From an optimization exercise on the open Yosys and OpenROAD flow, aimed at small area and a short achievable clock period; shortcuts taken in it are not production practice.
Where RTL was checked, it was by simulation tests only, not by an equivalence proof against the original.
The series may have gaps, and a smaller design here may also do less where the tests do not look.
No functional check of the RTL was part of runs 3 to 5, 7 and 8.

==> flow/config.mk <==
export PLATFORM = sky130hd
export DESIGN_NAME = GameModeEazy
export DESIGN_NICKNAME = GameModeEazy
export VERILOG_FILES = /design/flow/design.v
export SDC_FILE = /design/flow/constraint.sdc
export NUM_CORES = 4
export LEC_CHECK = 0
export CAP_MARGIN = 20
export CORE_MARGIN = 2
export CORE_UTILIZATION = 30
export GPL_ROUTABILITY_DRIVEN = 1
export SLEW_MARGIN = 20
==> flow/constraint.sdc <==
create_clock -name core_clock -period 28.0 [get_ports {clk}]
set_input_delay 5.6000 -clock core_clock [delete_from_list [all_inputs] [get_ports {clk}]]
set_output_delay 5.6000 -clock core_clock [all_outputs]
set_load 0.01 [all_outputs]
==> flow/run.sh <==
#!/bin/bash
# synth_recipe.tcl (not shown) runs the flow's synth.tcl, then flattens the netlist and writes it again
# the make line also repeats each setting of config.mk as NAME=value (left out here)
make -C /OpenROAD-flow-scripts/flow DESIGN_CONFIG=/design/flow/config.mk WORK_HOME=/design/flow/orfs CLKGATE_MAP_FILE= SYNTH_SCRIPT=/design/flow/synth_recipe.tcl finish
==> flow/design.v <==
`timescale 1ns / 1ps
module judge(
	input [63:0]num,
	output [15:0] judge
    );
assign judge[0] = (num[3:0]==4'b0000)?1'b0:1'b1;	
assign judge[1] = (num[7:4]==4'b0000)?1'b0:1'b1;
assign judge[2] = (num[11:8]==4'b0000)?1'b0:1'b1;
assign judge[3] = (num[15:12]==4'b0000)?1'b0:1'b1;
assign judge[4] = (num[19:16]==4'b0000)?1'b0:1'b1;
assign judge[5] = (num[23:20]==4'b0000)?1'b0:1'b1;
assign judge[6] = (num[27:24]==4'b0000)?1'b0:1'b1;
assign judge[7] = (num[31:28]==4'b0000)?1'b0:1'b1;
assign judge[8] = (num[35:32]==4'b0000)?1'b0:1'b1;
assign judge[9] = (num[39:36]==4'b0000)?1'b0:1'b1;
assign judge[10] = (num[43:40]==4'b0000)?1'b0:1'b1;
assign judge[11] = (num[47:44]==4'b0000)?1'b0:1'b1;
assign judge[12] = (num[51:48]==4'b0000)?1'b0:1'b1;
assign judge[13] = (num[55:52]==4'b0000)?1'b0:1'b1;
assign judge[14] = (num[59:56]==4'b0000)?1'b0:1'b1;
assign judge[15] = (num[63:60]==4'b0000)?1'b0:1'b1;
endmodule
`timescale 1ns / 1ps
module GameModeEazy(
input wire clk,
input wire rst,
input wire load,
input wire [63:0] load_board,
input wire [3:0]btn,
input wire [3:0]mode,
output wire [63:0] num,
output wire [15:0] judge
    );
reg [63:0] num_reg; 
reg [63:0] num_reg_last;
reg [3:0]position_reg;
reg [1:0]count;
assign num = num_reg;
judge m0(.num(num),.judge(judge));
always @ (posedge clk)
if (rst) begin
	num_reg = 64'b0001000000000000000000000000000000000000000000000000000000010000;
	count = 2'b00;
end
else if (load) begin
	num_reg = load_board;
end
else if (mode==4'b0011) begin
	if (count==2'b11) count=2'b00; else count=count+1'b1;
	num_reg_last=num_reg;
		if (btn[0]==1)
		begin		
			if (num_reg[3:0]==4'b0000)
				begin
					num_reg[3:0]=num_reg[19:16];
					num_reg[19:16]=4'b0000;
				end
			if (num_reg[7:4]==4'b0000)
				begin
					num_reg[7:4]=num_reg[23:20];
					num_reg[23:20]=4'b0000;
				end	
			if (num_reg[11:8]==4'b0000)
				begin
					num_reg[11:8]=num_reg[27:24];
					num_reg[27:24]=4'b0000;
				end	
			if (num_reg[15:12]==4'b0000)
				begin
					num_reg[15:12]=num_reg[31:28];
					num_reg[31:28]=4'b0000;
				end	
			if (num_reg[19:16]==4'b0000)
				begin
					num_reg[19:16]=num_reg[35:32];
					num_reg[35:32]=4'b0000;
				end
			if (num_reg[23:20]==4'b0000)
				begin
					num_reg[23:20]=num_reg[39:36];
					num_reg[39:36]=4'b0000;
				end	
			if (num_reg[27:24]==4'b0000)
				begin
					num_reg[27:24]=num_reg[43:40];
					num_reg[43:40]=4'b0000;
				end	
			if (num_reg[31:28]==4'b0000)
				begin
					num_reg[31:28]=num_reg[47:44];
					num_reg[47:44]=4'b0000;
				end	
			if (num_reg[3:0]==4'b0000)
				begin
					num_reg[3:0]=num_reg[19:16];
					num_reg[19:16]=4'b0000;
				end
			if (num_reg[7:4]==4'b0000)
				begin
					num_reg[7:4]=num_reg[23:20];
					num_reg[23:20]=4'b0000;
				end	
			if (num_reg[11:8]==4'b0000)
				begin
					num_reg[11:8]=num_reg[27:24];
					num_reg[27:24]=4'b0000;
				end	
			if (num_reg[15:12]==4'b0000)
				begin
					num_reg[15:12]=num_reg[31:28];
					num_reg[31:28]=4'b0000;
				end	
			if (num_reg[35:32]==4'b0000)
				begin
					num_reg[35:32]=num_reg[51:48];
					num_reg[51:48]=4'b0000;
				end
			if (num_reg[39:36]==4'b0000)
				begin
					num_reg[39:36]=num_reg[55:52];
					num_reg[55:52]=4'b0000;
				end	
			if (num_reg[43:40]==4'b0000)
				begin
					num_reg[43:40]=num_reg[59:56];
					num_reg[59:56]=4'b0000;
				end	
			if (num_reg[47:44]==4'b0000)
				begin
					num_reg[47:44]=num_reg[63:60];
					num_reg[63:60]=4'b0000;
				end		
			if (num_reg[19:16]==4'b0000)
				begin
					num_reg[19:16]=num_reg[35:32];
					num_reg[35:32]=4'b0000;
				end
			if (num_reg[23:20]==4'b0000)
				begin
					num_reg[23:20]=num_reg[39:36];
					num_reg[39:36]=4'b0000;
				end	
			if (num_reg[27:24]==4'b0000)
				begin
					num_reg[27:24]=num_reg[43:40];
					num_reg[43:40]=4'b0000;
				end	
			if (num_reg[31:28]==4'b0000)
				begin
					num_reg[31:28]=num_reg[47:44];
					num_reg[47:44]=4'b0000;
				end	
			if (num_reg[3:0]==4'b0000)
				begin
					num_reg[3:0]=num_reg[19:16];
					num_reg[19:16]=4'b0000;
				end
			if (num_reg[7:4]==4'b0000)
				begin
					num_reg[7:4]=num_reg[23:20];
					num_reg[23:20]=4'b0000;
				end	
			if (num_reg[11:8]==4'b0000)
				begin
					num_reg[11:8]=num_reg[27:24];
					num_reg[27:24]=4'b0000;
				end	
			if (num_reg[15:12]==4'b0000)
				begin
					num_reg[15:12]=num_reg[31:28];
					num_reg[31:28]=4'b0000;
				end	
			if (num_reg[3:0]==num_reg[19:16] && num_reg[3:0]!=4'b0000)
				begin
					num_reg[3:0]=num_reg[3:0]+1'b1;
					num_reg[19:16]=4'b0000;
				end
			if (num_reg[7:4]==num_reg[23:20] && num_reg[7:4]!=4'b0000)
				begin
					num_reg[7:4]=num_reg[7:4]+1'b1;
					num_reg[23:20]=4'b0000;
				end	
			if (num_reg[11:8]==num_reg[27:24] && num_reg[11:8]!=4'b0000)
				begin
					num_reg[11:8]=num_reg[11:8]+1'b1;
					num_reg[27:24]=4'b0000;
				end	
			if (num_reg[15:12]==num_reg[31:28] && num_reg[15:12]!=4'b0000)
				begin
					num_reg[15:12]=num_reg[15:12]+1'b1;
					num_reg[31:28]=4'b0000;
				end	
			if (num_reg[35:32]==num_reg[19:16] && num_reg[35:32]!=4'b0000)
				begin
					num_reg[19:16]=num_reg[19:16]+1'b1;
					num_reg[35:32]=4'b0000;
				end
			if (num_reg[23:20]==num_reg[39:36] && num_reg[23:20]!=4'b000)
				begin
					num_reg[23:20]=num_reg[23:20]+1'b1;
					num_reg[39:36]=4'b0000;
				end	
			if (num_reg[43:40]==num_reg[27:24] && num_reg[43:40]!=4'b0000)
				begin
					num_reg[27:24]=num_reg[27:24]+1'b1;
					num_reg[43:40]=4'b0000;
				end	
			if (num_reg[47:44]==num_reg[31:28] && num_reg[47:44]!=4'b0000)
				begin
					num_reg[31:28]=num_reg[31:28]+1'b1;
					num_reg[47:44]=4'b0000;
				end	
			if (num_reg[35:32]==num_reg[51:48] && num_reg[35:32]!=4'b0000)
				begin
					num_reg[35:32]=num_reg[35:32]+1'b1;
					num_reg[51:48]=4'b0000;
				end
			if (num_reg[55:52]==num_reg[39:36] && num_reg[55:52]!=4'b0000) 
				begin
					num_reg[39:36]=num_reg[39:36]+1'b1;
					num_reg[55:52]=4'b0000;
				end	
			if (num_reg[43:40]==num_reg[59:56] && num_reg[43:40]!=4'b0000)
				begin
					num_reg[43:40]=num_reg[43:40]+1'b1;
					num_reg[59:56]=4'b0000;
				end	
			if (num_reg[47:44]==num_reg[63:60] && num_reg[47:44]!=4'b0000)
				begin
					num_reg[47:44]=num_reg[47:44]+1'b1;
					num_reg[63:60]=4'b0000;
				end		
			if (num_reg[3:0]==4'b0000)
				begin
					num_reg[3:0]=num_reg[19:16];
					num_reg[19:16]=4'b0000;
				end
			if (num_reg[7:4]==4'b0000)
				begin
					num_reg[7:4]=num_reg[23:20];
					num_reg[23:20]=4'b0000;
				end	
			if (num_reg[11:8]==4'b0000)
				begin
					num_reg[11:8]=num_reg[27:24];
					num_reg[27:24]=4'b0000;
				end	
			if (num_reg[15:12]==4'b0000)
				begin
					num_reg[15:12]=num_reg[31:28];
					num_reg[31:28]=4'b0000;
				end	
			if (num_reg[19:16]==4'b0000)
				begin
					num_reg[19:16]=num_reg[35:32];
					num_reg[35:32]=4'b0000;
				end
			if (num_reg[23:20]==4'b0000)
				begin
					num_reg[23:20]=num_reg[39:36];
					num_reg[39:36]=4'b0000;
				end	
			if (num_reg[27:24]==4'b0000)
				begin
					num_reg[27:24]=num_reg[43:40];
					num_reg[43:40]=4'b0000;
				end	
			if (num_reg[31:28]==4'b0000)
				begin
					num_reg[31:28]=num_reg[47:44];
					num_reg[47:44]=4'b0000;
				end	
			if (num_reg[3:0]==4'b0000)
				begin
					num_reg[3:0]=num_reg[19:16];
					num_reg[19:16]=4'b0000;
				end
			if (num_reg[7:4]==4'b0000)
				begin
					num_reg[7:4]=num_reg[23:20];
					num_reg[23:20]=4'b0000;
				end	
			if (num_reg[11:8]==4'b0000)
				begin
					num_reg[11:8]=num_reg[27:24];
					num_reg[27:24]=4'b0000;
				end	
			if (num_reg[15:12]==4'b0000)
				begin
					num_reg[15:12]=num_reg[31:28];
					num_reg[31:28]=4'b0000;
				end	
			if (num_reg[35:32]==4'b0000)
				begin
					num_reg[35:32]=num_reg[51:48];
					num_reg[51:48]=4'b0000;
				end
			if (num_reg[39:36]==4'b0000)
				begin
					num_reg[39:36]=num_reg[55:52];
					num_reg[55:52]=4'b0000;
				end	
			if (num_reg[43:40]==4'b0000)
				begin
					num_reg[43:40]=num_reg[59:56];
					num_reg[59:56]=4'b0000;
				end	
			if (num_reg[47:44]==4'b0000)
				begin
					num_reg[47:44]=num_reg[63:60];
					num_reg[63:60]=4'b0000;
				end		
			if (num_reg[19:16]==4'b0000)
				begin
					num_reg[19:16]=num_reg[35:32];
					num_reg[35:32]=4'b0000;
				end
			if (num_reg[23:20]==4'b0000)
				begin
					num_reg[23:20]=num_reg[39:36];
					num_reg[39:36]=4'b0000;
				end	
			if (num_reg[27:24]==4'b0000)
				begin
					num_reg[27:24]=num_reg[43:40];
					num_reg[43:40]=4'b0000;
				end	
			if (num_reg[31:28]==4'b0000)
				begin
					num_reg[31:28]=num_reg[47:44];
					num_reg[47:44]=4'b0000;
				end	
			if (num_reg[3:0]==4'b0000)
				begin
					num_reg[3:0]=num_reg[19:16];
					num_reg[19:16]=4'b0000;
				end
			if (num_reg[7:4]==4'b0000)
				begin
					num_reg[7:4]=num_reg[23:20];
					num_reg[23:20]=4'b0000;
				end	
			if (num_reg[11:8]==4'b0000)
				begin
					num_reg[11:8]=num_reg[27:24];
					num_reg[27:24]=4'b0000;
				end	
			if (num_reg[15:12]==4'b0000)
				begin
					num_reg[15:12]=num_reg[31:28];
					num_reg[31:28]=4'b0000;
				end	
			end		
	else if (btn[1]==1)
		begin	
			if (num_reg[51:48]==4'b0000)
				begin
					num_reg[51:48]=num_reg[35:32];
					num_reg[35:32]=4'b0000;
				end
			if (num_reg[55:52]==4'b0000)
				begin
					num_reg[55:52]=num_reg[39:36];
					num_reg[39:36]=4'b0000;
				end	
			if (num_reg[59:56]==4'b0000)
				begin
					num_reg[59:56]=num_reg[43:40];
					num_reg[43:40]=4'b0000;
				end	
			if (num_reg[63:60]==4'b0000)
				begin
					num_reg[63:60]=num_reg[47:44];
					num_reg[47:44]=4'b0000;
				end	
			if (num_reg[35:32]==4'b0000)
				begin
					num_reg[35:32]=num_reg[19:16];
					num_reg[19:16]=4'b0000;
				end
			if (num_reg[39:36]==4'b0000)
				begin
					num_reg[39:36]=num_reg[23:20];
					num_reg[23:20]=4'b0000;
				end	
			if (num_reg[43:40]==4'b0000)
				begin
					num_reg[43:40]=num_reg[27:24];
					num_reg[27:24]=4'b0000;
				end	
			if (num_reg[47:44]==4'b0000)
				begin
					num_reg[47:44]=num_reg[31:28];
					num_reg[31:28]=4'b0000;
				end	
			if (num_reg[51:48]==4'b0000)
				begin
					num_reg[51:48]=num_reg[35:32];
					num_reg[35:32]=4'b0000;
				end
			if (num_reg[55:52]==4'b0000)
				begin
					num_reg[55:52]=num_reg[39:36];
					num_reg[39:36]=4'b0000;
				end	
			if (num_reg[59:56]==4'b0000)
				begin
					num_reg[59:56]=num_reg[43:40];
					num_reg[43:40]=4'b0000;
				end	
			if (num_reg[63:60]==4'b0000)
				begin
					num_reg[63:60]=num_reg[47:44];
					num_reg[47:44]=4'b0000;
				end	
			if (num_reg[19:16]==4'b0000)
				begin
					num_reg[19:16]=num_reg[3:0];
					num_reg[3:0]=4'b0000;
				end
			if (num_reg[23:20]==4'b0000)
				begin
					num_reg[23:20]=num_reg[7:4];
					num_reg[7:4]=4'b0000;
				end	
			if (num_reg[27:24]==4'b0000)
				begin
					num_reg[27:24]=num_reg[11:8];
					num_reg[11:8]=4'b0000;
				end	
			if (num_reg[31:28]==4'b0000)
				begin
					num_reg[31:28]=num_reg[15:12];
					num_reg[15:12]=4'b0000;
				end		
			if (num_reg[35:32]==4'b0000)
				begin
					num_reg[35:32]=num_reg[19:16];
					num_reg[19:16]=4'b0000;
				end
			if (num_reg[39:36]==4'b0000)
				begin
					num_reg[39:36]=num_reg[23:20];
					num_reg[23:20]=4'b0000;
				end	
			if (num_reg[43:40]==4'b0000)
				begin
					num_reg[43:40]=num_reg[27:24];
					num_reg[27:24]=4'b0000;
				end	
			if (num_reg[47:44]==4'b0000)
				begin
					num_reg[47:44]=num_reg[31:28];
					num_reg[31:28]=4'b0000;
				end	
			if (num_reg[51:48]==4'b0000)
				begin
					num_reg[51:48]=num_reg[35:32];
					num_reg[35:32]=4'b0000;
				end
			if (num_reg[55:52]==4'b0000)
				begin
					num_reg[55:52]=num_reg[39:36];
					num_reg[39:36]=4'b0000;
				end	
			if (num_reg[59:56]==4'b0000)
				begin
					num_reg[59:56]=num_reg[43:40];
					num_reg[43:40]=4'b0000;
				end	
			if (num_reg[63:60]==4'b0000)
				begin
					num_reg[63:60]=num_reg[47:44];
					num_reg[47:44]=4'b0000;
				end	
			if (num_reg[51:48]==num_reg[35:32] && num_reg[51:48]!=4'b0000)
				begin
					num_reg[51:48]=num_reg[51:48]+1'b1;
					num_reg[35:32]=4'b0000;
				end
			if (num_reg[55:52]==num_reg[39:36] && num_reg[55:52]!=4'b0000)
				begin
					num_reg[55:52]=num_reg[55:52]+1'b1;
					num_reg[39:36]=4'b0000;
				end	
			if (num_reg[59:56]==num_reg[43:40] && num_reg[59:56]!=4'b0000)
				begin
					num_reg[59:56]=num_reg[59:56]+1'b1;
					num_reg[43:40]=4'b0000;
				end	
			if (num_reg[63:60]==num_reg[47:44] && num_reg[63:60]!=4'b0000)
				begin
					num_reg[63:60]=num_reg[63:60]+1'b1;
					num_reg[47:44]=4'b0000;
				end	
			if (num_reg[35:32]==num_reg[19:16] && num_reg[35:32]!=4'b0000)
				begin
					num_reg[35:32]=num_reg[35:32]+1'b1;
					num_reg[19:16]=4'b0000;
				end
			if (num_reg[39:36]==num_reg[23:20] && num_reg[39:36]!=4'b0000)
				begin
					num_reg[39:36]=num_reg[39:36]+1'b1;
					num_reg[23:20]=4'b0000;
				end	
			if (num_reg[43:40]==num_reg[27:24] && num_reg[43:40]!=4'b0000)
				begin
					num_reg[43:40]=num_reg[43:40]+1'b1;
					num_reg[27:24]=4'b0000;
				end	
			if (num_reg[47:44]==num_reg[31:28] && num_reg[47:44]!=4'b0000)
				begin
					num_reg[47:44]=num_reg[47:44]+1'b1;
					num_reg[31:28]=4'b0000;
				end	
			if (num_reg[19:16]==num_reg[3:0] && num_reg[19:16]!=4'b0000)
				begin
					num_reg[19:16]=num_reg[19:16]+1'b1;
					num_reg[3:0]=4'b0000;
				end
			if (num_reg[23:20]==num_reg[7:4] && num_reg[23:20]!=4'b0000)
				begin
					num_reg[23:20]=num_reg[23:20]+1'b1;
					num_reg[7:4]=4'b0000;
				end	
			if (num_reg[27:24]==num_reg[11:8] && num_reg[27:24]!=4'b0000)
				begin
					num_reg[27:24]=num_reg[27:24]+1'b1;
					num_reg[11:8]=4'b0000;
				end	
			if (num_reg[31:28]==num_reg[15:12] && num_reg[31:28]!=4'b0000)
				begin
					num_reg[31:28]=num_reg[31:28]+1'b1;
					num_reg[15:12]=4'b0000;
				end		
			if (num_reg[51:48]==4'b0000)
				begin
					num_reg[51:48]=num_reg[35:32];
					num_reg[35:32]=4'b0000;
				end
			if (num_reg[55:52]==4'b0000)
				begin
					num_reg[55:52]=num_reg[39:36];
					num_reg[39:36]=4'b0000;
				end	
			if (num_reg[59:56]==4'b0000)
				begin
					num_reg[59:56]=num_reg[43:40];
					num_reg[43:40]=4'b0000;
				end	
			if (num_reg[63:60]==4'b0000)
				begin
					num_reg[63:60]=num_reg[47:44];
					num_reg[47:44]=4'b0000;
				end	
			if (num_reg[35:32]==4'b0000)
				begin
					num_reg[35:32]=num_reg[19:16];
					num_reg[19:16]=4'b0000;
				end
			if (num_reg[39:36]==4'b0000)
				begin
					num_reg[39:36]=num_reg[23:20];
					num_reg[23:20]=4'b0000;
				end	
			if (num_reg[43:40]==4'b0000)
				begin
					num_reg[43:40]=num_reg[27:24];
					num_reg[27:24]=4'b0000;
				end	
			if (num_reg[47:44]==4'b0000)
				begin
					num_reg[47:44]=num_reg[31:28];
					num_reg[31:28]=4'b0000;
				end	
			if (num_reg[51:48]==4'b0000)
				begin
					num_reg[51:48]=num_reg[35:32];
					num_reg[35:32]=4'b0000;
				end
			if (num_reg[55:52]==4'b0000)
				begin
					num_reg[55:52]=num_reg[39:36];
					num_reg[39:36]=4'b0000;
				end	
			if (num_reg[59:56]==4'b0000)
				begin
					num_reg[59:56]=num_reg[43:40];
					num_reg[43:40]=4'b0000;
				end	
			if (num_reg[63:60]==4'b0000)
				begin
					num_reg[63:60]=num_reg[47:44];
					num_reg[47:44]=4'b0000;
				end	
			if (num_reg[19:16]==4'b0000)
				begin
					num_reg[19:16]=num_reg[3:0];
					num_reg[3:0]=4'b0000;
				end
			if (num_reg[23:20]==4'b0000)
				begin
					num_reg[23:20]=num_reg[7:4];
					num_reg[7:4]=4'b0000;
				end	
			if (num_reg[27:24]==4'b0000)
				begin
					num_reg[27:24]=num_reg[11:8];
					num_reg[11:8]=4'b0000;
				end	
			if (num_reg[31:28]==4'b0000)
				begin
					num_reg[31:28]=num_reg[15:12];
					num_reg[15:12]=4'b0000;
				end		
			if (num_reg[35:32]==4'b0000)
				begin
					num_reg[35:32]=num_reg[19:16];
					num_reg[19:16]=4'b0000;
				end
			if (num_reg[39:36]==4'b0000)
				begin
					num_reg[39:36]=num_reg[23:20];
					num_reg[23:20]=4'b0000;
				end	
			if (num_reg[43:40]==4'b0000)
				begin
					num_reg[43:40]=num_reg[27:24];
					num_reg[27:24]=4'b0000;
				end	
			if (num_reg[47:44]==4'b0000)
				begin
					num_reg[47:44]=num_reg[31:28];
					num_reg[31:28]=4'b0000;
				end	
			if (num_reg[51:48]==4'b0000)
				begin
					num_reg[51:48]=num_reg[35:32];
					num_reg[35:32]=4'b0000;
				end
			if (num_reg[55:52]==4'b0000)
				begin
					num_reg[55:52]=num_reg[39:36];
					num_reg[39:36]=4'b0000;
				end	
			if (num_reg[59:56]==4'b0000)
				begin
					num_reg[59:56]=num_reg[43:40];
					num_reg[43:40]=4'b0000;
				end	
			if (num_reg[63:60]==4'b0000)
				begin
					num_reg[63:60]=num_reg[47:44];
					num_reg[47:44]=4'b0000;
				end	
			end	
	else if(btn[2]==1)
	begin
			if (num_reg[3:0]==4'b0000)
				begin
					num_reg[3:0]=num_reg[7:4];
					num_reg[7:4]=4'b0000;
				end
			if (num_reg[19:16]==4'b0000)
				begin
					num_reg[19:16]=num_reg[23:20];
					num_reg[23:20]=4'b0000;
				end	
			if (num_reg[35:32]==4'b0000)
				begin
					num_reg[35:32]=num_reg[39:36];
					num_reg[39:36]=4'b0000;
				end	
			if (num_reg[51:48]==4'b0000)
				begin
					num_reg[51:48]=num_reg[55:52];
					num_reg[55:52]=4'b0000;
				end	
			if (num_reg[7:4]==4'b0000)
				begin
					num_reg[7:4]=num_reg[11:8];
					num_reg[11:8]=4'b0000;
				end
			if (num_reg[23:20]==4'b0000)
				begin
					num_reg[23:20]=num_reg[27:24];
					num_reg[27:24]=4'b0000;
				end	
			if (num_reg[39:36]==4'b0000)
				begin
					num_reg[39:36]=num_reg[43:40];
					num_reg[43:40]=4'b0000;
				end	
			if (num_reg[55:52]==4'b0000)
				begin
					num_reg[55:52]=num_reg[59:56];
					num_reg[59:56]=4'b0000;
				end	
			if (num_reg[3:0]==4'b0000)
				begin
					num_reg[3:0]=num_reg[7:4];
					num_reg[7:4]=4'b0000;
				end
			if (num_reg[19:16]==4'b0000)
				begin
					num_reg[19:16]=num_reg[23:20];
					num_reg[23:20]=4'b0000;
				end	
			if (num_reg[35:32]==4'b0000)
				begin
					num_reg[35:32]=num_reg[39:36];
					num_reg[39:36]=4'b0000;
				end	
			if (num_reg[51:48]==4'b0000)
				begin
					num_reg[51:48]=num_reg[55:52];
					num_reg[55:52]=4'b0000;
				end	
			if (num_reg[11:8]==4'b0000)
				begin
					num_reg[11:8]=num_reg[15:12];
					num_reg[15:12]=4'b0000;
				end
			if (num_reg[27:24]==4'b0000)
				begin
					num_reg[27:24]=num_reg[31:28];
					num_reg[31:28]=4'b0000;
				end	
			if (num_reg[43:40]==4'b0000)
				begin
					num_reg[43:40]=num_reg[47:44];
					num_reg[47:44]=4'b0000;
				end	
			if (num_reg[59:56]==4'b0000)
				begin
					num_reg[59:56]=num_reg[63:60];
					num_reg[63:60]=4'b0000;
				end		
			if (num_reg[7:4]==4'b0000)
				begin
					num_reg[7:4]=num_reg[11:8];
					num_reg[11:8]=4'b0000;
				end
			if (num_reg[23:20]==4'b0000)
				begin
					num_reg[23:20]=num_reg[27:24];
					num_reg[27:24]=4'b0000;
				end	
			if (num_reg[39:36]==4'b0000)
				begin
					num_reg[39:36]=num_reg[43:40];
					num_reg[43:40]=4'b0000;
				end	
			if (num_reg[55:52]==4'b0000)
				begin
					num_reg[55:52]=num_reg[59:56];
					num_reg[59:56]=4'b0000;
				end	
			if (num_reg[3:0]==4'b0000)
				begin
					num_reg[3:0]=num_reg[7:4];
					num_reg[7:4]=4'b0000;
				end
			if (num_reg[19:16]==4'b0000)
				begin
					num_reg[19:16]=num_reg[23:20];
					num_reg[23:20]=4'b0000;
				end	
			if (num_reg[35:32]==4'b0000)
				begin
					num_reg[35:32]=num_reg[39:36];
					num_reg[39:36]=4'b0000;
				end	
			if (num_reg[51:48]==4'b0000)
				begin
					num_reg[51:48]=num_reg[55:52];
					num_reg[55:52]=4'b0000;
				end	
			if (num_reg[3:0]==num_reg[7:4] && num_reg[3:0]!=4'b0000)
				begin
					num_reg[3:0]=num_reg[3:0]+1'b1;
					num_reg[7:4]=4'b0000;
				end
			if (num_reg[19:16]==num_reg[23:20] && num_reg[19:16]!=4'b0000)
				begin
					num_reg[19:16]=num_reg[19:16]+1'b1;
					num_reg[23:20]=4'b0000;
				end	
			if (num_reg[35:32]==num_reg[39:36] && num_reg[35:32]!=4'b0000)
				begin
					num_reg[35:32]=num_reg[35:32]+1'b1;
					num_reg[39:36]=4'b0000;
				end	
			if (num_reg[51:48]==num_reg[55:52] && num_reg[51:48]!=4'b0000)
				begin
					num_reg[51:48]=num_reg[51:48]+1'b1;
					num_reg[55:52]=4'b0000;
				end	
			if (num_reg[7:4]==num_reg[11:8] && num_reg[7:4]!=4'b0000)
				begin
					num_reg[7:4]=num_reg[7:4]+1'b1;
					num_reg[11:8]=4'b0000;
				end
			if (num_reg[23:20]==num_reg[27:24] && num_reg[23:20]!=4'b0000)
				begin
					num_reg[23:20]=num_reg[23:20]+1'b1;
					num_reg[27:24]=4'b0000;
				end	
			if (num_reg[39:36]==num_reg[43:40] && num_reg[39:36]!=4'b0000)
				begin
					num_reg[39:36]=num_reg[39:36]+1'b1;
					num_reg[43:40]=4'b0000;
				end	
			if (num_reg[55:52]==num_reg[59:56] && num_reg[55:52]!=4'b0000)
				begin
					num_reg[55:52]=num_reg[55:52]+1'b1;
					num_reg[59:56]=4'b0000;
				end	
			if (num_reg[11:8]==num_reg[15:12] && num_reg[11:8]!=4'b0000)
				begin
					num_reg[11:8]=num_reg[11:8]+1'b1;
					num_reg[15:12]=4'b0000;
				end
			if (num_reg[27:24]==num_reg[31:28] && num_reg[27:24]!=4'b0000)
				begin
					num_reg[27:24]=num_reg[27:24]+1'b1;
					num_reg[31:28]=4'b0000;
				end	
			if (num_reg[43:40]==num_reg[47:44] && num_reg[43:40]!=4'b0000)
				begin
					num_reg[43:40]=num_reg[43:40]+1'b1;
					num_reg[47:44]=4'b0000;
				end	
			if (num_reg[59:56]==num_reg[63:60] && num_reg[59:56]!=4'b0000)
				begin
					num_reg[59:56]=num_reg[59:56]+1'b1;
					num_reg[63:60]=4'b0000;
				end		
			if (num_reg[3:0]==4'b0000)
				begin
					num_reg[3:0]=num_reg[7:4];
					num_reg[7:4]=4'b0000;
				end
			if (num_reg[19:16]==4'b0000)
				begin
					num_reg[19:16]=num_reg[23:20];
					num_reg[23:20]=4'b0000;
				end	
			if (num_reg[35:32]==4'b0000)
				begin
					num_reg[35:32]=num_reg[39:36];
					num_reg[39:36]=4'b0000;
				end	
			if (num_reg[51:48]==4'b0000)
				begin
					num_reg[51:48]=num_reg[55:52];
					num_reg[55:52]=4'b0000;
				end	
			if (num_reg[7:4]==4'b0000)
				begin
					num_reg[7:4]=num_reg[11:8];
					num_reg[11:8]=4'b0000;
				end
			if (num_reg[23:20]==4'b0000)
				begin
					num_reg[23:20]=num_reg[27:24];
					num_reg[27:24]=4'b0000;
				end	
			if (num_reg[39:36]==4'b0000)
				begin
					num_reg[39:36]=num_reg[43:40];
					num_reg[43:40]=4'b0000;
				end	
			if (num_reg[55:52]==4'b0000)
				begin
					num_reg[55:52]=num_reg[59:56];
					num_reg[59:56]=4'b0000;
				end	
			if (num_reg[3:0]==4'b0000)
				begin
					num_reg[3:0]=num_reg[7:4];
					num_reg[7:4]=4'b0000;
				end
			if (num_reg[19:16]==4'b0000)
				begin
					num_reg[19:16]=num_reg[23:20];
					num_reg[23:20]=4'b0000;
				end	
			if (num_reg[35:32]==4'b0000)
				begin
					num_reg[35:32]=num_reg[39:36];
					num_reg[39:36]=4'b0000;
				end	
			if (num_reg[51:48]==4'b0000)
				begin
					num_reg[51:48]=num_reg[55:52];
					num_reg[55:52]=4'b0000;
				end	
			if (num_reg[11:8]==4'b0000)
				begin
					num_reg[11:8]=num_reg[15:12];
					num_reg[15:12]=4'b0000;
				end
			if (num_reg[27:24]==4'b0000)
				begin
					num_reg[27:24]=num_reg[31:28];
					num_reg[31:28]=4'b0000;
				end	
			if (num_reg[43:40]==4'b0000)
				begin
					num_reg[43:40]=num_reg[47:44];
					num_reg[47:44]=4'b0000;
				end	
			if (num_reg[59:56]==4'b0000)
				begin
					num_reg[59:56]=num_reg[63:60];
					num_reg[63:60]=4'b0000;
				end		
			if (num_reg[7:4]==4'b0000)
				begin
					num_reg[7:4]=num_reg[11:8];
					num_reg[11:8]=4'b0000;
				end
			if (num_reg[23:20]==4'b0000)
				begin
					num_reg[23:20]=num_reg[27:24];
					num_reg[27:24]=4'b0000;
				end	
			if (num_reg[39:36]==4'b0000)
				begin
					num_reg[39:36]=num_reg[43:40];
					num_reg[43:40]=4'b0000;
				end	
			if (num_reg[55:52]==4'b0000)
				begin
					num_reg[55:52]=num_reg[59:56];
					num_reg[59:56]=4'b0000;
				end	
			if (num_reg[3:0]==4'b0000)
				begin
					num_reg[3:0]=num_reg[7:4];
					num_reg[7:4]=4'b0000;
				end
			if (num_reg[19:16]==4'b0000)
				begin
					num_reg[19:16]=num_reg[23:20];
					num_reg[23:20]=4'b0000;
				end	
			if (num_reg[35:32]==4'b0000)
				begin
					num_reg[35:32]=num_reg[39:36];
					num_reg[39:36]=4'b0000;
				end	
			if (num_reg[51:48]==4'b0000)
				begin
					num_reg[51:48]=num_reg[55:52];
					num_reg[55:52]=4'b0000;
				end	
		end	
	else if(btn[3]==1)
	begin		
			if (num_reg[15:12]==4'b0000)
				begin
					num_reg[15:12]=num_reg[11:8];
					num_reg[11:8]=4'b0000;
				end
			if (num_reg[31:28]==4'b0000)
				begin
					num_reg[31:28]=num_reg[27:24];
					num_reg[27:24]=4'b0000;
				end	
			if (num_reg[47:44]==4'b0000)
				begin
					num_reg[47:44]=num_reg[43:40];
					num_reg[43:40]=4'b0000;
				end	
			if (num_reg[63:60]==4'b0000)
				begin
					num_reg[63:60]=num_reg[59:56];
					num_reg[59:56]=4'b0000;
				end	
			if (num_reg[11:8]==4'b0000)
				begin
					num_reg[11:8]=num_reg[7:4];
					num_reg[7:4]=4'b0000;
				end
			if (num_reg[27:24]==4'b0000)
				begin
					num_reg[27:24]=num_reg[23:20];
					num_reg[23:20]=4'b0000;
				end	
			if (num_reg[43:40]==4'b0000)
				begin
					num_reg[43:40]=num_reg[39:36];
					num_reg[39:36]=4'b0000;
				end	
			if (num_reg[59:56]==4'b0000)
				begin
					num_reg[59:56]=num_reg[55:52];
					num_reg[55:52]=4'b0000;
				end	
			if (num_reg[15:12]==4'b0000)
				begin
					num_reg[15:12]=num_reg[11:8];
					num_reg[11:8]=4'b0000;
				end
			if (num_reg[31:28]==4'b0000)
				begin
					num_reg[31:28]=num_reg[27:24];
					num_reg[27:24]=4'b0000;
				end	
			if (num_reg[47:44]==4'b0000)
				begin
					num_reg[47:44]=num_reg[43:40];
					num_reg[43:40]=4'b0000;
				end	
			if (num_reg[63:60]==4'b0000)
				begin
					num_reg[63:60]=num_reg[59:56];
					num_reg[59:56]=4'b0000;
				end	
			if (num_reg[7:4]==4'b0000)
				begin
					num_reg[7:4]=num_reg[3:0];
					num_reg[3:0]=4'b0000;
				end
			if (num_reg[23:20]==4'b0000)
				begin
					num_reg[23:20]=num_reg[19:16];
					num_reg[19:16]=4'b0000;
				end	
			if (num_reg[39:36]==4'b0000)
				begin
					num_reg[39:36]=num_reg[35:32];
					num_reg[35:32]=4'b0000;
				end	
			if (num_reg[55:52]==4'b0000)
				begin
					num_reg[55:52]=num_reg[51:48];
					num_reg[51:48]=4'b0000;
				end		
			if (num_reg[11:8]==4'b0000)
				begin
					num_reg[11:8]=num_reg[7:4];
					num_reg[7:4]=4'b0000;
				end
			if (num_reg[27:24]==4'b0000)
				begin
					num_reg[27:24]=num_reg[23:20];
					num_reg[23:20]=4'b0000;
				end	
			if (num_reg[43:40]==4'b0000)
				begin
					num_reg[43:40]=num_reg[39:36];
					num_reg[39:36]=4'b0000;
				end	
			if (num_reg[59:56]==4'b0000)
				begin
					num_reg[59:56]=num_reg[55:52];
					num_reg[55:52]=4'b0000;
				end	
			if (num_reg[15:12]==4'b0000)
				begin
					num_reg[15:12]=num_reg[11:8];
					num_reg[11:8]=4'b0000;
				end
			if (num_reg[31:28]==4'b0000)
				begin
					num_reg[31:28]=num_reg[27:24];
					num_reg[27:24]=4'b0000;
				end	
			if (num_reg[47:44]==4'b0000)
				begin
					num_reg[47:44]=num_reg[43:40];
					num_reg[43:40]=4'b0000;
				end	
			if (num_reg[63:60]==4'b0000)
				begin
					num_reg[63:60]=num_reg[59:56];
					num_reg[59:56]=4'b0000;
				end	
			if (num_reg[15:12]==num_reg[11:8] && num_reg[15:12]!=4'b0000)
				begin
					num_reg[15:12]=num_reg[15:12]+1'b1;
					num_reg[11:8]=4'b0000;
				end
			if (num_reg[31:28]==num_reg[27:24] && num_reg[31:28]!=4'b0000)
				begin
					num_reg[31:28]=num_reg[31:28]+1'b1;
					num_reg[27:24]=4'b0000;
				end	
			if (num_reg[47:44]==num_reg[43:40] && num_reg[47:44]!=4'b0000)
				begin
					num_reg[47:44]=num_reg[47:44]+1'b1;
					num_reg[43:40]=4'b0000;
				end	
			if (num_reg[63:60]==num_reg[59:56] && num_reg[63:60]!=4'b0000)
				begin
					num_reg[63:60]=num_reg[63:60]+1'b1;
					num_reg[59:56]=4'b0000;
				end	
			if (num_reg[11:8]==num_reg[7:4] && num_reg[11:8]!=4'b0000)
				begin
					num_reg[11:8]=num_reg[11:8]+1'b1;
					num_reg[7:4]=4'b0000;
				end
			if (num_reg[27:24]==num_reg[23:20] && num_reg[27:24]!=4'b0000)
				begin
					num_reg[27:24]=num_reg[27:24]+1'b1;
					num_reg[23:20]=4'b0000;
				end	
			if (num_reg[43:40]==num_reg[39:36] && num_reg[43:40]!=4'b0000)
				begin
					num_reg[43:40]=num_reg[43:40]+1'b1;
					num_reg[39:36]=4'b0000;
				end	
			if (num_reg[59:56]==num_reg[55:52] && num_reg[59:56]!=4'b0000)
				begin
					num_reg[59:56]=num_reg[59:56]+1'b1;
					num_reg[55:52]=4'b0000;
				end	
			if (num_reg[7:4]==num_reg[3:0] && num_reg[7:4]!=4'b0000)
				begin
					num_reg[7:4]=num_reg[7:4]+1'b1;
					num_reg[3:0]=4'b0000;
				end
			if (num_reg[23:20]==num_reg[19:16] && num_reg[23:20]!=4'b0000)
				begin
					num_reg[23:20]=num_reg[23:20]+1'b1;
					num_reg[19:16]=4'b0000;
				end	
			if (num_reg[39:36]==num_reg[35:32] && num_reg[39:36]!=4'b0000)
				begin
					num_reg[39:36]=num_reg[39:36]+1'b1;
					num_reg[35:32]=4'b0000;
				end	
			if (num_reg[55:52]==num_reg[51:48] && num_reg[55:52]!=4'b0000)
				begin
					num_reg[55:52]=num_reg[55:52]+1'b1;
					num_reg[51:48]=4'b0000;
				end		
			if (num_reg[15:12]==4'b0000)
				begin
					num_reg[15:12]=num_reg[11:8];
					num_reg[11:8]=4'b0000;
				end
			if (num_reg[31:28]==4'b0000)
				begin
					num_reg[31:28]=num_reg[27:24];
					num_reg[27:24]=4'b0000;
				end	
			if (num_reg[47:44]==4'b0000)
				begin
					num_reg[47:44]=num_reg[43:40];
					num_reg[43:40]=4'b0000;
				end	
			if (num_reg[63:60]==4'b0000)
				begin
					num_reg[63:60]=num_reg[59:56];
					num_reg[59:56]=4'b0000;
				end	
			if (num_reg[11:8]==4'b0000)
				begin
					num_reg[11:8]=num_reg[7:4];
					num_reg[7:4]=4'b0000;
				end
			if (num_reg[27:24]==4'b0000)
				begin
					num_reg[27:24]=num_reg[23:20];
					num_reg[23:20]=4'b0000;
				end	
			if (num_reg[43:40]==4'b0000)
				begin
					num_reg[43:40]=num_reg[39:36];
					num_reg[39:36]=4'b0000;
				end	
			if (num_reg[59:56]==4'b0000)
				begin
					num_reg[59:56]=num_reg[55:52];
					num_reg[55:52]=4'b0000;
				end	
			if (num_reg[15:12]==4'b0000)
				begin
					num_reg[15:12]=num_reg[11:8];
					num_reg[11:8]=4'b0000;
				end
			if (num_reg[31:28]==4'b0000)
				begin
					num_reg[31:28]=num_reg[27:24];
					num_reg[27:24]=4'b0000;
				end	
			if (num_reg[47:44]==4'b0000)
				begin
					num_reg[47:44]=num_reg[43:40];
					num_reg[43:40]=4'b0000;
				end	
			if (num_reg[63:60]==4'b0000)
				begin
					num_reg[63:60]=num_reg[59:56];
					num_reg[59:56]=4'b0000;
				end	
			if (num_reg[7:4]==4'b0000)
				begin
					num_reg[7:4]=num_reg[3:0];
					num_reg[3:0]=4'b0000;
				end
			if (num_reg[23:20]==4'b0000)
				begin
					num_reg[23:20]=num_reg[19:16];
					num_reg[19:16]=4'b0000;
				end	
			if (num_reg[39:36]==4'b0000)
				begin
					num_reg[39:36]=num_reg[35:32];
					num_reg[35:32]=4'b0000;
				end	
			if (num_reg[55:52]==4'b0000)
				begin
					num_reg[55:52]=num_reg[51:48];
					num_reg[51:48]=4'b0000;
				end		
			if (num_reg[11:8]==4'b0000)
				begin
					num_reg[11:8]=num_reg[7:4];
					num_reg[7:4]=4'b0000;
				end
			if (num_reg[27:24]==4'b0000)
				begin
					num_reg[27:24]=num_reg[23:20];
					num_reg[23:20]=4'b0000;
				end	
			if (num_reg[43:40]==4'b0000)
				begin
					num_reg[43:40]=num_reg[39:36];
					num_reg[39:36]=4'b0000;
				end	
			if (num_reg[59:56]==4'b0000)
				begin
					num_reg[59:56]=num_reg[55:52];
					num_reg[55:52]=4'b0000;
				end	
			if (num_reg[15:12]==4'b0000)
				begin
					num_reg[15:12]=num_reg[11:8];
					num_reg[11:8]=4'b0000;
				end
			if (num_reg[31:28]==4'b0000)
				begin
					num_reg[31:28]=num_reg[27:24];
					num_reg[27:24]=4'b0000;
				end	
			if (num_reg[47:44]==4'b0000)
				begin
					num_reg[47:44]=num_reg[43:40];
					num_reg[43:40]=4'b0000;
				end	
			if (num_reg[63:60]==4'b0000)
				begin
					num_reg[63:60]=num_reg[59:56];
					num_reg[59:56]=4'b0000;
				end	
		end	
		if (num_reg !=num_reg_last) begin
		if (count==2'b00) position_reg=4'b0000;
		if (count==2'b01) position_reg=4'b0101;
		if (count==2'b10) position_reg=4'b1010;
		if (count==2'b11) position_reg=4'b1111;
		if (num_reg[4*position_reg+3]!=0 || num_reg[4*position_reg+2]!=0 || num_reg[4*position_reg+1]!=0 ||num_reg[4*position_reg]!=0) position_reg=(position_reg==4'b1111)?4'b0000:position_reg+1'b1;
		if (num_reg[4*position_reg+3]!=0 || num_reg[4*position_reg+2]!=0 || num_reg[4*position_reg+1]!=0 ||num_reg[4*position_reg]!=0) position_reg=(position_reg==4'b1111)?4'b0000:position_reg+1'b1;
		if (num_reg[4*position_reg+3]!=0 || num_reg[4*position_reg+2]!=0 || num_reg[4*position_reg+1]!=0 ||num_reg[4*position_reg]!=0) position_reg=(position_reg==4'b1111)?4'b0000:position_reg+1'b1;
		if (num_reg[4*position_reg+3]!=0 || num_reg[4*position_reg+2]!=0 || num_reg[4*position_reg+1]!=0 ||num_reg[4*position_reg]!=0) position_reg=(position_reg==4'b1111)?4'b0000:position_reg+1'b1;
		if (num_reg[4*position_reg+3]!=0 || num_reg[4*position_reg+2]!=0 || num_reg[4*position_reg+1]!=0 ||num_reg[4*position_reg]!=0) position_reg=(position_reg==4'b1111)?4'b0000:position_reg+1'b1;
		if (num_reg[4*position_reg+3]!=0 || num_reg[4*position_reg+2]!=0 || num_reg[4*position_reg+1]!=0 ||num_reg[4*position_reg]!=0) position_reg=(position_reg==4'b1111)?4'b0000:position_reg+1'b1;
		if (num_reg[4*position_reg+3]!=0 || num_reg[4*position_reg+2]!=0 || num_reg[4*position_reg+1]!=0 ||num_reg[4*position_reg]!=0) position_reg=(position_reg==4'b1111)?4'b0000:position_reg+1'b1;
		if (num_reg[4*position_reg+3]!=0 || num_reg[4*position_reg+2]!=0 || num_reg[4*position_reg+1]!=0 ||num_reg[4*position_reg]!=0) position_reg=(position_reg==4'b1111)?4'b0000:position_reg+1'b1;
		if (num_reg[4*position_reg+3]!=0 || num_reg[4*position_reg+2]!=0 || num_reg[4*position_reg+1]!=0 ||num_reg[4*position_reg]!=0) position_reg=(position_reg==4'b1111)?4'b0000:position_reg+1'b1;
		if (num_reg[4*position_reg+3]!=0 || num_reg[4*position_reg+2]!=0 || num_reg[4*position_reg+1]!=0 ||num_reg[4*position_reg]!=0) position_reg=(position_reg==4'b1111)?4'b0000:position_reg+1'b1;
		if (num_reg[4*position_reg+3]!=0 || num_reg[4*position_reg+2]!=0 || num_reg[4*position_reg+1]!=0 ||num_reg[4*position_reg]!=0) position_reg=(position_reg==4'b1111)?4'b0000:position_reg+1'b1;
		if (num_reg[4*position_reg+3]!=0 || num_reg[4*position_reg+2]!=0 || num_reg[4*position_reg+1]!=0 ||num_reg[4*position_reg]!=0) position_reg=(position_reg==4'b1111)?4'b0000:position_reg+1'b1;
		if (num_reg[4*position_reg+3]!=0 || num_reg[4*position_reg+2]!=0 || num_reg[4*position_reg+1]!=0 ||num_reg[4*position_reg]!=0) position_reg=(position_reg==4'b1111)?4'b0000:position_reg+1'b1;
		if (num_reg[4*position_reg+3]!=0 || num_reg[4*position_reg+2]!=0 || num_reg[4*position_reg+1]!=0 ||num_reg[4*position_reg]!=0) position_reg=(position_reg==4'b1111)?4'b0000:position_reg+1'b1;
		if (num_reg[4*position_reg+3]!=0 || num_reg[4*position_reg+2]!=0 || num_reg[4*position_reg+1]!=0 ||num_reg[4*position_reg]!=0) position_reg=(position_reg==4'b1111)?4'b0000:position_reg+1'b1;
		if (num_reg[4*position_reg+3]!=0 || num_reg[4*position_reg+2]!=0 || num_reg[4*position_reg+1]!=0 ||num_reg[4*position_reg]!=0) position_reg=(position_reg==4'b1111)?4'b0000:position_reg+1'b1;
		if (num_reg[3:0]>4'b0111 || num_reg[7:4]>4'b0111 || num_reg[11:8]>4'b0111 || num_reg[15:12]>4'b0111 || 
			 num_reg[19:16]>4'b0111 || num_reg[23:20]>4'b0111 || num_reg[27:24]>4'b0111 || num_reg[31:28]>4'b0111 ||
			 num_reg[35:32]>4'b0111 || num_reg[39:36]>4'b0111 || num_reg[43:40]>4'b0111 || num_reg[47:44]>4'b0111 ||
			 num_reg[51:48]>4'b0111 || num_reg[55:52]>4'b0111 || num_reg[59:56]>4'b0111 || num_reg[63:60]>4'b0111)
		num_reg[4*position_reg +: 4]=4'b0010;
		else
		num_reg[4*position_reg +: 4]=4'b0001;
	end	
end	
endmodule
==> summary.txt, run 1 <==
hold path start count[1]$_SDFFE_PP0P_; XOR/XNOR Fraction of Synth Area 0.06206; async set or reset register ratio after synthesis 0; # Post-CTS Setup Buffers 0; Worst Slack Setup Final 1.045 ns; hold path endpoint count[1]$_SDFFE_PP0P_; Seq/total area 0.02662; crit path to num_reg[44]$_SDFFE_PP0P_; largest fanout on the critical path 17; Hold Slack 0.5714 ns; Crit. End Element flip-flop; synth cell count leaders 620 x a21oi_1, 602 x nor2_1, 592 x nand2_1; buffering overhead 0.1235; Worst Hold Path Cells 2; Yosys cell types roughly 150; largest family of logic cells by synthesized area compound AO/OA/AOI/OAI gates; Cell Rows about 140; #FFs+latches synth 69; Worst-path clk slew 0.08 ns; synth-to-layout area growth 18.77%; DR DRC count 0; core box area between 100000 and 150000 um2; cts repair resizes 0; worst reg2reg setup slack around 1.0 ns; simple logic cell fraction of the synthesized area 0.2818; CP Buf/Inv Count 24; R2R Path Start num_reg[21]$_SDFFE_PP0P_; Largest register FFs 64; Slew @ Worst Pin 1.298 ns; Synth Instances 6829; # nets final 7383; met1 Use GR 0.4767; slowest CP cell mux4_2; YS warnings 1; Top Usage Layer GRT met2; Repair and plain buffers 819; GR Util met3 0.09971; vias in the first global route 57450; CP Launch Point num_reg[21]$_SDFFE_PP0P_; post-synth top area share 0.06896; H-tree depth 3; dominant kind of cell multi-input gates; adder-cell area share of the yosys netlist 0.03203; Num CTS Buffers 9; antenna cells 13; DR vias/cell 6.834; chip width 391.3 um; min-delay worst type reg -> reg; CTS Hold Bufs 0; grt total ovfl 0; Fillers between 15000 and 20000; design area 53440 um2; Post-synth EDFFs 3; non-clock inverter count 277; drt initial violations 9609; multiplexer area fraction after synthesis 0.08139; Mapped Avg Cell Area 6.589 um2; Final Cycle Share 0.9627; clock root cell clkbuf_16; #MultiIn Comb 6020; Multi-input gate area 41520 um2; FF+latch count between 60 and 70; CP Class reg -> reg; I/O pin cnt 155; max incr delay on CP 0.58 ns; # setup viols final 0; register area 1423 um2; largest net degree at the start of global routing 68; Worst path depth 115; Min Clock Period, post-route 26.96 ns; multi-input combinational area share 0.7769; total of max-cap violations 0; CTS sink cnt 69; DIE HEIGHT 391.3 um; sequential-to-total area share from yosys stat 0.03137; GR Util All Layers 0.3578; Setup crit start kind flip-flop; most common cell in the netlist a21oi_1; max-slew violation count 0; status no timing/DRC/antenna violations; clk_buf instances 11; DR pass1 iterations 8; global-route wire length before repair ~400 mm
**Run 1: signal routing as the flow saved it**

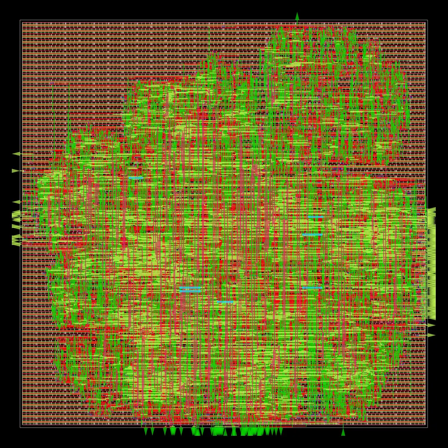
DR WL/cell: 31.33 um
Met3 Wirelength: 36.59 mm
Vias: 63070
DR WL met2: 117.3 mm
top layer in use: met5

**Run 1: placed cells, one color a class**

Scale: 1 px per um.
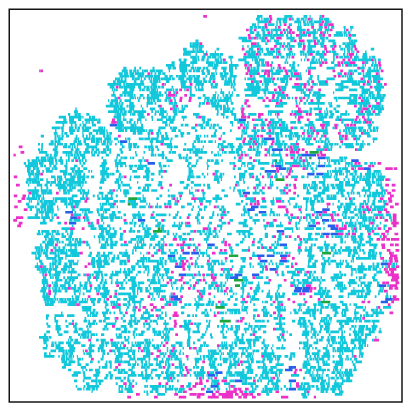
[clock drivers and dummy loads] green | cells: 15 | share of their area: 0.58%
[remaining logic cells] cyan | cells: 6297 | share of their area: 84%
[registers] blue | cells: 69 | share of their area: 2.8%
[remaining buffers and delay cells] magenta | cells: 819 | share of their area: 13%

**Run 1: the whole layout, all layers**

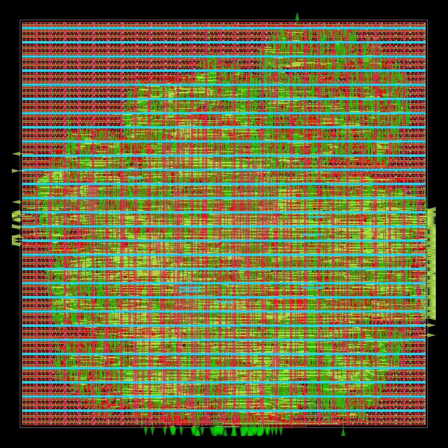
Finished Core Util: 0.3577
final cell count without fillers: 9229
routed wire length: 289.2 mm
Die ar.: 153100 um2

## Run 2: files that changed since run 1, shown whole
==> flow/design.v <==
`timescale 1ns / 1ps
module judge(
	input [63:0]num,
	output [15:0] judge
    );
assign judge[0] = (num[3:0]==4'b0000)?1'b0:1'b1;	
assign judge[1] = (num[7:4]==4'b0000)?1'b0:1'b1;
assign judge[2] = (num[11:8]==4'b0000)?1'b0:1'b1;
assign judge[3] = (num[15:12]==4'b0000)?1'b0:1'b1;
assign judge[4] = (num[19:16]==4'b0000)?1'b0:1'b1;
assign judge[5] = (num[23:20]==4'b0000)?1'b0:1'b1;
assign judge[6] = (num[27:24]==4'b0000)?1'b0:1'b1;
assign judge[7] = (num[31:28]==4'b0000)?1'b0:1'b1;
assign judge[8] = (num[35:32]==4'b0000)?1'b0:1'b1;
assign judge[9] = (num[39:36]==4'b0000)?1'b0:1'b1;
assign judge[10] = (num[43:40]==4'b0000)?1'b0:1'b1;
assign judge[11] = (num[47:44]==4'b0000)?1'b0:1'b1;
assign judge[12] = (num[51:48]==4'b0000)?1'b0:1'b1;
assign judge[13] = (num[55:52]==4'b0000)?1'b0:1'b1;
assign judge[14] = (num[59:56]==4'b0000)?1'b0:1'b1;
assign judge[15] = (num[63:60]==4'b0000)?1'b0:1'b1;
endmodule
module line4(
	input  wire [15:0] in,    
	input  wire        hold,
	output wire [15:0] out,
	output wire        chg
);
	wire [3:0] e0 = in[3:0], e1 = in[7:4], e2 = in[11:8], e3 = in[15:12];
	wire n0 = |e0, n1 = |e1, n2 = |e2, n3 = |e3;
	wire [3:0] x0 = e1 | (e2 & {4{~n1}}) | (e3 & {4{~n1 & ~n2}});
	wire [3:0] x1 = e2 | (e3 & {4{~n2}});
	wire q0 = n0 & (e0 == x0);
	wire q1 = n1 & (e1 == x1);
	wire q2 = n2 & (e2 == e3);
	wire h0 = q0;
	wire t1 = h0;
	wire h1 = q1 & ~t1;
	wire t2 = n1 ? h1 : t1;
	wire h2 = q2 & ~t2;
	wire t3 = n2 ? h2 : t2;
	wire s0 = hold | (n0 & ~(h0 & (&e0)));
	wire s1 = hold | (n1 & ~t1 & ~(h1 & (&e1)));
	wire s2 = hold | (n2 & ~t2 & ~(h2 & (&e2)));
	wire s3 = hold | (n3 & ~t3);
	wire i0 = h0 & ~hold, i1 = h1 & ~hold, i2 = h2 & ~hold;
	wire p00 = s0, p01 = ~s0 & s1, p02 = ~s0 & ~s1 & s2, p03 = ~s0 & ~s1 & ~s2 & s3;
	wire p11 = s0 & s1, p12 = (s0 ^ s1) & s2, p13 = ((s0 ^ s1) ^ s2) & ~(s0 & s1 & s2) & s3;
	wire p22 = s0 & s1 & s2, p23 = ((s0 & s1 & ~s2) | (s0 & ~s1 & s2) | (~s0 & s1 & s2)) & s3;
	wire p33 = s0 & s1 & s2 & s3;
	wire [3:0] v0 = (e0 & {4{p00}}) | (e1 & {4{p01}}) | (e2 & {4{p02}}) | (e3 & {4{p03}});
	wire [3:0] v1 = (e1 & {4{p11}}) | (e2 & {4{p12}}) | (e3 & {4{p13}});
	wire [3:0] v2 = (e2 & {4{p22}}) | (e3 & {4{p23}});
	wire [3:0] v3 = e3 & {4{p33}};
	wire c0 = (p00 & i0) | (p01 & i1) | (p02 & i2);
	wire c1 = (p11 & i1) | (p12 & i2);
	wire c2 = p22 & i2;
	assign out[3:0]   = v0 + {3'b000, c0};
	assign out[7:4]   = v1 + {3'b000, c1};
	assign out[11:8]  = v2 + {3'b000, c2};
	assign out[15:12] = v3;
	wire gap = (~n0 & (n1 | n2 | n3)) | (~n1 & (n2 | n3)) | (~n2 & n3);
	assign chg = gap | h0 | h1 | h2;
endmodule
module GameModeEazy(
input wire clk,
input wire rst,
input wire load,
input wire [63:0] load_board,
input wire [3:0]btn,
input wire [3:0]mode,
output wire [63:0] num,
output wire [15:0] judge
    );
reg [63:0] num_reg;
reg [1:0] count;
assign num = num_reg;
judge m0(.num(num),.judge(judge));
wire move = (mode == 4'b0011) & (|btn);
wire d0 = btn[0] | ~(|btn);
wire d1 = ~btn[0] & btn[1];
wire d2 = ~btn[0] & ~btn[1] & btn[2];
wire d3 = ~btn[0] & ~btn[1] & ~btn[2] & btn[3];
wire [63:0] moved;
wire [3:0] ch;
genvar l, p;
generate
for (l = 0; l < 4; l = l + 1) begin : ln
	wire [15:0] lin, lout;
	for (p = 0; p < 4; p = p + 1) begin : pos
		localparam integer C0 = l + 4*p;
		localparam integer C1 = l + 4*(3-p);
		localparam integer C2 = 4*l + p;
		localparam integer C3 = 4*l + 3 - p;
		assign lin[4*p +: 4] = (num_reg[4*C0 +: 4] & {4{d0}}) | (num_reg[4*C1 +: 4] & {4{d1}}) |
		                       (num_reg[4*C2 +: 4] & {4{d2}}) | (num_reg[4*C3 +: 4] & {4{d3}});
	end
	line4 u(.in(lin), .hold(~move), .out(lout), .chg(ch[l]));
end
endgenerate
genvar i;
generate
for (i = 0; i < 16; i = i + 1) begin : sc
	assign moved[4*i +: 4] = (ln[i%4].lout[4*(i/4) +: 4] & {4{d0}}) |
	                         (ln[i%4].lout[4*(3-i/4) +: 4] & {4{d1}}) |
	                         (ln[i/4].lout[4*(i%4) +: 4] & {4{d2}}) |
	                         (ln[i/4].lout[4*(3-i%4) +: 4] & {4{d3}});
end
endgenerate
wire changed = move & (|ch);
wire [1:0] cnt_n = count + 2'd1;
wire [15:0] em;
generate
for (i = 0; i < 16; i = i + 1) begin : emp
	assign em[i] = ~(|moved[4*i +: 4]);
end
endgenerate
wire big = moved[3] | moved[7] | moved[11] | moved[15] | moved[19] | moved[23] | moved[27] | moved[31] |
           moved[35] | moved[39] | moved[43] | moved[47] | moved[51] | moved[55] | moved[59] | moved[63];
wire f0 = ~(|em[4:0]);
wire f1 = ~(|em[9:5]);
wire f2 = ~(|em[14:10]);
wire f3 = ~em[15];
wire c0 = cnt_n == 2'd0, c1 = cnt_n == 2'd1, c2 = cnt_n == 2'd2, c3 = cnt_n == 2'd3;
wire g0 = changed & (c0 | (c1 & f1 & f2 & f3) | (c2 & f2 & f3) | (c3 & f3));
wire g1 = changed & (c1 | (c2 & f2 & f3 & f0) | (c3 & f3 & f0) | (c0 & f0));
wire g2 = changed & (c2 | (c3 & f3 & f0 & f1) | (c0 & f0 & f1) | (c1 & f1));
wire g3 = changed & (c3 | (c0 & f0 & f1 & f2) | (c1 & f1 & f2) | (c2 & f2));
wire [15:0] sel;
assign sel[0]  = g0 & em[0];
assign sel[1]  = g0 & ~em[0] & em[1];
assign sel[2]  = g0 & ~em[0] & ~em[1] & em[2];
assign sel[3]  = g0 & ~em[0] & ~em[1] & ~em[2] & em[3];
assign sel[4]  = g0 & ~em[0] & ~em[1] & ~em[2] & ~em[3] & em[4];
assign sel[5]  = g1 & em[5];
assign sel[6]  = g1 & ~em[5] & em[6];
assign sel[7]  = g1 & ~em[5] & ~em[6] & em[7];
assign sel[8]  = g1 & ~em[5] & ~em[6] & ~em[7] & em[8];
assign sel[9]  = g1 & ~em[5] & ~em[6] & ~em[7] & ~em[8] & em[9];
assign sel[10] = g2 & em[10];
assign sel[11] = g2 & ~em[10] & em[11];
assign sel[12] = g2 & ~em[10] & ~em[11] & em[12];
assign sel[13] = g2 & ~em[10] & ~em[11] & ~em[12] & em[13];
assign sel[14] = g2 & ~em[10] & ~em[11] & ~em[12] & ~em[13] & em[14];
assign sel[15] = g3 & em[15];
wire [63:0] spawned;
generate
for (i = 0; i < 16; i = i + 1) begin : sp
	assign spawned[4*i +: 4] = moved[4*i +: 4] | {2'b00, sel[i] & big, sel[i] & ~big};
end
endgenerate
always @(posedge clk)
	if (rst) begin
		num_reg <= 64'h1000_0000_0000_0010;
		count <= 2'b00;
	end
	else if (load) begin
		num_reg <= load_board;
	end
	else begin
		if (mode == 4'b0011) count <= cnt_n;
		num_reg <= spawned;
	end
endmodule
**Run 2: clock distribution**

Scale: 2 px per um.
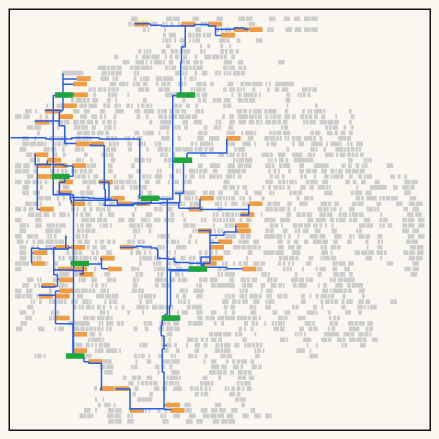
[flip-flops] orange | count: 66
[clock wires] blue | length: 1380 um
[clock-net drivers] green | count: 9
routed clock nets: 10
clock skew: 0.01867 ns

**Run 2: the whole layout, all layers**

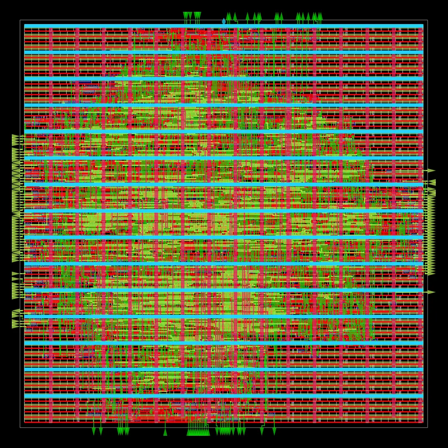
chip width: 209.7 um
Die ar.: 43990 um2
Cell Rows: 75
I/O pin cnt: 155

==> run 2 against run 1 <==
Clock skew fell by 0.0035 ns; non-clock buffer count down 642; synthesized area fell by 72%; highest routed layer is now met4.
==> summary.txt, run 2 <==
status no timing/DRC/antenna violations (unchanged); sequential-to-total area share from yosys stat 0.1040 (was 0.03137); Compound-Gate Fraction of Synth Area 0.4173 (was 0.4426); dominant kind of cell multi-input gates (unchanged); Worst path depth 30 (was 115); layout cells sized above 1 0.07609 (was 0.1717); DR pass1 iterations 8 (unchanged); DR WL/cell 28.93 um (was 31.33 um); register area 1321 um2 (was 1423 um2); GR Util met3 0.09217 (was 0.09971); post-synth top area share 0.1040 (was 0.06896); multiplexer area fraction after synthesis 0.01833 (was 0.08139); met1 Use GR 0.4079 (was 0.4767); Multi-input gate area 10540 um2 (was 41520 um2); final cell count without fillers 2392 (was 9229); most common cell in the netlist nand2_1 (was a21oi_1); buffering overhead 0.1160 (was 0.1235); GR Util All Layers 0.3002 (was 0.3578); worst reg2reg setup slack 19.19 ns (was 1.04 ns); cts repair resizes 0 (unchanged); CP Class in -> reg (was reg -> reg); DR vias/cell 6.976 (was 6.834); Post-synth EDFFs 0 (was 3); Vias 16690 (was 63070); Repair and plain buffers 177 (was 819); CTS Hold Bufs 0 (unchanged); CTS max path bufs 2 (unchanged); FF+latch count 66 (was 69); grt total ovfl 0 (unchanged); XOR/XNOR Fraction of Synth Area 0.03705 (was 0.06206); max-slew violation count 0 (unchanged); vias in the first global route 15230 (was 57450); largest net degree at the start of global routing 79 (was 68); slowest CP cell clkdlybuf4s50_1 (was mux4_2); total of max-cap violations 0 (unchanged); Mapped Avg Cell Area 7.090 um2 (was 6.589 um2); Largest register FFs 64 (unchanged); Slew @ Worst Pin 1.145 ns (was 1.298 ns); multi-input combinational area share 0.7147 (was 0.7769); largest family of logic cells by synthesized area compound AO/OA/AOI/OAI gates (unchanged); core box area 41850 um2 (was 149400 um2); Yosys cell types 118 (was 149); YS warnings 1 (unchanged); Hold Slack 0.5539 ns (was 0.5714 ns); crit path to num_reg[12]$_SDFF_PP0_ (was num_reg[44]$_SDFFE_PP0P_); H-tree depth 3 (unchanged); Final Cycle Share 0.5580 (was 0.9627); #FFs+latches synth 66 (was 69); simple logic cell fraction of the synthesized area 0.3076 (was 0.2818); Met3 Wirelength 10.03 mm (was 36.59 mm); #MultiIn Comb 1552 (was 6020); crit-path leading delay family compound AO/OA/AOI/OAI gates (unchanged); DR WL met2 27.64 mm (was 117.3 mm); drt initial violations 2794 (was 9609); top layer in use met4 (was met5); Min Clock Period, post-route 15.62 ns (was 26.96 ns); Crit. End Element flip-flop (unchanged); clock root cell clkbuf_16 (unchanged); adder-cell area share of the yosys netlist 0.04730 (was 0.03203); Fillers 4474 (was 16190); CTS sink cnt 66 (was 69); CP Buf/Inv Count 3 (was 24); synth-to-layout area growth 16.18% (was 18.77%); async set or reset register ratio after synthesis 0 (unchanged); hold path start count[1]$_SDFFE_PP0P_ (unchanged); Setup TNS Final 0 ns (unchanged); design area 14750 um2 (was 53440 um2); # nets final 1971 (was 7383); antenna cells 0 (was 13); hold path endpoint count[1]$_SDFFE_PP0P_ (unchanged); Worst-path clk slew 0.06 ns (was 0.08 ns); # setup viols final 0 (unchanged); DR DRC count 0 (unchanged); Worst Slack Setup Final 12.38 ns (was 1.045 ns); synth cell count leaders 197 x nand2_1, 159 x nor2_1, 145 x a21oi_1 (was 620 x a21oi_1, 602 x nor2_1, 592 x nand2_1); max incr delay on CP 1.18 ns (was 0.58 ns); Synth Instances 1791 (was 6829); routed wire length 69.20 mm (was 289.2 mm); clk_buf instances 10 (was 11); Num CTS Buffers 9 (unchanged); # Post-CTS Setup Buffers 0 (unchanged); largest fanout on the critical path 40 (was 17); global-route wire length before repair 100.2 mm (was 409.6 mm); non-clock inverter count 42 (was 277); Setup crit start kind input port (was flip-flop); Worst Hold Path Cells 2 (unchanged); CP Launch Point btn[3] (was num_reg[21]$_SDFFE_PP0P_); Top Usage Layer GRT met2 (unchanged)
**Run 2: placed cells, one color a class**

Scale: 2 px per um.
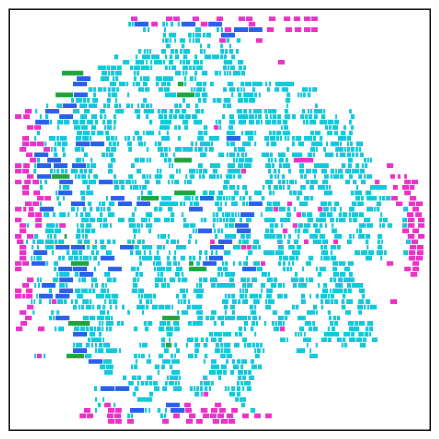
Finished Core Util: 0.3525
Seq/total area: 0.08956

**Run 2: routed metal, one color a layer**

Scale: 3 px per um.
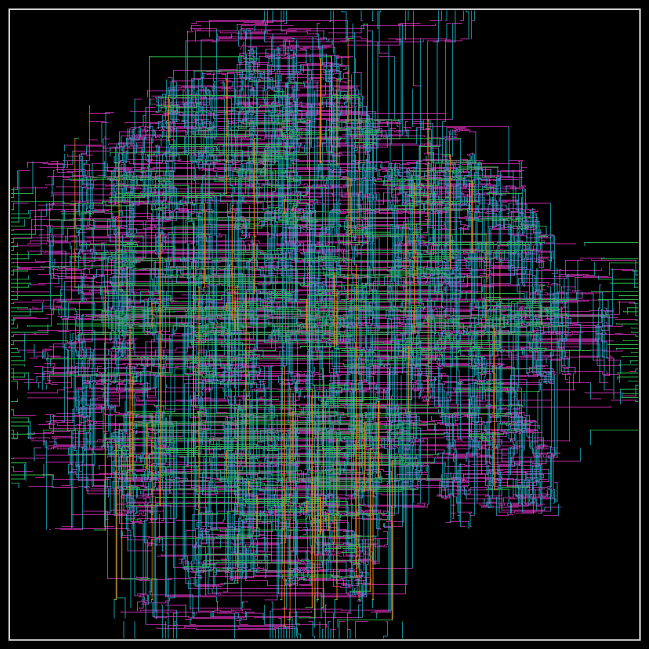
[M4] orange | wire length: 3340 um
[M2] cyan | wire length: 27.6 mm
[M1] magenta | wire length: 28.2 mm
[M3] green | wire length: 10000 um

--- run 3 (changed files replaced; the others as in run 2) ---
==> flow/design.v <==
`timescale 1ns / 1ps
module judge(
	input [63:0]num,
	output [15:0] judge
    );
assign judge[0] = (num[3:0]==4'b0000)?1'b0:1'b1;	
assign judge[1] = (num[7:4]==4'b0000)?1'b0:1'b1;
assign judge[2] = (num[11:8]==4'b0000)?1'b0:1'b1;
assign judge[3] = (num[15:12]==4'b0000)?1'b0:1'b1;
assign judge[4] = (num[19:16]==4'b0000)?1'b0:1'b1;
assign judge[5] = (num[23:20]==4'b0000)?1'b0:1'b1;
assign judge[6] = (num[27:24]==4'b0000)?1'b0:1'b1;
assign judge[7] = (num[31:28]==4'b0000)?1'b0:1'b1;
assign judge[8] = (num[35:32]==4'b0000)?1'b0:1'b1;
assign judge[9] = (num[39:36]==4'b0000)?1'b0:1'b1;
assign judge[10] = (num[43:40]==4'b0000)?1'b0:1'b1;
assign judge[11] = (num[47:44]==4'b0000)?1'b0:1'b1;
assign judge[12] = (num[51:48]==4'b0000)?1'b0:1'b1;
assign judge[13] = (num[55:52]==4'b0000)?1'b0:1'b1;
assign judge[14] = (num[59:56]==4'b0000)?1'b0:1'b1;
assign judge[15] = (num[63:60]==4'b0000)?1'b0:1'b1;
endmodule
module dline(
	input  wire [15:0] e,      
	input  wire [11:0] ei,     
	input  wire [3:0]  n,      
	input  wire [2:0]  q,      
	input  wire [2:0]  f,      
	output wire [15:0] out,
	output wire [3:0]  occ,    
	output wire        chg
);
	wire h0 = q[0];
	wire t1 = h0;
	wire h1 = q[1] & ~t1;
	wire t2 = n[1] ? h1 : t1;
	wire h2 = q[2] & ~t2;
	wire t3 = n[2] ? h2 : t2;
	wire s0 = n[0] & ~(h0 & f[0]);
	wire s1 = n[1] & ~t1 & ~(h1 & f[1]);
	wire s2 = n[2] & ~t2 & ~(h2 & f[2]);
	wire s3 = n[3] & ~t3;
	wire p00 = s0, p01 = ~s0 & s1, p02 = ~s0 & ~s1 & s2, p03 = ~s0 & ~s1 & ~s2 & s3;
	wire p11 = s0 & s1, p12 = (s0 ^ s1) & s2, p13 = ((s0 ^ s1) ^ s2) & ~(s0 & s1 & s2) & s3;
	wire p22 = s0 & s1 & s2, p23 = ((s0 & s1 & ~s2) | (s0 & ~s1 & s2) | (~s0 & s1 & s2)) & s3;
	wire p33 = s0 & s1 & s2 & s3;
	wire [3:0] e0 = e[3:0], e1 = e[7:4], e2 = e[11:8], e3 = e[15:12];
	wire [3:0] i0 = ei[3:0], i1 = ei[7:4], i2 = ei[11:8];
	assign out[3:0]   = (e0 & {4{p00 & ~h0}}) | (i0 & {4{p00 & h0}}) |
	                    (e1 & {4{p01 & ~h1}}) | (i1 & {4{p01 & h1}}) |
	                    (e2 & {4{p02 & ~h2}}) | (i2 & {4{p02 & h2}}) |
	                    (e3 & {4{p03}});
	assign out[7:4]   = (e1 & {4{p11 & ~h1}}) | (i1 & {4{p11 & h1}}) |
	                    (e2 & {4{p12 & ~h2}}) | (i2 & {4{p12 & h2}}) |
	                    (e3 & {4{p13}});
	assign out[11:8]  = (e2 & {4{p22 & ~h2}}) | (i2 & {4{p22 & h2}}) |
	                    (e3 & {4{p23}});
	assign out[15:12] = e3 & {4{p33}};
	assign occ = {p33, p22 | p23, p11 | p12 | p13, s0 | s1 | s2 | s3};
	wire gap = (~n[0] & (n[1] | n[2] | n[3])) | (~n[1] & (n[2] | n[3])) | (~n[2] & n[3]);
	assign chg = gap | h0 | h1 | h2;
endmodule
module spawn(
	input  wire [15:0] em,
	input  wire [3:0]  c,       
	input  wire        changed,
	output wire [15:0] sel
);
	wire f0 = ~(|em[4:0]);
	wire f1 = ~(|em[9:5]);
	wire f2 = ~(|em[14:10]);
	wire f3 = ~em[15];
	wire g0 = changed & (c[0] | (c[1] & f1 & f2 & f3) | (c[2] & f2 & f3) | (c[3] & f3));
	wire g1 = changed & (c[1] | (c[2] & f2 & f3 & f0) | (c[3] & f3 & f0) | (c[0] & f0));
	wire g2 = changed & (c[2] | (c[3] & f3 & f0 & f1) | (c[0] & f0 & f1) | (c[1] & f1));
	wire g3 = changed & (c[3] | (c[0] & f0 & f1 & f2) | (c[1] & f1 & f2) | (c[2] & f2));
	assign sel[0]  = g0 & em[0];
	assign sel[1]  = g0 & ~em[0] & em[1];
	assign sel[2]  = g0 & ~em[0] & ~em[1] & em[2];
	assign sel[3]  = g0 & ~em[0] & ~em[1] & ~em[2] & em[3];
	assign sel[4]  = g0 & ~em[0] & ~em[1] & ~em[2] & ~em[3] & em[4];
	assign sel[5]  = g1 & em[5];
	assign sel[6]  = g1 & ~em[5] & em[6];
	assign sel[7]  = g1 & ~em[5] & ~em[6] & em[7];
	assign sel[8]  = g1 & ~em[5] & ~em[6] & ~em[7] & em[8];
	assign sel[9]  = g1 & ~em[5] & ~em[6] & ~em[7] & ~em[8] & em[9];
	assign sel[10] = g2 & em[10];
	assign sel[11] = g2 & ~em[10] & em[11];
	assign sel[12] = g2 & ~em[10] & ~em[11] & em[12];
	assign sel[13] = g2 & ~em[10] & ~em[11] & ~em[12] & em[13];
	assign sel[14] = g2 & ~em[10] & ~em[11] & ~em[12] & ~em[13] & em[14];
	assign sel[15] = g3 & em[15];
endmodule
module GameModeEazy(
input wire clk,
input wire rst,
input wire load,
input wire [63:0] load_board,
input wire [3:0]btn,
input wire [3:0]mode,
output wire [63:0] num,
output wire [15:0] judge
    );
reg [63:0] num_reg;
reg [1:0] count;
assign num = num_reg;
judge m0(.num(num),.judge(judge));
wire [1:0] cnt_n = count + 2'd1;
wire [3:0] c1h = {cnt_n == 2'd3, cnt_n == 2'd2, cnt_n == 2'd1, cnt_n == 2'd0};
wire [15:0] nz, f15;
wire [63:0] inc;
genvar i, l, p, d;
generate
for (i = 0; i < 16; i = i + 1) begin : cl
	assign nz[i]  = |num_reg[4*i +: 4];
	assign f15[i] = &num_reg[4*i +: 4];
	assign inc[4*i +: 4] = num_reg[4*i +: 4] + 4'd1;
end
endgenerate
wire [63:0] mv [0:3];
wire [15:0] oc [0:3];
wire [3:0]  ch [0:3];
generate
for (l = 0; l < 8; l = l + 1) begin : pl
	localparam integer B = (l < 4) ? l : 4*(l-4);
	localparam integer S = (l < 4) ? 4 : 1;
	wire [3:0] c0 = num_reg[4*(B)     +: 4];
	wire [3:0] c1 = num_reg[4*(B+S)   +: 4];
	wire [3:0] c2 = num_reg[4*(B+2*S) +: 4];
	wire [3:0] c3 = num_reg[4*(B+3*S) +: 4];
	wire [3:0] n = {nz[B+3*S], nz[B+2*S], nz[B+S], nz[B]};
	wire [3:0] fl = {f15[B+3*S], f15[B+2*S], f15[B+S], f15[B]};
	wire [3:0] x0 = c1 | (c2 & {4{~n[1]}}) | (c3 & {4{~n[1] & ~n[2]}});
	wire [3:0] x1 = c2 | (c3 & {4{~n[2]}});
	wire E0 = n[0] & (c0 == x0);
	wire E1 = n[1] & (c1 == x1);
	wire E2 = n[2] & (c2 == c3);
	wire [2:0] qf = {E2, E1, E0};
	wire [2:0] qb = {n[1] & E0, n[2] & (n[1] ? E1 : E0), n[2] ? E2 : (n[1] ? E1 : E0)};
	wire [15:0] fo, bo;
	wire [3:0] fc, bc;
	wire fch, bch;
	dline fw(.e({c3, c2, c1, c0}),
	         .ei({inc[4*(B+2*S) +: 4], inc[4*(B+S) +: 4], inc[4*B +: 4]}),
	         .n(n), .q(qf), .f(fl[2:0]), .out(fo), .occ(fc), .chg(fch));
	dline bw(.e({c0, c1, c2, c3}),
	         .ei({inc[4*(B+S) +: 4], inc[4*(B+2*S) +: 4], inc[4*(B+3*S) +: 4]}),
	         .n({n[0], n[1], n[2], n[3]}), .q(qb), .f({fl[1], fl[2], fl[3]}),
	         .out(bo), .occ(bc), .chg(bch));
	localparam integer DF = (l < 4) ? 0 : 2;
	localparam integer LI = (l < 4) ? l : l - 4;
	for (p = 0; p < 4; p = p + 1) begin : pos
		assign mv[DF][4*(B+p*S) +: 4]     = fo[4*p +: 4];
		assign mv[DF+1][4*(B+p*S) +: 4]   = bo[4*(3-p) +: 4];
		assign oc[DF][B+p*S]   = fc[p];
		assign oc[DF+1][B+p*S] = bc[3-p];
	end
	assign ch[DF][LI]   = fch;
	assign ch[DF+1][LI] = bch;
end
endgenerate
wire [63:0] nb [0:3];
generate
for (d = 0; d < 4; d = d + 1) begin : dir
	wire changed = |ch[d];
	wire [15:0] sel;
	wire big = mv[d][3] | mv[d][7] | mv[d][11] | mv[d][15] | mv[d][19] | mv[d][23] | mv[d][27] | mv[d][31] |
	           mv[d][35] | mv[d][39] | mv[d][43] | mv[d][47] | mv[d][51] | mv[d][55] | mv[d][59] | mv[d][63];
	spawn sp(.em(~oc[d]), .c(c1h), .changed(changed), .sel(sel));
	for (i = 0; i < 16; i = i + 1) begin : c
		assign nb[d][4*i +: 4] = mv[d][4*i +: 4] | {2'b00, sel[i] & big, sel[i] & ~big};
	end
end
endgenerate
wire m3 = (mode == 4'b0011);
wire s0 = m3 & btn[0];
wire s1 = m3 & ~btn[0] & btn[1];
wire s2 = m3 & ~btn[0] & ~btn[1] & btn[2];
wire s3 = m3 & ~btn[0] & ~btn[1] & ~btn[2] & btn[3];
wire sh = ~(m3 & (|btn));
wire [63:0] nxt = (nb[0] & {64{s0}}) | (nb[1] & {64{s1}}) | (nb[2] & {64{s2}}) |
                  (nb[3] & {64{s3}}) | (num_reg & {64{sh}});
always @(posedge clk)
	if (rst) begin
		num_reg <= 64'h1000_0000_0000_0010;
		count <= 2'b00;
	end
	else if (load) begin
		num_reg <= load_board;
	end
	else begin
		if (m3) count <= cnt_n;
		num_reg <= nxt;
	end
endmodule
**Run 3: routed metal, one color a layer**

Scale: 2 px per um.
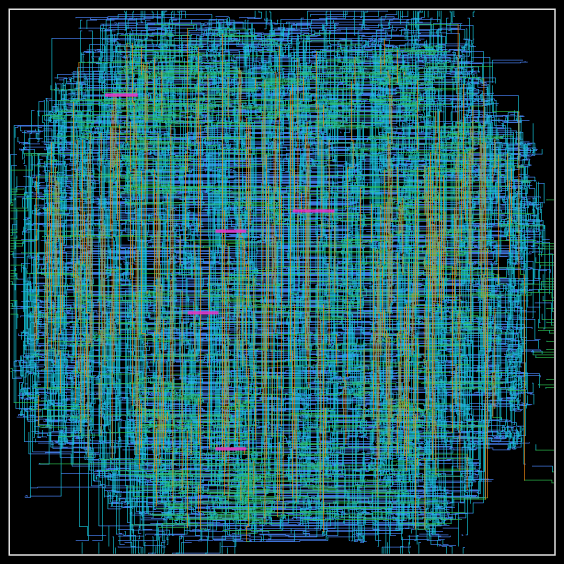
routed wire length: 168.8 mm
Vias: 30310
GR Util All Layers: 0.4373

**Run 3: clock distribution**

Scale: 1.5 px per um.
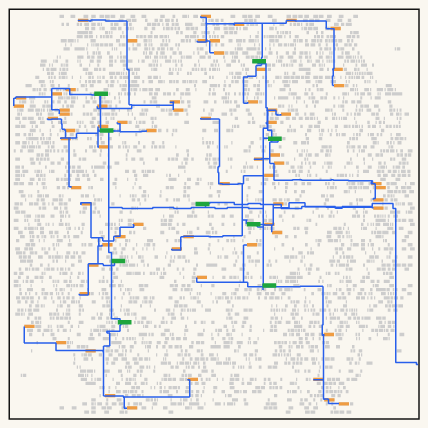
clock latency at the later pin of the worst-skew pair: 0.42 ns
clock skew: 0.02366 ns

==> run 3 against run 2 <==
Via count is 82% higher; critical path depth shrank 23; core utilization decreased by 0.48 points; setup slack better by 6.7 ns; synthesized cell count is 85% higher; sequential share of layout area down 3.6 points; fmax increased by 74%; synthesized area is 70% higher.
==> summary.txt, run 3 <==
Worst Hold Path Cells 2 (unchanged); Synth Instances 3320 (was 1791); #FFs+latches synth 66 (unchanged); Num CTS Buffers 9 (unchanged); synth cell count leaders 353 x nand2_1, 283 x nor2_1, 215 x a21oi_1 (was 197 x nand2_1, 159 x nor2_1, 145 x a21oi_1); largest fanout on the critical path 16 (was 40); layout cells sized above 1 0.09573 (was 0.07609); cts repair resizes 0 (unchanged); simple logic cell fraction of the synthesized area 0.3178 (was 0.3076); clk_buf instances 11 (was 10); Hold Slack 0.5582 ns (was 0.5539 ns); drt initial violations 4988 (was 2794); dominant kind of cell multi-input gates (unchanged); R2R Path Start num_reg[41]$_SDFF_PP0_ (was num_reg[12]$_SDFF_PP0_); Finished Core Util 0.3477 (was 0.3525); final cell count without fillers 4351 (was 2392); hold path endpoint count[1]$_SDFFE_PP0P_ (unchanged); FF+latch count 66 (unchanged); Final Cycle Share 0.3203 (was 0.5580); adder-cell area share of the yosys netlist 0.07323 (was 0.04730); CP Class reg -> out (was in -> reg); CTS Hold Bufs 0 (unchanged); I/O pin cnt 155 (unchanged); Multi-input gate area 18590 um2 (was 10540 um2); synth-to-layout area growth 15.07% (was 16.18%); # Post-CTS Setup Buffers 0 (unchanged); Largest register FFs 64 (unchanged); #MultiIn Comb 2814 (was 1552); DR DRC count 0 (unchanged); Repair and plain buffers 311 (was 177); crit-path leading delay family buffers and inverters (was compound AO/OA/AOI/OAI gates); register area 1321 um2 (unchanged); max-slew violation count 0 (unchanged); Setup crit start kind flip-flop (was input port); most common cell in the netlist nand2_1 (unchanged); hold path start count[1]$_SDFFE_PP0P_ (unchanged); Crit. End Element output pin (was flip-flop); multi-input combinational area share 0.7493 (was 0.7147); Worst-path clk slew 0.09 ns (was 0.06 ns); clock root cell clkbuf_16 (unchanged); Cell Rows 98 (was 75); Setup TNS Final 0 ns (unchanged); sequential-to-total area share from yosys stat 0.06127 (was 0.1040); global-route wire length before repair 228.0 mm (was 100.2 mm); grt total ovfl 0 (unchanged); Slew @ Worst Pin 1.248 ns (was 1.145 ns); antenna cells 6 (was 0); post-synth top area share 0.06214 (was 0.1040); Slew HR 0.1651 (was 0.2350); antenna violations before repair 16 (was 0); vias in the first global route 27400 (was 15230); placed cell area 24510 um2 (was 14380 um2); crit path to judge[6] (was num_reg[12]$_SDFF_PP0_); top layer in use met5 (was met4); CP Launch Point num_reg[24]$_SDFF_PP0_ (was btn[3]); non-clock inverter count 189 (was 42); max incr delay on CP 0.67 ns (was 1.18 ns); XOR/XNOR Fraction of Synth Area 0.07717 (was 0.03705); slowest CP cell clkdlybuf4s50_1 (unchanged); core box area 71360 um2 (was 41850 um2); CTS sink cnt 66 (unchanged); chip width 272.1 um (was 209.7 um); buffering overhead 0.1090 (was 0.1160); Top Usage Layer GRT met2 (unchanged); Fillers 7941 (was 4474); top_reg_cell synth dfxtp_1 (unchanged); met1 Use GR 0.5695 (was 0.4079); H-tree depth 3 (unchanged); min-delay worst type reg -> reg (unchanged); largest net degree at the start of global routing 67 (was 79); DRT antenna net count 0 (unchanged); total of max-cap violations 0 (unchanged); # nets final 3585 (was 1971); async set or reset register ratio after synthesis 0 (unchanged); worst reg2reg setup slack 19.52 ns (was 19.19 ns); DIE HEIGHT 272.1 um (was 209.7 um); Mapped Avg Cell Area 6.495 um2 (was 7.090 um2); Post-synth EDFFs 0 (unchanged); Yosys cell types 110 (was 118); CTS max path bufs 2 (unchanged); status no timing/DRC/antenna violations (unchanged); multiplexer area fraction after synthesis 0.03302 (was 0.01833); Min Clock Period, post-route 8.968 ns (was 15.62 ns); Compound-Gate Fraction of Synth Area 0.3575 (was 0.4173); DR vias/cell 6.965 (was 6.976); Mapped Area 21560 um2 (was 12700 um2); GR Util met3 0.1048 (was 0.09217); largest family of logic cells by synthesized area compound AO/OA/AOI/OAI gates (unchanged); Worst Slack Setup Final 19.03 ns (was 12.38 ns); Seq/total area 0.05325 (was 0.08956); YS warnings 1 (unchanged); Worst path depth 7 (was 30)
**Run 3: the whole layout, all layers**

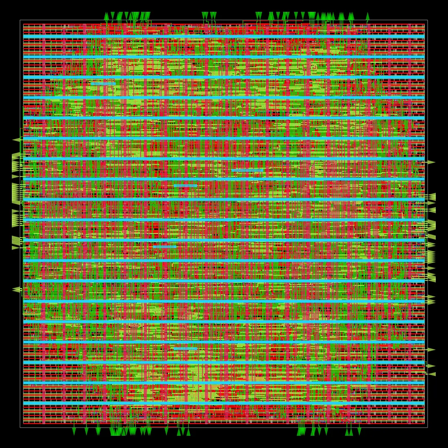
Die ar.: 74040 um2
design area: 24810 um2

**Run 3: signal routing as the flow saved it**

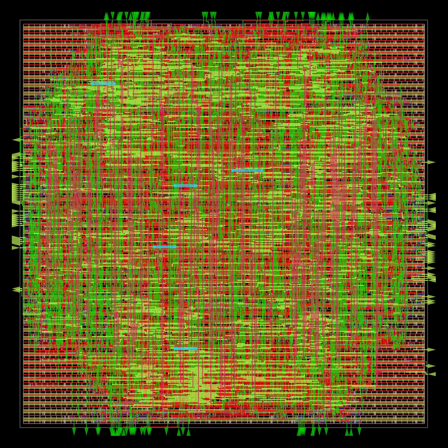
M1 wire length: 67.14 mm
DR WL met2: 68.78 mm
Met3 Wirelength: 18.94 mm
DR WL/cell: 38.79 um

--- run 4 (changed files replaced; the others as in run 3) ---
removed: flow/run.sh
==> flow/design.v <==
module judge(
	input  wire [15:0] nzr,
	output wire [15:0] judge
    );
assign judge = nzr;
endmodule
module dline(
	input  wire [15:0] e,      
	input  wire [11:0] ei,     
	input  wire [3:0]  n,      
	input  wire [2:0]  q,      
	input  wire [2:0]  f,      
	output wire [15:0] out,
	input  wire [3:0]  b3,     
	input  wire [2:0]  f7,     
	output wire [3:0]  occ,    
	output wire        big,    
	output wire        chg
);
	wire h0 = q[0];
	wire t1 = h0;
	wire h1 = q[1] & ~t1;
	wire t2 = n[1] ? h1 : t1;
	wire h2 = q[2] & ~t2;
	wire t3 = n[2] ? h2 : t2;
	wire s0 = n[0] & ~(h0 & f[0]);
	wire s1 = n[1] & ~t1 & ~(h1 & f[1]);
	wire s2 = n[2] & ~t2 & ~(h2 & f[2]);
	wire s3 = n[3] & ~t3;
	wire p00 = s0, p01 = ~s0 & s1, p02 = ~s0 & ~s1 & s2, p03 = ~s0 & ~s1 & ~s2 & s3;
	wire p11 = s0 & s1, p12 = (s0 ^ s1) & s2, p13 = ((s0 ^ s1) ^ s2) & ~(s0 & s1 & s2) & s3;
	wire p22 = s0 & s1 & s2, p23 = ((s0 & s1 & ~s2) | (s0 & ~s1 & s2) | (~s0 & s1 & s2)) & s3;
	wire p33 = s0 & s1 & s2 & s3;
	wire [3:0] e0 = e[3:0], e1 = e[7:4], e2 = e[11:8], e3 = e[15:12];
	wire [3:0] i0 = ei[3:0], i1 = ei[7:4], i2 = ei[11:8];
	assign out[3:0]   = (e0 & {4{p00 & ~h0}}) | (i0 & {4{p00 & h0}}) |
	                    (e1 & {4{p01 & ~h1}}) | (i1 & {4{p01 & h1}}) |
	                    (e2 & {4{p02 & ~h2}}) | (i2 & {4{p02 & h2}}) |
	                    (e3 & {4{p03}});
	assign out[7:4]   = (e1 & {4{p11 & ~h1}}) | (i1 & {4{p11 & h1}}) |
	                    (e2 & {4{p12 & ~h2}}) | (i2 & {4{p12 & h2}}) |
	                    (e3 & {4{p13}});
	assign out[11:8]  = (e2 & {4{p22 & ~h2}}) | (i2 & {4{p22 & h2}}) |
	                    (e3 & {4{p23}});
	assign out[15:12] = e3 & {4{p33}};
	assign big = (s0 & (b3[0] | (h0 & f7[0]))) | (s1 & (b3[1] | (h1 & f7[1]))) |
	             (s2 & (b3[2] | (h2 & f7[2]))) | (s3 & b3[3]);
	assign occ = {p33, p22 | p23, p11 | p12 | p13, s0 | s1 | s2 | s3};
	wire gap = (~n[0] & (n[1] | n[2] | n[3])) | (~n[1] & (n[2] | n[3])) | (~n[2] & n[3]);
	assign chg = gap | h0 | h1 | h2;
endmodule
module spawn(
	input  wire [15:0] em,
	input  wire [3:0]  c,       
	input  wire        changed,
	output wire [15:0] sel
);
	wire f0 = ~(|em[4:0]);
	wire f1 = ~(|em[9:5]);
	wire f2 = ~(|em[14:10]);
	wire f3 = ~em[15];
	wire g0 = changed & (c[0] | (c[1] & f1 & f2 & f3) | (c[2] & f2 & f3) | (c[3] & f3));
	wire g1 = changed & (c[1] | (c[2] & f2 & f3 & f0) | (c[3] & f3 & f0) | (c[0] & f0));
	wire g2 = changed & (c[2] | (c[3] & f3 & f0 & f1) | (c[0] & f0 & f1) | (c[1] & f1));
	wire g3 = changed & (c[3] | (c[0] & f0 & f1 & f2) | (c[1] & f1 & f2) | (c[2] & f2));
	assign sel[0]  = g0 & em[0];
	assign sel[1]  = g0 & ~em[0] & em[1];
	assign sel[2]  = g0 & ~em[0] & ~em[1] & em[2];
	assign sel[3]  = g0 & ~em[0] & ~em[1] & ~em[2] & em[3];
	assign sel[4]  = g0 & ~em[0] & ~em[1] & ~em[2] & ~em[3] & em[4];
	assign sel[5]  = g1 & em[5];
	assign sel[6]  = g1 & ~em[5] & em[6];
	assign sel[7]  = g1 & ~em[5] & ~em[6] & em[7];
	assign sel[8]  = g1 & ~em[5] & ~em[6] & ~em[7] & em[8];
	assign sel[9]  = g1 & ~em[5] & ~em[6] & ~em[7] & ~em[8] & em[9];
	assign sel[10] = g2 & em[10];
	assign sel[11] = g2 & ~em[10] & em[11];
	assign sel[12] = g2 & ~em[10] & ~em[11] & em[12];
	assign sel[13] = g2 & ~em[10] & ~em[11] & ~em[12] & em[13];
	assign sel[14] = g2 & ~em[10] & ~em[11] & ~em[12] & ~em[13] & em[14];
	assign sel[15] = g3 & em[15];
endmodule
module GameModeEazy(
input wire clk,
input wire rst,
input wire load,
input wire [63:0] load_board,
input wire [3:0]btn,
input wire [3:0]mode,
output wire [63:0] num,
output wire [15:0] judge
    );
reg [63:0] num_reg;
reg [15:0] nz;       
reg [1:0] count;
assign num = num_reg;
judge m0(.nzr(nz),.judge(judge));
wire [1:0] cnt_n = count + 2'd1;
wire [3:0] c1h = {cnt_n == 2'd3, cnt_n == 2'd2, cnt_n == 2'd1, cnt_n == 2'd0};
wire [15:0] f15, f7, b3;
wire [63:0] inc;
genvar i, l, p, d;
generate
for (i = 0; i < 16; i = i + 1) begin : cl
	assign f7[i]  = num_reg[4*i +: 4] == 4'd7;
	assign b3[i]  = num_reg[4*i + 3];
	assign f15[i] = &num_reg[4*i +: 4];
	assign inc[4*i +: 4] = num_reg[4*i +: 4] + 4'd1;
end
endgenerate
wire [63:0] mv [0:3];
wire [15:0] oc [0:3];
wire [3:0]  ch [0:3];
wire [3:0]  bg [0:3];
generate
for (l = 0; l < 8; l = l + 1) begin : pl
	localparam integer B = (l < 4) ? l : 4*(l-4);
	localparam integer S = (l < 4) ? 4 : 1;
	wire [3:0] c0 = num_reg[4*(B)     +: 4];
	wire [3:0] c1 = num_reg[4*(B+S)   +: 4];
	wire [3:0] c2 = num_reg[4*(B+2*S) +: 4];
	wire [3:0] c3 = num_reg[4*(B+3*S) +: 4];
	wire [3:0] n = {nz[B+3*S], nz[B+2*S], nz[B+S], nz[B]};
	wire [3:0] fl = {f15[B+3*S], f15[B+2*S], f15[B+S], f15[B]};
	wire [3:0] f7l = {f7[B+3*S], f7[B+2*S], f7[B+S], f7[B]};
	wire [3:0] b3l = {b3[B+3*S], b3[B+2*S], b3[B+S], b3[B]};
	wire [3:0] x0 = c1 | (c2 & {4{~n[1]}}) | (c3 & {4{~n[1] & ~n[2]}});
	wire [3:0] x1 = c2 | (c3 & {4{~n[2]}});
	wire E0 = n[0] & (c0 == x0);
	wire E1 = n[1] & (c1 == x1);
	wire E2 = n[2] & (c2 == c3);
	wire [2:0] qf = {E2, E1, E0};
	wire [2:0] qb = {n[1] & E0, n[2] & (n[1] ? E1 : E0), n[2] ? E2 : (n[1] ? E1 : E0)};
	wire [15:0] fo, bo;
	wire [3:0] fc, bc;
	wire fch, bch, fbig, bbig;
	dline fw(.e({c3, c2, c1, c0}),
	         .ei({inc[4*(B+2*S) +: 4], inc[4*(B+S) +: 4], inc[4*B +: 4]}),
	         .n(n), .q(qf), .f(fl[2:0]), .b3(b3l), .f7(f7l[2:0]),
	         .out(fo), .occ(fc), .big(fbig), .chg(fch));
	dline bw(.e({c0, c1, c2, c3}),
	         .ei({inc[4*(B+S) +: 4], inc[4*(B+2*S) +: 4], inc[4*(B+3*S) +: 4]}),
	         .n({n[0], n[1], n[2], n[3]}), .q(qb), .f({fl[1], fl[2], fl[3]}),
	         .b3({b3l[0], b3l[1], b3l[2], b3l[3]}), .f7({f7l[1], f7l[2], f7l[3]}),
	         .out(bo), .occ(bc), .big(bbig), .chg(bch));
	localparam integer DF = (l < 4) ? 0 : 2;
	localparam integer LI = (l < 4) ? l : l - 4;
	for (p = 0; p < 4; p = p + 1) begin : pos
		assign mv[DF][4*(B+p*S) +: 4]     = fo[4*p +: 4];
		assign mv[DF+1][4*(B+p*S) +: 4]   = bo[4*(3-p) +: 4];
		assign oc[DF][B+p*S]   = fc[p];
		assign oc[DF+1][B+p*S] = bc[3-p];
	end
	assign ch[DF][LI]   = fch;
	assign ch[DF+1][LI] = bch;
	assign bg[DF][LI]   = fbig;
	assign bg[DF+1][LI] = bbig;
end
endgenerate
wire [63:0] nb [0:3];
wire [15:0] nn [0:3];
generate
for (d = 0; d < 4; d = d + 1) begin : dir
	wire changed = |ch[d];
	wire [15:0] sel;
	wire big = |bg[d];
	assign nn[d] = oc[d] | sel;
	spawn sp(.em(~oc[d]), .c(c1h), .changed(changed), .sel(sel));
	for (i = 0; i < 16; i = i + 1) begin : c
		assign nb[d][4*i +: 4] = mv[d][4*i +: 4] | {2'b00, sel[i] & big, sel[i] & ~big};
	end
end
endgenerate
wire m3 = (mode == 4'b0011);
wire s0 = m3 & btn[0];
wire s1 = m3 & ~btn[0] & btn[1];
wire s2 = m3 & ~btn[0] & ~btn[1] & btn[2];
wire s3 = m3 & ~btn[0] & ~btn[1] & ~btn[2] & btn[3];
wire sh = ~(m3 & (|btn));
wire [63:0] nxt = (nb[0] & {64{s0}}) | (nb[1] & {64{s1}}) | (nb[2] & {64{s2}}) |
                  (nb[3] & {64{s3}}) | (num_reg & {64{sh}});
wire [15:0] nzn = (nn[0] & {16{s0}}) | (nn[1] & {16{s1}}) | (nn[2] & {16{s2}}) |
                  (nn[3] & {16{s3}}) | (nz & {16{sh}});
wire [15:0] nzl;
generate
for (i = 0; i < 16; i = i + 1) begin : ldz
	assign nzl[i] = |load_board[4*i +: 4];
end
endgenerate
always @(posedge clk)
	if (rst) begin
		num_reg <= 64'h1000_0000_0000_0010;
		nz <= 16'h8002;
		count <= 2'b00;
	end
	else if (load) begin
		num_reg <= load_board;
		nz <= nzl;
	end
	else begin
		if (m3) count <= cnt_n;
		num_reg <= nxt;
		nz <= nzn;
	end
endmodule
==> flow/flow/run.sh <==
#!/bin/bash
# The standard layout, with the timing repair steps aiming for a
# setup slack margin well above zero, so that the design is laid out for
# speed rather than only for the (loose) clock period.
set -uo pipefail
bash standard.sh SETUP_SLACK_MARGIN=20 finish > standard.log 2>&1
==> flow/standard.sh <==
#!/bin/bash
# synth_recipe.tcl (not shown) runs the flow's synth.tcl, then flattens the netlist and writes it again
# the make line also repeats each setting of config.mk as NAME=value (left out here)
make -C /OpenROAD-flow-scripts/flow DESIGN_CONFIG=/design/flow/config.mk WORK_HOME=/design/flow/orfs CLKGATE_MAP_FILE= SYNTH_SCRIPT=/design/flow/synth_recipe.tcl "${@:-finish}"
**Run 4: placed cells, one color a class**

Scale: 1.5 px per um.
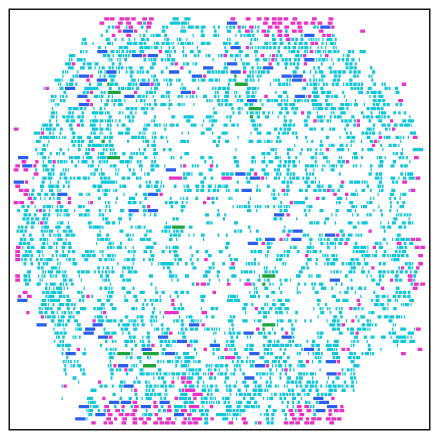
[remaining logic cells] cyan | cells: 3129 | share of their area: 81%
[clock drivers and dummy loads] green | cells: 16 | share of their area: 1.2%
[remaining buffers and delay cells] magenta | cells: 321 | share of their area: 12%
[registers] blue | cells: 82 | share of their area: 6.6%
Cell Rows: 100
Seq/total area: 0.06263

**Run 4: routed metal, one color a layer**

Scale: 2 px per um.
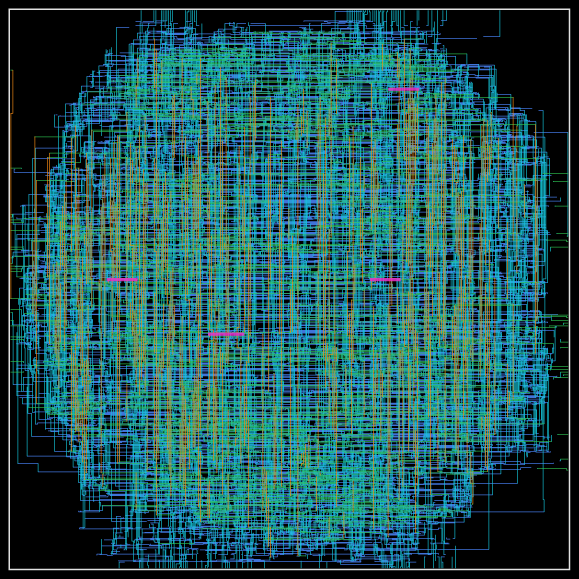
[M2] cyan | wire length: 69.3 mm
[M3] green | wire length: 25.7 mm
[M5] magenta | wire length: 58.0 um
[M1] blue | wire length: 68.5 mm
[M4] orange | wire length: 15600 um
Vias: 33030
routed wire length: 179.1 mm
DR WL/cell: 39.60 um
GR Util All Layers: 0.4381

==> run 4 against run 3 <==
Still clean on timing, DRC and antenna; global-route usage up 0.075 points; die area up 5.4%; register-to-register slack better by 0.96 ns; final cell count up 3.9%; sequential share of layout area up 0.94 points; count of clock-buffer cells in the layout up 1; first-iteration DRC count up 21%; synthesized cell count up 5.4%; worst hold slack worse by 0.0019 ns.
==> summary.txt, run 4 <==
Slew @ Worst Pin 1.238 ns (was 1.248 ns); max-slew violation count 0 (unchanged); grt total ovfl 0 (unchanged); DR WL met2 69.30 mm (was 68.78 mm); Worst Slack Setup Final 19.89 ns (was 19.03 ns); Slew HR 0.1715 (was 0.1651); H-tree depth 3 (unchanged); clock root cell clkbuf_16 (unchanged); layout cells sized above 1 0.08794 (was 0.09573); largest fanout on the critical path 11 (was 16); clk_buf instances 12 (was 11); non-clock inverter count 163 (was 189); adder-cell area share of the yosys netlist 0.05909 (was 0.07323); antenna cells 5 (was 6); register area 1642 um2 (was 1321 um2); routability congestion estimate 1.102 (was 1.077); I/O pin cnt 155 (unchanged); most frequent cells in the layout 346 x nand2_1, 281 x nor2_1, 225 x a21oi_1, 174 x o21ai_0, 155 x buf_4 (was 353 x nand2_1, 283 x nor2_1, 215 x a21oi_1, 206 x o21ai_0, 172 x inv_1); vias in the first global route 30050 (was 27400); multiplexer area fraction after synthesis 0.01959 (was 0.03302); # setup viols final 0 (unchanged); clock skew 0.01847 ns (was 0.02366 ns); Mapped Avg Cell Area 6.502 um2 (was 6.495 um2); # nets final 3720 (was 3585); antenna violations before repair 11 (was 16); Hold Slack 0.5563 ns (was 0.5582 ns); CTS max path bufs 2 (unchanged); # Post-CTS Setup Buffers 0 (unchanged); Min Clock Period, post-route 8.109 ns (was 8.968 ns); #MultiIn Comb 2966 (was 2814); #FFs+latches synth 82 (was 66); Final Cycle Share 0.2896 (was 0.3203); status no timing/DRC/antenna violations (unchanged); CTS sink cnt 82 (was 66); most common cell in the netlist nand2_1 (unchanged); CP Class in -> reg (was reg -> out); Synth Instances 3498 (was 3320); Yosys cell types 107 (was 110); largest family of logic cells by synthesized area compound AO/OA/AOI/OAI gates (unchanged); Worst path depth 10 (was 7); cts repair resizes 24 (was 0); CP Launch Point mode[1] (was num_reg[24]$_SDFF_PP0_); DR DRC count 0 (unchanged); R2R Path Start num_reg[1]$_SDFF_PP0_ (was num_reg[41]$_SDFF_PP0_); clock latency at the later pin of the worst-skew pair 0.41 ns (was 0.42 ns); dominant kind of cell multi-input gates (unchanged); Compound-Gate Fraction of Synth Area 0.3745 (was 0.3575); Mapped Area 22740 um2 (was 21560 um2); Num CTS Buffers 9 (unchanged); async set or reset register ratio after synthesis 0 (unchanged); crit path to num_reg[12]$_SDFF_PP0_ (was judge[6]); sequential-to-total area share from yosys stat 0.07218 (was 0.06127); top_reg_cell synth dfxtp_1 (unchanged); XOR/XNOR Fraction of Synth Area 0.07317 (was 0.07717); buffering overhead 0.1116 (was 0.1090); largest net degree at the start of global routing 58 (was 67); Met3 Wirelength 25.70 mm (was 18.94 mm); hold path endpoint count[1]$_SDFFE_PP0P_ (unchanged); Worst Hold Path Cells 2 (unchanged); multi-input combinational area share 0.7445 (was 0.7493); max incr delay on CP 0.46 ns (was 0.67 ns); Repair and plain buffers 321 (was 311); hold path start count[1]$_SDFFE_PP0P_ (unchanged); GR Util met3 0.1490 (was 0.1048); min-delay worst type reg -> reg (unchanged); global-route wire length before repair 242.7 mm (was 228.0 mm); Fillers 8270 (was 7941); synth-to-layout area growth 15.25% (was 15.07%); DR vias/cell 7.305 (was 6.965); Top Usage Layer GRT met2 (unchanged); crit-path cells clkdlybuf4s50_1 -> nand2_1 -> nor3_2 -> buf_4 -> and3b_1 -> buf_4 -> nand2_1 -> and2b_1 -> nand4b_1 -> a311oi_1 (was buf_4 -> clkinv_1 -> ha_1 -> nor3b_2 -> buf_4 -> inv_1 -> clkdlybuf4s50_1); Multi-input gate area 19520 um2 (was 18590 um2); worst reg2reg setup slack 20.48 ns (was 19.52 ns); simple logic cell fraction of the synthesized area 0.3239 (was 0.3178); DR pass1 iterations 9 (unchanged); Largest register FFs 64 (unchanged); crit-path leading delay family simple AND/OR/NAND/NOR gates (was buffers and inverters); synth cell count leaders 348 x nand2_1, 286 x nor2_1, 225 x a21oi_1 (was 353 x nand2_1, 283 x nor2_1, 215 x a21oi_1); M1 wire length 68.45 mm (was 67.14 mm); met1 Use GR 0.5606 (was 0.5695); CP Buf/Inv Count 3 (was 5); DRT antenna net count 0 (unchanged); YS warnings 1 (unchanged); post-synth top area share 0.07218 (was 0.06214); Setup crit start kind input port (was flip-flop)
**Run 4: power grid**

Scale: 1.5 px per um. Pins as bars on the die edge. Tap cells in gray.
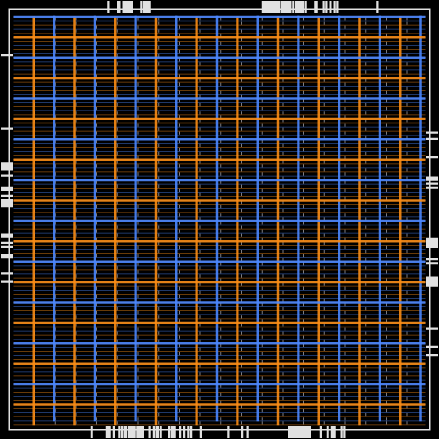
[VSS] orange
[VDD] blue
tap cells: 969
rows: 100
chip width: 279.3 um
DIE HEIGHT: 279.3 um

**Run 4: the whole layout, all layers**

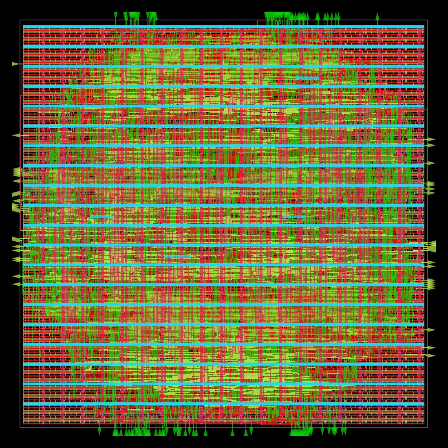
Die ar.: 78030 um2
design area: 26210 um2
final cell count without fillers: 4522
Finished Core Util: 0.3509

## Run 5: files that changed since run 4, shown whole
removed: flow/flow/run.sh
removed: flow/standard.sh
==> flow/design.v <==
module judge(
	input  wire [15:0] nzr,
	output wire [15:0] judge
    );
assign judge = nzr;
endmodule
module dctl(
	input  wire [3:0] n,      
	input  wire [2:0] q,      
	input  wire [2:0] f,      
	input  wire [3:0] b3,     
	input  wire [2:0] f7,     
	output wire [9:0] pp,     
	output wire [5:0] pi,     
	output wire [3:0] occ,    
	output wire       big,    
	output wire       chg     
);
	wire h0 = q[0];
	wire t1 = h0;
	wire h1 = q[1] & ~t1;
	wire t2 = n[1] ? h1 : t1;
	wire h2 = q[2] & ~t2;
	wire t3 = n[2] ? h2 : t2;
	wire s0 = n[0] & ~(h0 & f[0]);
	wire s1 = n[1] & ~t1 & ~(h1 & f[1]);
	wire s2 = n[2] & ~t2 & ~(h2 & f[2]);
	wire s3 = n[3] & ~t3;
	wire p00 = s0, p01 = ~s0 & s1, p02 = ~s0 & ~s1 & s2, p03 = ~s0 & ~s1 & ~s2 & s3;
	wire p11 = s0 & s1, p12 = (s0 ^ s1) & s2, p13 = ((s0 ^ s1) ^ s2) & ~(s0 & s1 & s2) & s3;
	wire p22 = s0 & s1 & s2, p23 = ((s0 & s1 & ~s2) | (s0 & ~s1 & s2) | (~s0 & s1 & s2)) & s3;
	wire p33 = s0 & s1 & s2 & s3;
	assign pp = {p33, p23, p22 & ~h2, p13, p12 & ~h2, p11 & ~h1, p03, p02 & ~h2, p01 & ~h1, p00 & ~h0};
	assign pi = {p22 & h2, p12 & h2, p11 & h1, p02 & h2, p01 & h1, p00 & h0};
	assign occ = {p33, p22 | p23, p11 | p12 | p13, s0 | s1 | s2 | s3};
	assign big = (s0 & (b3[0] | (h0 & f7[0]))) | (s1 & (b3[1] | (h1 & f7[1]))) |
	             (s2 & (b3[2] | (h2 & f7[2]))) | (s3 & b3[3]);
	wire gap = (~n[0] & (n[1] | n[2] | n[3])) | (~n[1] & (n[2] | n[3])) | (~n[2] & n[3]);
	assign chg = gap | h0 | h1 | h2;
endmodule
module spawn(
	input  wire [15:0] em,
	input  wire [3:0]  c,       
	input  wire        changed,
	output wire [15:0] sel
);
	wire f0 = ~(|em[4:0]);
	wire f1 = ~(|em[9:5]);
	wire f2 = ~(|em[14:10]);
	wire f3 = ~em[15];
	wire g0 = changed & (c[0] | (c[1] & f1 & f2 & f3) | (c[2] & f2 & f3) | (c[3] & f3));
	wire g1 = changed & (c[1] | (c[2] & f2 & f3 & f0) | (c[3] & f3 & f0) | (c[0] & f0));
	wire g2 = changed & (c[2] | (c[3] & f3 & f0 & f1) | (c[0] & f0 & f1) | (c[1] & f1));
	wire g3 = changed & (c[3] | (c[0] & f0 & f1 & f2) | (c[1] & f1 & f2) | (c[2] & f2));
	assign sel[0]  = g0 & em[0];
	assign sel[1]  = g0 & ~em[0] & em[1];
	assign sel[2]  = g0 & ~em[0] & ~em[1] & em[2];
	assign sel[3]  = g0 & ~em[0] & ~em[1] & ~em[2] & em[3];
	assign sel[4]  = g0 & ~em[0] & ~em[1] & ~em[2] & ~em[3] & em[4];
	assign sel[5]  = g1 & em[5];
	assign sel[6]  = g1 & ~em[5] & em[6];
	assign sel[7]  = g1 & ~em[5] & ~em[6] & em[7];
	assign sel[8]  = g1 & ~em[5] & ~em[6] & ~em[7] & em[8];
	assign sel[9]  = g1 & ~em[5] & ~em[6] & ~em[7] & ~em[8] & em[9];
	assign sel[10] = g2 & em[10];
	assign sel[11] = g2 & ~em[10] & em[11];
	assign sel[12] = g2 & ~em[10] & ~em[11] & em[12];
	assign sel[13] = g2 & ~em[10] & ~em[11] & ~em[12] & em[13];
	assign sel[14] = g2 & ~em[10] & ~em[11] & ~em[12] & ~em[13] & em[14];
	assign sel[15] = g3 & em[15];
endmodule
module GameModeEazy(
input wire clk,
input wire rst,
input wire load,
input wire [63:0] load_board,
input wire [3:0]btn,
input wire [3:0]mode,
output wire [63:0] num,
output wire [15:0] judge
    );
reg [63:0] num_reg;
reg [15:0] nz;       
reg [1:0] count;
assign num = num_reg;
judge m0(.nzr(nz),.judge(judge));
wire [1:0] cnt_n = count + 2'd1;
wire [3:0] c1h = {cnt_n == 2'd3, cnt_n == 2'd2, cnt_n == 2'd1, cnt_n == 2'd0};
wire m3 = (mode == 4'b0011);
wire [3:0] sd;       
assign sd[0] = m3 & btn[0];
assign sd[1] = m3 & ~btn[0] & btn[1];
assign sd[2] = m3 & ~btn[0] & ~btn[1] & btn[2];
assign sd[3] = m3 & ~btn[0] & ~btn[1] & ~btn[2] & btn[3];
wire sh = ~(m3 & (|btn));
wire [15:0] f15, f7, b3;
wire [63:0] inc;
genvar i, l, p, d, j, k;
generate
for (i = 0; i < 16; i = i + 1) begin : cl
	assign f15[i] = &num_reg[4*i +: 4];
	assign f7[i]  = num_reg[4*i +: 4] == 4'd7;
	assign b3[i]  = num_reg[4*i + 3];
	assign inc[4*i +: 4] = num_reg[4*i +: 4] + 4'd1;
end
endgenerate
wire [63:0] tv [0:3];
wire [15:0] oc [0:3];
wire [3:0]  ch [0:3];
wire [3:0]  bg [0:3];
generate
for (l = 0; l < 8; l = l + 1) begin : pl
	localparam integer B = (l < 4) ? l : 4*(l-4);
	localparam integer S = (l < 4) ? 4 : 1;
	localparam integer DF = (l < 4) ? 0 : 2;
	localparam integer LI = (l < 4) ? l : l - 4;
	wire [3:0] c0 = num_reg[4*(B)     +: 4];
	wire [3:0] c1 = num_reg[4*(B+S)   +: 4];
	wire [3:0] c2 = num_reg[4*(B+2*S) +: 4];
	wire [3:0] c3 = num_reg[4*(B+3*S) +: 4];
	wire [3:0] n = {nz[B+3*S], nz[B+2*S], nz[B+S], nz[B]};
	wire [3:0] fl = {f15[B+3*S], f15[B+2*S], f15[B+S], f15[B]};
	wire [3:0] f7l = {f7[B+3*S], f7[B+2*S], f7[B+S], f7[B]};
	wire [3:0] b3l = {b3[B+3*S], b3[B+2*S], b3[B+S], b3[B]};
	wire [3:0] x0 = c1 | (c2 & {4{~n[1]}}) | (c3 & {4{~n[1] & ~n[2]}});
	wire [3:0] x1 = c2 | (c3 & {4{~n[2]}});
	wire E0 = n[0] & (c0 == x0);
	wire E1 = n[1] & (c1 == x1);
	wire E2 = n[2] & (c2 == c3);
	wire [2:0] qf = {E2, E1, E0};
	wire [2:0] qb = {n[1] & E0, n[2] & (n[1] ? E1 : E0), n[2] ? E2 : (n[1] ? E1 : E0)};
	wire [9:0] fpp, bpp;
	wire [5:0] fpi, bpi;
	wire [3:0] fc, bc;
	wire fch, bch, fbig, bbig;
	dctl fw(.n(n), .q(qf), .f(fl[2:0]), .b3(b3l), .f7(f7l[2:0]),
	        .pp(fpp), .pi(fpi), .occ(fc), .big(fbig), .chg(fch));
	dctl bw(.n({n[0], n[1], n[2], n[3]}), .q(qb), .f({fl[1], fl[2], fl[3]}),
	        .b3({b3l[0], b3l[1], b3l[2], b3l[3]}), .f7({f7l[1], f7l[2], f7l[3]}),
	        .pp(bpp), .pi(bpi), .occ(bc), .big(bbig), .chg(bch));
	wire [9:0] gfp = fpp & {10{sd[DF]}},   gbp = bpp & {10{sd[DF+1]}};
	wire [5:0] gfi = fpi & {6{sd[DF]}},    gbi = bpi & {6{sd[DF+1]}};
	wire [3:0] fe0 = c0, fe1 = c1, fe2 = c2, fe3 = c3;
	wire [3:0] fi0 = inc[4*B +: 4], fi1 = inc[4*(B+S) +: 4], fi2 = inc[4*(B+2*S) +: 4];
	wire [3:0] bi0 = inc[4*(B+3*S) +: 4], bi1 = inc[4*(B+2*S) +: 4], bi2 = inc[4*(B+S) +: 4];
	assign tv[DF][4*B +: 4] =
		(c0 & {4{gfp[0]}}) | (c1 & {4{gfp[1]}}) | (c2 & {4{gfp[2]}}) | (c3 & {4{gfp[3]}}) |
		(fi0 & {4{gfi[0]}}) | (fi1 & {4{gfi[1]}}) | (fi2 & {4{gfi[2]}});
	assign tv[DF][4*(B+S) +: 4] =
		(c1 & {4{gfp[4]}}) | (c2 & {4{gfp[5]}}) | (c3 & {4{gfp[6]}}) |
		(fi1 & {4{gfi[3]}}) | (fi2 & {4{gfi[4]}});
	assign tv[DF][4*(B+2*S) +: 4] =
		(c2 & {4{gfp[7]}}) | (c3 & {4{gfp[8]}}) | (fi2 & {4{gfi[5]}});
	assign tv[DF][4*(B+3*S) +: 4] = c3 & {4{gfp[9]}};
	assign tv[DF+1][4*(B+3*S) +: 4] =
		(c3 & {4{gbp[0]}}) | (c2 & {4{gbp[1]}}) | (c1 & {4{gbp[2]}}) | (c0 & {4{gbp[3]}}) |
		(bi0 & {4{gbi[0]}}) | (bi1 & {4{gbi[1]}}) | (bi2 & {4{gbi[2]}});
	assign tv[DF+1][4*(B+2*S) +: 4] =
		(c2 & {4{gbp[4]}}) | (c1 & {4{gbp[5]}}) | (c0 & {4{gbp[6]}}) |
		(bi1 & {4{gbi[3]}}) | (bi2 & {4{gbi[4]}});
	assign tv[DF+1][4*(B+S) +: 4] =
		(c1 & {4{gbp[7]}}) | (c0 & {4{gbp[8]}}) | (bi2 & {4{gbi[5]}});
	assign tv[DF+1][4*B +: 4] = c0 & {4{gbp[9]}};
	for (p = 0; p < 4; p = p + 1) begin : pos
		assign oc[DF][B+p*S]   = fc[p];
		assign oc[DF+1][B+p*S] = bc[3-p];
	end
	assign ch[DF][LI]   = fch;
	assign ch[DF+1][LI] = bch;
	assign bg[DF][LI]   = fbig;
	assign bg[DF+1][LI] = bbig;
end
endgenerate
wire [15:0] sp1 [0:3];
wire [15:0] sp2 [0:3];
wire [15:0] gn [0:3];
generate
for (d = 0; d < 4; d = d + 1) begin : dir
	wire changed = |ch[d];
	wire [15:0] sel;
	wire big = |bg[d];
	spawn sp(.em(~oc[d]), .c(c1h), .changed(changed), .sel(sel));
	assign sp1[d] = sel & {16{sd[d] & ~big}};
	assign sp2[d] = sel & {16{sd[d] & big}};
	assign gn[d] = (oc[d] | sel) & {16{sd[d]}};
end
endgenerate
wire [63:0] nxt;
wire [15:0] nzn = gn[0] | gn[1] | gn[2] | gn[3] | (nz & {16{sh}});
wire [15:0] nzl;
generate
for (i = 0; i < 16; i = i + 1) begin : nx
	assign nxt[4*i +: 4] = tv[0][4*i +: 4] | tv[1][4*i +: 4] | tv[2][4*i +: 4] | tv[3][4*i +: 4] |
	                       (num_reg[4*i +: 4] & {4{sh}}) |
	                       {2'b00, sp2[0][i] | sp2[1][i] | sp2[2][i] | sp2[3][i],
	                               sp1[0][i] | sp1[1][i] | sp1[2][i] | sp1[3][i]};
	assign nzl[i] = |load_board[4*i +: 4];
end
endgenerate
always @(posedge clk)
	if (rst) begin
		num_reg <= 64'h1000_0000_0000_0010;
		nz <= 16'h8002;
		count <= 2'b00;
	end
	else if (load) begin
		num_reg <= load_board;
		nz <= nzl;
	end
	else begin
		if (m3) count <= cnt_n;
		num_reg <= nxt;
		nz <= nzn;
	end
endmodule
==> flow/run.sh <==
#!/bin/bash
# synth_recipe.tcl (not shown) runs the flow's synth.tcl, then flattens the netlist and writes it again
# the make line also repeats each setting of config.mk as NAME=value (left out here)
make -C /OpenROAD-flow-scripts/flow DESIGN_CONFIG=/design/flow/config.mk WORK_HOME=/design/flow/orfs CLKGATE_MAP_FILE= SYNTH_SCRIPT=/design/flow/synth_recipe.tcl finish
**Run 5: routed metal, one color a layer**

Scale: 2 px per um.
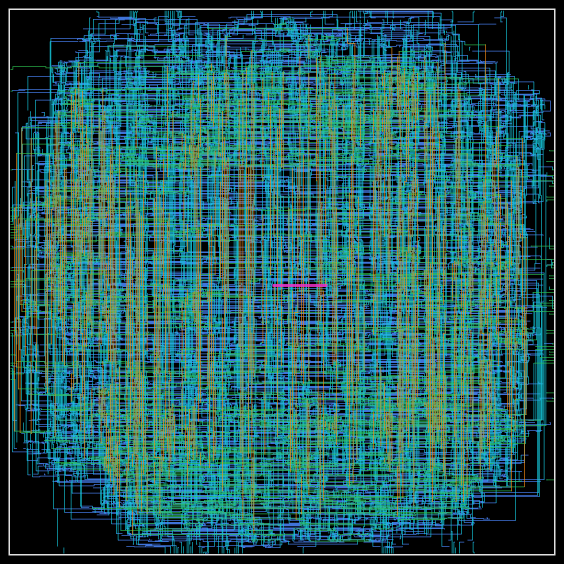
DR WL/cell: 43.48 um
Vias: 32510
GR Util All Layers: 0.4902

**Run 5: signal routing as the flow saved it**

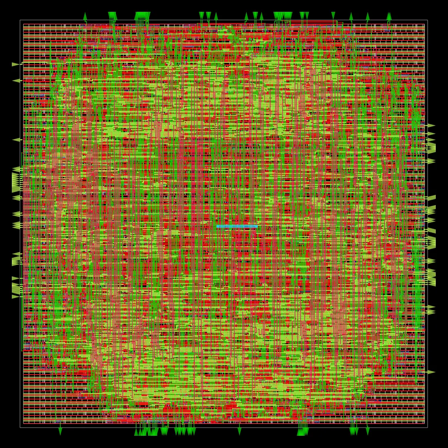
routed wire length: 188.9 mm
M1 wire length: 70.09 mm

==> run 5 against run 4 <==
Core utilization rose by 0.16 points; final cell count fell by 3.9%; critical path depth increased by 2; critical endpoint is now num_reg[17]$_SDFF_PP0_; clock skew shrank 0.0052 ns; final area decreased by 4.0%; non-clock buffer count up 20; count of clock-buffer cells in the layout stayed put; routed wire length rose by 5.5%; fmax fell by 14%; sequential share of layout area is 0.27 points higher.
==> summary.txt, run 5 <==
routability congestion estimate 1.120 (was 1.102); slowest CP cell nor3_1 (was clkdlybuf4s50_1); DRT antenna net count 0 (unchanged); most common cell in the netlist nand2_1 (unchanged); CP Class in -> reg (unchanged); clock latency at the later pin of the worst-skew pair 0.42 ns (was 0.41 ns); placed cell area 24830 um2 (was 25580 um2); antenna violations before repair 10 (was 11); dominant kind of cell multi-input gates (unchanged); Repair and plain buffers 341 (was 321); Top Usage Layer GRT met2 (unchanged); largest net degree at the start of global routing 43 (was 58); sequential-to-total area share from yosys stat 0.07616 (was 0.07218); Setup TNS Final 0 ns (unchanged); hold path start count[1]$_SDFFE_PP0P_ (unchanged); worst reg2reg setup slack 19.40 ns (was 20.48 ns); core box area 71360 um2 (was 74700 um2); CTS Hold Bufs 0 (unchanged); grt total ovfl 0 (unchanged); Min Clock Period, post-route 9.386 ns (was 8.109 ns); Slew @ Worst Pin 1.286 ns (was 1.238 ns); Die ar. 74010 um2 (was 78030 um2); total of max-cap violations 0 (unchanged); DR DRC count 0 (unchanged); Worst path depth 12 (was 10); vias in the first global route 29410 (was 30050); synth-to-layout area growth 16.69% (was 15.25%); R2R Path Start num_reg[24]$_SDFF_PP0_ (was num_reg[1]$_SDFF_PP0_); crit-path leading delay family simple AND/OR/NAND/NOR gates (unchanged); Synth Instances 3269 (was 3498); largest family of logic cells by synthesized area compound AO/OA/AOI/OAI gates (unchanged); status no timing/DRC/antenna violations (unchanged); min-delay worst type reg -> reg (unchanged); Post-synth EDFFs 0 (unchanged); top layer in use met5 (unchanged); DR pass1 iterations 7 (was 9); FF+latch count 82 (unchanged); crit-path cells clkdlybuf4s50_1 -> nor2_1 -> and4b_2 -> buf_4 -> nand2_1 -> nor3_1 -> nor3_1 -> o2111ai_1 -> a41oi_1 -> nand3_1 -> a21oi_1 -> a311oi_1 (was clkdlybuf4s50_1 -> nand2_1 -> nor3_2 -> buf_4 -> and3b_1 -> buf_4 -> nand2_1 -> and2b_1 -> nand4b_1 -> a311oi_1); H-tree depth 3 (unchanged); synth cell count leaders 313 x nand2_1, 269 x nor2_1, 172 x inv_1 (was 348 x nand2_1, 286 x nor2_1, 225 x a21oi_1)
**Run 5: placed cells, one color a class**

Scale: 1.5 px per um.
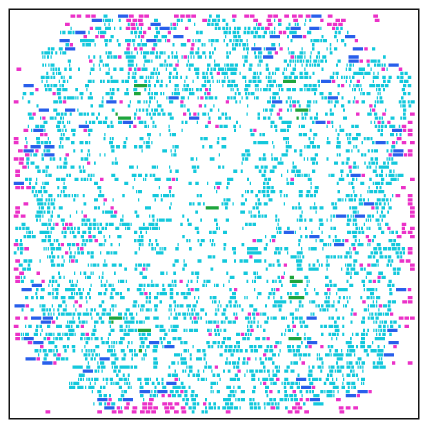
[registers] blue | cells: 82 | share of their area: 6.9%
[clock drivers and dummy loads] green | cells: 16 | share of their area: 1.2%
[remaining logic cells] cyan | cells: 2951 | share of their area: 80%
[remaining buffers and delay cells] magenta | cells: 341 | share of their area: 12%

**Run 5: the whole layout, all layers**

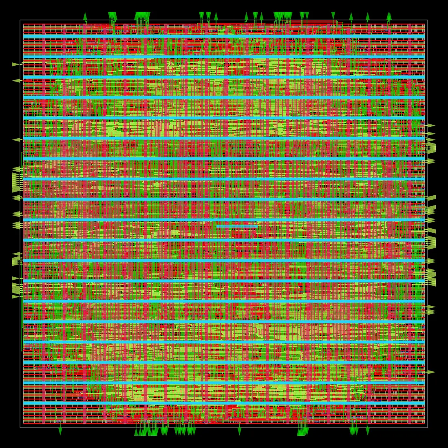
Cell Rows: 98
DIE HEIGHT: 272.1 um
chip width: 272.1 um

==> inputs of run 6 (changes only) <==
--- a/flow/design.v
+++ b/flow/design.v
@@ -88,10 +88,12 @@
 wire [3:0] c1h = {cnt_n == 2'd3, cnt_n == 2'd2, cnt_n == 2'd1, cnt_n == 2'd0};
 wire m3 = (mode == 4'b0011);
-wire [3:0] sd;       
-assign sd[0] = m3 & btn[0];
-assign sd[1] = m3 & ~btn[0] & btn[1];
-assign sd[2] = m3 & ~btn[0] & ~btn[1] & btn[2];
-assign sd[3] = m3 & ~btn[0] & ~btn[1] & ~btn[2] & btn[3];
-wire sh = ~(m3 & (|btn));
+wire go = ~rst & ~load & m3;
+wire [3:0] sd;
+assign sd[0] = go & btn[0];
+assign sd[1] = go & ~btn[0] & btn[1];
+assign sd[2] = go & ~btn[0] & ~btn[1] & btn[2];
+assign sd[3] = go & ~btn[0] & ~btn[1] & ~btn[2] & btn[3];
+wire sh = ~rst & ~load & ~(m3 & (|btn));
+wire sl = ~rst & load;
 wire [15:0] f15, f7, b3;
 wire [63:0] inc;
@@ -172,44 +174,32 @@
 end
 endgenerate
-wire [15:0] sp1 [0:3];
-wire [15:0] sp2 [0:3];
-wire [15:0] gn [0:3];
+wire [15:0] sp_sel [0:3];
+wire [3:0] bgd;
 generate
 for (d = 0; d < 4; d = d + 1) begin : dir
-	wire changed = |ch[d];
-	wire [15:0] sel;
-	wire big = |bg[d];
-	spawn sp(.em(~oc[d]), .c(c1h), .changed(changed), .sel(sel));
-	assign sp1[d] = sel & {16{sd[d] & ~big}};
-	assign sp2[d] = sel & {16{sd[d] & big}};
-	assign gn[d] = (oc[d] | sel) & {16{sd[d]}};
-end
-endgenerate
+	spawn sp(.em(~oc[d]), .c(c1h), .changed(|ch[d]), .sel(sp_sel[d]));
+	assign bgd[d] = |bg[d];
+end
+endgenerate
+wire [15:0] sel = (sp_sel[0] & {16{sd[0]}}) | (sp_sel[1] & {16{sd[1]}}) | (sp_sel[2] & {16{sd[2]}}) | (sp_sel[3] & {16{sd[3]}});
+wire big = |(bgd & sd);
 wire [63:0] nxt;
-wire [15:0] nzn = gn[0] | gn[1] | gn[2] | gn[3] | (nz & {16{sh}});
 wire [15:0] nzl;
+wire [15:0] nzn = (oc[0] & {16{sd[0]}}) | (oc[1] & {16{sd[1]}}) | (oc[2] & {16{sd[2]}}) | (oc[3] & {16{sd[3]}}) |
+                  sel | (nz & {16{sh}}) | (nzl & {16{sl}}) | ({16{rst}} & 16'h8002);
 generate
 for (i = 0; i < 16; i = i + 1) begin : nx
 	assign nxt[4*i +: 4] = tv[0][4*i +: 4] | tv[1][4*i +: 4] | tv[2][4*i +: 4] | tv[3][4*i +: 4] |
-	                       (num_reg[4*i +: 4] & {4{sh}}) |
-	                       {2'b00, sp2[0][i] | sp2[1][i] | sp2[2][i] | sp2[3][i],
-	                               sp1[0][i] | sp1[1][i] | sp1[2][i] | sp1[3][i]};
+	                       (num_reg[4*i +: 4] & {4{sh}}) | (load_board[4*i +: 4] & {4{sl}}) |
+	                       {2'b00, sel[i] & big, sel[i] & ~big} |
+	                       {3'b000, rst & (i == 1 || i == 15)};
 	assign nzl[i] = |load_board[4*i +: 4];
 end
 endgenerate
-always @(posedge clk)
-	if (rst) begin
-		num_reg <= 64'h1000_0000_0000_0010;
-		nz <= 16'h8002;
-		count <= 2'b00;
-	end
-	else if (load) begin
-		num_reg <= load_board;
-		nz <= nzl;
-	end
-	else begin
-		if (m3) count <= cnt_n;
-		num_reg <= nxt;
-		nz <= nzn;
-	end
-endmodule
+always @(posedge clk) begin
+	num_reg <= nxt;
+	nz <= nzn;
+	if (rst) count <= 2'b00;
+	else if (~load & m3) count <= cnt_n;
+end
+endmodule
==> flow/flow/run.sh (new file) <==
#!/bin/bash
# The standard layout (standard.sh, unchanged synthesis), with two
# settings changed:
#  - the timing repair steps aim for a setup slack margin well above zero,
#    so the layout is optimised for speed rather than only for the loose
#    clock period;
#  - the port buffers that every input and output gets are buf_2 cells
#    rather than the resizer's default pick (a slow delay buffer).
# The full tool output goes to standard.log in this folder.
set -uo pipefail
bash standard.sh SETUP_SLACK_MARGIN=20 "BUFFER_PORTS_ARGS=-buffer_cell sky130_fd_sc_hd__buf_2" finish > standard.log 2>&1
==> flow/standard.sh (new file) <==
#!/bin/bash
# synth_recipe.tcl (not shown) runs the flow's synth.tcl, then flattens the netlist and writes it again
# the make line also repeats each setting of config.mk as NAME=value (left out here)
make -C /OpenROAD-flow-scripts/flow DESIGN_CONFIG=/design/flow/config.mk WORK_HOME=/design/flow/orfs CLKGATE_MAP_FILE= SYNTH_SCRIPT=/design/flow/synth_recipe.tcl "${@:-finish}"
removed: flow/run.sh
**Run 6: clock distribution**

Scale: 2 px per um.
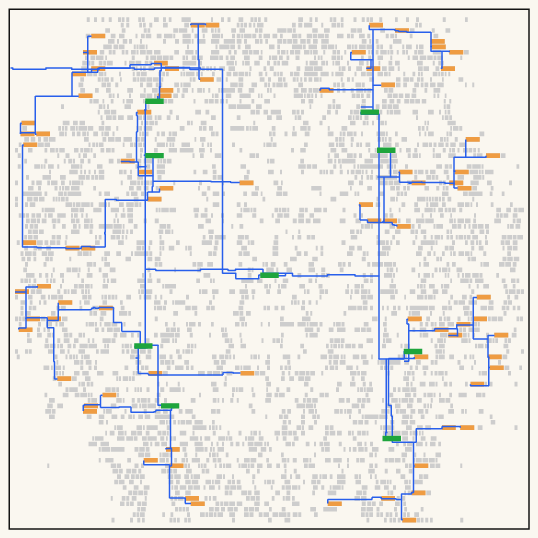
[clock-net drivers] green | count: 9
[flip-flops] orange | count: 82
[clock wires] blue | length: 2240 um
routed clock nets: 10
flops lie: spread over the die

**Run 6: signal routing as the flow saved it**

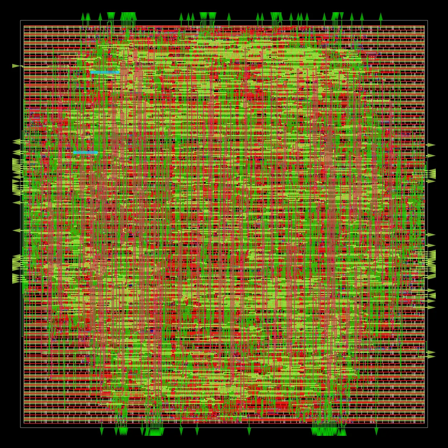
DR WL met2: 61.05 mm
routed wire length: 152.0 mm
Met3 Wirelength: 19.52 mm
Vias: 27790
DR WL/cell: 38.89 um

==> run 6 against run 5 <==
Global-route usage decreased by 5.2 points; die area fell by 9.3%; first-iteration DRC count fell by 22%; routed wire length fell by 20%.
==> summary.txt, run 6 <==
Post-synth EDFFs 0 (unchanged); largest net degree at the start of global routing 46 (was 43); XOR/XNOR Fraction of Synth Area 0.07221 (was 0.06257); post-synth top area share 0.08406 (was 0.07616); simple logic cell fraction of the synthesized area 0.3145 (was 0.3237); DRT antenna net count 0 (unchanged); largest family of logic cells by synthesized area compound AO/OA/AOI/OAI gates (unchanged); core box area 64460 um2 (was 71360 um2); I/O pin cnt 155 (unchanged); min-delay worst type reg -> reg (unchanged); crit path to nz[9]$_DFF_P_ (was num_reg[17]$_SDFF_PP0_); status no timing/DRC/antenna violations (unchanged); GR Util All Layers 0.4379 (was 0.4902); max incr delay on CP 1.01 ns (was 0.81 ns); Synth Instances 2953 (was 3269); Min Clock Period, post-route 8.093 ns (was 9.386 ns); Mapped Avg Cell Area 6.613 um2 (was 6.594 um2); hold path endpoint count[1]$_SDFFE_PP0P_ (unchanged); synth-to-layout area growth 13.60% (was 16.69%); cts repair resizes 28 (was 0); CP Launch Point load (was btn[0]); placed cell area 21510 um2 (was 24830 um2); layout cells sized above 1 0.1375 (was 0.09056); CP Buf/Inv Count 2 (unchanged); crit-path leading delay family compound AO/OA/AOI/OAI gates (was simple AND/OR/NAND/NOR gates); Largest register FFs 64 (unchanged); Setup TNS Final 0 ns (unchanged); buffering overhead 0.08471 (was 0.1169); multi-input combinational area share 0.7529 (was 0.7310); global-route wire length before repair 206.2 mm (was 252.1 mm); antenna cells 14 (was 5); design area 22190 um2 (was 25150 um2); grt total ovfl 0 (unchanged); non-clock inverter count 147 (was 182); CTS Hold Bufs 0 (unchanged); clock root cell clkbuf_16 (unchanged); crit-path cells buf_2 -> nor3_4 -> nand3_1 -> buf_4 -> nor2_1 -> a22o_1 -> a211oi_1 -> nand3_1 (was clkdlybuf4s50_1 -> nor2_1 -> and4b_2 -> buf_4 -> nand2_1 -> nor3_1 -> nor3_1 -> o2111ai_1 -> a41oi_1 -> nand3_1 -> a21oi_1 -> a311oi_1); CTS sink cnt 82 (unchanged); adder-cell area share of the yosys netlist 0.08047 (was 0.07081); Fillers 7222 (was 7916); total of max-cap violations 0 (unchanged); FF+latch count 82 (unchanged); routability congestion estimate 1.111 (was 1.120)
**Run 6: power grid**

Scale: 2 px per um. Pins as bars on the die edge. Tap cells in gray.
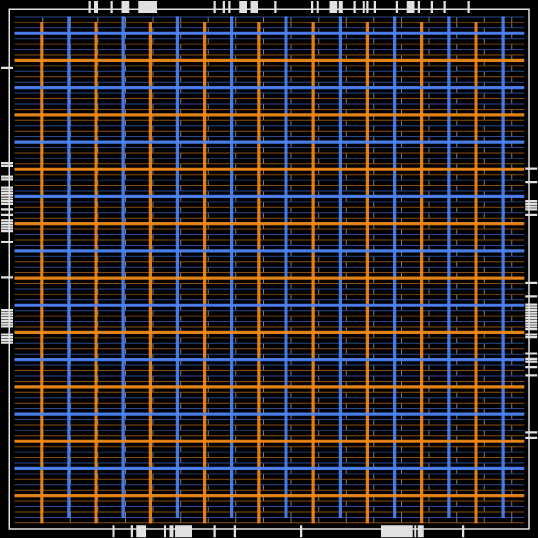
[VSS] orange
[VDD] blue
signal pins: 155
rows: 93

**Run 6: the whole layout, all layers**

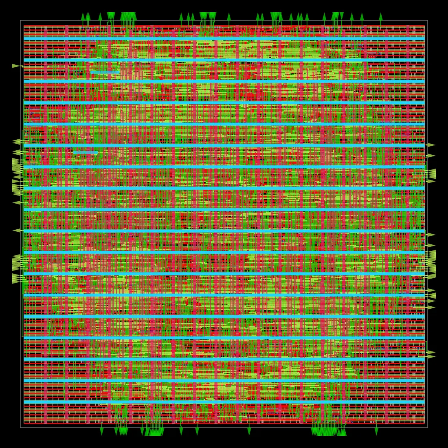
final cell count without fillers: 3910
chip width: 259.1 um
Die ar.: 67150 um2
Finished Core Util: 0.3441
DIE HEIGHT: 259.1 um

==> inputs of run 7 (changes only) <==
--- a/flow/design.v
+++ b/flow/design.v
@@ -1,7 +1,23 @@
+`timescale 1ns / 1ps
 module judge(
-	input  wire [15:0] nzr,
-	output wire [15:0] judge
+	input [63:0]num,
+	output [15:0] judge
     );
-assign judge = nzr;
+assign judge[0] = (num[3:0]==4'b0000)?1'b0:1'b1;	
+assign judge[1] = (num[7:4]==4'b0000)?1'b0:1'b1;
+assign judge[2] = (num[11:8]==4'b0000)?1'b0:1'b1;
+assign judge[3] = (num[15:12]==4'b0000)?1'b0:1'b1;
+assign judge[4] = (num[19:16]==4'b0000)?1'b0:1'b1;
+assign judge[5] = (num[23:20]==4'b0000)?1'b0:1'b1;
+assign judge[6] = (num[27:24]==4'b0000)?1'b0:1'b1;
+assign judge[7] = (num[31:28]==4'b0000)?1'b0:1'b1;
+assign judge[8] = (num[35:32]==4'b0000)?1'b0:1'b1;
+assign judge[9] = (num[39:36]==4'b0000)?1'b0:1'b1;
+assign judge[10] = (num[43:40]==4'b0000)?1'b0:1'b1;
+assign judge[11] = (num[47:44]==4'b0000)?1'b0:1'b1;
+assign judge[12] = (num[51:48]==4'b0000)?1'b0:1'b1;
+assign judge[13] = (num[55:52]==4'b0000)?1'b0:1'b1;
+assign judge[14] = (num[59:56]==4'b0000)?1'b0:1'b1;
+assign judge[15] = (num[63:60]==4'b0000)?1'b0:1'b1;
 endmodule
 module dctl(
@@ -28,5 +44,6 @@
 	wire s3 = n[3] & ~t3;
 	wire p00 = s0, p01 = ~s0 & s1, p02 = ~s0 & ~s1 & s2, p03 = ~s0 & ~s1 & ~s2 & s3;
-	wire p11 = s0 & s1, p12 = (s0 ^ s1) & s2, p13 = ((s0 ^ s1) ^ s2) & ~(s0 & s1 & s2) & s3;
+	wire p11 = s0 & s1, p12 = ((s0 & ~s1) | (~s0 & s1)) & s2;
+	wire p13 = ((s0 & ~s1 & ~s2) | (~s0 & s1 & ~s2) | (~s0 & ~s1 & s2)) & s3;
 	wire p22 = s0 & s1 & s2, p23 = ((s0 & s1 & ~s2) | (s0 & ~s1 & s2) | (~s0 & s1 & s2)) & s3;
 	wire p33 = s0 & s1 & s2 & s3;
@@ -81,8 +98,9 @@
     );
 reg [63:0] num_reg;
-reg [15:0] nz;       
+wire [15:0] nz;      
 reg [1:0] count;
 assign num = num_reg;
-judge m0(.nzr(nz),.judge(judge));
+judge m0(.num(num),.judge(judge));
+assign nz = judge;
 wire [1:0] cnt_n = count + 2'd1;
 wire [3:0] c1h = {cnt_n == 2'd3, cnt_n == 2'd2, cnt_n == 2'd1, cnt_n == 2'd0};
@@ -168,8 +186,9 @@
 		assign oc[DF+1][B+p*S] = bc[3-p];
 	end
-	assign ch[DF][LI]   = fch;
-	assign ch[DF+1][LI] = bch;
+	wire mg = E0 | E1 | E2;
+	assign ch[DF][LI]   = mg | (~n[0] & (n[1] | n[2] | n[3])) | (~n[1] & (n[2] | n[3])) | (~n[2] & n[3]);
+	assign ch[DF+1][LI] = mg | (~n[3] & (n[2] | n[1] | n[0])) | (~n[2] & (n[1] | n[0])) | (~n[1] & n[0]);
 	assign bg[DF][LI]   = fbig;
-	assign bg[DF+1][LI] = bbig;
+	assign bg[DF+1][LI] = fbig;
 end
 endgenerate
@@ -186,6 +205,4 @@
 wire [63:0] nxt;
 wire [15:0] nzl;
-wire [15:0] nzn = (oc[0] & {16{sd[0]}}) | (oc[1] & {16{sd[1]}}) | (oc[2] & {16{sd[2]}}) | (oc[3] & {16{sd[3]}}) |
-                  sel | (nz & {16{sh}}) | (nzl & {16{sl}}) | ({16{rst}} & 16'h8002);
 generate
 for (i = 0; i < 16; i = i + 1) begin : nx
@@ -199,5 +216,4 @@
 always @(posedge clk) begin
 	num_reg <= nxt;
-	nz <= nzn;
 	if (rst) count <= 2'b00;
 	else if (~load & m3) count <= cnt_n;
**Run 7: power grid**

Scale: 2 px per um. Pins as bars on the die edge. Tap cells in gray.
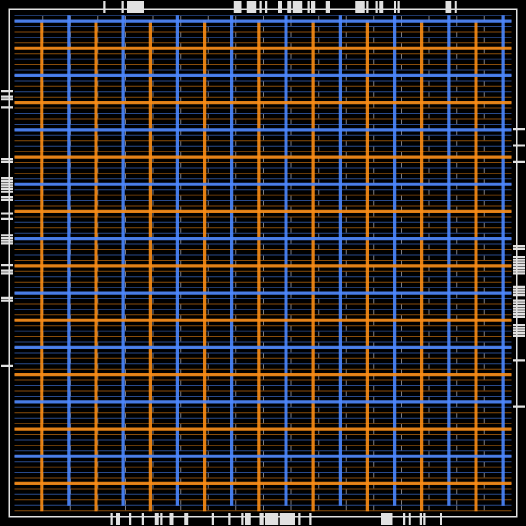
[VDD] blue
[VSS] orange
rows: 91
met1 rails: 92
met4 straps: 18
DIE HEIGHT: 253.1 um
core box area: 61480 um2

**Run 7: signal routing as the flow saved it**

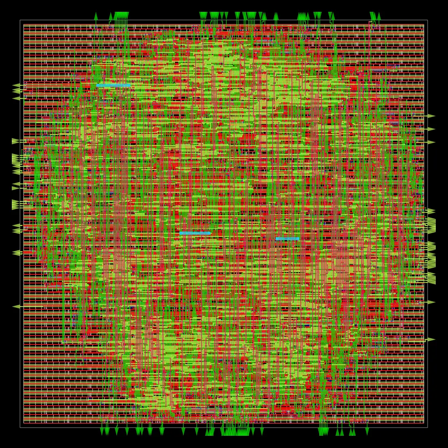
Vias: 26540
DR WL met2: 53.98 mm
routed wire length: 136.9 mm

==> run 7 against run 6 <==
Fmax down 0.47%; still clean on timing, DRC and antenna; synthesized cell count down 2.9%; flip-flop and latch count down 16; synthesized area down 4.7%; sequential share of layout area down 1.2 points; global-route usage down 2.6 points; final area down 4.2%.
==> summary.txt, run 7 <==
post-synth top area share 0.07101 (was 0.08406); Worst Hold Path Cells 2 (unchanged); Worst Slack Setup Final 19.87 ns (was 19.91 ns); most common cell in the netlist nand2_1 (unchanged); multiplexer area fraction after synthesis 0.02293 (was 0.02146); Slew @ Worst Pin 1.147 ns (was 1.192 ns); # Post-CTS Setup Buffers 9 (was 1); Top Usage Layer GRT met2 (unchanged); met1 Use GR 0.5237 (was 0.5399); Synth Instances 2868 (was 2953); slowest CP cell dfxtp_2 (was a211oi_1); Mapped Avg Cell Area 6.488 um2 (was 6.613 um2); Min Clock Period, post-route 8.131 ns (was 8.093 ns); Met3 Wirelength 18.50 mm (was 19.52 mm); cts repair resizes 42 (was 28); XOR/XNOR Fraction of Synth Area 0.07813 (was 0.07221); status no timing/DRC/antenna violations (unchanged); Compound-Gate Fraction of Synth Area 0.3494 (was 0.3543); CP Buf/Inv Count 4 (was 2); clock skew 0.01927 ns (was 0.02043 ns); routability congestion estimate 1.087 (was 1.111); DR vias/cell 7.037 (was 7.106); FF+latch count 66 (was 82); clock root cell clkbuf_16 (unchanged); crit path to judge[10] (was nz[9]$_DFF_P_); top layer in use met5 (unchanged); Cell Rows 91 (was 93); CTS Hold Bufs 0 (unchanged); drt initial violations 4519 (was 4744); crit-path leading delay family buffers and inverters (was compound AO/OA/AOI/OAI gates); Yosys cell types 125 (was 96); Worst path depth 6 (was 8); CTS sink cnt 66 (was 82); grt total ovfl 0 (unchanged); worst reg2reg setup slack 20.97 ns (was 21.06 ns); largest fanout on the critical path 22 (was 29); Hold Slack 0.5352 ns (was 0.5301 ns); top_reg_cell synth dfxtp_1 (unchanged); H-tree depth 3 (unchanged); register area 1328 um2 (was 1642 um2); DR pass1 iterations 9 (was 10); Largest register FFs 64 (unchanged); min-delay worst type reg -> reg (unchanged); vias in the first global route 24030 (was 25400); CTS max path bufs 2 (unchanged); Multi-input gate area 16170 um2 (was 16700 um2); Repair and plain buffers 302 (was 290); I/O pin cnt 155 (unchanged); #FFs+latches synth 66 (was 82); YS warnings 1 (unchanged); placed cell area 20460 um2 (was 21510 um2); Slew HR 0.2300 (was 0.1985); crit-path cells inv_4 -> ha_2 -> nor3b_2 -> buf_4 -> inv_2 -> buf_2 (was buf_2 -> nor3_4 -> nand3_1 -> buf_4 -> nor2_1 -> a22o_1 -> a211oi_1 -> nand3_1); M1 wire length 51.56 mm (was 56.71 mm); final cell count without fillers 3772 (was 3910); largest net degree at the start of global routing 53 (was 46); # setup viols final 0 (unchanged); Setup TNS Final 0 ns (unchanged); hold path start count[1]$_SDFFE_PP0P_ (unchanged); R2R Path Start num_reg[21]$_DFF_P_ (was nz[10]$_DFF_P_); CP Launch Point num_reg[41]$_DFF_P_ (was load); dominant kind of cell multi-input gates (unchanged); clock latency at the later pin of the worst-skew pair 0.42 ns (about the same); GR Util met3 0.1171 (was 0.1320); Worst-path clk slew 0.06 ns (was 0.08 ns); buffering overhead 0.09360 (was 0.08471); # nets final 3140 (was 3227); DR DRC count 0 (unchanged); Final Cycle Share 0.2904 (was 0.2890); simple logic cell fraction of the synthesized area 0.3464 (was 0.3145); largest family of logic cells by synthesized area compound AO/OA/AOI/OAI gates (unchanged); #MultiIn Comb 2469 (was 2506); Num CTS Buffers 9 (unchanged); chip width 253.1 um (was 259.1 um); Mapped Area 18610 um2 (was 19530 um2); max incr delay on CP 0.44 ns (was 1.01 ns); antenna violations before repair 8 (was 14); synth-to-layout area growth 14.22% (was 13.60%); async set or reset register ratio after synthesis 0 (unchanged); non-clock inverter count 129 (was 147); multi-input combinational area share 0.7607 (was 0.7529); Seq/total area 0.06246 (was 0.07399); max-slew violation count 0 (unchanged); Fillers 6843 (was 7222); synth cell count leaders 311 x nand2_1, 305 x nor2_1, 164 x a21oi_1 (was 309 x nand2_1, 257 x nor2_1, 167 x o21ai_0)
**Run 7: routed metal, one color a layer**

Scale: 2 px per um.
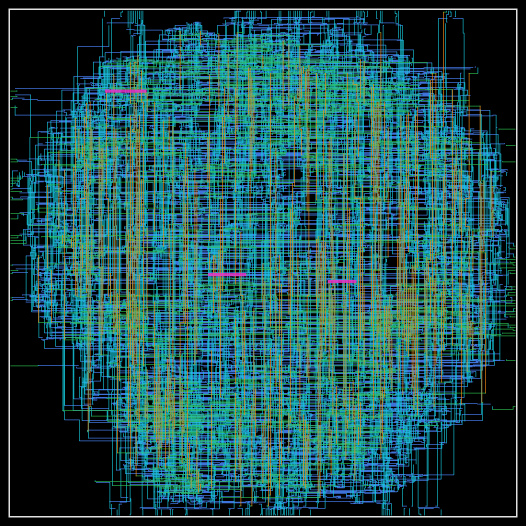
[M5] magenta | wire length: 49.7 um
[M1] blue | wire length: 51.6 mm
[M4] orange | wire length: 12800 um
[M2] cyan | wire length: 54.0 mm
[M3] green | wire length: 18500 um
DR WL/cell: 36.29 um
GR Util All Layers: 0.4116

**Run 7: the whole layout, all layers**

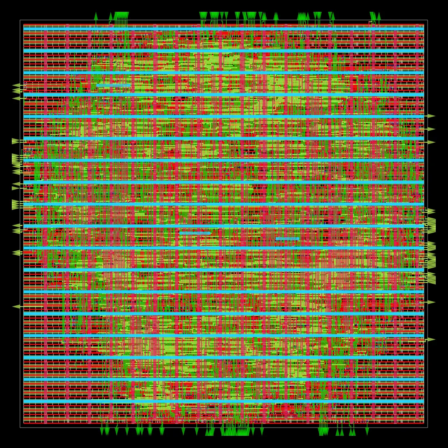
Die ar.: 64030 um2
Finished Core Util: 0.3457

==> inputs of run 8 (changes only) <==
--- a/flow/flow/run.sh
+++ b/flow/flow/run.sh
@@ -9,3 +9,3 @@
 # The full tool output goes to standard.log in this folder.
 set -uo pipefail
-bash standard.sh SETUP_SLACK_MARGIN=20 "BUFFER_PORTS_ARGS=-buffer_cell sky130_fd_sc_hd__buf_2" finish > standard.log 2>&1
+bash standard.sh SETUP_SLACK_MARGIN=20 CORE_UTILIZATION=42 "BUFFER_PORTS_ARGS=-buffer_cell sky130_fd_sc_hd__buf_2" finish > standard.log 2>&1
**Run 8: the whole layout, all layers**

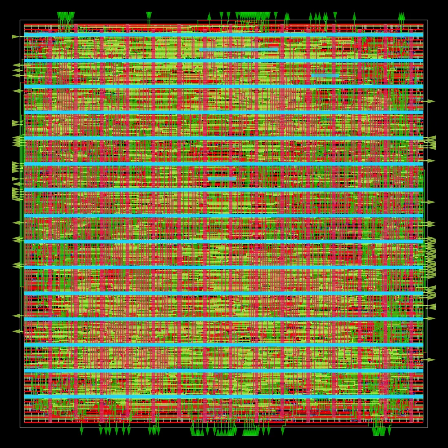
Finished Core Util: 0.4767
final cell count without fillers: 3557

**Run 8: power grid**

Scale: 2 px per um. Pins as bars on the die edge. Tap cells in gray.
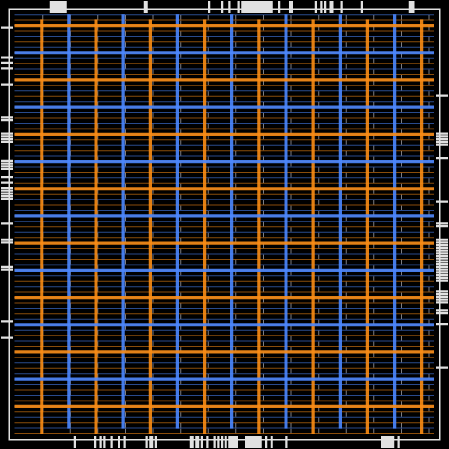
[VDD] blue
[VSS] orange
met1 rails: 78
met4 straps: 15
tap cells: 592
rows: 77
chip width: 214.5 um
DIE HEIGHT: 214.5 um
core box area: 43930 um2

==> run 8 against run 7 <==
Highest routed layer unchanged; die area shrank 28%; register-to-register slack worse by 0.05 ns; largest cell class unchanged; still clean; non-clock buffer count down 23; synthesized area is the same; flip-flop and latch count stayed put; first-iteration DRC count grew 21%; final cell count down 5.7%; routed wire length down 5.1%; core utilization increased by 13 points.
==> summary.txt, run 8 <==
hold path endpoint count[1]$_SDFFE_PP0P_ (unchanged); routability congestion estimate 1.157 (was 1.087); Vias 27310 (was 26540); most common cell in the netlist nand2_1 (unchanged); #MultiIn Comb 2469 (unchanged); dominant kind of cell multi-input gates (unchanged); max-slew violation count 0 (unchanged); crit-path leading delay family compound AO/OA/AOI/OAI gates (was buffers and inverters); #FFs+latches synth 66 (unchanged); grt total ovfl 0 (unchanged); Die ar. 46000 um2 (was 64030 um2); CTS Hold Bufs 0 (unchanged); DR pass1 iterations 10 (was 9); async set or reset register ratio after synthesis 0 (unchanged); non-clock inverter count 129 (unchanged); min-delay worst type reg -> reg (unchanged); # nets final 3117 (was 3140); status no timing/DRC/antenna violations (unchanged); clock latency at the later pin of the worst-skew pair 0.42 ns (about the same); DR vias/cell 7.677 (was 7.037); most frequent cells in the layout 309 x nand2_1, 304 x nor2_1, 164 x a21oi_1, 159 x o21ai_0, 154 x buf_2 (was 310 x nand2_1, 301 x nor2_1, 164 x a21oi_1, 161 x o21ai_0, 154 x buf_2); DR DRC count 0 (unchanged); Post-synth EDFFs 0 (unchanged); antenna cells 6 (was 2); Fillers 4641 (was 6843); hold path start count[1]$_SDFFE_PP0P_ (unchanged); Mapped Area 18610 um2 (unchanged); Setup crit start kind input port (was flip-flop); I/O pin cnt 155 (unchanged); vias in the first global route 24490 (was 24030); Top Usage Layer GRT met2 (unchanged); top layer in use met5 (unchanged); worst reg2reg setup slack 20.92 ns (was 20.97 ns); CTS sink cnt 66 (unchanged); multiplexer area fraction after synthesis 0.02293 (unchanged); buffering overhead 0.08615 (was 0.09360); Num CTS Buffers 9 (unchanged); Largest register FFs 64 (unchanged); Repair and plain buffers 279 (was 302); H-tree depth 3 (unchanged); DR WL met2 48.61 mm (was 53.98 mm); Mapped Avg Cell Area 6.488 um2 (unchanged); clock root cell clkbuf_16 (unchanged); Compound-Gate Fraction of Synth Area 0.3494 (unchanged); GR Util All Layers 0.5352 (was 0.4116); global-route wire length before repair 179.1 mm (was 187.1 mm); R2R Path Start num_reg[41]$_DFF_P_ (was num_reg[21]$_DFF_P_); total of max-cap violations 0 (unchanged); largest net degree at the start of global routing 63 (was 53); largest fanout on the critical path 12 (was 22); cts repair resizes 44 (was 42); largest family of logic cells by synthesized area compound AO/OA/AOI/OAI gates (unchanged); synth cell count leaders 311 x nand2_1, 305 x nor2_1, 164 x a21oi_1 (unchanged); crit-path cells buf_2 -> nor3_2 -> and3_4 -> buf_12 -> nand3_4 -> nor2_4 -> a222oi_1 -> o211ai_1 -> a2111oi_2 -> o2111ai_1 (was inv_4 -> ha_2 -> nor3b_2 -> buf_4 -> inv_2 -> buf_2); multi-input combinational area share 0.7753 (was 0.7607); Crit. End Element flip-flop (was output pin); slowest CP cell a222oi_1 (was dfxtp_2); layout cells sized above 1 0.1599 (was 0.1648); CTS max path bufs 2 (unchanged); M1 wire length 45.52 mm (was 51.56 mm); top_reg_cell synth dfxtp_1 (unchanged); crit path to num_reg[62]$_DFF_P_ (was judge[10]); Seq/total area 0.06350 (was 0.06246); design area 20940 um2 (was 21250 um2); CP Class in -> reg (was reg -> out); Final Cycle Share 0.2923 (was 0.2904); Cell Rows 77 (was 91); simple logic cell fraction of the synthesized area 0.3464 (unchanged); Worst-path clk slew 0.07 ns (was 0.06 ns); DR WL/cell 36.51 um (was 36.29 um); Worst Slack Setup Final 19.82 ns (was 19.87 ns); # setup viols final 0 (unchanged); GR Util met3 0.2370 (was 0.1171); adder-cell area share of the yosys netlist 0.05917 (unchanged); clock skew 0.02231 ns (was 0.01927 ns); max incr delay on CP 1.17 ns (was 0.44 ns); FF+latch count 66 (unchanged); YS warnings 1 (unchanged); Synth Instances 2868 (unchanged); met1 Use GR 0.6484 (was 0.5237); Slew @ Worst Pin 1.388 ns (was 1.147 ns); placed cell area 20080 um2 (was 20460 um2)
**Run 8: routed metal, one color a layer**

Scale: 3 px per um.
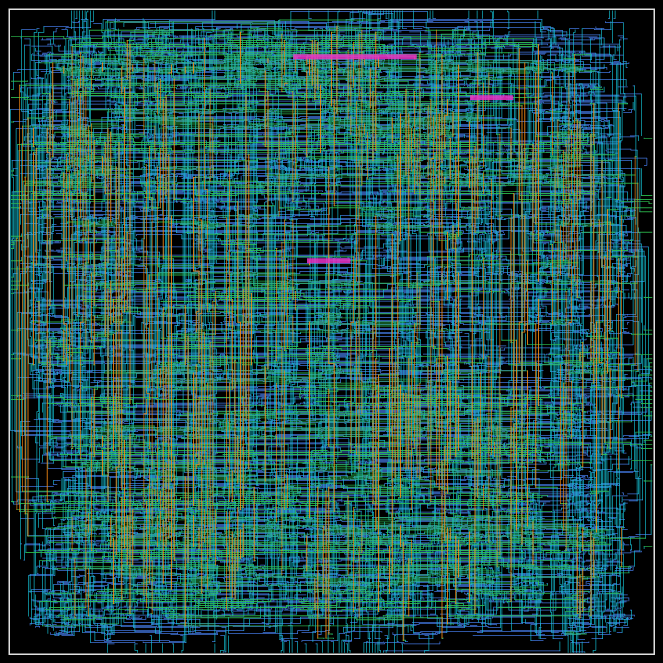
[M5] magenta | wire length: 65.3 um
[M3] green | wire length: 22.1 mm
[M1] blue | wire length: 45.5 mm
[M4] orange | wire length: 13600 um
[M2] cyan | wire length: 48.6 mm

**Run 8: clock distribution**

Scale: 2 px per um.
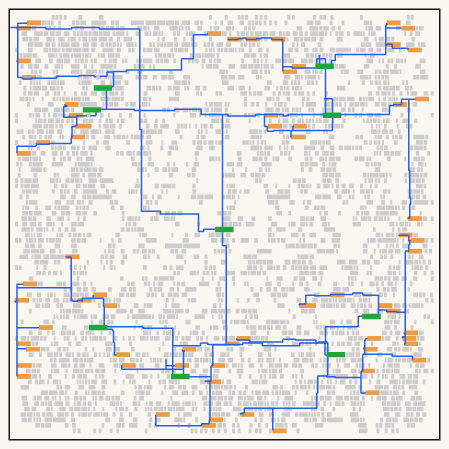
[clock wires] blue | length: 1950 um
[clock-net drivers] green | count: 9
[flip-flops] orange | count: 66
routed clock nets: 10

==> inputs of run 9 (changes only) <==
--- a/flow/design.v
+++ b/flow/design.v
@@ -159,6 +159,6 @@
 	        .b3({b3l[0], b3l[1], b3l[2], b3l[3]}), .f7({f7l[1], f7l[2], f7l[3]}),
 	        .pp(bpp), .pi(bpi), .occ(bc), .big(bbig), .chg(bch));
-	wire [9:0] gfp = fpp & {10{sd[DF]}},   gbp = bpp & {10{sd[DF+1]}};
-	wire [5:0] gfi = fpi & {6{sd[DF]}},    gbi = bpi & {6{sd[DF+1]}};
+	wire [9:0] gfp = fpp,   gbp = bpp;
+	wire [5:0] gfi = fpi,   gbi = bpi;
 	wire [3:0] fe0 = c0, fe1 = c1, fe2 = c2, fe3 = c3;
 	wire [3:0] fi0 = inc[4*B +: 4], fi1 = inc[4*(B+S) +: 4], fi2 = inc[4*(B+2*S) +: 4];
@@ -207,5 +207,6 @@
 generate
 for (i = 0; i < 16; i = i + 1) begin : nx
-	assign nxt[4*i +: 4] = tv[0][4*i +: 4] | tv[1][4*i +: 4] | tv[2][4*i +: 4] | tv[3][4*i +: 4] |
+	assign nxt[4*i +: 4] = (tv[0][4*i +: 4] & {4{sd[0]}}) | (tv[1][4*i +: 4] & {4{sd[1]}}) |
+	                       (tv[2][4*i +: 4] & {4{sd[2]}}) | (tv[3][4*i +: 4] & {4{sd[3]}}) |
 	                       (num_reg[4*i +: 4] & {4{sh}}) | (load_board[4*i +: 4] & {4{sl}}) |
 	                       {2'b00, sel[i] & big, sel[i] & ~big} |
**Run 9: clock distribution**

Scale: 2 px per um.
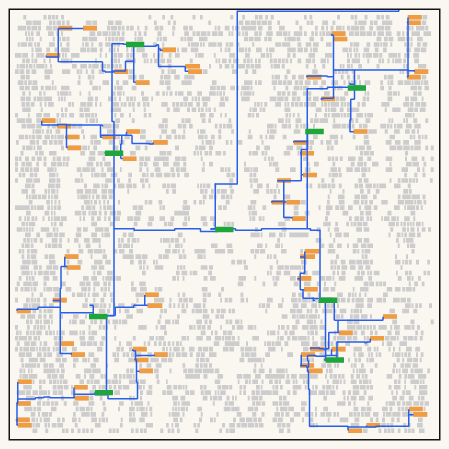
clock latency at the later pin of the worst-skew pair: 0.40 ns
clock skew: 0.01419 ns

**Run 9: signal routing as the flow saved it**

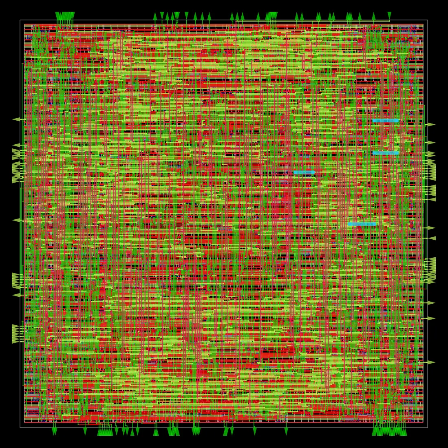
routed wire length: 119.7 mm
Met3 Wirelength: 17.60 mm
Vias: 25940

==> run 9 against run 8 <==
Final area down 2.3%; fmax up 2.2%; via count down 5.0%; final cell count down 2.3%; core utilization down 1.1 points; clock skew down 0.0081 ns; first-iteration DRC count shrank 13%; critical path depth fell by 4; register-to-register slack better by 0.21 ns; sequential share of layout area is 0.15 points higher; critical endpoint is now judge[6].
==> summary.txt, run 9 <==
non-clock inverter count 129 (unchanged); CP Buf/Inv Count 4 (was 2); max incr delay on CP 0.43 ns (was 1.17 ns); grt total ovfl 0 (unchanged); most frequent cells in the layout 293 x nand2_1, 250 x nor2_1, 203 x o21ai_0, 162 x a21oi_1, 154 x buf_2 (was 309 x nand2_1, 304 x nor2_1, 164 x a21oi_1, 159 x o21ai_0, 154 x buf_2); routability congestion estimate 1.110 (was 1.157); DR WL met2 46.72 mm (was 48.61 mm); synth-to-layout area growth 10.06% (was 12.55%); final cell count without fillers 3476 (was 3557); status no timing/DRC/antenna violations (unchanged); met1 Use GR 0.6207 (was 0.6484); vias in the first global route 23800 (was 24490); hold path endpoint count[1]$_SDFFE_PP0P_ (unchanged); Crit. End Element output pin (was flip-flop); Slew HR 0.1987 (was 0.07455); cts repair resizes 22 (was 44); layout cells sized above 1 0.1502 (was 0.1599); YS warnings 1 (unchanged); Worst-path clk slew 0.06 ns (was 0.07 ns); adder-cell area share of the yosys netlist 0.06189 (was 0.05917); I/O pin cnt 155 (unchanged); largest family of logic cells by synthesized area compound AO/OA/AOI/OAI gates (unchanged); post-synth top area share 0.07103 (was 0.07101); Num CTS Buffers 9 (unchanged); dominant kind of cell multi-input gates (unchanged); register area 1330 um2 (unchanged); slowest CP cell dfxtp_2 (was a222oi_1); crit-path cells clkinv_1 -> ha_2 -> nor3b_2 -> buf_4 -> clkinv_2 -> buf_2 (was buf_2 -> nor3_2 -> and3_4 -> buf_12 -> nand3_4 -> nor2_4 -> a222oi_1 -> o211ai_1 -> a2111oi_2 -> o2111ai_1); Fillers 4697 (was 4641); FF+latch count 66 (unchanged); sequential-to-total area share from yosys stat 0.07103 (was 0.07101); GR Util met3 0.1813 (was 0.2370); top_reg_cell synth dfxtp_1 (unchanged); synth cell count leaders 294 x nand2_1, 250 x nor2_1, 204 x o21ai_0 (was 311 x nand2_1, 305 x nor2_1, 164 x a21oi_1); Final Cycle Share 0.2860 (was 0.2923); async set or reset register ratio after synthesis 0 (unchanged); Die ar. 45990 um2 (was 46000 um2); largest net degree at the start of global routing 40 (was 63); Finished Core Util 0.4660 (was 0.4767); # nets final 3045 (was 3117); Synth Instances 2833 (was 2868); DR vias/cell 7.463 (was 7.677); buffering overhead 0.07945 (was 0.08615); DIE HEIGHT 214.4 um (was 214.5 um); Compound-Gate Fraction of Synth Area 0.3758 (was 0.3494); Worst path depth 6 (was 10); multi-input combinational area share 0.7809 (was 0.7753); XOR/XNOR Fraction of Synth Area 0.08805 (was 0.07813); CTS max path bufs 2 (unchanged); #FFs+latches synth 66 (unchanged); # Post-CTS Setup Buffers 3 (was 7); core box area 43930 um2 (unchanged); max-slew violation count 0 (unchanged); Slew @ Worst Pin 1.168 ns (was 1.388 ns); Worst Hold Path Cells 2 (unchanged); most common cell in the netlist nand2_1 (unchanged); Repair and plain buffers 267 (was 279); Setup crit start kind flip-flop (was input port); Largest register FFs 64 (unchanged); Setup TNS Final 0 ns (unchanged); Yosys cell types 107 (was 125); R2R Path Start num_reg[32]$_DFF_P_ (was num_reg[41]$_DFF_P_); Mapped Area 18600 um2 (was 18610 um2); placed cell area 20030 um2 (was 20080 um2); DR pass1 iterations 13 (was 10); clock root cell clkbuf_16 (unchanged); M1 wire length 44.66 mm (was 45.52 mm); Multi-input gate area 15990 um2 (was 16240 um2); Top Usage Layer GRT met2 (unchanged); Hold Slack 0.5282 ns (was 0.5790 ns); min-delay worst type reg -> reg (unchanged); Hold Vio Cnt, Final 0 (unchanged); # setup viols final 0 (unchanged); largest fanout on the critical path 21 (was 12); Mapped Avg Cell Area 6.566 um2 (was 6.488 um2); drt initial violations 4787 (was 5490); global-route wire length before repair 168.0 mm (was 179.1 mm); simple logic cell fraction of the synthesized area 0.3022 (was 0.3464); H-tree depth 3 (unchanged); total of max-cap violations 0 (unchanged); Post-synth EDFFs 0 (unchanged); multiplexer area fraction after synthesis 0.02395 (was 0.02293); Worst Slack Setup Final 19.99 ns (was 19.82 ns); hold path start count[1]$_SDFFE_PP0P_ (unchanged); CTS sink cnt 66 (unchanged); #MultiIn Comb 2405 (was 2469); worst reg2reg setup slack 21.13 ns (was 20.92 ns); CP Launch Point num_reg[24]$_DFF_P_ (was btn[0]); crit-path leading delay family buffers and inverters (was compound AO/OA/AOI/OAI gates)
**Run 9: placed cells, one color a class**

Scale: 1.5 px per um.
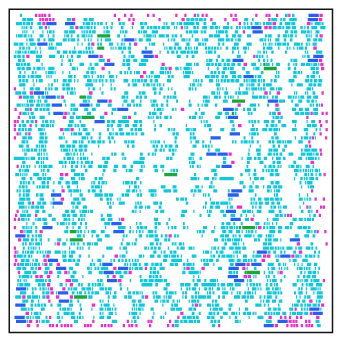
[remaining logic cells] cyan | cells: 2534 | share of their area: 84%
[registers] blue | cells: 66 | share of their area: 6.7%
[clock drivers and dummy loads] green | cells: 16 | share of their area: 1.4%
[remaining buffers and delay cells] magenta | cells: 267 | share of their area: 8.2%
design area: 20470 um2
Cell Rows: 77
Seq/total area: 0.06497

**Run 9: routed metal, one color a layer**

Scale: 3 px per um.
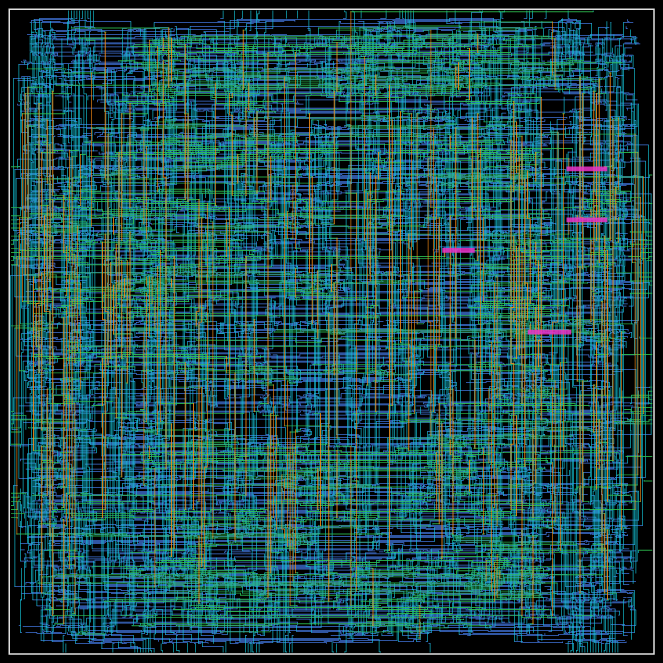
[M1] blue | wire length: 44.7 mm
[M3] green | wire length: 17600 um
[M5] magenta | wire length: 46.0 um
[M4] orange | wire length: 10700 um
[M2] cyan | wire length: 46.7 mm
GR Util All Layers: 0.4981
DR WL/cell: 34.44 um

==> inputs of run 10 (changes only) <==
--- a/flow/flow/run.sh
+++ b/flow/flow/run.sh
@@ -9,3 +9,3 @@
 # The full tool output goes to standard.log in this folder.
 set -uo pipefail
-bash standard.sh SETUP_SLACK_MARGIN=20 CORE_UTILIZATION=42 "BUFFER_PORTS_ARGS=-buffer_cell sky130_fd_sc_hd__buf_2" finish > standard.log 2>&1
+bash standard.sh SETUP_SLACK_MARGIN=20 CORE_UTILIZATION=42 PLACE_DENSITY=0.75 "BUFFER_PORTS_ARGS=-buffer_cell sky130_fd_sc_hd__buf_2" finish > standard.log 2>&1
**Run 10: routed metal, one color a layer**

Scale: 3 px per um.
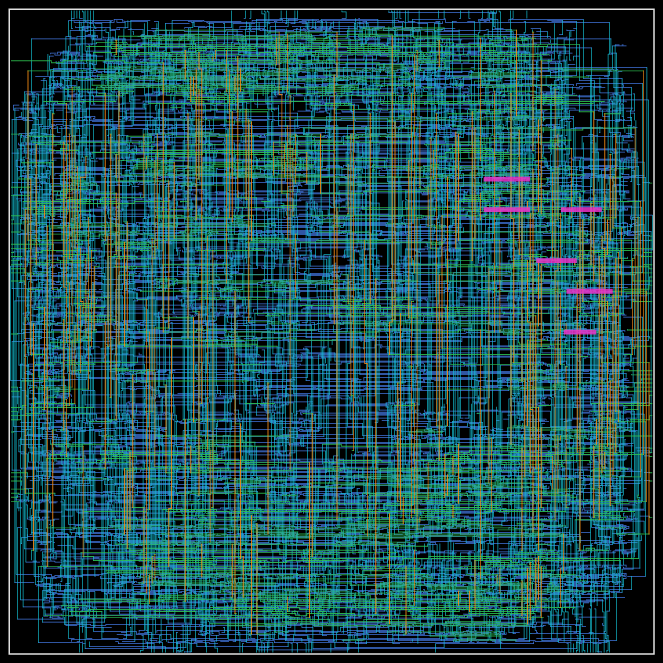
[M4] orange | wire length: 9590 um
[M1] blue | wire length: 45.1 mm
[M3] green | wire length: 16700 um
[M2] cyan | wire length: 48.9 mm
[M5] magenta | wire length: 74.5 um

**Run 10: power grid**

Scale: 2 px per um. Pins as bars on the die edge. Tap cells in gray.
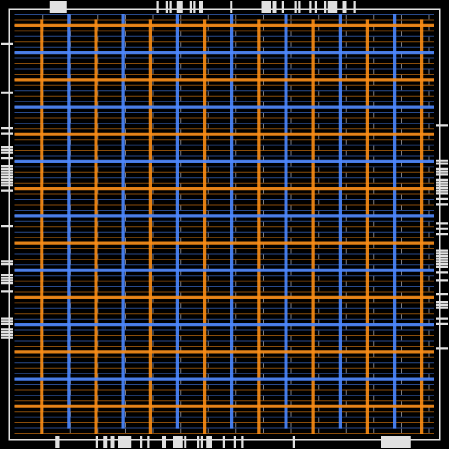
[VSS] orange
[VDD] blue
met1 rails: 78
signal pins: 155
chip width: 214.4 um
DIE HEIGHT: 214.4 um

==> run 10 against run 9 <==
Global-route usage is essentially flat; final cell count rose by 0.35%; die area did not move; critical path depth increased by 1; first-iteration DRC count decreased by 2.3%; non-clock buffer count increased by 11; critical path type unchanged; setup slack lost 0.026 ns; fmax down 0.32%; sequential share of layout area about the same.
==> summary.txt, run 10 <==
clk_buf instances 14 (unchanged); cts repair resizes 13 (was 22); routability congestion estimate 1.096 (was 1.110); largest family of logic cells by synthesized area compound AO/OA/AOI/OAI gates (unchanged); Worst path depth 7 (was 6); hold path start count[1]$_SDFFE_PP0P_ (unchanged); # Post-CTS Setup Buffers 2 (was 3); adder-cell area share of the yosys netlist 0.06189 (unchanged); Worst Slack Setup Final 19.97 ns (was 19.99 ns); top layer in use met5 (unchanged); Final Cycle Share 0.2869 (was 0.2860); Cell Rows 77 (unchanged); CTS sink cnt 66 (unchanged); Mapped Area 18600 um2 (unchanged); DR DRC count 0 (unchanged); Top Usage Layer GRT met2 (unchanged); dominant kind of cell multi-input gates (unchanged); Repair and plain buffers 278 (was 267); crit-path leading delay family buffers and inverters (unchanged); Multi-input gate area 15970 um2 (was 15990 um2); vias in the first global route 23160 (was 23800); hold path endpoint count[1]$_SDFFE_PP0P_ (unchanged); register area 1329 um2 (was 1330 um2); Worst-path clk slew 0.07 ns (was 0.06 ns); synth-to-layout area growth 10.68% (was 10.06%); FF+latch count 66 (unchanged); core box area 43930 um2 (unchanged); CP Launch Point num_reg[28]$_DFF_P_ (was num_reg[24]$_DFF_P_); non-clock inverter count 129 (unchanged); clock root cell clkbuf_16 (unchanged); grt total ovfl 0 (unchanged); buffering overhead 0.08485 (was 0.07945); max incr delay on CP 0.32 ns (was 0.43 ns); most frequent cells in the layout 294 x nand2_1, 250 x nor2_1, 203 x o21ai_0, 162 x a21oi_1, 154 x buf_2 (was 293 x nand2_1, 250 x nor2_1, 203 x o21ai_0, 162 x a21oi_1, 154 x buf_2); XOR/XNOR Fraction of Synth Area 0.08805 (unchanged); Fillers 4755 (was 4697); slowest CP cell ha_1 (was dfxtp_2); multi-input combinational area share 0.7758 (was 0.7809); largest fanout on the critical path 12 (was 21); R2R Path Start num_reg[16]$_DFF_P_ (was num_reg[32]$_DFF_P_); status no timing/DRC/antenna violations (unchanged); DR WL/cell 34.50 um (was 34.44 um); Slew @ Worst Pin 1.230 ns (was 1.168 ns); simple logic cell fraction of the synthesized area 0.3022 (unchanged); #MultiIn Comb 2405 (unchanged); Hold Slack 0.5506 ns (was 0.5282 ns); # setup viols final 0 (unchanged); Seq/total area 0.06455 (was 0.06497); Met3 Wirelength 16.69 mm (was 17.60 mm); M1 wire length 45.10 mm (was 44.66 mm); clock latency at the later pin of the worst-skew pair 0.40 ns (about the same); Worst Hold Path Cells 2 (unchanged); GR Util met3 0.1590 (was 0.1813); largest net degree at the start of global routing 63 (was 40); DR WL met2 48.89 mm (was 46.72 mm); CTS Hold Bufs 0 (unchanged); synth cell count leaders 294 x nand2_1, 250 x nor2_1, 204 x o21ai_0 (unchanged); YS warnings 1 (unchanged); Min Clock Period, post-route 8.034 ns (was 8.009 ns); CP Buf/Inv Count 5 (was 4); Compound-Gate Fraction of Synth Area 0.3758 (unchanged); DRT antenna net count 0 (unchanged); Synth Instances 2833 (unchanged); layout cells sized above 1 0.1503 (was 0.1502); DR pass1 iterations 11 (was 13); sequential-to-total area share from yosys stat 0.07103 (unchanged); CTS max path bufs 2 (unchanged); Slew HR 0.1712 (was 0.1987); min-delay worst type reg -> reg (unchanged); Num CTS Buffers 9 (unchanged); # nets final 3056 (was 3045); H-tree depth 3 (unchanged); CP Class reg -> out (unchanged); Setup crit start kind flip-flop (unchanged); Post-synth EDFFs 0 (unchanged); I/O pin cnt 155 (unchanged); post-synth top area share 0.07103 (unchanged); async set or reset register ratio after synthesis 0 (unchanged); Hold Vio Cnt, Final 0 (unchanged); total of max-cap violations 0 (unchanged); Yosys cell types 107 (unchanged); top_reg_cell synth dfxtp_1 (unchanged)
**Run 10: clock distribution**

Scale: 2 px per um.
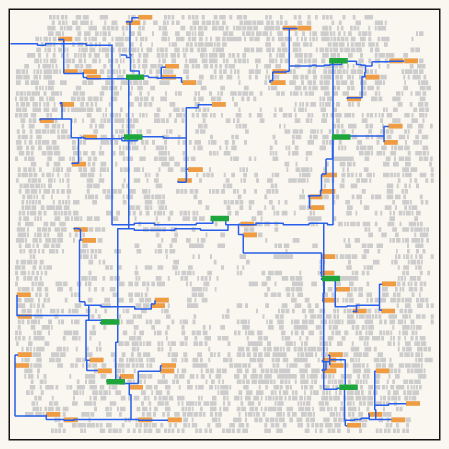
clock skew: 0.01818 ns

**Run 10: the whole layout, all layers**

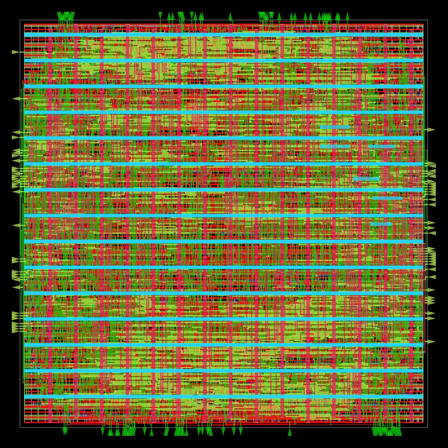
routed wire length: 120.3 mm
design area: 20590 um2
final cell count without fillers: 3488
Die ar.: 45990 um2

==> inputs of run 11 (changes only) <==
--- a/flow/flow/run.sh
+++ b/flow/flow/run.sh
@@ -9,3 +9,3 @@
 # The full tool output goes to standard.log in this folder.
 set -uo pipefail
-bash standard.sh SETUP_SLACK_MARGIN=20 CORE_UTILIZATION=42 PLACE_DENSITY=0.75 "BUFFER_PORTS_ARGS=-buffer_cell sky130_fd_sc_hd__buf_2" finish > standard.log 2>&1
+bash standard.sh SETUP_SLACK_MARGIN=20 CORE_UTILIZATION=42 GPL_ROUTABILITY_DRIVEN=0 "BUFFER_PORTS_ARGS=-buffer_cell sky130_fd_sc_hd__buf_2" finish > standard.log 2>&1
**Run 11: power grid**

Scale: 2 px per um. Pins as bars on the die edge. Tap cells in gray.
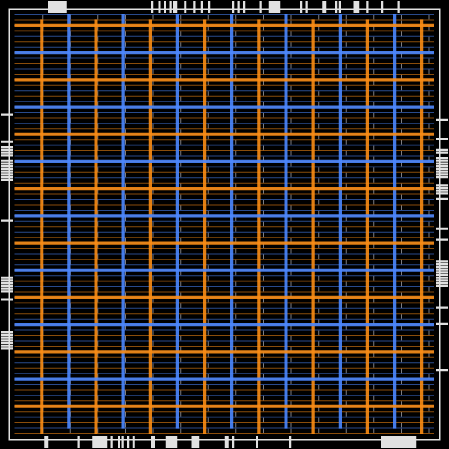
[VSS] orange
[VDD] blue
tap cells: 592
signal pins: 155
met5 straps: 15

**Run 11: the whole layout, all layers**

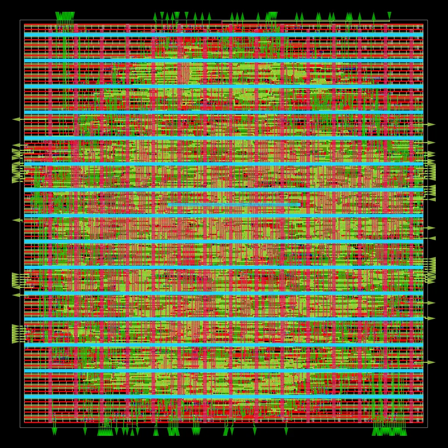
design area: 20460 um2
Finished Core Util: 0.4657

==> run 11 against run 10 <==
Still clean on timing, DRC and antenna; routed wire length shrank 11%; final area shrank 0.61%; final cell count shrank 0.46%; sequential share of layout area grew 0.064 points; synthesized area is the same; worst hold slack lost 0.016 ns; die area is the same; synthesized cell count is the same; non-clock buffer count shrank 16; fmax shrank 0.31%; global-route usage shrank 5.9 points; critical endpoint is now judge[1].
==> summary.txt, run 11 <==
Mapped Area 18600 um2 (unchanged); R2R cell count 21 (was 18); FF+latch count 66 (unchanged); CTS max path bufs 2 (unchanged); crit-path cells inv_1 -> ha_1 -> nor3b_2 -> clkinvlp_4 -> buf_2 (was buf_4 -> clkinv_2 -> ha_1 -> nor3b_2 -> buf_4 -> inv_2 -> buf_2); synth cell count leaders 294 x nand2_1, 250 x nor2_1, 204 x o21ai_0 (unchanged); Slew HR 0.2294 (was 0.1712); sequential-to-total area share from yosys stat 0.07103 (unchanged); DR WL met2 41.44 mm (was 48.89 mm); global-route wire length before repair 152.8 mm (was 167.8 mm); Crit. End Element output pin (unchanged); DR WL/cell 30.79 um (was 34.50 um); met2 Resource Use GR 0.6240 (was 0.7334); hold path endpoint count[1]$_SDFFE_PP0P_ (unchanged); synth-to-layout area growth 10.00% (was 10.68%); Worst-path clk slew 0.07 ns (about the same); final cell count without fillers 3472 (was 3488); largest net degree at the start of global routing 63 (unchanged); clock latency at the later pin of the worst-skew pair 0.40 ns (about the same); layout cells sized above 1 0.1497 (was 0.1503); R2R Path Start num_reg[20]$_DFF_P_ (was num_reg[16]$_DFF_P_); YS warnings 1 (unchanged); Multi-input gate area 16010 um2 (was 15970 um2); Compound-Gate Fraction of Synth Area 0.3758 (unchanged); Slew @ Worst Pin 1.151 ns (was 1.230 ns); Hold Slack 0.5351 ns (was 0.5506 ns); multiplexer area fraction after synthesis 0.02395 (unchanged); Worst Slack Setup Final 19.94 ns (was 19.97 ns); non-clock inverter count 130 (was 129); Min Clock Period, post-route 8.059 ns (was 8.034 ns); most frequent cells in the layout 293 x nand2_1, 250 x nor2_1, 203 x o21ai_0, 162 x a21oi_1, 156 x buf_2 (was 294 x nand2_1, 250 x nor2_1, 203 x o21ai_0, 162 x a21oi_1, 154 x buf_2); cts repair resizes 22 (was 13); register area 1334 um2 (was 1329 um2); Largest register FFs 64 (unchanged); largest family of logic cells by synthesized area compound AO/OA/AOI/OAI gates (unchanged); simple logic cell fraction of the synthesized area 0.3022 (unchanged); Worst Hold Path Cells 2 (unchanged); Hold Vio Cnt, Final 0 (unchanged); Post-synth EDFFs 0 (unchanged); CTS Hold Bufs 0 (unchanged); dominant kind of cell multi-input gates (unchanged); GR Util met3 0.1828 (was 0.1590); drt initial violations 5421 (was 4679); #FFs+latches synth 66 (unchanged); Setup TNS Final 0 ns (unchanged); Synth Instances 2833 (unchanged); total of max-cap violations 0 (unchanged); met1 Use GR 0.5313 (was 0.6239); Die ar. 45990 um2 (unchanged); # nets final 3041 (was 3056); vias in the first global route 23650 (was 23160); worst reg2reg setup slack 21.08 ns (was 21.29 ns); # setup viols final 0 (unchanged); #MultiIn Comb 2405 (unchanged); Yosys cell types 107 (unchanged); Synth area leaders dfxtp_1 7.1%, ha_1 6.2%, nand2_1 5.9% (unchanged); I/O pin cnt 155 (unchanged); async set or reset register ratio after synthesis 0 (unchanged); DR DRC count 0 (unchanged); DIE HEIGHT 214.4 um (unchanged); Cell Rows 77 (unchanged); slowest CP cell dfxtp_1 (was ha_1); antenna cells 1 (was 2); antenna violations before repair 0 (was 6); CTS sink cnt 66 (unchanged); multi-input combinational area share 0.7822 (was 0.7758); # Post-CTS Setup Buffers 6 (was 2); Mapped Avg Cell Area 6.566 um2 (unchanged); Vias 25990 (was 25850); clock root cell clkbuf_16 (unchanged); top_reg_cell synth dfxtp_1 (unchanged); clock skew 0.01438 ns (was 0.01818 ns); Worst path depth 5 (was 7); top layer in use met5 (unchanged); CP Launch Point num_reg[5]$_DFF_P_ (was num_reg[28]$_DFF_P_); max-slew violation count 0 (unchanged); adder-cell area share of the yosys netlist 0.06189 (unchanged); H-tree depth 3 (unchanged); XOR/XNOR Fraction of Synth Area 0.08805 (unchanged); Repair and plain buffers 262 (was 278); CP Class reg -> out (unchanged); Met3 Wirelength 18.44 mm (was 16.69 mm); crit path to judge[1] (was judge[7]); core box area 43930 um2 (unchanged); hold path start count[1]$_SDFFE_PP0P_ (unchanged); Num CTS Buffers 9 (unchanged); crit-path leading delay family buffers and inverters (unchanged); chip width 214.4 um (unchanged); CP Buf/Inv Count 3 (was 5); DR pass1 iterations 14 (was 11); Setup crit start kind flip-flop (unchanged); status no timing/DRC/antenna violations (unchanged); grt total ovfl 0 (unchanged); Fillers 4616 (was 4755); buffering overhead 0.07723 (was 0.08485); DRT antenna net count 0 (unchanged); post-synth top area share 0.07103 (unchanged); min-delay worst type reg -> reg (unchanged)
**Run 11: signal routing as the flow saved it**

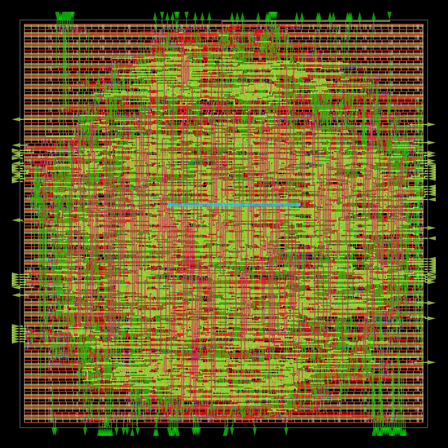
M1 wire length: 37.11 mm
GR Util All Layers: 0.4392

**Run 11: placed cells, one color a class**

Scale: 1.5 px per um.
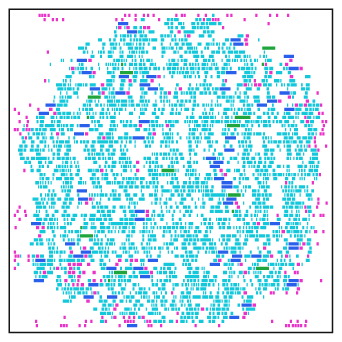
[remaining logic cells] cyan | cells: 2535 | share of their area: 84%
[registers] blue | cells: 66 | share of their area: 6.8%
[clock drivers and dummy loads] green | cells: 16 | share of their area: 1.4%
[remaining buffers and delay cells] magenta | cells: 262 | share of their area: 8.0%
Seq/total area: 0.06519

==> inputs of run 12 (changes only) <==
--- a/flow/flow/run.sh
+++ b/flow/flow/run.sh
@@ -9,3 +9,3 @@
 # The full tool output goes to standard.log in this folder.
 set -uo pipefail
-bash standard.sh SETUP_SLACK_MARGIN=20 CORE_UTILIZATION=42 GPL_ROUTABILITY_DRIVEN=0 "BUFFER_PORTS_ARGS=-buffer_cell sky130_fd_sc_hd__buf_2" finish > standard.log 2>&1
+bash standard.sh SETUP_SLACK_MARGIN=20 "BUFFER_PORTS_ARGS=-buffer_cell sky130_fd_sc_hd__buf_2" finish > standard.log 2>&1
**Run 12: the whole layout, all layers**

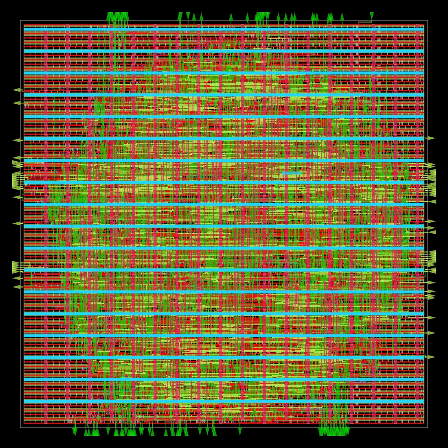
routed wire length: 119.0 mm
final cell count without fillers: 3692
design area: 20860 um2
Die ar.: 64010 um2

**Run 12: routed metal, one color a layer**

Scale: 2 px per um.
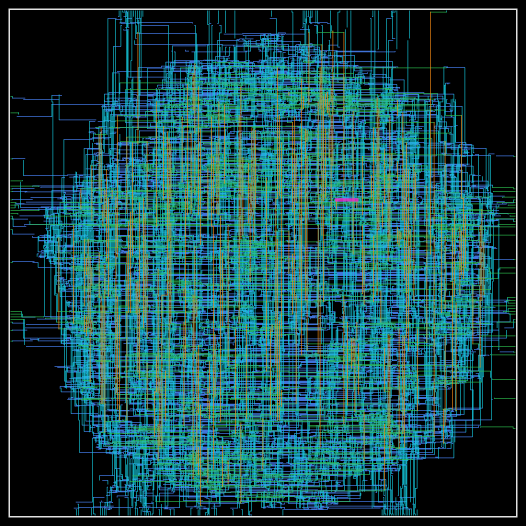
[M5] magenta | wire length: 10.1 um
[M3] green | wire length: 15300 um
[M1] blue | wire length: 45.4 mm
[M4] orange | wire length: 9020 um
[M2] cyan | wire length: 49.3 mm

==> run 12 against run 11 <==
Still clean; setup slack gained 0.054 ns; clock skew fell by 0.0012 ns; global-route usage down 8.0 points; flip-flop and latch count stayed put; via count is 2.4% lower; register-to-register slack improved by 0.21 ns; die area rose by 39%; synthesized area stayed put; critical path depth grew 1; critical path type unchanged; largest cell class unchanged; highest routed layer unchanged.
==> summary.txt, run 12 <==
# setup viols final 0 (unchanged); Synth area leaders dfxtp_1 7.1%, ha_1 6.2%, nand2_1 5.9% (unchanged); GR Util met3 0.07823 (was 0.1828); synth-to-layout area growth 12.14% (was 10.00%); clock skew 0.01320 ns (was 0.01438 ns); largest family of logic cells by synthesized area compound AO/OA/AOI/OAI gates (unchanged); CP Buf/Inv Count 4 (was 3); most frequent cells in the layout 294 x nand2_1, 250 x nor2_1, 202 x o21ai_0, 163 x a21oi_1, 154 x buf_2 (was 293 x nand2_1, 250 x nor2_1, 203 x o21ai_0, 162 x a21oi_1, 156 x buf_2); slowest CP cell dfxtp_1 (unchanged); chip width 253 um (was 214.4 um); I/O pin cnt 155 (unchanged); met1 Use GR 0.4701 (was 0.5313); Crit. End Element output pin (unchanged); Worst Slack Setup Final 20.00 ns (was 19.94 ns); synth cell count leaders 294 x nand2_1, 250 x nor2_1, 204 x o21ai_0 (unchanged); post-synth top area share 0.07103 (unchanged); most common cell in the netlist nand2_1 (unchanged); top layer in use met5 (unchanged); hold path endpoint count[1]$_SDFFE_PP0P_ (unchanged); Setup crit start kind flip-flop (unchanged); grt total ovfl 0 (unchanged); sequential-to-total area share from yosys stat 0.07103 (unchanged); CTS sink cnt 66 (unchanged); clock root cell clkbuf_16 (unchanged); clk_buf instances 14 (was 13); max incr delay on CP 0.52 ns (was 0.54 ns); Mapped Area 18600 um2 (unchanged); routability congestion estimate 1.059; DRT antenna net count 0 (unchanged); hold path start count[1]$_SDFFE_PP0P_ (unchanged); Top Usage Layer GRT met2 (unchanged); core box area 61480 um2 (was 43930 um2); Min Clock Period, post-route 8.005 ns (was 8.059 ns); adder-cell area share of the yosys netlist 0.06189 (unchanged); YS warnings 1 (unchanged); crit-path leading delay family buffers and inverters (unchanged); total of max-cap violations 0 (unchanged); XOR/XNOR Fraction of Synth Area 0.08805 (unchanged); non-clock inverter count 129 (was 130); layout cells sized above 1 0.1538 (was 0.1497); # Post-CTS Setup Buffers 4 (was 6); multi-input combinational area share 0.7659 (was 0.7822); DR vias/cell 6.875 (was 7.487); Fillers 6828 (was 4616); register area 1323 um2 (was 1334 um2); Mapped Avg Cell Area 6.566 um2 (unchanged); Multi-input gate area 15970 um2 (was 16010 um2); drt initial violations 4528 (was 5421); crit path to judge[6] (was judge[1]); Seq/total area 0.06341 (was 0.06519); dominant kind of cell multi-input gates (unchanged); status no timing/DRC/antenna violations (unchanged); Largest register FFs 64 (unchanged); Slew HR 0.1386 (was 0.2294); min-delay worst type reg -> reg (unchanged); Worst Hold Path Cells 2 (unchanged); #MultiIn Comb 2405 (unchanged); CP Class reg -> out (unchanged); simple logic cell fraction of the synthesized area 0.3022 (unchanged); Hold Slack 0.5508 ns (was 0.5351 ns); clock latency at the later pin of the worst-skew pair 0.40 ns (about the same); Finished Core Util 0.3392 (was 0.4657); Synth Instances 2833 (unchanged); async set or reset register ratio after synthesis 0 (unchanged)
**Run 12: power grid**

Scale: 2 px per um. Pins as bars on the die edge. Tap cells in gray.
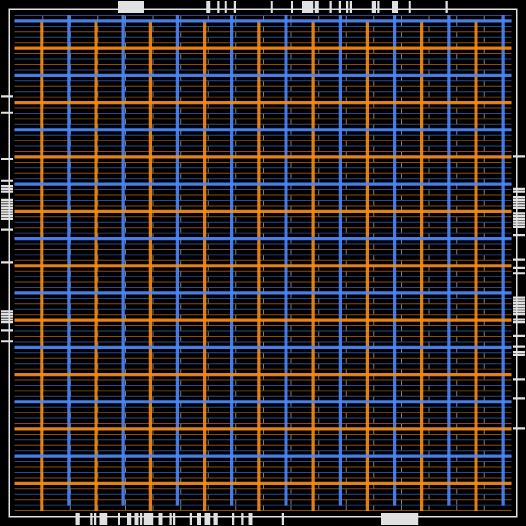
[VSS] orange
[VDD] blue
met1 rails: 92
tap cells: 790
signal pins: 155
met4 straps: 18

**Run 12: signal routing as the flow saved it**

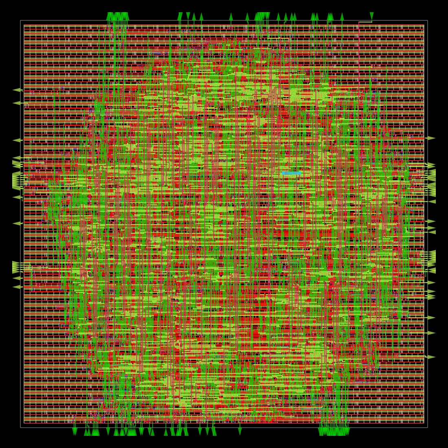
DR WL/cell: 32.24 um
DR WL met2: 49.29 mm
M1 wire length: 45.41 mm
Met3 Wirelength: 15.31 mm
Vias: 25380

==> inputs of run 13 (changes only) <==
==> flow/flow/run.sh (replaced) <==
#!/bin/bash
# The standard layout (standard.sh, unchanged synthesis), with two
# settings changed:
#  - the timing repair steps aim for a setup slack margin well above zero,
#    so the layout is optimised for speed rather than only for the loose
#    clock period;
#  - the port buffers that every input and output gets are buf_1 cells
#    rather than the resizer's default pick (a slow delay buffer).
# The full tool output goes to standard.log in this folder.
set -uo pipefail
bash standard.sh SETUP_SLACK_MARGIN=20 CORE_UTILIZATION=42 "BUFFER_PORTS_ARGS=-buffer_cell sky130_fd_sc_hd__buf_1" finish > standard.log 2>&1
**Run 13: clock distribution**

Scale: 2 px per um.
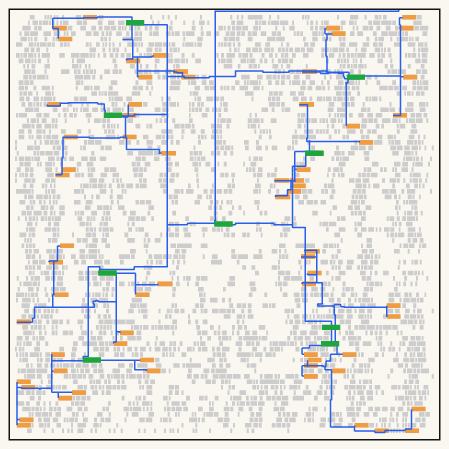
[flip-flops] orange | count: 66
[clock-net drivers] green | count: 9
[clock wires] blue | length: 1890 um
flops lie: spread over the die

**Run 13: routed metal, one color a layer**

Scale: 3 px per um.
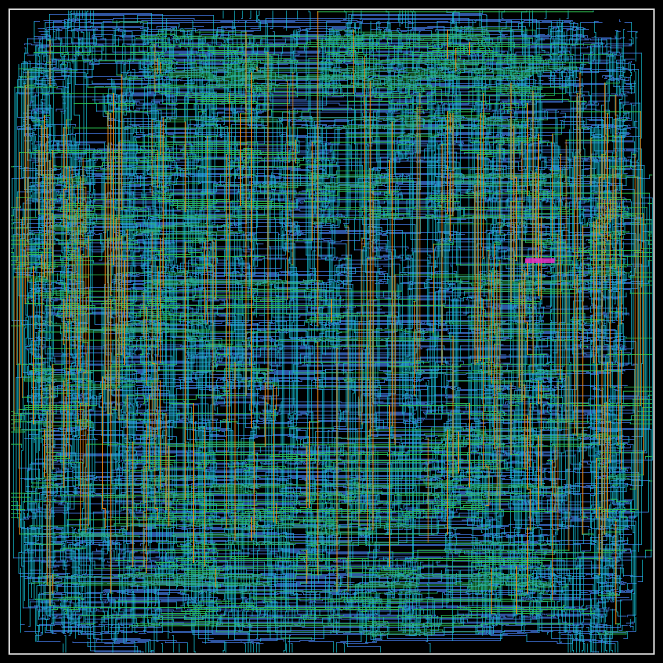
[M2] cyan | wire length: 48.0 mm
[M1] blue | wire length: 44.8 mm
[M4] orange | wire length: 9870 um
[M3] green | wire length: 17900 um
[M5] magenta | wire length: 8.30 um

==> run 13 against run 12 <==
Global-route usage grew 14 points; via count grew 2.0%; non-clock buffer count shrank 11; count of clock-buffer cells in the layout grew 1; synthesized area is the same; critical path depth is the same; routed wire length grew 1.3%; still clean.
==> summary.txt, run 13 <==
status no timing/DRC/antenna violations (unchanged); Worst path depth 6 (unchanged); routed wire length 120.5 mm (was 119.0 mm); most common cell in the netlist nand2_1 (unchanged); Worst Hold Path Cells 2 (unchanged); most frequent cells in the layout 293 x nand2_1, 250 x nor2_1, 203 x o21ai_0, 163 x a21oi_1, 154 x buf_1 (was 294 x nand2_1, 250 x nor2_1, 202 x o21ai_0, 163 x a21oi_1, 154 x buf_2); met2 Resource Use GR 0.7157 (was 0.5305); largest net degree at the start of global routing 40 (was 41); Hold Slack 0.5678 ns (was 0.5508 ns); clock latency at the later pin of the worst-skew pair 0.41 ns (was 0.40 ns); clock root cell clkbuf_16 (unchanged); Post-synth EDFFs 0 (unchanged); hold path endpoint count[1]$_SDFFE_PP0P_ (unchanged); simple logic cell fraction of the synthesized area 0.3022 (unchanged); CTS Hold Bufs 0 (unchanged); Repair and plain buffers 272 (was 283); antenna cells 1 (was 3); Slew HR 0.2121 (was 0.1386); non-clock inverter count 129 (unchanged); Yosys cell types 107 (unchanged); CTS sink cnt 66 (unchanged); R2R Path Start num_reg[52]$_DFF_P_ (was num_reg[32]$_DFF_P_); Final Cycle Share 0.2864 (was 0.2859); min-delay worst type reg -> reg (unchanged); multi-input combinational area share 0.7856 (was 0.7659); I/O pin cnt 155 (unchanged); antenna violations before repair 2 (was 5); Multi-input gate area 15990 um2 (was 15970 um2); DR vias/cell 7.440 (was 6.875); synth-to-layout area growth 9.444% (was 12.14%); Synth area leaders dfxtp_1 7.1%, ha_1 6.2%, nand2_1 5.9% (unchanged); core box area 43930 um2 (was 61480 um2); R2R cell count 20 (was 18); hold path start count[1]$_SDFFE_PP0P_ (unchanged); multiplexer area fraction after synthesis 0.02395 (unchanged); YS warnings 1 (unchanged); Worst-path clk slew 0.07 ns (was 0.06 ns); CP Class reg -> out (unchanged); slowest CP cell dfxtp_2 (was dfxtp_1); Met3 Wirelength 17.88 mm (was 15.31 mm); cts repair resizes 17 (was 12); chip width 214.4 um (was 253 um); # Post-CTS Setup Buffers 1 (was 4); top_reg_cell synth dfxtp_1 (unchanged); async set or reset register ratio after synthesis 0 (unchanged); DIE HEIGHT 214.4 um (was 253 um); CP Launch Point num_reg[41]$_DFF_P_ (was num_reg[25]$_DFF_P_); Min Clock Period, post-route 8.020 ns (was 8.005 ns); largest family of logic cells by synthesized area compound AO/OA/AOI/OAI gates (unchanged); Num CTS Buffers 9 (unchanged); crit-path leading delay family buffers and inverters (unchanged)
**Run 13: placed cells, one color a class**

Scale: 1.5 px per um.
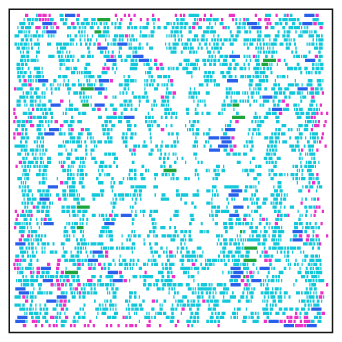
Seq/total area: 0.06540
Finished Core Util: 0.4634
design area: 20360 um2

**Run 13: signal routing as the flow saved it**

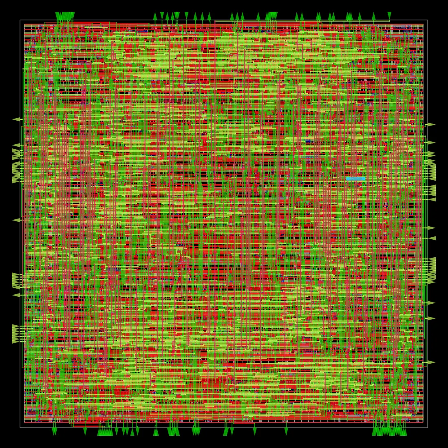
DR WL met2: 47.98 mm
M1 wire length: 44.79 mm
GR Util All Layers: 0.4997

==> inputs of run 14 (changes only) <==
==> flow/flow/run.sh (replaced) <==
#!/bin/bash
# The standard layout (standard.sh: the standard synthesis and ORFS
# flow, unchanged), with these flow settings changed:
#  - SETUP_SLACK_MARGIN=20: the timing repair steps aim for a setup slack
#    margin well above zero, so the layout is optimised for speed rather
#    than only for the (loose) clock period; the SDC is the design's own;
#  - CORE_UTILIZATION=42: a smaller core, for shorter wires;
#  - every input and output port still gets a buffer, but a buf_1 cell
#    rather than the resizer's default pick (a slow delay buffer); the
#    timing repair may upsize it.
# The full tool output goes to standard.log in this folder.
set -uo pipefail
bash standard.sh SETUP_SLACK_MARGIN=20 CORE_UTILIZATION=42 REMOVE_ABC_BUFFERS=1 \
  "BUFFER_PORTS_ARGS=-buffer_cell sky130_fd_sc_hd__buf_1" finish > standard.log 2>&1
**Run 14: signal routing as the flow saved it**

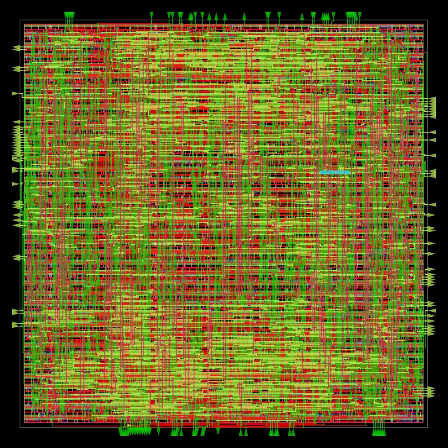
Vias: 26200
routed wire length: 120.8 mm
Met3 Wirelength: 18.70 mm
GR Util All Layers: 0.5006

**Run 14: power grid**

Scale: 2 px per um. Pins as bars on the die edge. Tap cells in gray.
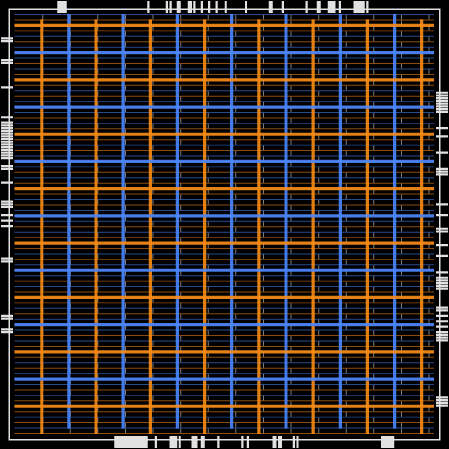
[VSS] orange
[VDD] blue
signal pins: 155
met1 rails: 78
met5 straps: 15

==> run 14 against run 13 <==
Synthesized area unchanged; global-route usage is 0.090 points higher; via count grew 1.2%; die area stayed put; critical path type unchanged; still clean on timing, DRC and antenna; highest routed layer unchanged; critical endpoint is now judge[15]; non-clock buffer count shrank 1; final area is 0.17% lower.
==> summary.txt, run 14 <==
XOR/XNOR Fraction of Synth Area 0.08805 (unchanged); DR DRC count 0 (unchanged); Final Cycle Share 0.2863 (was 0.2864); CTS Hold Bufs 0 (unchanged); Crit. End Element output pin (unchanged); global-route wire length before repair 169.1 mm (was 168.6 mm); top_reg_cell synth dfxtp_1 (unchanged); # setup viols final 0 (unchanged); M1 wire length 44.32 mm (was 44.79 mm); largest family of logic cells by synthesized area compound AO/OA/AOI/OAI gates (unchanged); vias in the first global route 23880 (was 23990); hold path endpoint count[1]$_SDFFE_PP0P_ (unchanged); clock skew 0.01480 ns (was 0.01125 ns); Num CTS Buffers 9 (unchanged); DR vias/cell 7.528 (was 7.440); GR Util met3 0.2174 (was 0.1743); cts repair resizes 14 (was 17); R2R Path Start num_reg[20]$_DFF_P_ (was num_reg[52]$_DFF_P_); Hold Slack 0.5325 ns (was 0.5678 ns); hold path start count[1]$_SDFFE_PP0P_ (unchanged); register area 1323 um2 (was 1331 um2); chip width 214.4 um (unchanged); buffering overhead 0.07203 (was 0.07246); met1 Use GR 0.6073 (was 0.6252); synth cell count leaders 294 x nand2_1, 250 x nor2_1, 204 x o21ai_0 (unchanged); status no timing/DRC/antenna violations (unchanged); layout cells sized above 1 0.09598 (was 0.09972); largest net degree at the start of global routing 63 (was 40); core box area 43930 um2 (unchanged); placed cell area 19880 um2 (about the same); synth-to-layout area growth 9.263% (was 9.444%); clock latency at the later pin of the worst-skew pair 0.41 ns (about the same); routability congestion estimate 1.092 (was 1.099); slowest CP cell inv_1 (was dfxtp_2); Setup TNS Final 0 ns (unchanged); multi-input combinational area share 0.7862 (was 0.7856); Yosys cell types 107 (unchanged); Setup crit start kind flip-flop (unchanged); crit-path cells buf_4 -> inv_1 -> ha_1 -> and2_1 -> buf_4 -> inv_1 -> buf_1 (was inv_2 -> ha_2 -> nor3b_2 -> buf_4 -> clkinvlp_4 -> buf_1); Hold Vio Cnt, Final 0 (unchanged); dominant kind of cell multi-input gates (unchanged); CTS max path bufs 2 (unchanged); clock root cell clkbuf_16 (unchanged); Min Clock Period, post-route 8.016 ns (was 8.020 ns); DR pass1 iterations 9 (was 8); simple logic cell fraction of the synthesized area 0.3022 (unchanged); FF+latch count 66 (unchanged); DRT antenna net count 0 (unchanged); max-slew violation count 0 (unchanged); final cell count without fillers 3480 (was 3481); Mapped Area 18600 um2 (unchanged); Finished Core Util 0.4626 (was 0.4634); Worst path depth 7 (was 6); antenna cells 2 (was 1); total of max-cap violations 0 (unchanged); Slew HR 0.2128 (was 0.2121); async set or reset register ratio after synthesis 0 (unchanged); most common cell in the netlist nand2_1 (unchanged); worst reg2reg setup slack 21.00 ns (was 21.23 ns); CP Buf/Inv Count 5 (was 4); CP Launch Point num_reg[60]$_DFF_P_ (was num_reg[41]$_DFF_P_); antenna violations before repair 4 (was 2); adder-cell area share of the yosys netlist 0.06189 (unchanged); I/O pin cnt 155 (unchanged); Top Usage Layer GRT met2 (unchanged); Synth Instances 2833 (unchanged); DIE HEIGHT 214.4 um (unchanged); # nets final 3049 (was 3050); Post-synth EDFFs 0 (unchanged); DR WL/cell 34.72 um (was 34.62 um); largest fanout on the critical path 16 (was 22); drt initial violations 4800 (was 4658); H-tree depth 3 (unchanged); post-synth top area share 0.07103 (unchanged); Largest register FFs 64 (unchanged); YS warnings 1 (unchanged); max incr delay on CP 0.41 ns (was 0.44 ns); Compound-Gate Fraction of Synth Area 0.3758 (unchanged); multiplexer area fraction after synthesis 0.02395 (unchanged); non-clock inverter count 129 (unchanged); crit-path leading delay family buffers and inverters (unchanged); #MultiIn Comb 2405 (unchanged); grt total ovfl 0 (unchanged); Slew @ Worst Pin 1.178 ns (was 1.180 ns); #FFs+latches synth 66 (unchanged); Worst Slack Setup Final 19.98 ns (about the same); Fillers 4727 (was 4757); Mapped Avg Cell Area 6.566 um2 (unchanged); CTS sink cnt 66 (unchanged); # Post-CTS Setup Buffers 2 (was 1); DR WL met2 48.72 mm (was 47.98 mm)
**Run 14: the whole layout, all layers**

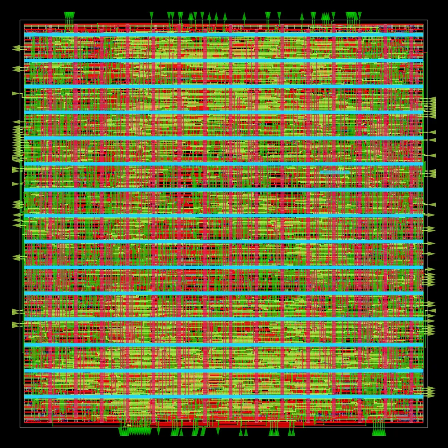
Die ar.: 45990 um2
design area: 20320 um2

**Run 14: routed metal, one color a layer**

Scale: 3 px per um.
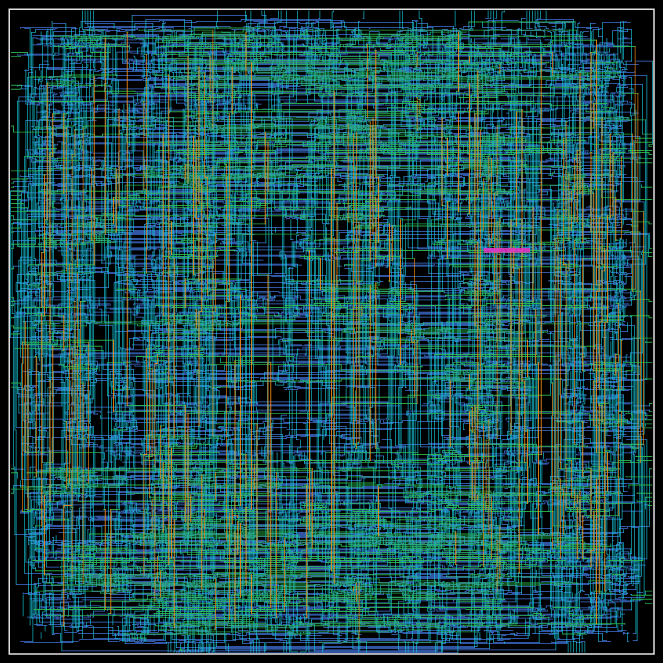
[M1] blue | wire length: 44.3 mm
[M3] green | wire length: 18700 um
[M5] magenta | wire length: 13.8 um
[M2] cyan | wire length: 48.7 mm
[M4] orange | wire length: 9070 um

==> inputs of run 15 (changes only) <==
--- a/flow/flow/run.sh
+++ b/flow/flow/run.sh
@@ -11,4 +11,4 @@
 # The full tool output goes to standard.log in this folder.
 set -uo pipefail
-bash standard.sh SETUP_SLACK_MARGIN=20 CORE_UTILIZATION=42 REMOVE_ABC_BUFFERS=1 \
+bash standard.sh SETUP_SLACK_MARGIN=0 CORE_UTILIZATION=42 \
   "BUFFER_PORTS_ARGS=-buffer_cell sky130_fd_sc_hd__buf_1" finish > standard.log 2>&1
**Run 15: placed cells, one color a class**

Scale: 1.5 px per um.
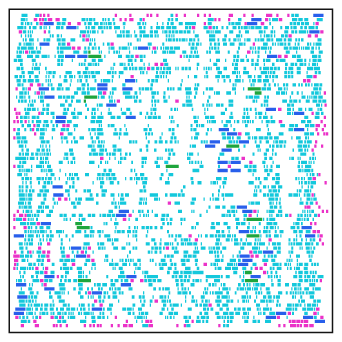
[registers] blue | cells: 66 | share of their area: 6.8%
[remaining logic cells] cyan | cells: 2534 | share of their area: 84%
[clock drivers and dummy loads] green | cells: 15 | share of their area: 1.6%
[remaining buffers and delay cells] magenta | cells: 265 | share of their area: 7.3%

**Run 15: routed metal, one color a layer**

Scale: 3 px per um.
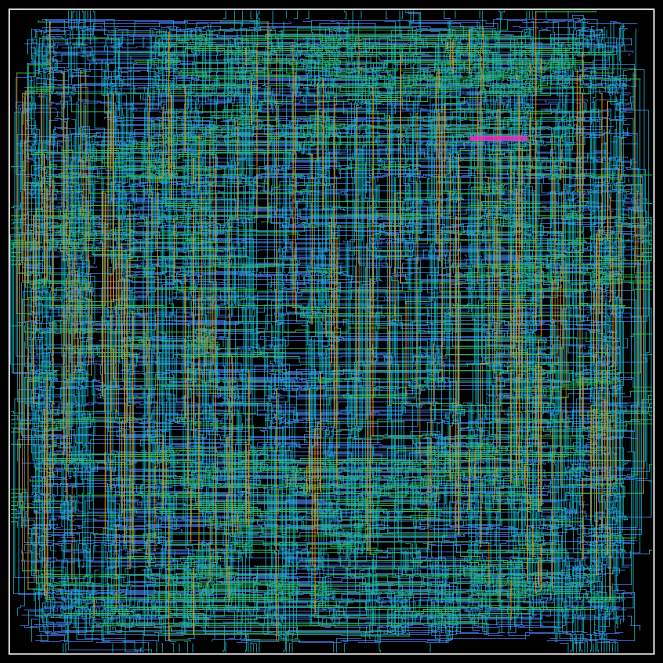
[M3] green | wire length: 17700 um
[M4] orange | wire length: 9980 um
[M2] cyan | wire length: 48.4 mm
[M1] blue | wire length: 44.6 mm
[M5] magenta | wire length: 17.5 um

==> run 15 against run 14 <==
Worst hold slack improved by 0.017 ns; clock skew about the same; synthesized cell count unchanged; routed wire length about the same; die area unchanged; final area decreased by 0.66%; flip-flop and latch count unchanged; setup slack got worse by 0.54 ns; critical path type is now in -> reg; critical endpoint is now num_reg[48]$_DFF_P_; largest cell class unchanged.
==> summary.txt, run 15 <==
layout cells sized above 1 0.08819 (was 0.09598); met1 Use GR 0.6269 (was 0.6073); chip width 214.4 um (unchanged); met2 Resource Use GR 0.7338 (was 0.7236); GR Util met3 0.1667 (was 0.2174); final cell count without fillers 3476 (was 3480); buffering overhead 0.06991 (was 0.07203); Slew @ Worst Pin 1.142 ns (was 1.178 ns); largest net degree at the start of global routing 63 (unchanged); #FFs+latches synth 66 (unchanged); hold path start count[1]$_SDFFE_PP0P_ (unchanged); top layer in use met5 (unchanged); Num CTS Buffers 9 (unchanged); Finished Core Util 0.4596 (was 0.4626); adder-cell area share of the yosys netlist 0.06189 (unchanged); CTS max path bufs 2 (unchanged); Largest register FFs 64 (unchanged); XOR/XNOR Fraction of Synth Area 0.08805 (unchanged); Synth area leaders dfxtp_1 7.1%, ha_1 6.2%, nand2_1 5.9% (unchanged); largest family of logic cells by synthesized area compound AO/OA/AOI/OAI gates (unchanged); Setup crit start kind input port (was flip-flop); Synth Instances 2833 (unchanged); register area 1321 um2 (was 1323 um2); clock latency at the later pin of the worst-skew pair 0.39 ns (was 0.41 ns); Setup TNS Final 0 ns (unchanged); synth cell count leaders 294 x nand2_1, 250 x nor2_1, 204 x o21ai_0 (unchanged); Multi-input gate area 15920 um2 (was 15980 um2); max incr delay on CP 0.69 ns (was 0.41 ns); H-tree depth 3 (unchanged); Die ar. 45990 um2 (unchanged); total of max-cap violations 0 (unchanged); DR pass1 iterations 10 (was 9); # Post-CTS Setup Buffers 0 (was 2); Mapped Avg Cell Area 6.566 um2 (unchanged); sequential-to-total area share from yosys stat 0.07103 (unchanged); DRT antenna net count 0 (unchanged); most frequent cells in the layout 294 x nand2_1, 250 x nor2_1, 203 x o21ai_0, 163 x a21oi_1, 154 x buf_1 (was 293 x nand2_1, 250 x nor2_1, 203 x o21ai_0, 162 x a21oi_1, 154 x buf_1); R2R cell count 17 (was 19); Slew HR 0.2304 (was 0.2128); Fillers 4719 (was 4727); Worst Hold Path Cells 2 (unchanged); most common cell in the netlist nand2_1 (unchanged); dominant kind of cell multi-input gates (unchanged); crit-path cells buf_1 -> nor2_1 -> nand3_1 -> nor3_1 -> nand3_2 -> buf_4 -> a31oi_1 -> o221ai_1 -> or4b_2 -> o31a_1 -> and3_1 -> o221ai_1 (was buf_4 -> inv_1 -> ha_1 -> and2_1 -> buf_4 -> inv_1 -> buf_1); Repair and plain buffers 265 (was 271); Min Clock Period, post-route 8.552 ns (was 8.016 ns); routability congestion estimate 1.101 (was 1.092); global-route wire length before repair 169.6 mm (was 169.1 mm); Top Usage Layer GRT met2 (unchanged); multiplexer area fraction after synthesis 0.02395 (unchanged); non-clock inverter count 129 (unchanged); hold path endpoint count[1]$_SDFFE_PP0P_ (unchanged); DIE HEIGHT 214.4 um (unchanged); top_reg_cell synth dfxtp_1 (unchanged); slowest CP cell or4b_2 (was inv_1); antenna cells 4 (was 2); clk_buf instances 13 (unchanged); Hold Vio Cnt, Final 0 (unchanged); YS warnings 1 (unchanged); Mapped Area 18600 um2 (unchanged); simple logic cell fraction of the synthesized area 0.3022 (unchanged); CTS sink cnt 66 (unchanged); tap cells 592 (unchanged); crit-path leading delay family simple AND/OR/NAND/NOR gates (was buffers and inverters); min-delay worst type reg -> reg (unchanged); drt initial violations 4496 (was 4800); status no timing/DRC/antenna violations (unchanged); grt total ovfl 0 (unchanged); core box area 43930 um2 (unchanged); DR WL met2 48.45 mm (was 48.72 mm); I/O pin cnt 155 (unchanged); DR DRC count 0 (unchanged); Worst-path clk slew 0.06 ns (about the same); Post-synth EDFFs 0 (unchanged); async set or reset register ratio after synthesis 0 (unchanged); Hold Slack 0.5492 ns (was 0.5325 ns); # setup viols final 0 (unchanged); Crit. End Element flip-flop (was output pin); largest fanout on the critical path 26 (was 16); Worst Slack Setup Final 19.45 ns (was 19.98 ns); clock skew 0.01472 ns (was 0.01480 ns); CP Launch Point mode[3] (was num_reg[60]$_DFF_P_); max-slew violation count 0 (unchanged); CTS Hold Bufs 0 (unchanged); CP Class in -> reg (was reg -> out); GR Util All Layers 0.5026 (was 0.5006); DR vias/cell 7.507 (was 7.528); post-synth top area share 0.07103 (unchanged); design area 20190 um2 (was 20320 um2); Worst path depth 12 (was 7); Yosys cell types 107 (unchanged); placed cell area 19860 um2 (was 19880 um2); synth-to-layout area growth 8.543% (was 9.263%); # nets final 3043 (was 3049); Compound-Gate Fraction of Synth Area 0.3758 (unchanged); #MultiIn Comb 2405 (unchanged); Cell Rows 77 (unchanged); R2R Path Start num_reg[16]$_DFF_P_ (was num_reg[20]$_DFF_P_)
**Run 15: signal routing as the flow saved it**

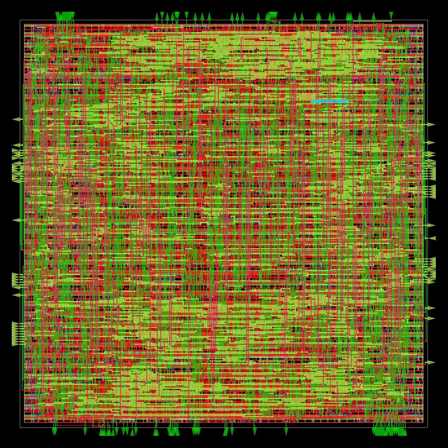
M1 wire length: 44.60 mm
Met3 Wirelength: 17.70 mm
Vias: 26100
routed wire length: 120.7 mm
DR WL/cell: 34.74 um

**Run 15: power grid**

Scale: 2 px per um. Pins as bars on the die edge. Tap cells in gray.
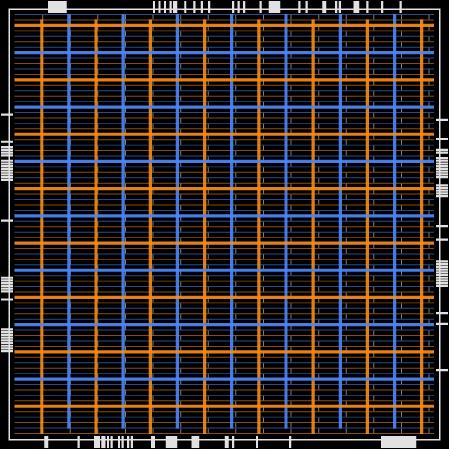
[VDD] blue
[VSS] orange
rows: 77
signal pins: 155
met5 straps: 15
met1 rails: 78
met4 straps: 15

==> inputs of run 16 (changes only) <==
--- a/flow/flow/run.sh
+++ b/flow/flow/run.sh
@@ -11,4 +11,4 @@
 # The full tool output goes to standard.log in this folder.
 set -uo pipefail
-bash standard.sh SETUP_SLACK_MARGIN=0 CORE_UTILIZATION=42 \
+bash standard.sh SETUP_SLACK_MARGIN=20 CORE_UTILIZATION=48 REMOVE_ABC_BUFFERS=1 \
   "BUFFER_PORTS_ARGS=-buffer_cell sky130_fd_sc_hd__buf_1" finish > standard.log 2>&1
**Run 16: placed cells, one color a class**

Scale: 2 px per um.
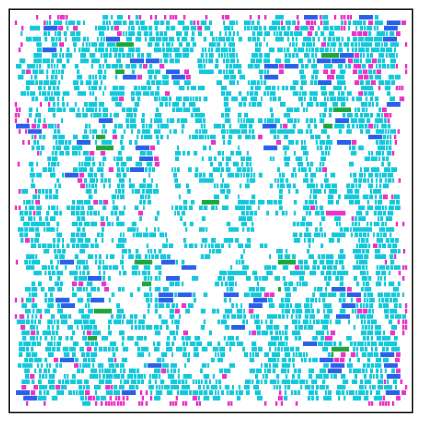
[clock drivers and dummy loads] green | cells: 16 | share of their area: 1.5%
[registers] blue | cells: 66 | share of their area: 6.7%
[remaining logic cells] cyan | cells: 2535 | share of their area: 84%
[remaining buffers and delay cells] magenta | cells: 278 | share of their area: 7.8%

**Run 16: routed metal, one color a layer**

Scale: 3 px per um.
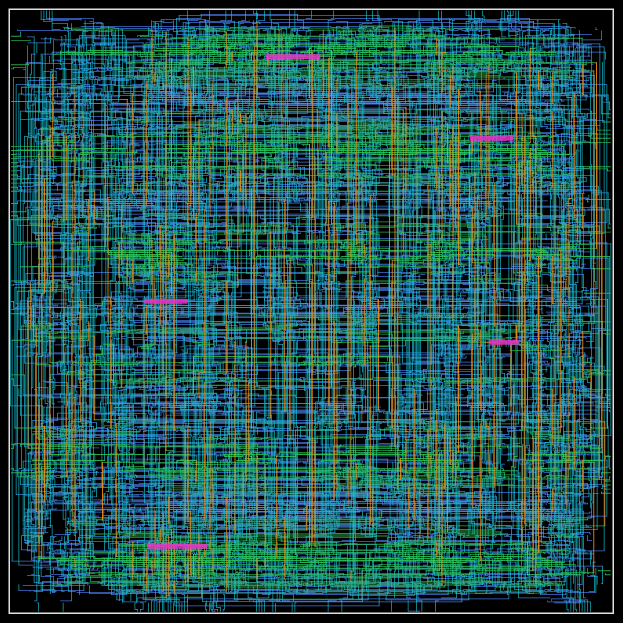
[M3] green | wire length: 20.0 mm
[M2] cyan | wire length: 45.3 mm
[M1] blue | wire length: 39.8 mm
[M5] magenta | wire length: 69.0 um
[M4] orange | wire length: 10300 um
DR WL/cell: 33.80 um
GR Util All Layers: 0.5452
Vias: 26490
routed wire length: 115.4 mm

==> run 16 against run 15 <==
Via count up 1.5%; critical path depth shrank 6; global-route usage grew 4.3 points; final area grew 0.85%; fmax rose by 6.3%; non-clock buffer count up 13; worst hold slack worse by 0.012 ns.
==> summary.txt, run 16 <==
H-tree depth 3 (unchanged); CP Buf/Inv Count 4 (was 2); antenna violations before repair 6 (was 3); status no timing/DRC/antenna violations (unchanged); routability congestion estimate 1.137 (was 1.101); Worst-path clk slew 0.06 ns (about the same); crit-path cells clkinvlp_4 -> ha_2 -> nor3b_2 -> buf_6 -> clkinv_2 -> buf_1 (was buf_1 -> nor2_1 -> nand3_1 -> nor3_1 -> nand3_2 -> buf_4 -> a31oi_1 -> o221ai_1 -> or4b_2 -> o31a_1 -> and3_1 -> o221ai_1); DR WL met2 45.26 mm (was 48.45 mm); FF+latch count 66 (unchanged); adder-cell area share of the yosys netlist 0.06189 (unchanged); DR DRC count 0 (unchanged); largest net degree at the start of global routing 63 (unchanged); drt initial violations 5660 (was 4496); clock latency at the later pin of the worst-skew pair 0.41 ns (was 0.39 ns); total of max-cap violations 0 (unchanged); crit path to judge[6] (was num_reg[48]$_DFF_P_); met1 Use GR 0.6436 (was 0.6269); CTS max path bufs 2 (unchanged); Setup TNS Final 0 ns (unchanged); YS warnings 1 (unchanged); global-route wire length before repair 163.2 mm (was 169.6 mm); DRT antenna net count 0 (unchanged); non-clock inverter count 129 (unchanged); Seq/total area 0.06514 (was 0.06544); # Post-CTS Setup Buffers 3 (was 0); CTS sink cnt 66 (unchanged); register area 1326 um2 (was 1321 um2); top_reg_cell synth dfxtp_1 (unchanged); max incr delay on CP 0.60 ns (was 0.69 ns); worst reg2reg setup slack 21.22 ns (was 20.81 ns); Min Clock Period, post-route 8.043 ns (was 8.552 ns); met2 Resource Use GR 0.7651 (was 0.7338); Top Usage Layer GRT met2 (unchanged); # nets final 3057 (was 3043); DR pass1 iterations 12 (was 10); final cell count without fillers 3415 (was 3476); #MultiIn Comb 2406 (was 2405); buffering overhead 0.07565 (was 0.06991); Num CTS Buffers 9 (unchanged); I/O pin cnt 155 (unchanged); #FFs+latches synth 66 (unchanged); slowest CP cell dfxtp_2 (was or4b_2); top layer in use met5 (unchanged); Worst Hold Path Cells 2 (unchanged); crit-path leading delay family buffers and inverters (was simple AND/OR/NAND/NOR gates); vias in the first global route 24300 (was 23790); cts repair resizes 23 (was 0); Synth Instances 2833 (unchanged); Finished Core Util 0.5293 (was 0.4596); Hold Vio Cnt, Final 0 (unchanged); hold path start count[1]$_SDFFE_PP0P_ (unchanged); Slew @ Worst Pin 1.314 ns (was 1.142 ns); Multi-input gate area 16030 um2 (was 15920 um2); Setup crit start kind flip-flop (was input port); GR Util met3 0.2659 (was 0.1667); Hold Slack 0.5374 ns (was 0.5492 ns); placed cell area 19760 um2 (was 19860 um2); Repair and plain buffers 278 (was 265); antenna cells 2 (was 4); CP Launch Point num_reg[24]$_DFF_P_ (was mode[3]); synth cell count leaders 294 x nand2_1, 250 x nor2_1, 204 x o21ai_0 (unchanged); min-delay worst type reg -> reg (unchanged); Final Cycle Share 0.2872 (was 0.3054); clock root cell clkbuf_16 (unchanged); max-slew violation count 0 (unchanged); most frequent cells in the layout 293 x nand2_1, 250 x nor2_1, 203 x o21ai_0, 162 x a21oi_1, 154 x buf_1 (was 294 x nand2_1, 250 x nor2_1, 203 x o21ai_0, 163 x a21oi_1, 154 x buf_1); post-synth top area share 0.07103 (unchanged); Mapped Area 18600 um2 (unchanged); sequential-to-total area share from yosys stat 0.07103 (unchanged); DR vias/cell 7.757 (was 7.507); layout cells sized above 1 0.1016 (was 0.08819); synth-to-layout area growth 9.465% (was 8.543%); simple logic cell fraction of the synthesized area 0.3022 (unchanged); Slew HR 0.1241 (was 0.2304); Synth area leaders dfxtp_1 7.1%, ha_1 6.2%, nand2_1 5.9% (unchanged); XOR/XNOR Fraction of Synth Area 0.08805 (unchanged); CP Class reg -> out (was in -> reg); largest fanout on the critical path 21 (was 26); largest family of logic cells by synthesized area compound AO/OA/AOI/OAI gates (unchanged); clock skew 0.01446 ns (was 0.01472 ns); Post-synth EDFFs 0 (unchanged); Met3 Wirelength 20.01 mm (was 17.70 mm); Worst path depth 6 (was 12); # setup viols final 0 (unchanged); dominant kind of cell multi-input gates (unchanged); R2R cell count 18 (was 17); most common cell in the netlist nand2_1 (unchanged)
**Run 16: clock distribution**

Scale: 2 px per um.
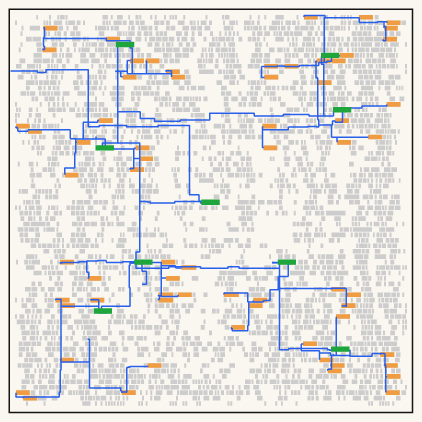
[flip-flops] orange | count: 66
[clock wires] blue | length: 1790 um
[clock-net drivers] green | count: 9
flops lie: spread over the die

**Run 16: the whole layout, all layers**

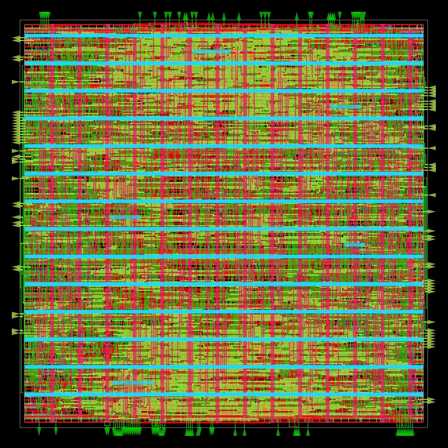
chip width: 200.9 um
DIE HEIGHT: 200.9 um
Die ar.: 40340 um2
design area: 20360 um2
Cell Rows: 72

==> inputs of run 17 (changes only) <==
--- a/flow/flow/run.sh
+++ b/flow/flow/run.sh
@@ -11,4 +11,4 @@
 # The full tool output goes to standard.log in this folder.
 set -uo pipefail
-bash standard.sh SETUP_SLACK_MARGIN=20 CORE_UTILIZATION=48 REMOVE_ABC_BUFFERS=1 \
+bash standard.sh SETUP_SLACK_MARGIN=21 CORE_UTILIZATION=42 REMOVE_ABC_BUFFERS=1 \
   "BUFFER_PORTS_ARGS=-buffer_cell sky130_fd_sc_hd__buf_1" finish > standard.log 2>&1
**Run 17: the whole layout, all layers**

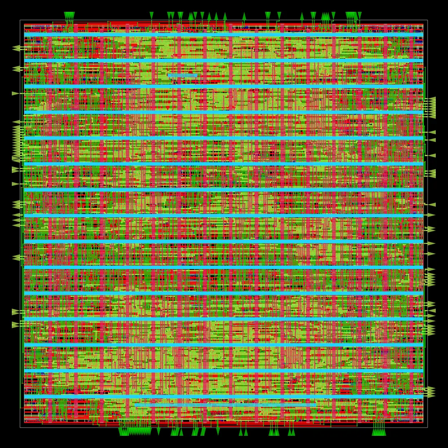
DIE HEIGHT: 214.4 um
routed wire length: 130.8 mm

**Run 17: placed cells, one color a class**

Scale: 1.5 px per um.
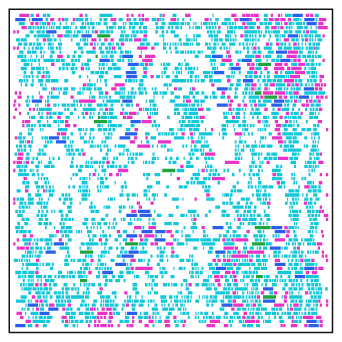
[registers] blue | cells: 66 | share of their area: 5.9%
[remaining logic cells] cyan | cells: 2536 | share of their area: 76%
[clock drivers and dummy loads] green | cells: 15 | share of their area: 1.3%
[remaining buffers and delay cells] magenta | cells: 463 | share of their area: 16%

==> run 17 against run 16 <==
Still clean on timing, DRC and antenna; die area increased by 14%; final cell count increased by 7.6%; worst hold slack lost 0.0077 ns; via count grew 4.4%; synthesized area did not move; core utilization grew 1.3 points; final area is 17% higher; register-to-register slack worse by 0.06 ns; setup slack better by 0.61 ns; synthesized cell count unchanged; largest cell class unchanged; highest routed layer unchanged.
==> summary.txt, run 17 <==
status no timing/DRC/antenna violations (unchanged); simple logic cell fraction of the synthesized area 0.3022 (unchanged); Yosys cell types 107 (unchanged); Vias 27650 (was 26490); top layer in use met5 (unchanged); worst reg2reg setup slack 21.16 ns (was 21.22 ns); R2R cell count 19 (was 18); drt initial violations 5505 (was 5660); # setup viols final 0 (unchanged); core box area 43930 um2 (was 38470 um2); Slew @ Worst Pin 1.220 ns (was 1.314 ns); async set or reset register ratio after synthesis 0 (unchanged); GR Util All Layers 0.5325 (was 0.5452); Worst Slack Setup Final 20.56 ns (was 19.96 ns); Mapped Area 18600 um2 (unchanged); largest family of logic cells by synthesized area compound AO/OA/AOI/OAI gates (unchanged); DR WL met2 51.06 mm (was 45.26 mm); hold path start count[1]$_SDFFE_PP0P_ (unchanged); multiplexer area fraction after synthesis 0.02395 (unchanged); Largest register FFs 64 (unchanged); cts repair resizes 416 (was 23); CP Class in -> reg (was reg -> out); post-synth top area share 0.07103 (unchanged); Multi-input gate area 16910 um2 (was 16030 um2); met2 Resource Use GR 0.7564 (was 0.7651); antenna cells 4 (was 2); sequential-to-total area share from yosys stat 0.07103 (unchanged); XOR/XNOR Fraction of Synth Area 0.08805 (unchanged); global-route wire length before repair 179.4 mm (was 163.2 mm); Crit. End Element flip-flop (was output pin); top_reg_cell synth dfxtp_1 (unchanged); Hold Vio Cnt, Final 0 (unchanged); M1 wire length 46.09 mm (was 39.76 mm); GR Util met3 0.2475 (was 0.2659); most common cell in the netlist nand2_1 (unchanged); tap cells 592 (was 518); max incr delay on CP 0.45 ns (was 0.60 ns); CP Buf/Inv Count 5 (was 4); placed cell area 19880 um2 (was 19760 um2); Met3 Wirelength 21.73 mm (was 20.01 mm); slowest CP cell a222oi_1 (was dfxtp_2); # nets final 3243 (was 3057); Setup TNS Final 0 ns (unchanged); vias in the first global route 25120 (was 24300); multi-input combinational area share 0.7096 (was 0.7873); grt total ovfl 0 (unchanged); antenna violations before repair 6 (unchanged); register area 1369 um2 (was 1326 um2); most frequent cells in the layout 289 x nand2_1, 243 x nor2_1, 217 x buf_4, 165 x o21ai_0, 160 x a21oi_1 (was 293 x nand2_1, 250 x nor2_1, 203 x o21ai_0, 162 x a21oi_1, 154 x buf_1); largest net degree at the start of global routing 63 (unchanged); Synth Instances 2833 (unchanged); Synth area leaders dfxtp_1 7.1%, ha_1 6.2%, nand2_1 5.9% (unchanged); Fillers 4417 (was 4009)
**Run 17: routed metal, one color a layer**

Scale: 3 px per um.
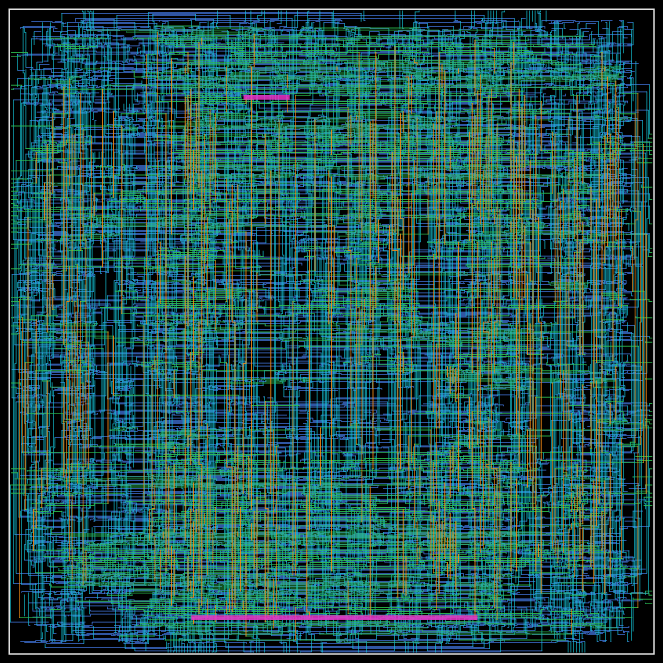
[M1] blue | wire length: 46.1 mm
[M5] magenta | wire length: 108 um
[M2] cyan | wire length: 51.1 mm
[M3] green | wire length: 21.7 mm
[M4] orange | wire length: 11800 um

**Run 17: clock distribution**

Scale: 2 px per um.
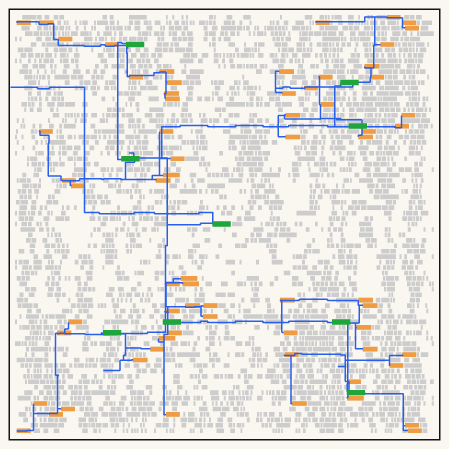
clock skew: 0.01179 ns

==> inputs of run 18 (changes only) <==
--- a/flow/flow/run.sh
+++ b/flow/flow/run.sh
@@ -11,4 +11,4 @@
 # The full tool output goes to standard.log in this folder.
 set -uo pipefail
-bash standard.sh SETUP_SLACK_MARGIN=21 CORE_UTILIZATION=42 REMOVE_ABC_BUFFERS=1 \
+bash standard.sh SETUP_SLACK_MARGIN=20.3 CORE_UTILIZATION=42 REMOVE_ABC_BUFFERS=1 \
   "BUFFER_PORTS_ARGS=-buffer_cell sky130_fd_sc_hd__buf_1" finish > standard.log 2>&1
**Run 18: placed cells, one color a class**

Scale: 1.5 px per um.
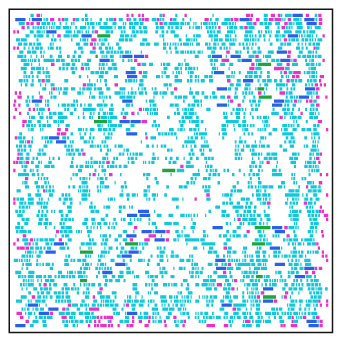
Cell Rows: 77
Seq/total area: 0.06394

**Run 18: the whole layout, all layers**

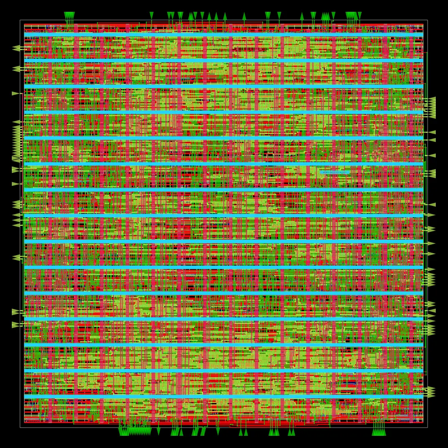
design area: 20720 um2
Finished Core Util: 0.4717
routed wire length: 121.3 mm
chip width: 214.4 um

==> run 18 against run 17 <==
Still clean; core utilization shrank 7.1 points; critical path depth shrank 5; setup slack lost 0.28 ns; non-clock buffer count shrank 174; global-route usage shrank 3.1 points; synthesized area is the same; largest cell class unchanged.
==> summary.txt, run 18 <==
register area 1325 um2 (was 1369 um2); multiplexer area fraction after synthesis 0.02395 (unchanged); final cell count without fillers 3501 (was 3676); most common cell in the netlist nand2_1 (unchanged); antenna violations before repair 3 (was 6); min-delay worst type reg -> reg (unchanged); GR Util met3 0.2155 (was 0.2475); DR DRC count 0 (unchanged); core box area 43930 um2 (unchanged); largest net degree at the start of global routing 63 (unchanged); XOR/XNOR Fraction of Synth Area 0.08805 (unchanged); CTS sink cnt 66 (unchanged); Die ar. 45990 um2 (unchanged); Met3 Wirelength 18.81 mm (was 21.73 mm); Crit. End Element output pin (was flip-flop); Mapped Area 18600 um2 (unchanged); #MultiIn Comb 2405 (was 2407); simple logic cell fraction of the synthesized area 0.3022 (unchanged); adder-cell area share of the yosys netlist 0.06189 (unchanged); antenna cells 5 (was 4); cts repair resizes 62 (was 416); Vias 26440 (was 27650); global-route wire length before repair 169.5 mm (was 179.4 mm); Multi-input gate area 16120 um2 (was 16910 um2); status no timing/DRC/antenna violations (unchanged); Mapped Avg Cell Area 6.566 um2 (unchanged); largest family of logic cells by synthesized area compound AO/OA/AOI/OAI gates (unchanged); CP Buf/Inv Count 5 (unchanged); clk_buf instances 13 (unchanged); R2R Path Start num_reg[17]$_DFF_P_ (was num_reg[33]$_DFF_P_); layout cells sized above 1 0.1088 (was 0.2127); top_reg_cell synth dfxtp_1 (unchanged); Largest register FFs 64 (unchanged); slowest CP cell dfxtp_1 (was a222oi_1); Fillers 4707 (was 4417); # Post-CTS Setup Buffers 9 (was 136); synth cell count leaders 294 x nand2_1, 250 x nor2_1, 204 x o21ai_0 (unchanged); Num CTS Buffers 9 (unchanged); multi-input combinational area share 0.7781 (was 0.7096); routability congestion estimate 1.092 (unchanged); DRT antenna net count 0 (unchanged); drt initial violations 4773 (was 5505); R2R cell count 20 (was 19); H-tree depth 3 (unchanged); Worst Hold Path Cells 2 (unchanged); #FFs+latches synth 66 (unchanged); CTS max path bufs 2 (unchanged); top layer in use met5 (unchanged); worst reg2reg setup slack 21.11 ns (was 21.16 ns); I/O pin cnt 155 (unchanged); tap cells 592 (unchanged); Synth area leaders dfxtp_1 7.1%, ha_1 6.2%, nand2_1 5.9% (unchanged); Slew HR 0.1794 (was 0.1818); crit-path cells buf_4 -> inv_1 -> ha_4 -> nor3b_4 -> buf_6 -> clkinv_4 -> buf_1 (was buf_1 -> nor2_1 -> nand3_2 -> buf_4 -> buf_6 -> o21ai_2 -> buf_6 -> buf_12 -> o21ai_4 -> a222oi_1 -> o21ai_0 -> a211o_1); Post-synth EDFFs 0 (unchanged); largest fanout on the critical path 12 (was 8)
**Run 18: clock distribution**

Scale: 2 px per um.
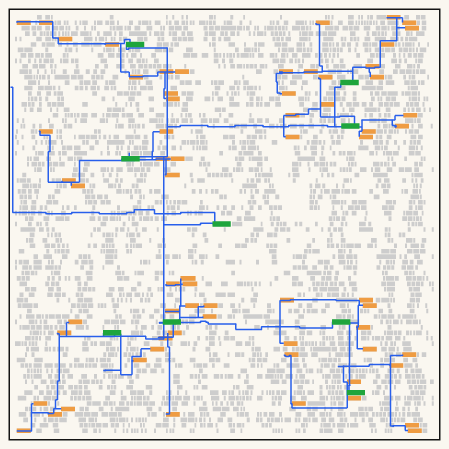
[flip-flops] orange | count: 66
[clock wires] blue | length: 1800 um
[clock-net drivers] green | count: 9
routed clock nets: 10
clock latency at the later pin of the worst-skew pair: 0.41 ns
clock skew: 0.01532 ns

**Run 18: signal routing as the flow saved it**

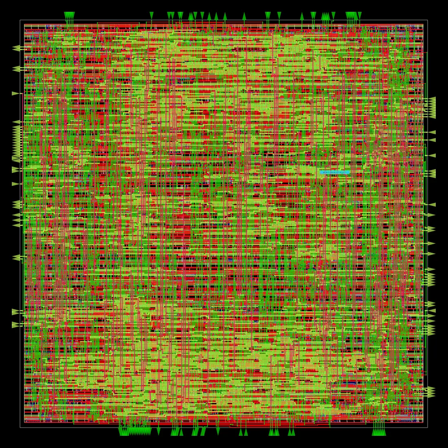
M1 wire length: 44.27 mm
DR WL met2: 48.46 mm

==> inputs of run 19 (changes only) <==
--- a/flow/flow/run.sh
+++ b/flow/flow/run.sh
@@ -11,4 +11,4 @@
 # The full tool output goes to standard.log in this folder.
 set -uo pipefail
-bash standard.sh SETUP_SLACK_MARGIN=20.3 CORE_UTILIZATION=42 REMOVE_ABC_BUFFERS=1 \
+bash standard.sh SETUP_SLACK_MARGIN=20.6 CORE_UTILIZATION=42 REMOVE_ABC_BUFFERS=1 \
   "BUFFER_PORTS_ARGS=-buffer_cell sky130_fd_sc_hd__buf_1" finish > standard.log 2>&1
**Run 19: the whole layout, all layers**

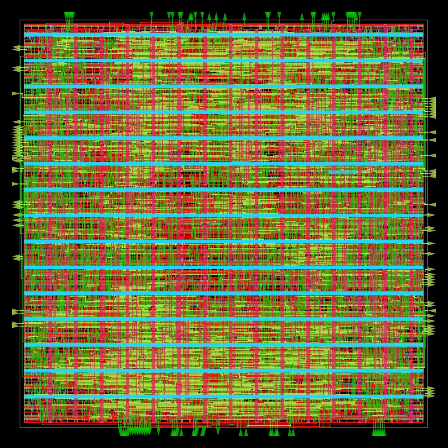
routed wire length: 123.3 mm
Die ar.: 45990 um2
final cell count without fillers: 3552

**Run 19: clock distribution**

Scale: 2 px per um.
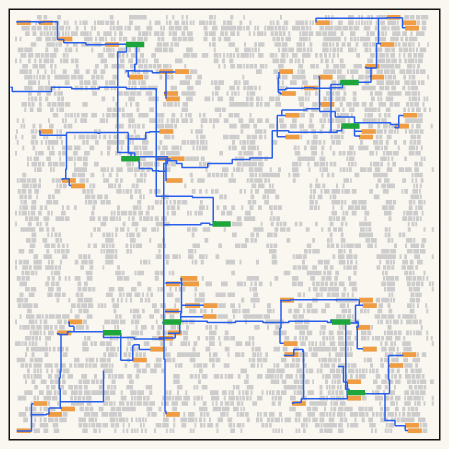
[clock-net drivers] green | count: 9
[clock wires] blue | length: 1860 um
[flip-flops] orange | count: 66
flops lie: spread over the die
clock skew: 0.01664 ns

==> run 19 against run 18 <==
Sequential share of layout area is 0.22 points lower; flip-flop and latch count stayed put; count of clock-buffer cells in the layout stayed put; synthesized cell count stayed put; synthesized area stayed put; setup slack better by 0.31 ns; final area is 4.4% higher; clock skew is 0.0013 ns higher; final cell count is 1.5% higher; highest routed layer unchanged.
==> summary.txt, run 19 <==
Hold Vio Cnt, Final 0 (unchanged); core box area 43930 um2 (unchanged); XOR/XNOR Fraction of Synth Area 0.08805 (unchanged); min-delay worst type reg -> reg (unchanged); non-clock inverter count 129 (unchanged); crit path to num_reg[1]$_DFF_P_ (was judge[6]); R2R Path Start num_reg[17]$_DFF_P_ (unchanged); Finished Core Util 0.4923 (was 0.4717); multiplexer area fraction after synthesis 0.02395 (unchanged); Slew HR 0.1754 (was 0.1794); FF+latch count 66 (unchanged); CP Buf/Inv Count 4 (was 5); Synth Instances 2833 (unchanged); CTS sink cnt 66 (unchanged); Yosys cell types 107 (unchanged); Fillers 4648 (was 4707); Compound-Gate Fraction of Synth Area 0.3758 (unchanged); YS warnings 1 (unchanged); DRT antenna net count 0 (unchanged); Synth area leaders dfxtp_1 7.1%, ha_1 6.2%, nand2_1 5.9% (unchanged); status no timing/DRC/antenna violations (unchanged); # setup viols final 0 (unchanged); global-route wire length before repair 172.4 mm (was 169.5 mm); total of max-cap violations 0 (unchanged); I/O pin cnt 155 (unchanged); Crit. End Element flip-flop (was output pin); worst reg2reg setup slack 21.17 ns (was 21.11 ns); Mapped Area 18600 um2 (unchanged); #FFs+latches synth 66 (unchanged); met2 Resource Use GR 0.7381 (was 0.7220); # Post-CTS Setup Buffers 41 (was 9); most common cell in the netlist nand2_1 (unchanged); Setup crit start kind input port (was flip-flop); hold path start count[1]$_SDFFE_PP0P_ (unchanged); Setup TNS Final 0 ns (unchanged); buffering overhead 0.1064 (was 0.08097); drt initial violations 4848 (was 4773); DR DRC count 0 (unchanged); vias in the first global route 24410 (was 23950); most frequent cells in the layout 293 x nand2_1, 247 x nor2_1, 198 x o21ai_0, 162 x a21oi_1, 146 x buf_4 (was 293 x nand2_1, 250 x nor2_1, 201 x o21ai_0, 162 x a21oi_1, 152 x buf_1); Repair and plain buffers 343 (was 289); CP Class in -> reg (was reg -> out); Worst Hold Path Cells 2 (unchanged); crit-path leading delay family compound AO/OA/AOI/OAI gates (was buffers and inverters); crit-path cells buf_2 -> nor3_4 -> buf_4 -> and3b_1 -> buf_12 -> buf_12 -> a221o_1 -> a222oi_1 -> o21ai_0 -> a21o_1 (was buf_4 -> inv_1 -> ha_4 -> nor3b_4 -> buf_6 -> clkinv_4 -> buf_1); clock root cell clkbuf_16 (unchanged); # nets final 3121 (was 3067); Worst Slack Setup Final 20.59 ns (was 20.28 ns); grt total ovfl 0 (unchanged); CTS Hold Bufs 0 (unchanged); routability congestion estimate 1.092 (unchanged); Worst-path clk slew 0.07 ns (about the same); Min Clock Period, post-route 7.406 ns (was 7.717 ns); DR pass1 iterations 9 (unchanged); dominant kind of cell multi-input gates (unchanged); hold path endpoint count[1]$_SDFFE_PP0P_ (unchanged); simple logic cell fraction of the synthesized area 0.3022 (unchanged); Worst path depth 10 (was 7); Hold Slack 0.5316 ns (was 0.5325 ns); synth-to-layout area growth 16.27% (was 11.41%); antenna violations before repair 3 (unchanged); sequential-to-total area share from yosys stat 0.07103 (unchanged); Cell Rows 77 (unchanged); DIE HEIGHT 214.4 um (unchanged); Final Cycle Share 0.2645 (was 0.2756); top_reg_cell synth dfxtp_1 (unchanged); CP Launch Point rst (was num_reg[25]$_DFF_P_); synth cell count leaders 294 x nand2_1, 250 x nor2_1, 204 x o21ai_0 (unchanged); Met3 Wirelength 19.30 mm (was 18.81 mm); design area 21630 um2 (was 20720 um2); Top Usage Layer GRT met2 (unchanged); Multi-input gate area 16340 um2 (was 16120 um2); Num CTS Buffers 9 (unchanged); Post-synth EDFFs 0 (unchanged); H-tree depth 3 (unchanged); slowest CP cell a221o_1 (was dfxtp_1); CTS max path bufs 2 (unchanged); Largest register FFs 64 (unchanged); met1 Use GR 0.6235 (was 0.6097); largest family of logic cells by synthesized area compound AO/OA/AOI/OAI gates (unchanged)
**Run 19: signal routing as the flow saved it**

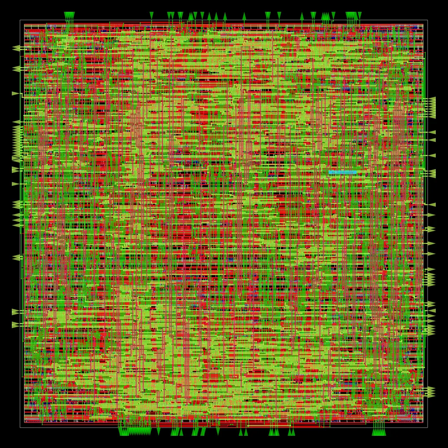
DR WL met2: 49.69 mm
DR WL/cell: 34.71 um
GR Util All Layers: 0.5096
M1 wire length: 44.95 mm

**Run 19: placed cells, one color a class**

Scale: 1.5 px per um.
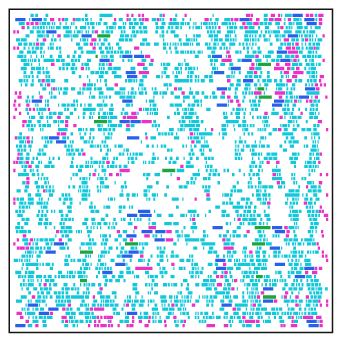
[registers] blue | cells: 66 | share of their area: 6.4%
[clock drivers and dummy loads] green | cells: 15 | share of their area: 1.5%
[remaining buffers and delay cells] magenta | cells: 343 | share of their area: 11%
[remaining logic cells] cyan | cells: 2534 | share of their area: 81%

==> inputs of run 20 (changes only) <==
--- a/flow/flow/run.sh
+++ b/flow/flow/run.sh
@@ -11,4 +11,4 @@
 # The full tool output goes to standard.log in this folder.
 set -uo pipefail
-bash standard.sh SETUP_SLACK_MARGIN=20.6 CORE_UTILIZATION=42 REMOVE_ABC_BUFFERS=1 \
+bash standard.sh SETUP_SLACK_MARGIN=20.4 CORE_UTILIZATION=42 REMOVE_ABC_BUFFERS=1 \
   "BUFFER_PORTS_ARGS=-buffer_cell sky130_fd_sc_hd__buf_1" finish > standard.log 2>&1
**Run 20: the whole layout, all layers**

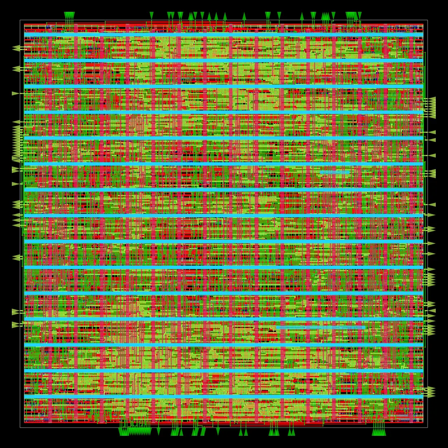
design area: 21060 um2
Finished Core Util: 0.4794
routed wire length: 122.2 mm
final cell count without fillers: 3517

**Run 20: placed cells, one color a class**

Scale: 1.5 px per um.
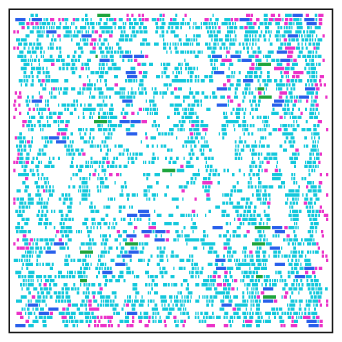
Seq/total area: 0.06292

==> run 20 against run 19 <==
Critical path type is now reg -> out; clock skew down 0.0026 ns; setup slack worse by 0.21 ns; final cell count decreased by 0.99%; final area is 2.6% lower; critical path depth shrank 3; highest routed layer unchanged; critical endpoint is now judge[3]; first-iteration DRC count up 0.62%; non-clock buffer count decreased by 36.
==> summary.txt, run 20 <==
synth-to-layout area growth 13.22% (was 16.27%); layout cells sized above 1 0.1229 (was 0.1423); XOR/XNOR Fraction of Synth Area 0.08805 (unchanged); most common cell in the netlist nand2_1 (unchanged); vias in the first global route 24140 (was 24410); Slew HR 0.1563 (was 0.1754); min-delay worst type reg -> reg (unchanged); Post-synth EDFFs 0 (unchanged); Largest register FFs 64 (unchanged); sequential-to-total area share from yosys stat 0.07103 (unchanged); synth cell count leaders 294 x nand2_1, 250 x nor2_1, 204 x o21ai_0 (unchanged); Synth Instances 2833 (unchanged); global-route wire length before repair 170.6 mm (was 172.4 mm); R2R cell count 20 (unchanged); clk_buf instances 13 (unchanged); Worst Hold Path Cells 2 (unchanged); Vias 26550 (was 26640); Setup TNS Final 0 ns (unchanged); crit path to judge[3] (was num_reg[1]$_DFF_P_); clock latency at the later pin of the worst-skew pair 0.41 ns (about the same); dominant kind of cell multi-input gates (unchanged); Worst Slack Setup Final 20.39 ns (was 20.59 ns); Setup crit start kind flip-flop (was input port); met2 Resource Use GR 0.7328 (was 0.7381); FF+latch count 66 (unchanged); GR Util All Layers 0.5050 (was 0.5096); Hold Slack 0.5383 ns (was 0.5316 ns); R2R Path Start num_reg[17]$_DFF_P_ (unchanged); Fillers 4685 (was 4648); DR WL met2 49.61 mm (was 49.69 mm); hold path start count[1]$_SDFFE_PP0P_ (unchanged); buffering overhead 0.08942 (was 0.1064); CTS max path bufs 2 (unchanged); CTS Hold Bufs 0 (unchanged); Min Clock Period, post-route 7.613 ns (was 7.406 ns); status no timing/DRC/antenna violations (unchanged); YS warnings 1 (unchanged); clock root cell clkbuf_16 (unchanged)
**Run 20: clock distribution**

Scale: 2 px per um.
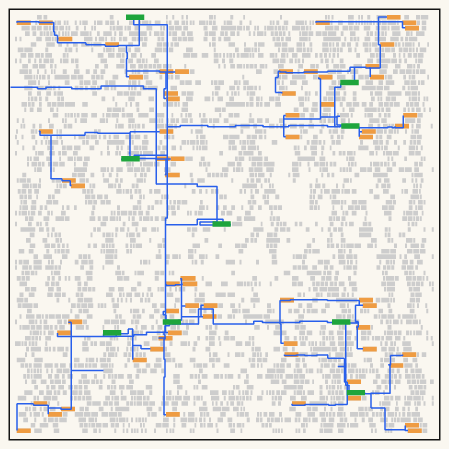
clock skew: 0.01403 ns

**Run 20: signal routing as the flow saved it**

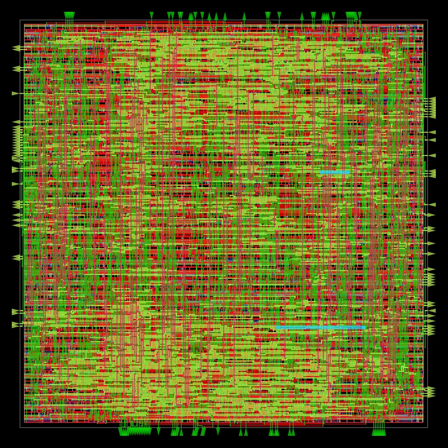
DR WL/cell: 34.75 um
Met3 Wirelength: 18.70 mm
M1 wire length: 44.76 mm

==> inputs of run 21 (changes only) <==
--- a/flow/flow/run.sh
+++ b/flow/flow/run.sh
@@ -11,4 +11,4 @@
 # The full tool output goes to standard.log in this folder.
 set -uo pipefail
-bash standard.sh SETUP_SLACK_MARGIN=20.4 CORE_UTILIZATION=42 REMOVE_ABC_BUFFERS=1 \
+bash standard.sh SETUP_SLACK_MARGIN=20.5 CORE_UTILIZATION=42 REMOVE_ABC_BUFFERS=1 \
   "BUFFER_PORTS_ARGS=-buffer_cell sky130_fd_sc_hd__buf_1" finish > standard.log 2>&1
**Run 21: the whole layout, all layers**

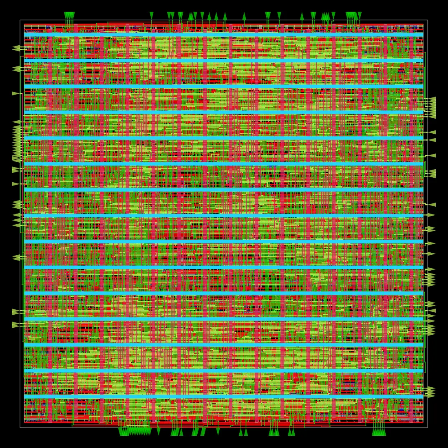
design area: 21350 um2
final cell count without fillers: 3528
routed wire length: 122.4 mm

**Run 21: signal routing as the flow saved it**

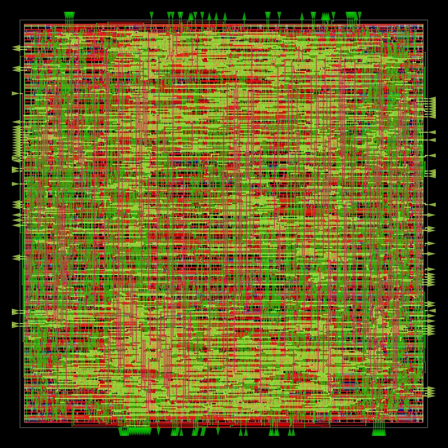
top layer in use: met4
GR Util All Layers: 0.5064
DR WL met2: 49.67 mm
M1 wire length: 44.85 mm

==> run 21 against run 20 <==
Routed wire length grew 0.19%; fmax up 1.4%; final cell count grew 0.31%; worst hold slack lost 0.0039 ns; largest cell class unchanged; highest routed layer is now met4; final area increased by 1.4%; register-to-register slack worse by 0.15 ns; flip-flop and latch count did not move; synthesized cell count did not move; die area did not move; critical path depth unchanged.
==> summary.txt, run 21 <==
status no timing/DRC/antenna violations (unchanged); Setup crit start kind flip-flop (unchanged); Final Cycle Share 0.2682 (was 0.2719); Post-synth EDFFs 0 (unchanged); Vias 26370 (was 26550); clk_buf instances 13 (unchanged); multiplexer area fraction after synthesis 0.02395 (unchanged); #MultiIn Comb 2405 (unchanged); Worst Hold Path Cells 2 (unchanged); R2R Path Start num_reg[16]$_DFF_P_ (was num_reg[17]$_DFF_P_); top_reg_cell synth dfxtp_1 (unchanged); Synth Instances 2833 (unchanged); post-synth top area share 0.07103 (unchanged); register area 1330 um2 (was 1325 um2); adder-cell area share of the yosys netlist 0.06189 (unchanged); largest family of logic cells by synthesized area compound AO/OA/AOI/OAI gates (unchanged); core box area 43930 um2 (unchanged); crit-path cells inv_1 -> ha_1 -> and2_0 -> buf_4 -> inv_2 -> buf_12 -> buf_2 (was inv_1 -> ha_1 -> and2_0 -> buf_4 -> inv_1 -> buf_8 -> buf_1); Worst path depth 7 (unchanged); FF+latch count 66 (unchanged); Num CTS Buffers 9 (unchanged); H-tree depth 3 (unchanged); worst reg2reg setup slack 21.21 ns (was 21.36 ns); Die ar. 45990 um2 (unchanged); Yosys cell types 107 (unchanged); Hold Vio Cnt, Final 0 (unchanged); hold path start count[1]$_SDFFE_PP0P_ (unchanged); DR pass1 iterations 14 (was 11); crit-path leading delay family buffers and inverters (unchanged); CP Class reg -> out (unchanged); DR WL/cell 34.70 um (was 34.75 um); hold path endpoint count[1]$_SDFFE_PP0P_ (unchanged); CTS Hold Bufs 0 (unchanged); most common cell in the netlist nand2_1 (unchanged); clock latency at the later pin of the worst-skew pair 0.41 ns (about the same); Largest register FFs 64 (unchanged); sequential-to-total area share from yosys stat 0.07103 (unchanged); Setup TNS Final 0 ns (unchanged); DR DRC count 0 (unchanged); synth cell count leaders 294 x nand2_1, 250 x nor2_1, 204 x o21ai_0 (unchanged); dominant kind of cell multi-input gates (unchanged); R2R cell count 20 (unchanged); Worst Slack Setup Final 20.49 ns (was 20.39 ns); DIE HEIGHT 214.4 um (unchanged); CTS sink cnt 66 (unchanged); I/O pin cnt 155 (unchanged); largest net degree at the start of global routing 63 (unchanged); max-slew violation count 0 (unchanged); global-route wire length before repair 171.2 mm (was 170.6 mm); drt initial violations 4819 (was 4878); Cell Rows 77 (unchanged); Compound-Gate Fraction of Synth Area 0.3758 (unchanged); Synth area leaders dfxtp_1 7.1%, ha_1 6.2%, nand2_1 5.9% (unchanged); CP Launch Point num_reg[12]$_DFF_P_ (unchanged); DRT antenna net count 0 (unchanged); async set or reset register ratio after synthesis 0 (unchanged); Mapped Area 18600 um2 (unchanged); grt total ovfl 0 (unchanged); Fillers 4655 (was 4685); # Post-CTS Setup Buffers 26 (was 18); YS warnings 1 (unchanged); buffering overhead 0.09611 (was 0.08942); placed cell area 19880 um2 (unchanged); met1 Use GR 0.6178 (was 0.6114); simple logic cell fraction of the synthesized area 0.3022 (unchanged); layout cells sized above 1 0.1319 (was 0.1229); GR Util met3 0.2085 (was 0.2169); non-clock inverter count 129 (unchanged); Crit. End Element output pin (unchanged); synth-to-layout area growth 14.78% (was 13.22%); Slew HR 0.1149 (was 0.1563); cts repair resizes 124 (was 90); met2 Resource Use GR 0.7351 (was 0.7328); FMAX 133.2 MHz (was 131.4 MHz); Repair and plain buffers 319 (was 307); crit path to judge[3] (unchanged); #FFs+latches synth 66 (unchanged); largest fanout on the critical path 13 (unchanged); most frequent cells in the layout 293 x nand2_1, 248 x nor2_1, 198 x o21ai_0, 162 x a21oi_1, 149 x buf_1 (was 293 x nand2_1, 250 x nor2_1, 200 x o21ai_0, 162 x a21oi_1, 151 x buf_1); clock root cell clkbuf_16 (unchanged); tap cells 592 (unchanged)
**Run 21: clock distribution**

Scale: 2 px per um.
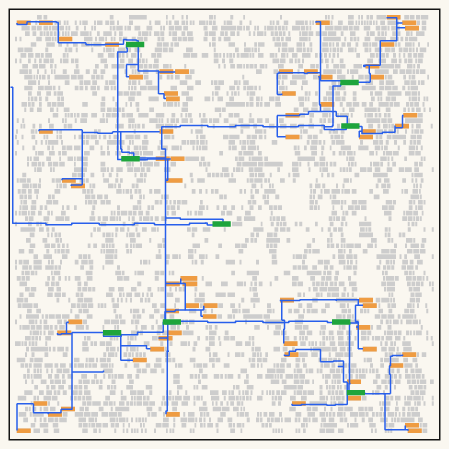
[clock-net drivers] green | count: 9
[clock wires] blue | length: 1840 um
[flip-flops] orange | count: 66
flops lie: spread over the die
clock skew: 0.01470 ns

**Run 21: placed cells, one color a class**

Scale: 1.5 px per um.
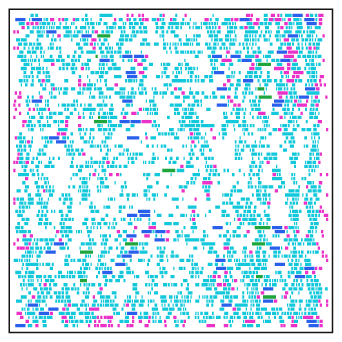
[remaining buffers and delay cells] magenta | cells: 319 | share of their area: 10%
[clock drivers and dummy loads] green | cells: 15 | share of their area: 1.5%
[remaining logic cells] cyan | cells: 2534 | share of their area: 82%
[registers] blue | cells: 66 | share of their area: 6.5%
Seq/total area: 0.06230
Finished Core Util: 0.4860

==> inputs of run 22 (changes only) <==
--- a/flow/flow/run.sh
+++ b/flow/flow/run.sh
@@ -11,4 +11,4 @@
 # The full tool output goes to standard.log in this folder.
 set -uo pipefail
-bash standard.sh SETUP_SLACK_MARGIN=20.5 CORE_UTILIZATION=42 REMOVE_ABC_BUFFERS=1 \
+bash standard.sh SETUP_SLACK_MARGIN=20.3 CORE_UTILIZATION=42 \
   "BUFFER_PORTS_ARGS=-buffer_cell sky130_fd_sc_hd__buf_1" finish > standard.log 2>&1
**Run 22: routed metal, one color a layer**

Scale: 3 px per um.
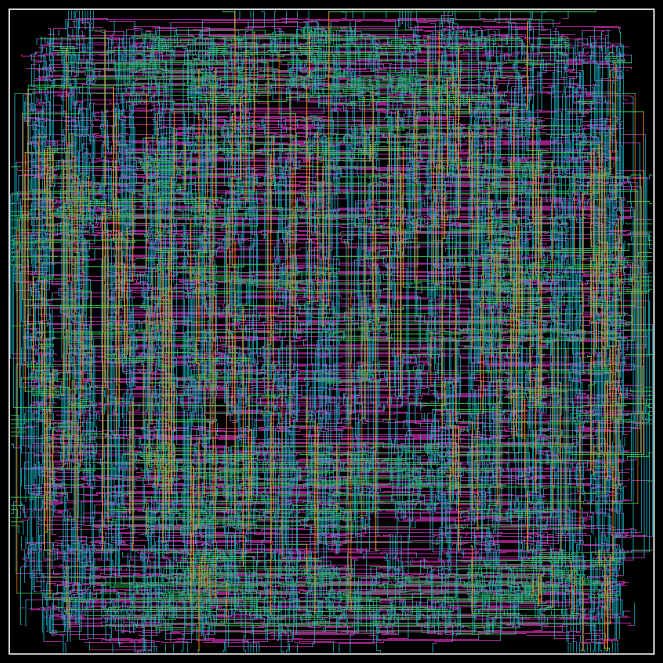
[M1] magenta | wire length: 44.6 mm
[M3] green | wire length: 16800 um
[M2] cyan | wire length: 47.6 mm
[M4] orange | wire length: 10400 um

**Run 22: signal routing as the flow saved it**

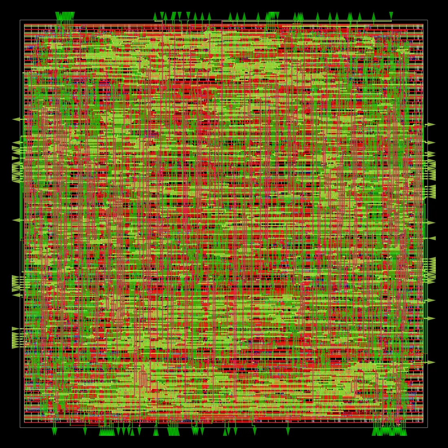
routed wire length: 119.4 mm
GR Util All Layers: 0.4926
DR WL met2: 47.60 mm
DR WL/cell: 34.08 um
M1 wire length: 44.61 mm

==> run 22 against run 21 <==
Still clean; non-clock buffer count fell by 25; flip-flop and latch count did not move; register-to-register slack improved by 0.22 ns; final cell count fell by 0.68%; global-route usage fell by 1.4 points.
==> summary.txt, run 22 <==
async set or reset register ratio after synthesis 0 (unchanged); # setup viols final 0 (unchanged); Vias 26230 (was 26370); synth-to-layout area growth 12.01% (was 14.78%); min-delay worst type reg -> reg (unchanged); CP Class in -> reg (was reg -> out); tap cells 592 (unchanged); most frequent cells in the layout 293 x nand2_1, 250 x nor2_1, 197 x o21ai_0, 162 x a21oi_1, 152 x buf_1 (was 293 x nand2_1, 248 x nor2_1, 198 x o21ai_0, 162 x a21oi_1, 149 x buf_1); Slew @ Worst Pin 1.255 ns (was 1.324 ns); Mapped Area 18600 um2 (unchanged); register area 1338 um2 (was 1330 um2); Met3 Wirelength 16.77 mm (was 18.67 mm); DIE HEIGHT 214.4 um (unchanged); status no timing/DRC/antenna violations (unchanged); drt initial violations 5029 (was 4819); CTS sink cnt 66 (unchanged); multi-input combinational area share 0.7767 (was 0.7652); crit-path cells buf_1 -> nor2_1 -> nand3_2 -> nor3_4 -> and3_1 -> buf_12 -> and2_1 -> nand3_1 -> a2111oi_4 -> a311oi_1 -> o21ai_1 (was inv_1 -> ha_1 -> and2_0 -> buf_4 -> inv_2 -> buf_12 -> buf_2); Hold Vio Cnt, Final 0 (unchanged); Top Usage Layer GRT met2 (unchanged); Yosys cell types 107 (unchanged); Hold Slack 0.5284 ns (was 0.5344 ns); max incr delay on CP 0.37 ns (about the same); R2R Path Start num_reg[32]$_DFF_P_ (was num_reg[16]$_DFF_P_); antenna cells 3 (was 2); GR Util met3 0.1597 (was 0.2085); largest fanout on the critical path 18 (was 13); Min Clock Period, post-route 7.720 ns (was 7.510 ns); Final Cycle Share 0.2757 (was 0.2682); Fillers 4656 (was 4655); DR DRC count 0 (unchanged); # Post-CTS Setup Buffers 12 (was 26); DRT antenna net count 0 (unchanged); Setup crit start kind input port (was flip-flop); sequential-to-total area share from yosys stat 0.07103 (unchanged); Worst Slack Setup Final 20.28 ns (was 20.49 ns); Mapped Avg Cell Area 6.566 um2 (unchanged); Synth area leaders dfxtp_1 7.1%, ha_1 6.2%, nand2_1 5.9% (unchanged); buffering overhead 0.08437 (was 0.09611); hold path endpoint count[1]$_SDFFE_PP0P_ (unchanged); Repair and plain buffers 294 (was 319); CP Launch Point mode[2] (was num_reg[12]$_DFF_P_); adder-cell area share of the yosys netlist 0.06189 (unchanged); core box area 43930 um2 (unchanged); Worst-path clk slew 0.06 ns (was 0.07 ns); Largest register FFs 64 (unchanged); Synth Instances 2833 (unchanged); largest net degree at the start of global routing 63 (unchanged); worst reg2reg setup slack 21.43 ns (was 21.21 ns); dominant kind of cell multi-input gates (unchanged); Worst path depth 11 (was 7); cts repair resizes 62 (was 124); met2 Resource Use GR 0.7147 (was 0.7351); DR vias/cell 7.486 (was 7.476); CTS max path bufs 2 (unchanged); clock skew 0.01628 ns (was 0.01470 ns); global-route wire length before repair 167.7 mm (was 171.2 mm)
**Run 22: placed cells, one color a class**

Scale: 1.5 px per um.
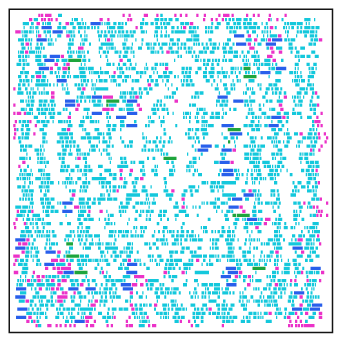
[remaining logic cells] cyan | cells: 2534 | share of their area: 83%
[registers] blue | cells: 66 | share of their area: 6.7%
[clock drivers and dummy loads] green | cells: 15 | share of their area: 1.4%
[remaining buffers and delay cells] magenta | cells: 294 | share of their area: 8.8%
Seq/total area: 0.06420
design area: 20840 um2
Finished Core Util: 0.4743

**Run 22: the whole layout, all layers**

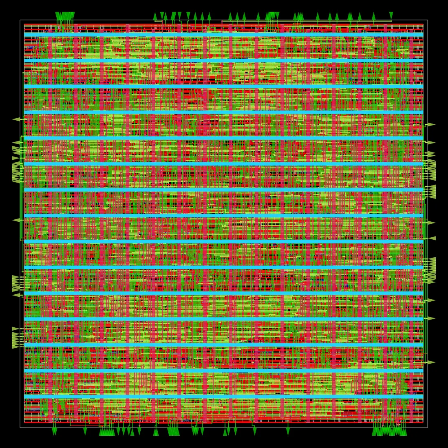
final cell count without fillers: 3504

[port drivers added, routing unchanged]
No port has a modelled driver above. Below, the same layouts with a new extraction and two added sets of constraints. Step 1, drivers: a clkbuf_16 drives clk and a buf_2 each remaining input, both assumed. Step 2 also shifts input and output timing later by t, the mid clock arrival at the registers, as if the neighbouring blocks saw the same clock. Three values: ideal ports, drivers, drivers and shift; two values: the first two.
| run | shift t [ns] | slack for setup (ns) | hold WS [ns] |
|---|---|---|---|
| run 1 | 0.467 | 1.045 / 1.045 / 0.736 | 0.571 / 0.571 / 0.571 |
| run 2 | 0.405 | 12.377 / 12.388 / 11.982 | 0.554 / 0.554 / 0.554 |
| run 3 | 0.481 | 19.032 / 18.960 / 19.112 | 0.558 / 0.558 / 0.558 |
| run 4 | 0.464 | 19.891 / 19.923 / 19.459 | 0.556 / 0.556 / 0.556 |
| run 5 | 0.484 | 18.614 / 18.654 / 18.170 | 0.552 / 0.552 / 0.552 |
| run 6 | 0.479 | 19.907 / 19.951 / 19.472 | 0.530 / 0.530 / 0.530 |
| run 7 | 0.468 | 19.869 / 19.807 / 19.526 | 0.535 / 0.535 / 0.535 |
| run 8 | 0.466 | 19.815 / 19.839 / 19.373 | 0.579 / 0.579 / 0.579 |
| run 9 | 0.446 | 19.991 / 19.935 / 19.687 | 0.528 / 0.528 / 0.528 |
| run 10 | 0.452 | 19.966 / 19.906 / 19.677 | 0.551 / 0.551 / 0.551 |
| run 11 | 0.451 | 19.941 / 19.887 / 19.601 | 0.535 / 0.535 / 0.535 |
| run 12 | 0.457 | 19.995 / 19.930 / 19.711 | 0.551 / 0.551 / 0.551 |
| run 13 | 0.464 | 19.980 / 19.923 / 19.575 | 0.568 / 0.568 / 0.568 |
| run 14 | 0.455 | 19.984 / 19.928 / 19.696 | 0.533 / 0.533 / 0.533 |
| run 15 | 0.445 | 19.448 / 19.424 / 19.039 | 0.549 / 0.549 / 0.549 |
| run 16 | 0.461 | 19.957 / 19.902 / 19.619 | 0.537 / 0.537 / 0.537 |
| run 17 | 0.457 | 20.562 / 20.599 / 20.142 | 0.530 / 0.530 / 0.530 |
| run 18 | 0.456 | 20.283 / 20.226 / 19.935 | 0.532 / 0.532 / 0.532 |
| run 19 | 0.458 | 20.594 / 20.558 / 20.168 | 0.532 / 0.532 / 0.532 |
| run 20 | 0.461 | 20.387 / 20.328 / 20.030 | 0.538 / 0.538 / 0.538 |
| run 21 | 0.454 | 20.490 / 20.436 / 20.092 | 0.534 / 0.534 / 0.534 |
| run 22 | 0.436 | 20.280 / 20.241 / 19.867 | 0.528 / 0.528 / 0.528 |
After both steps setup and hold are still met in every run listed. The setup slack of run 5, which loses most, moves by +0.040 ns with the drivers and by -0.444 ns with both steps.
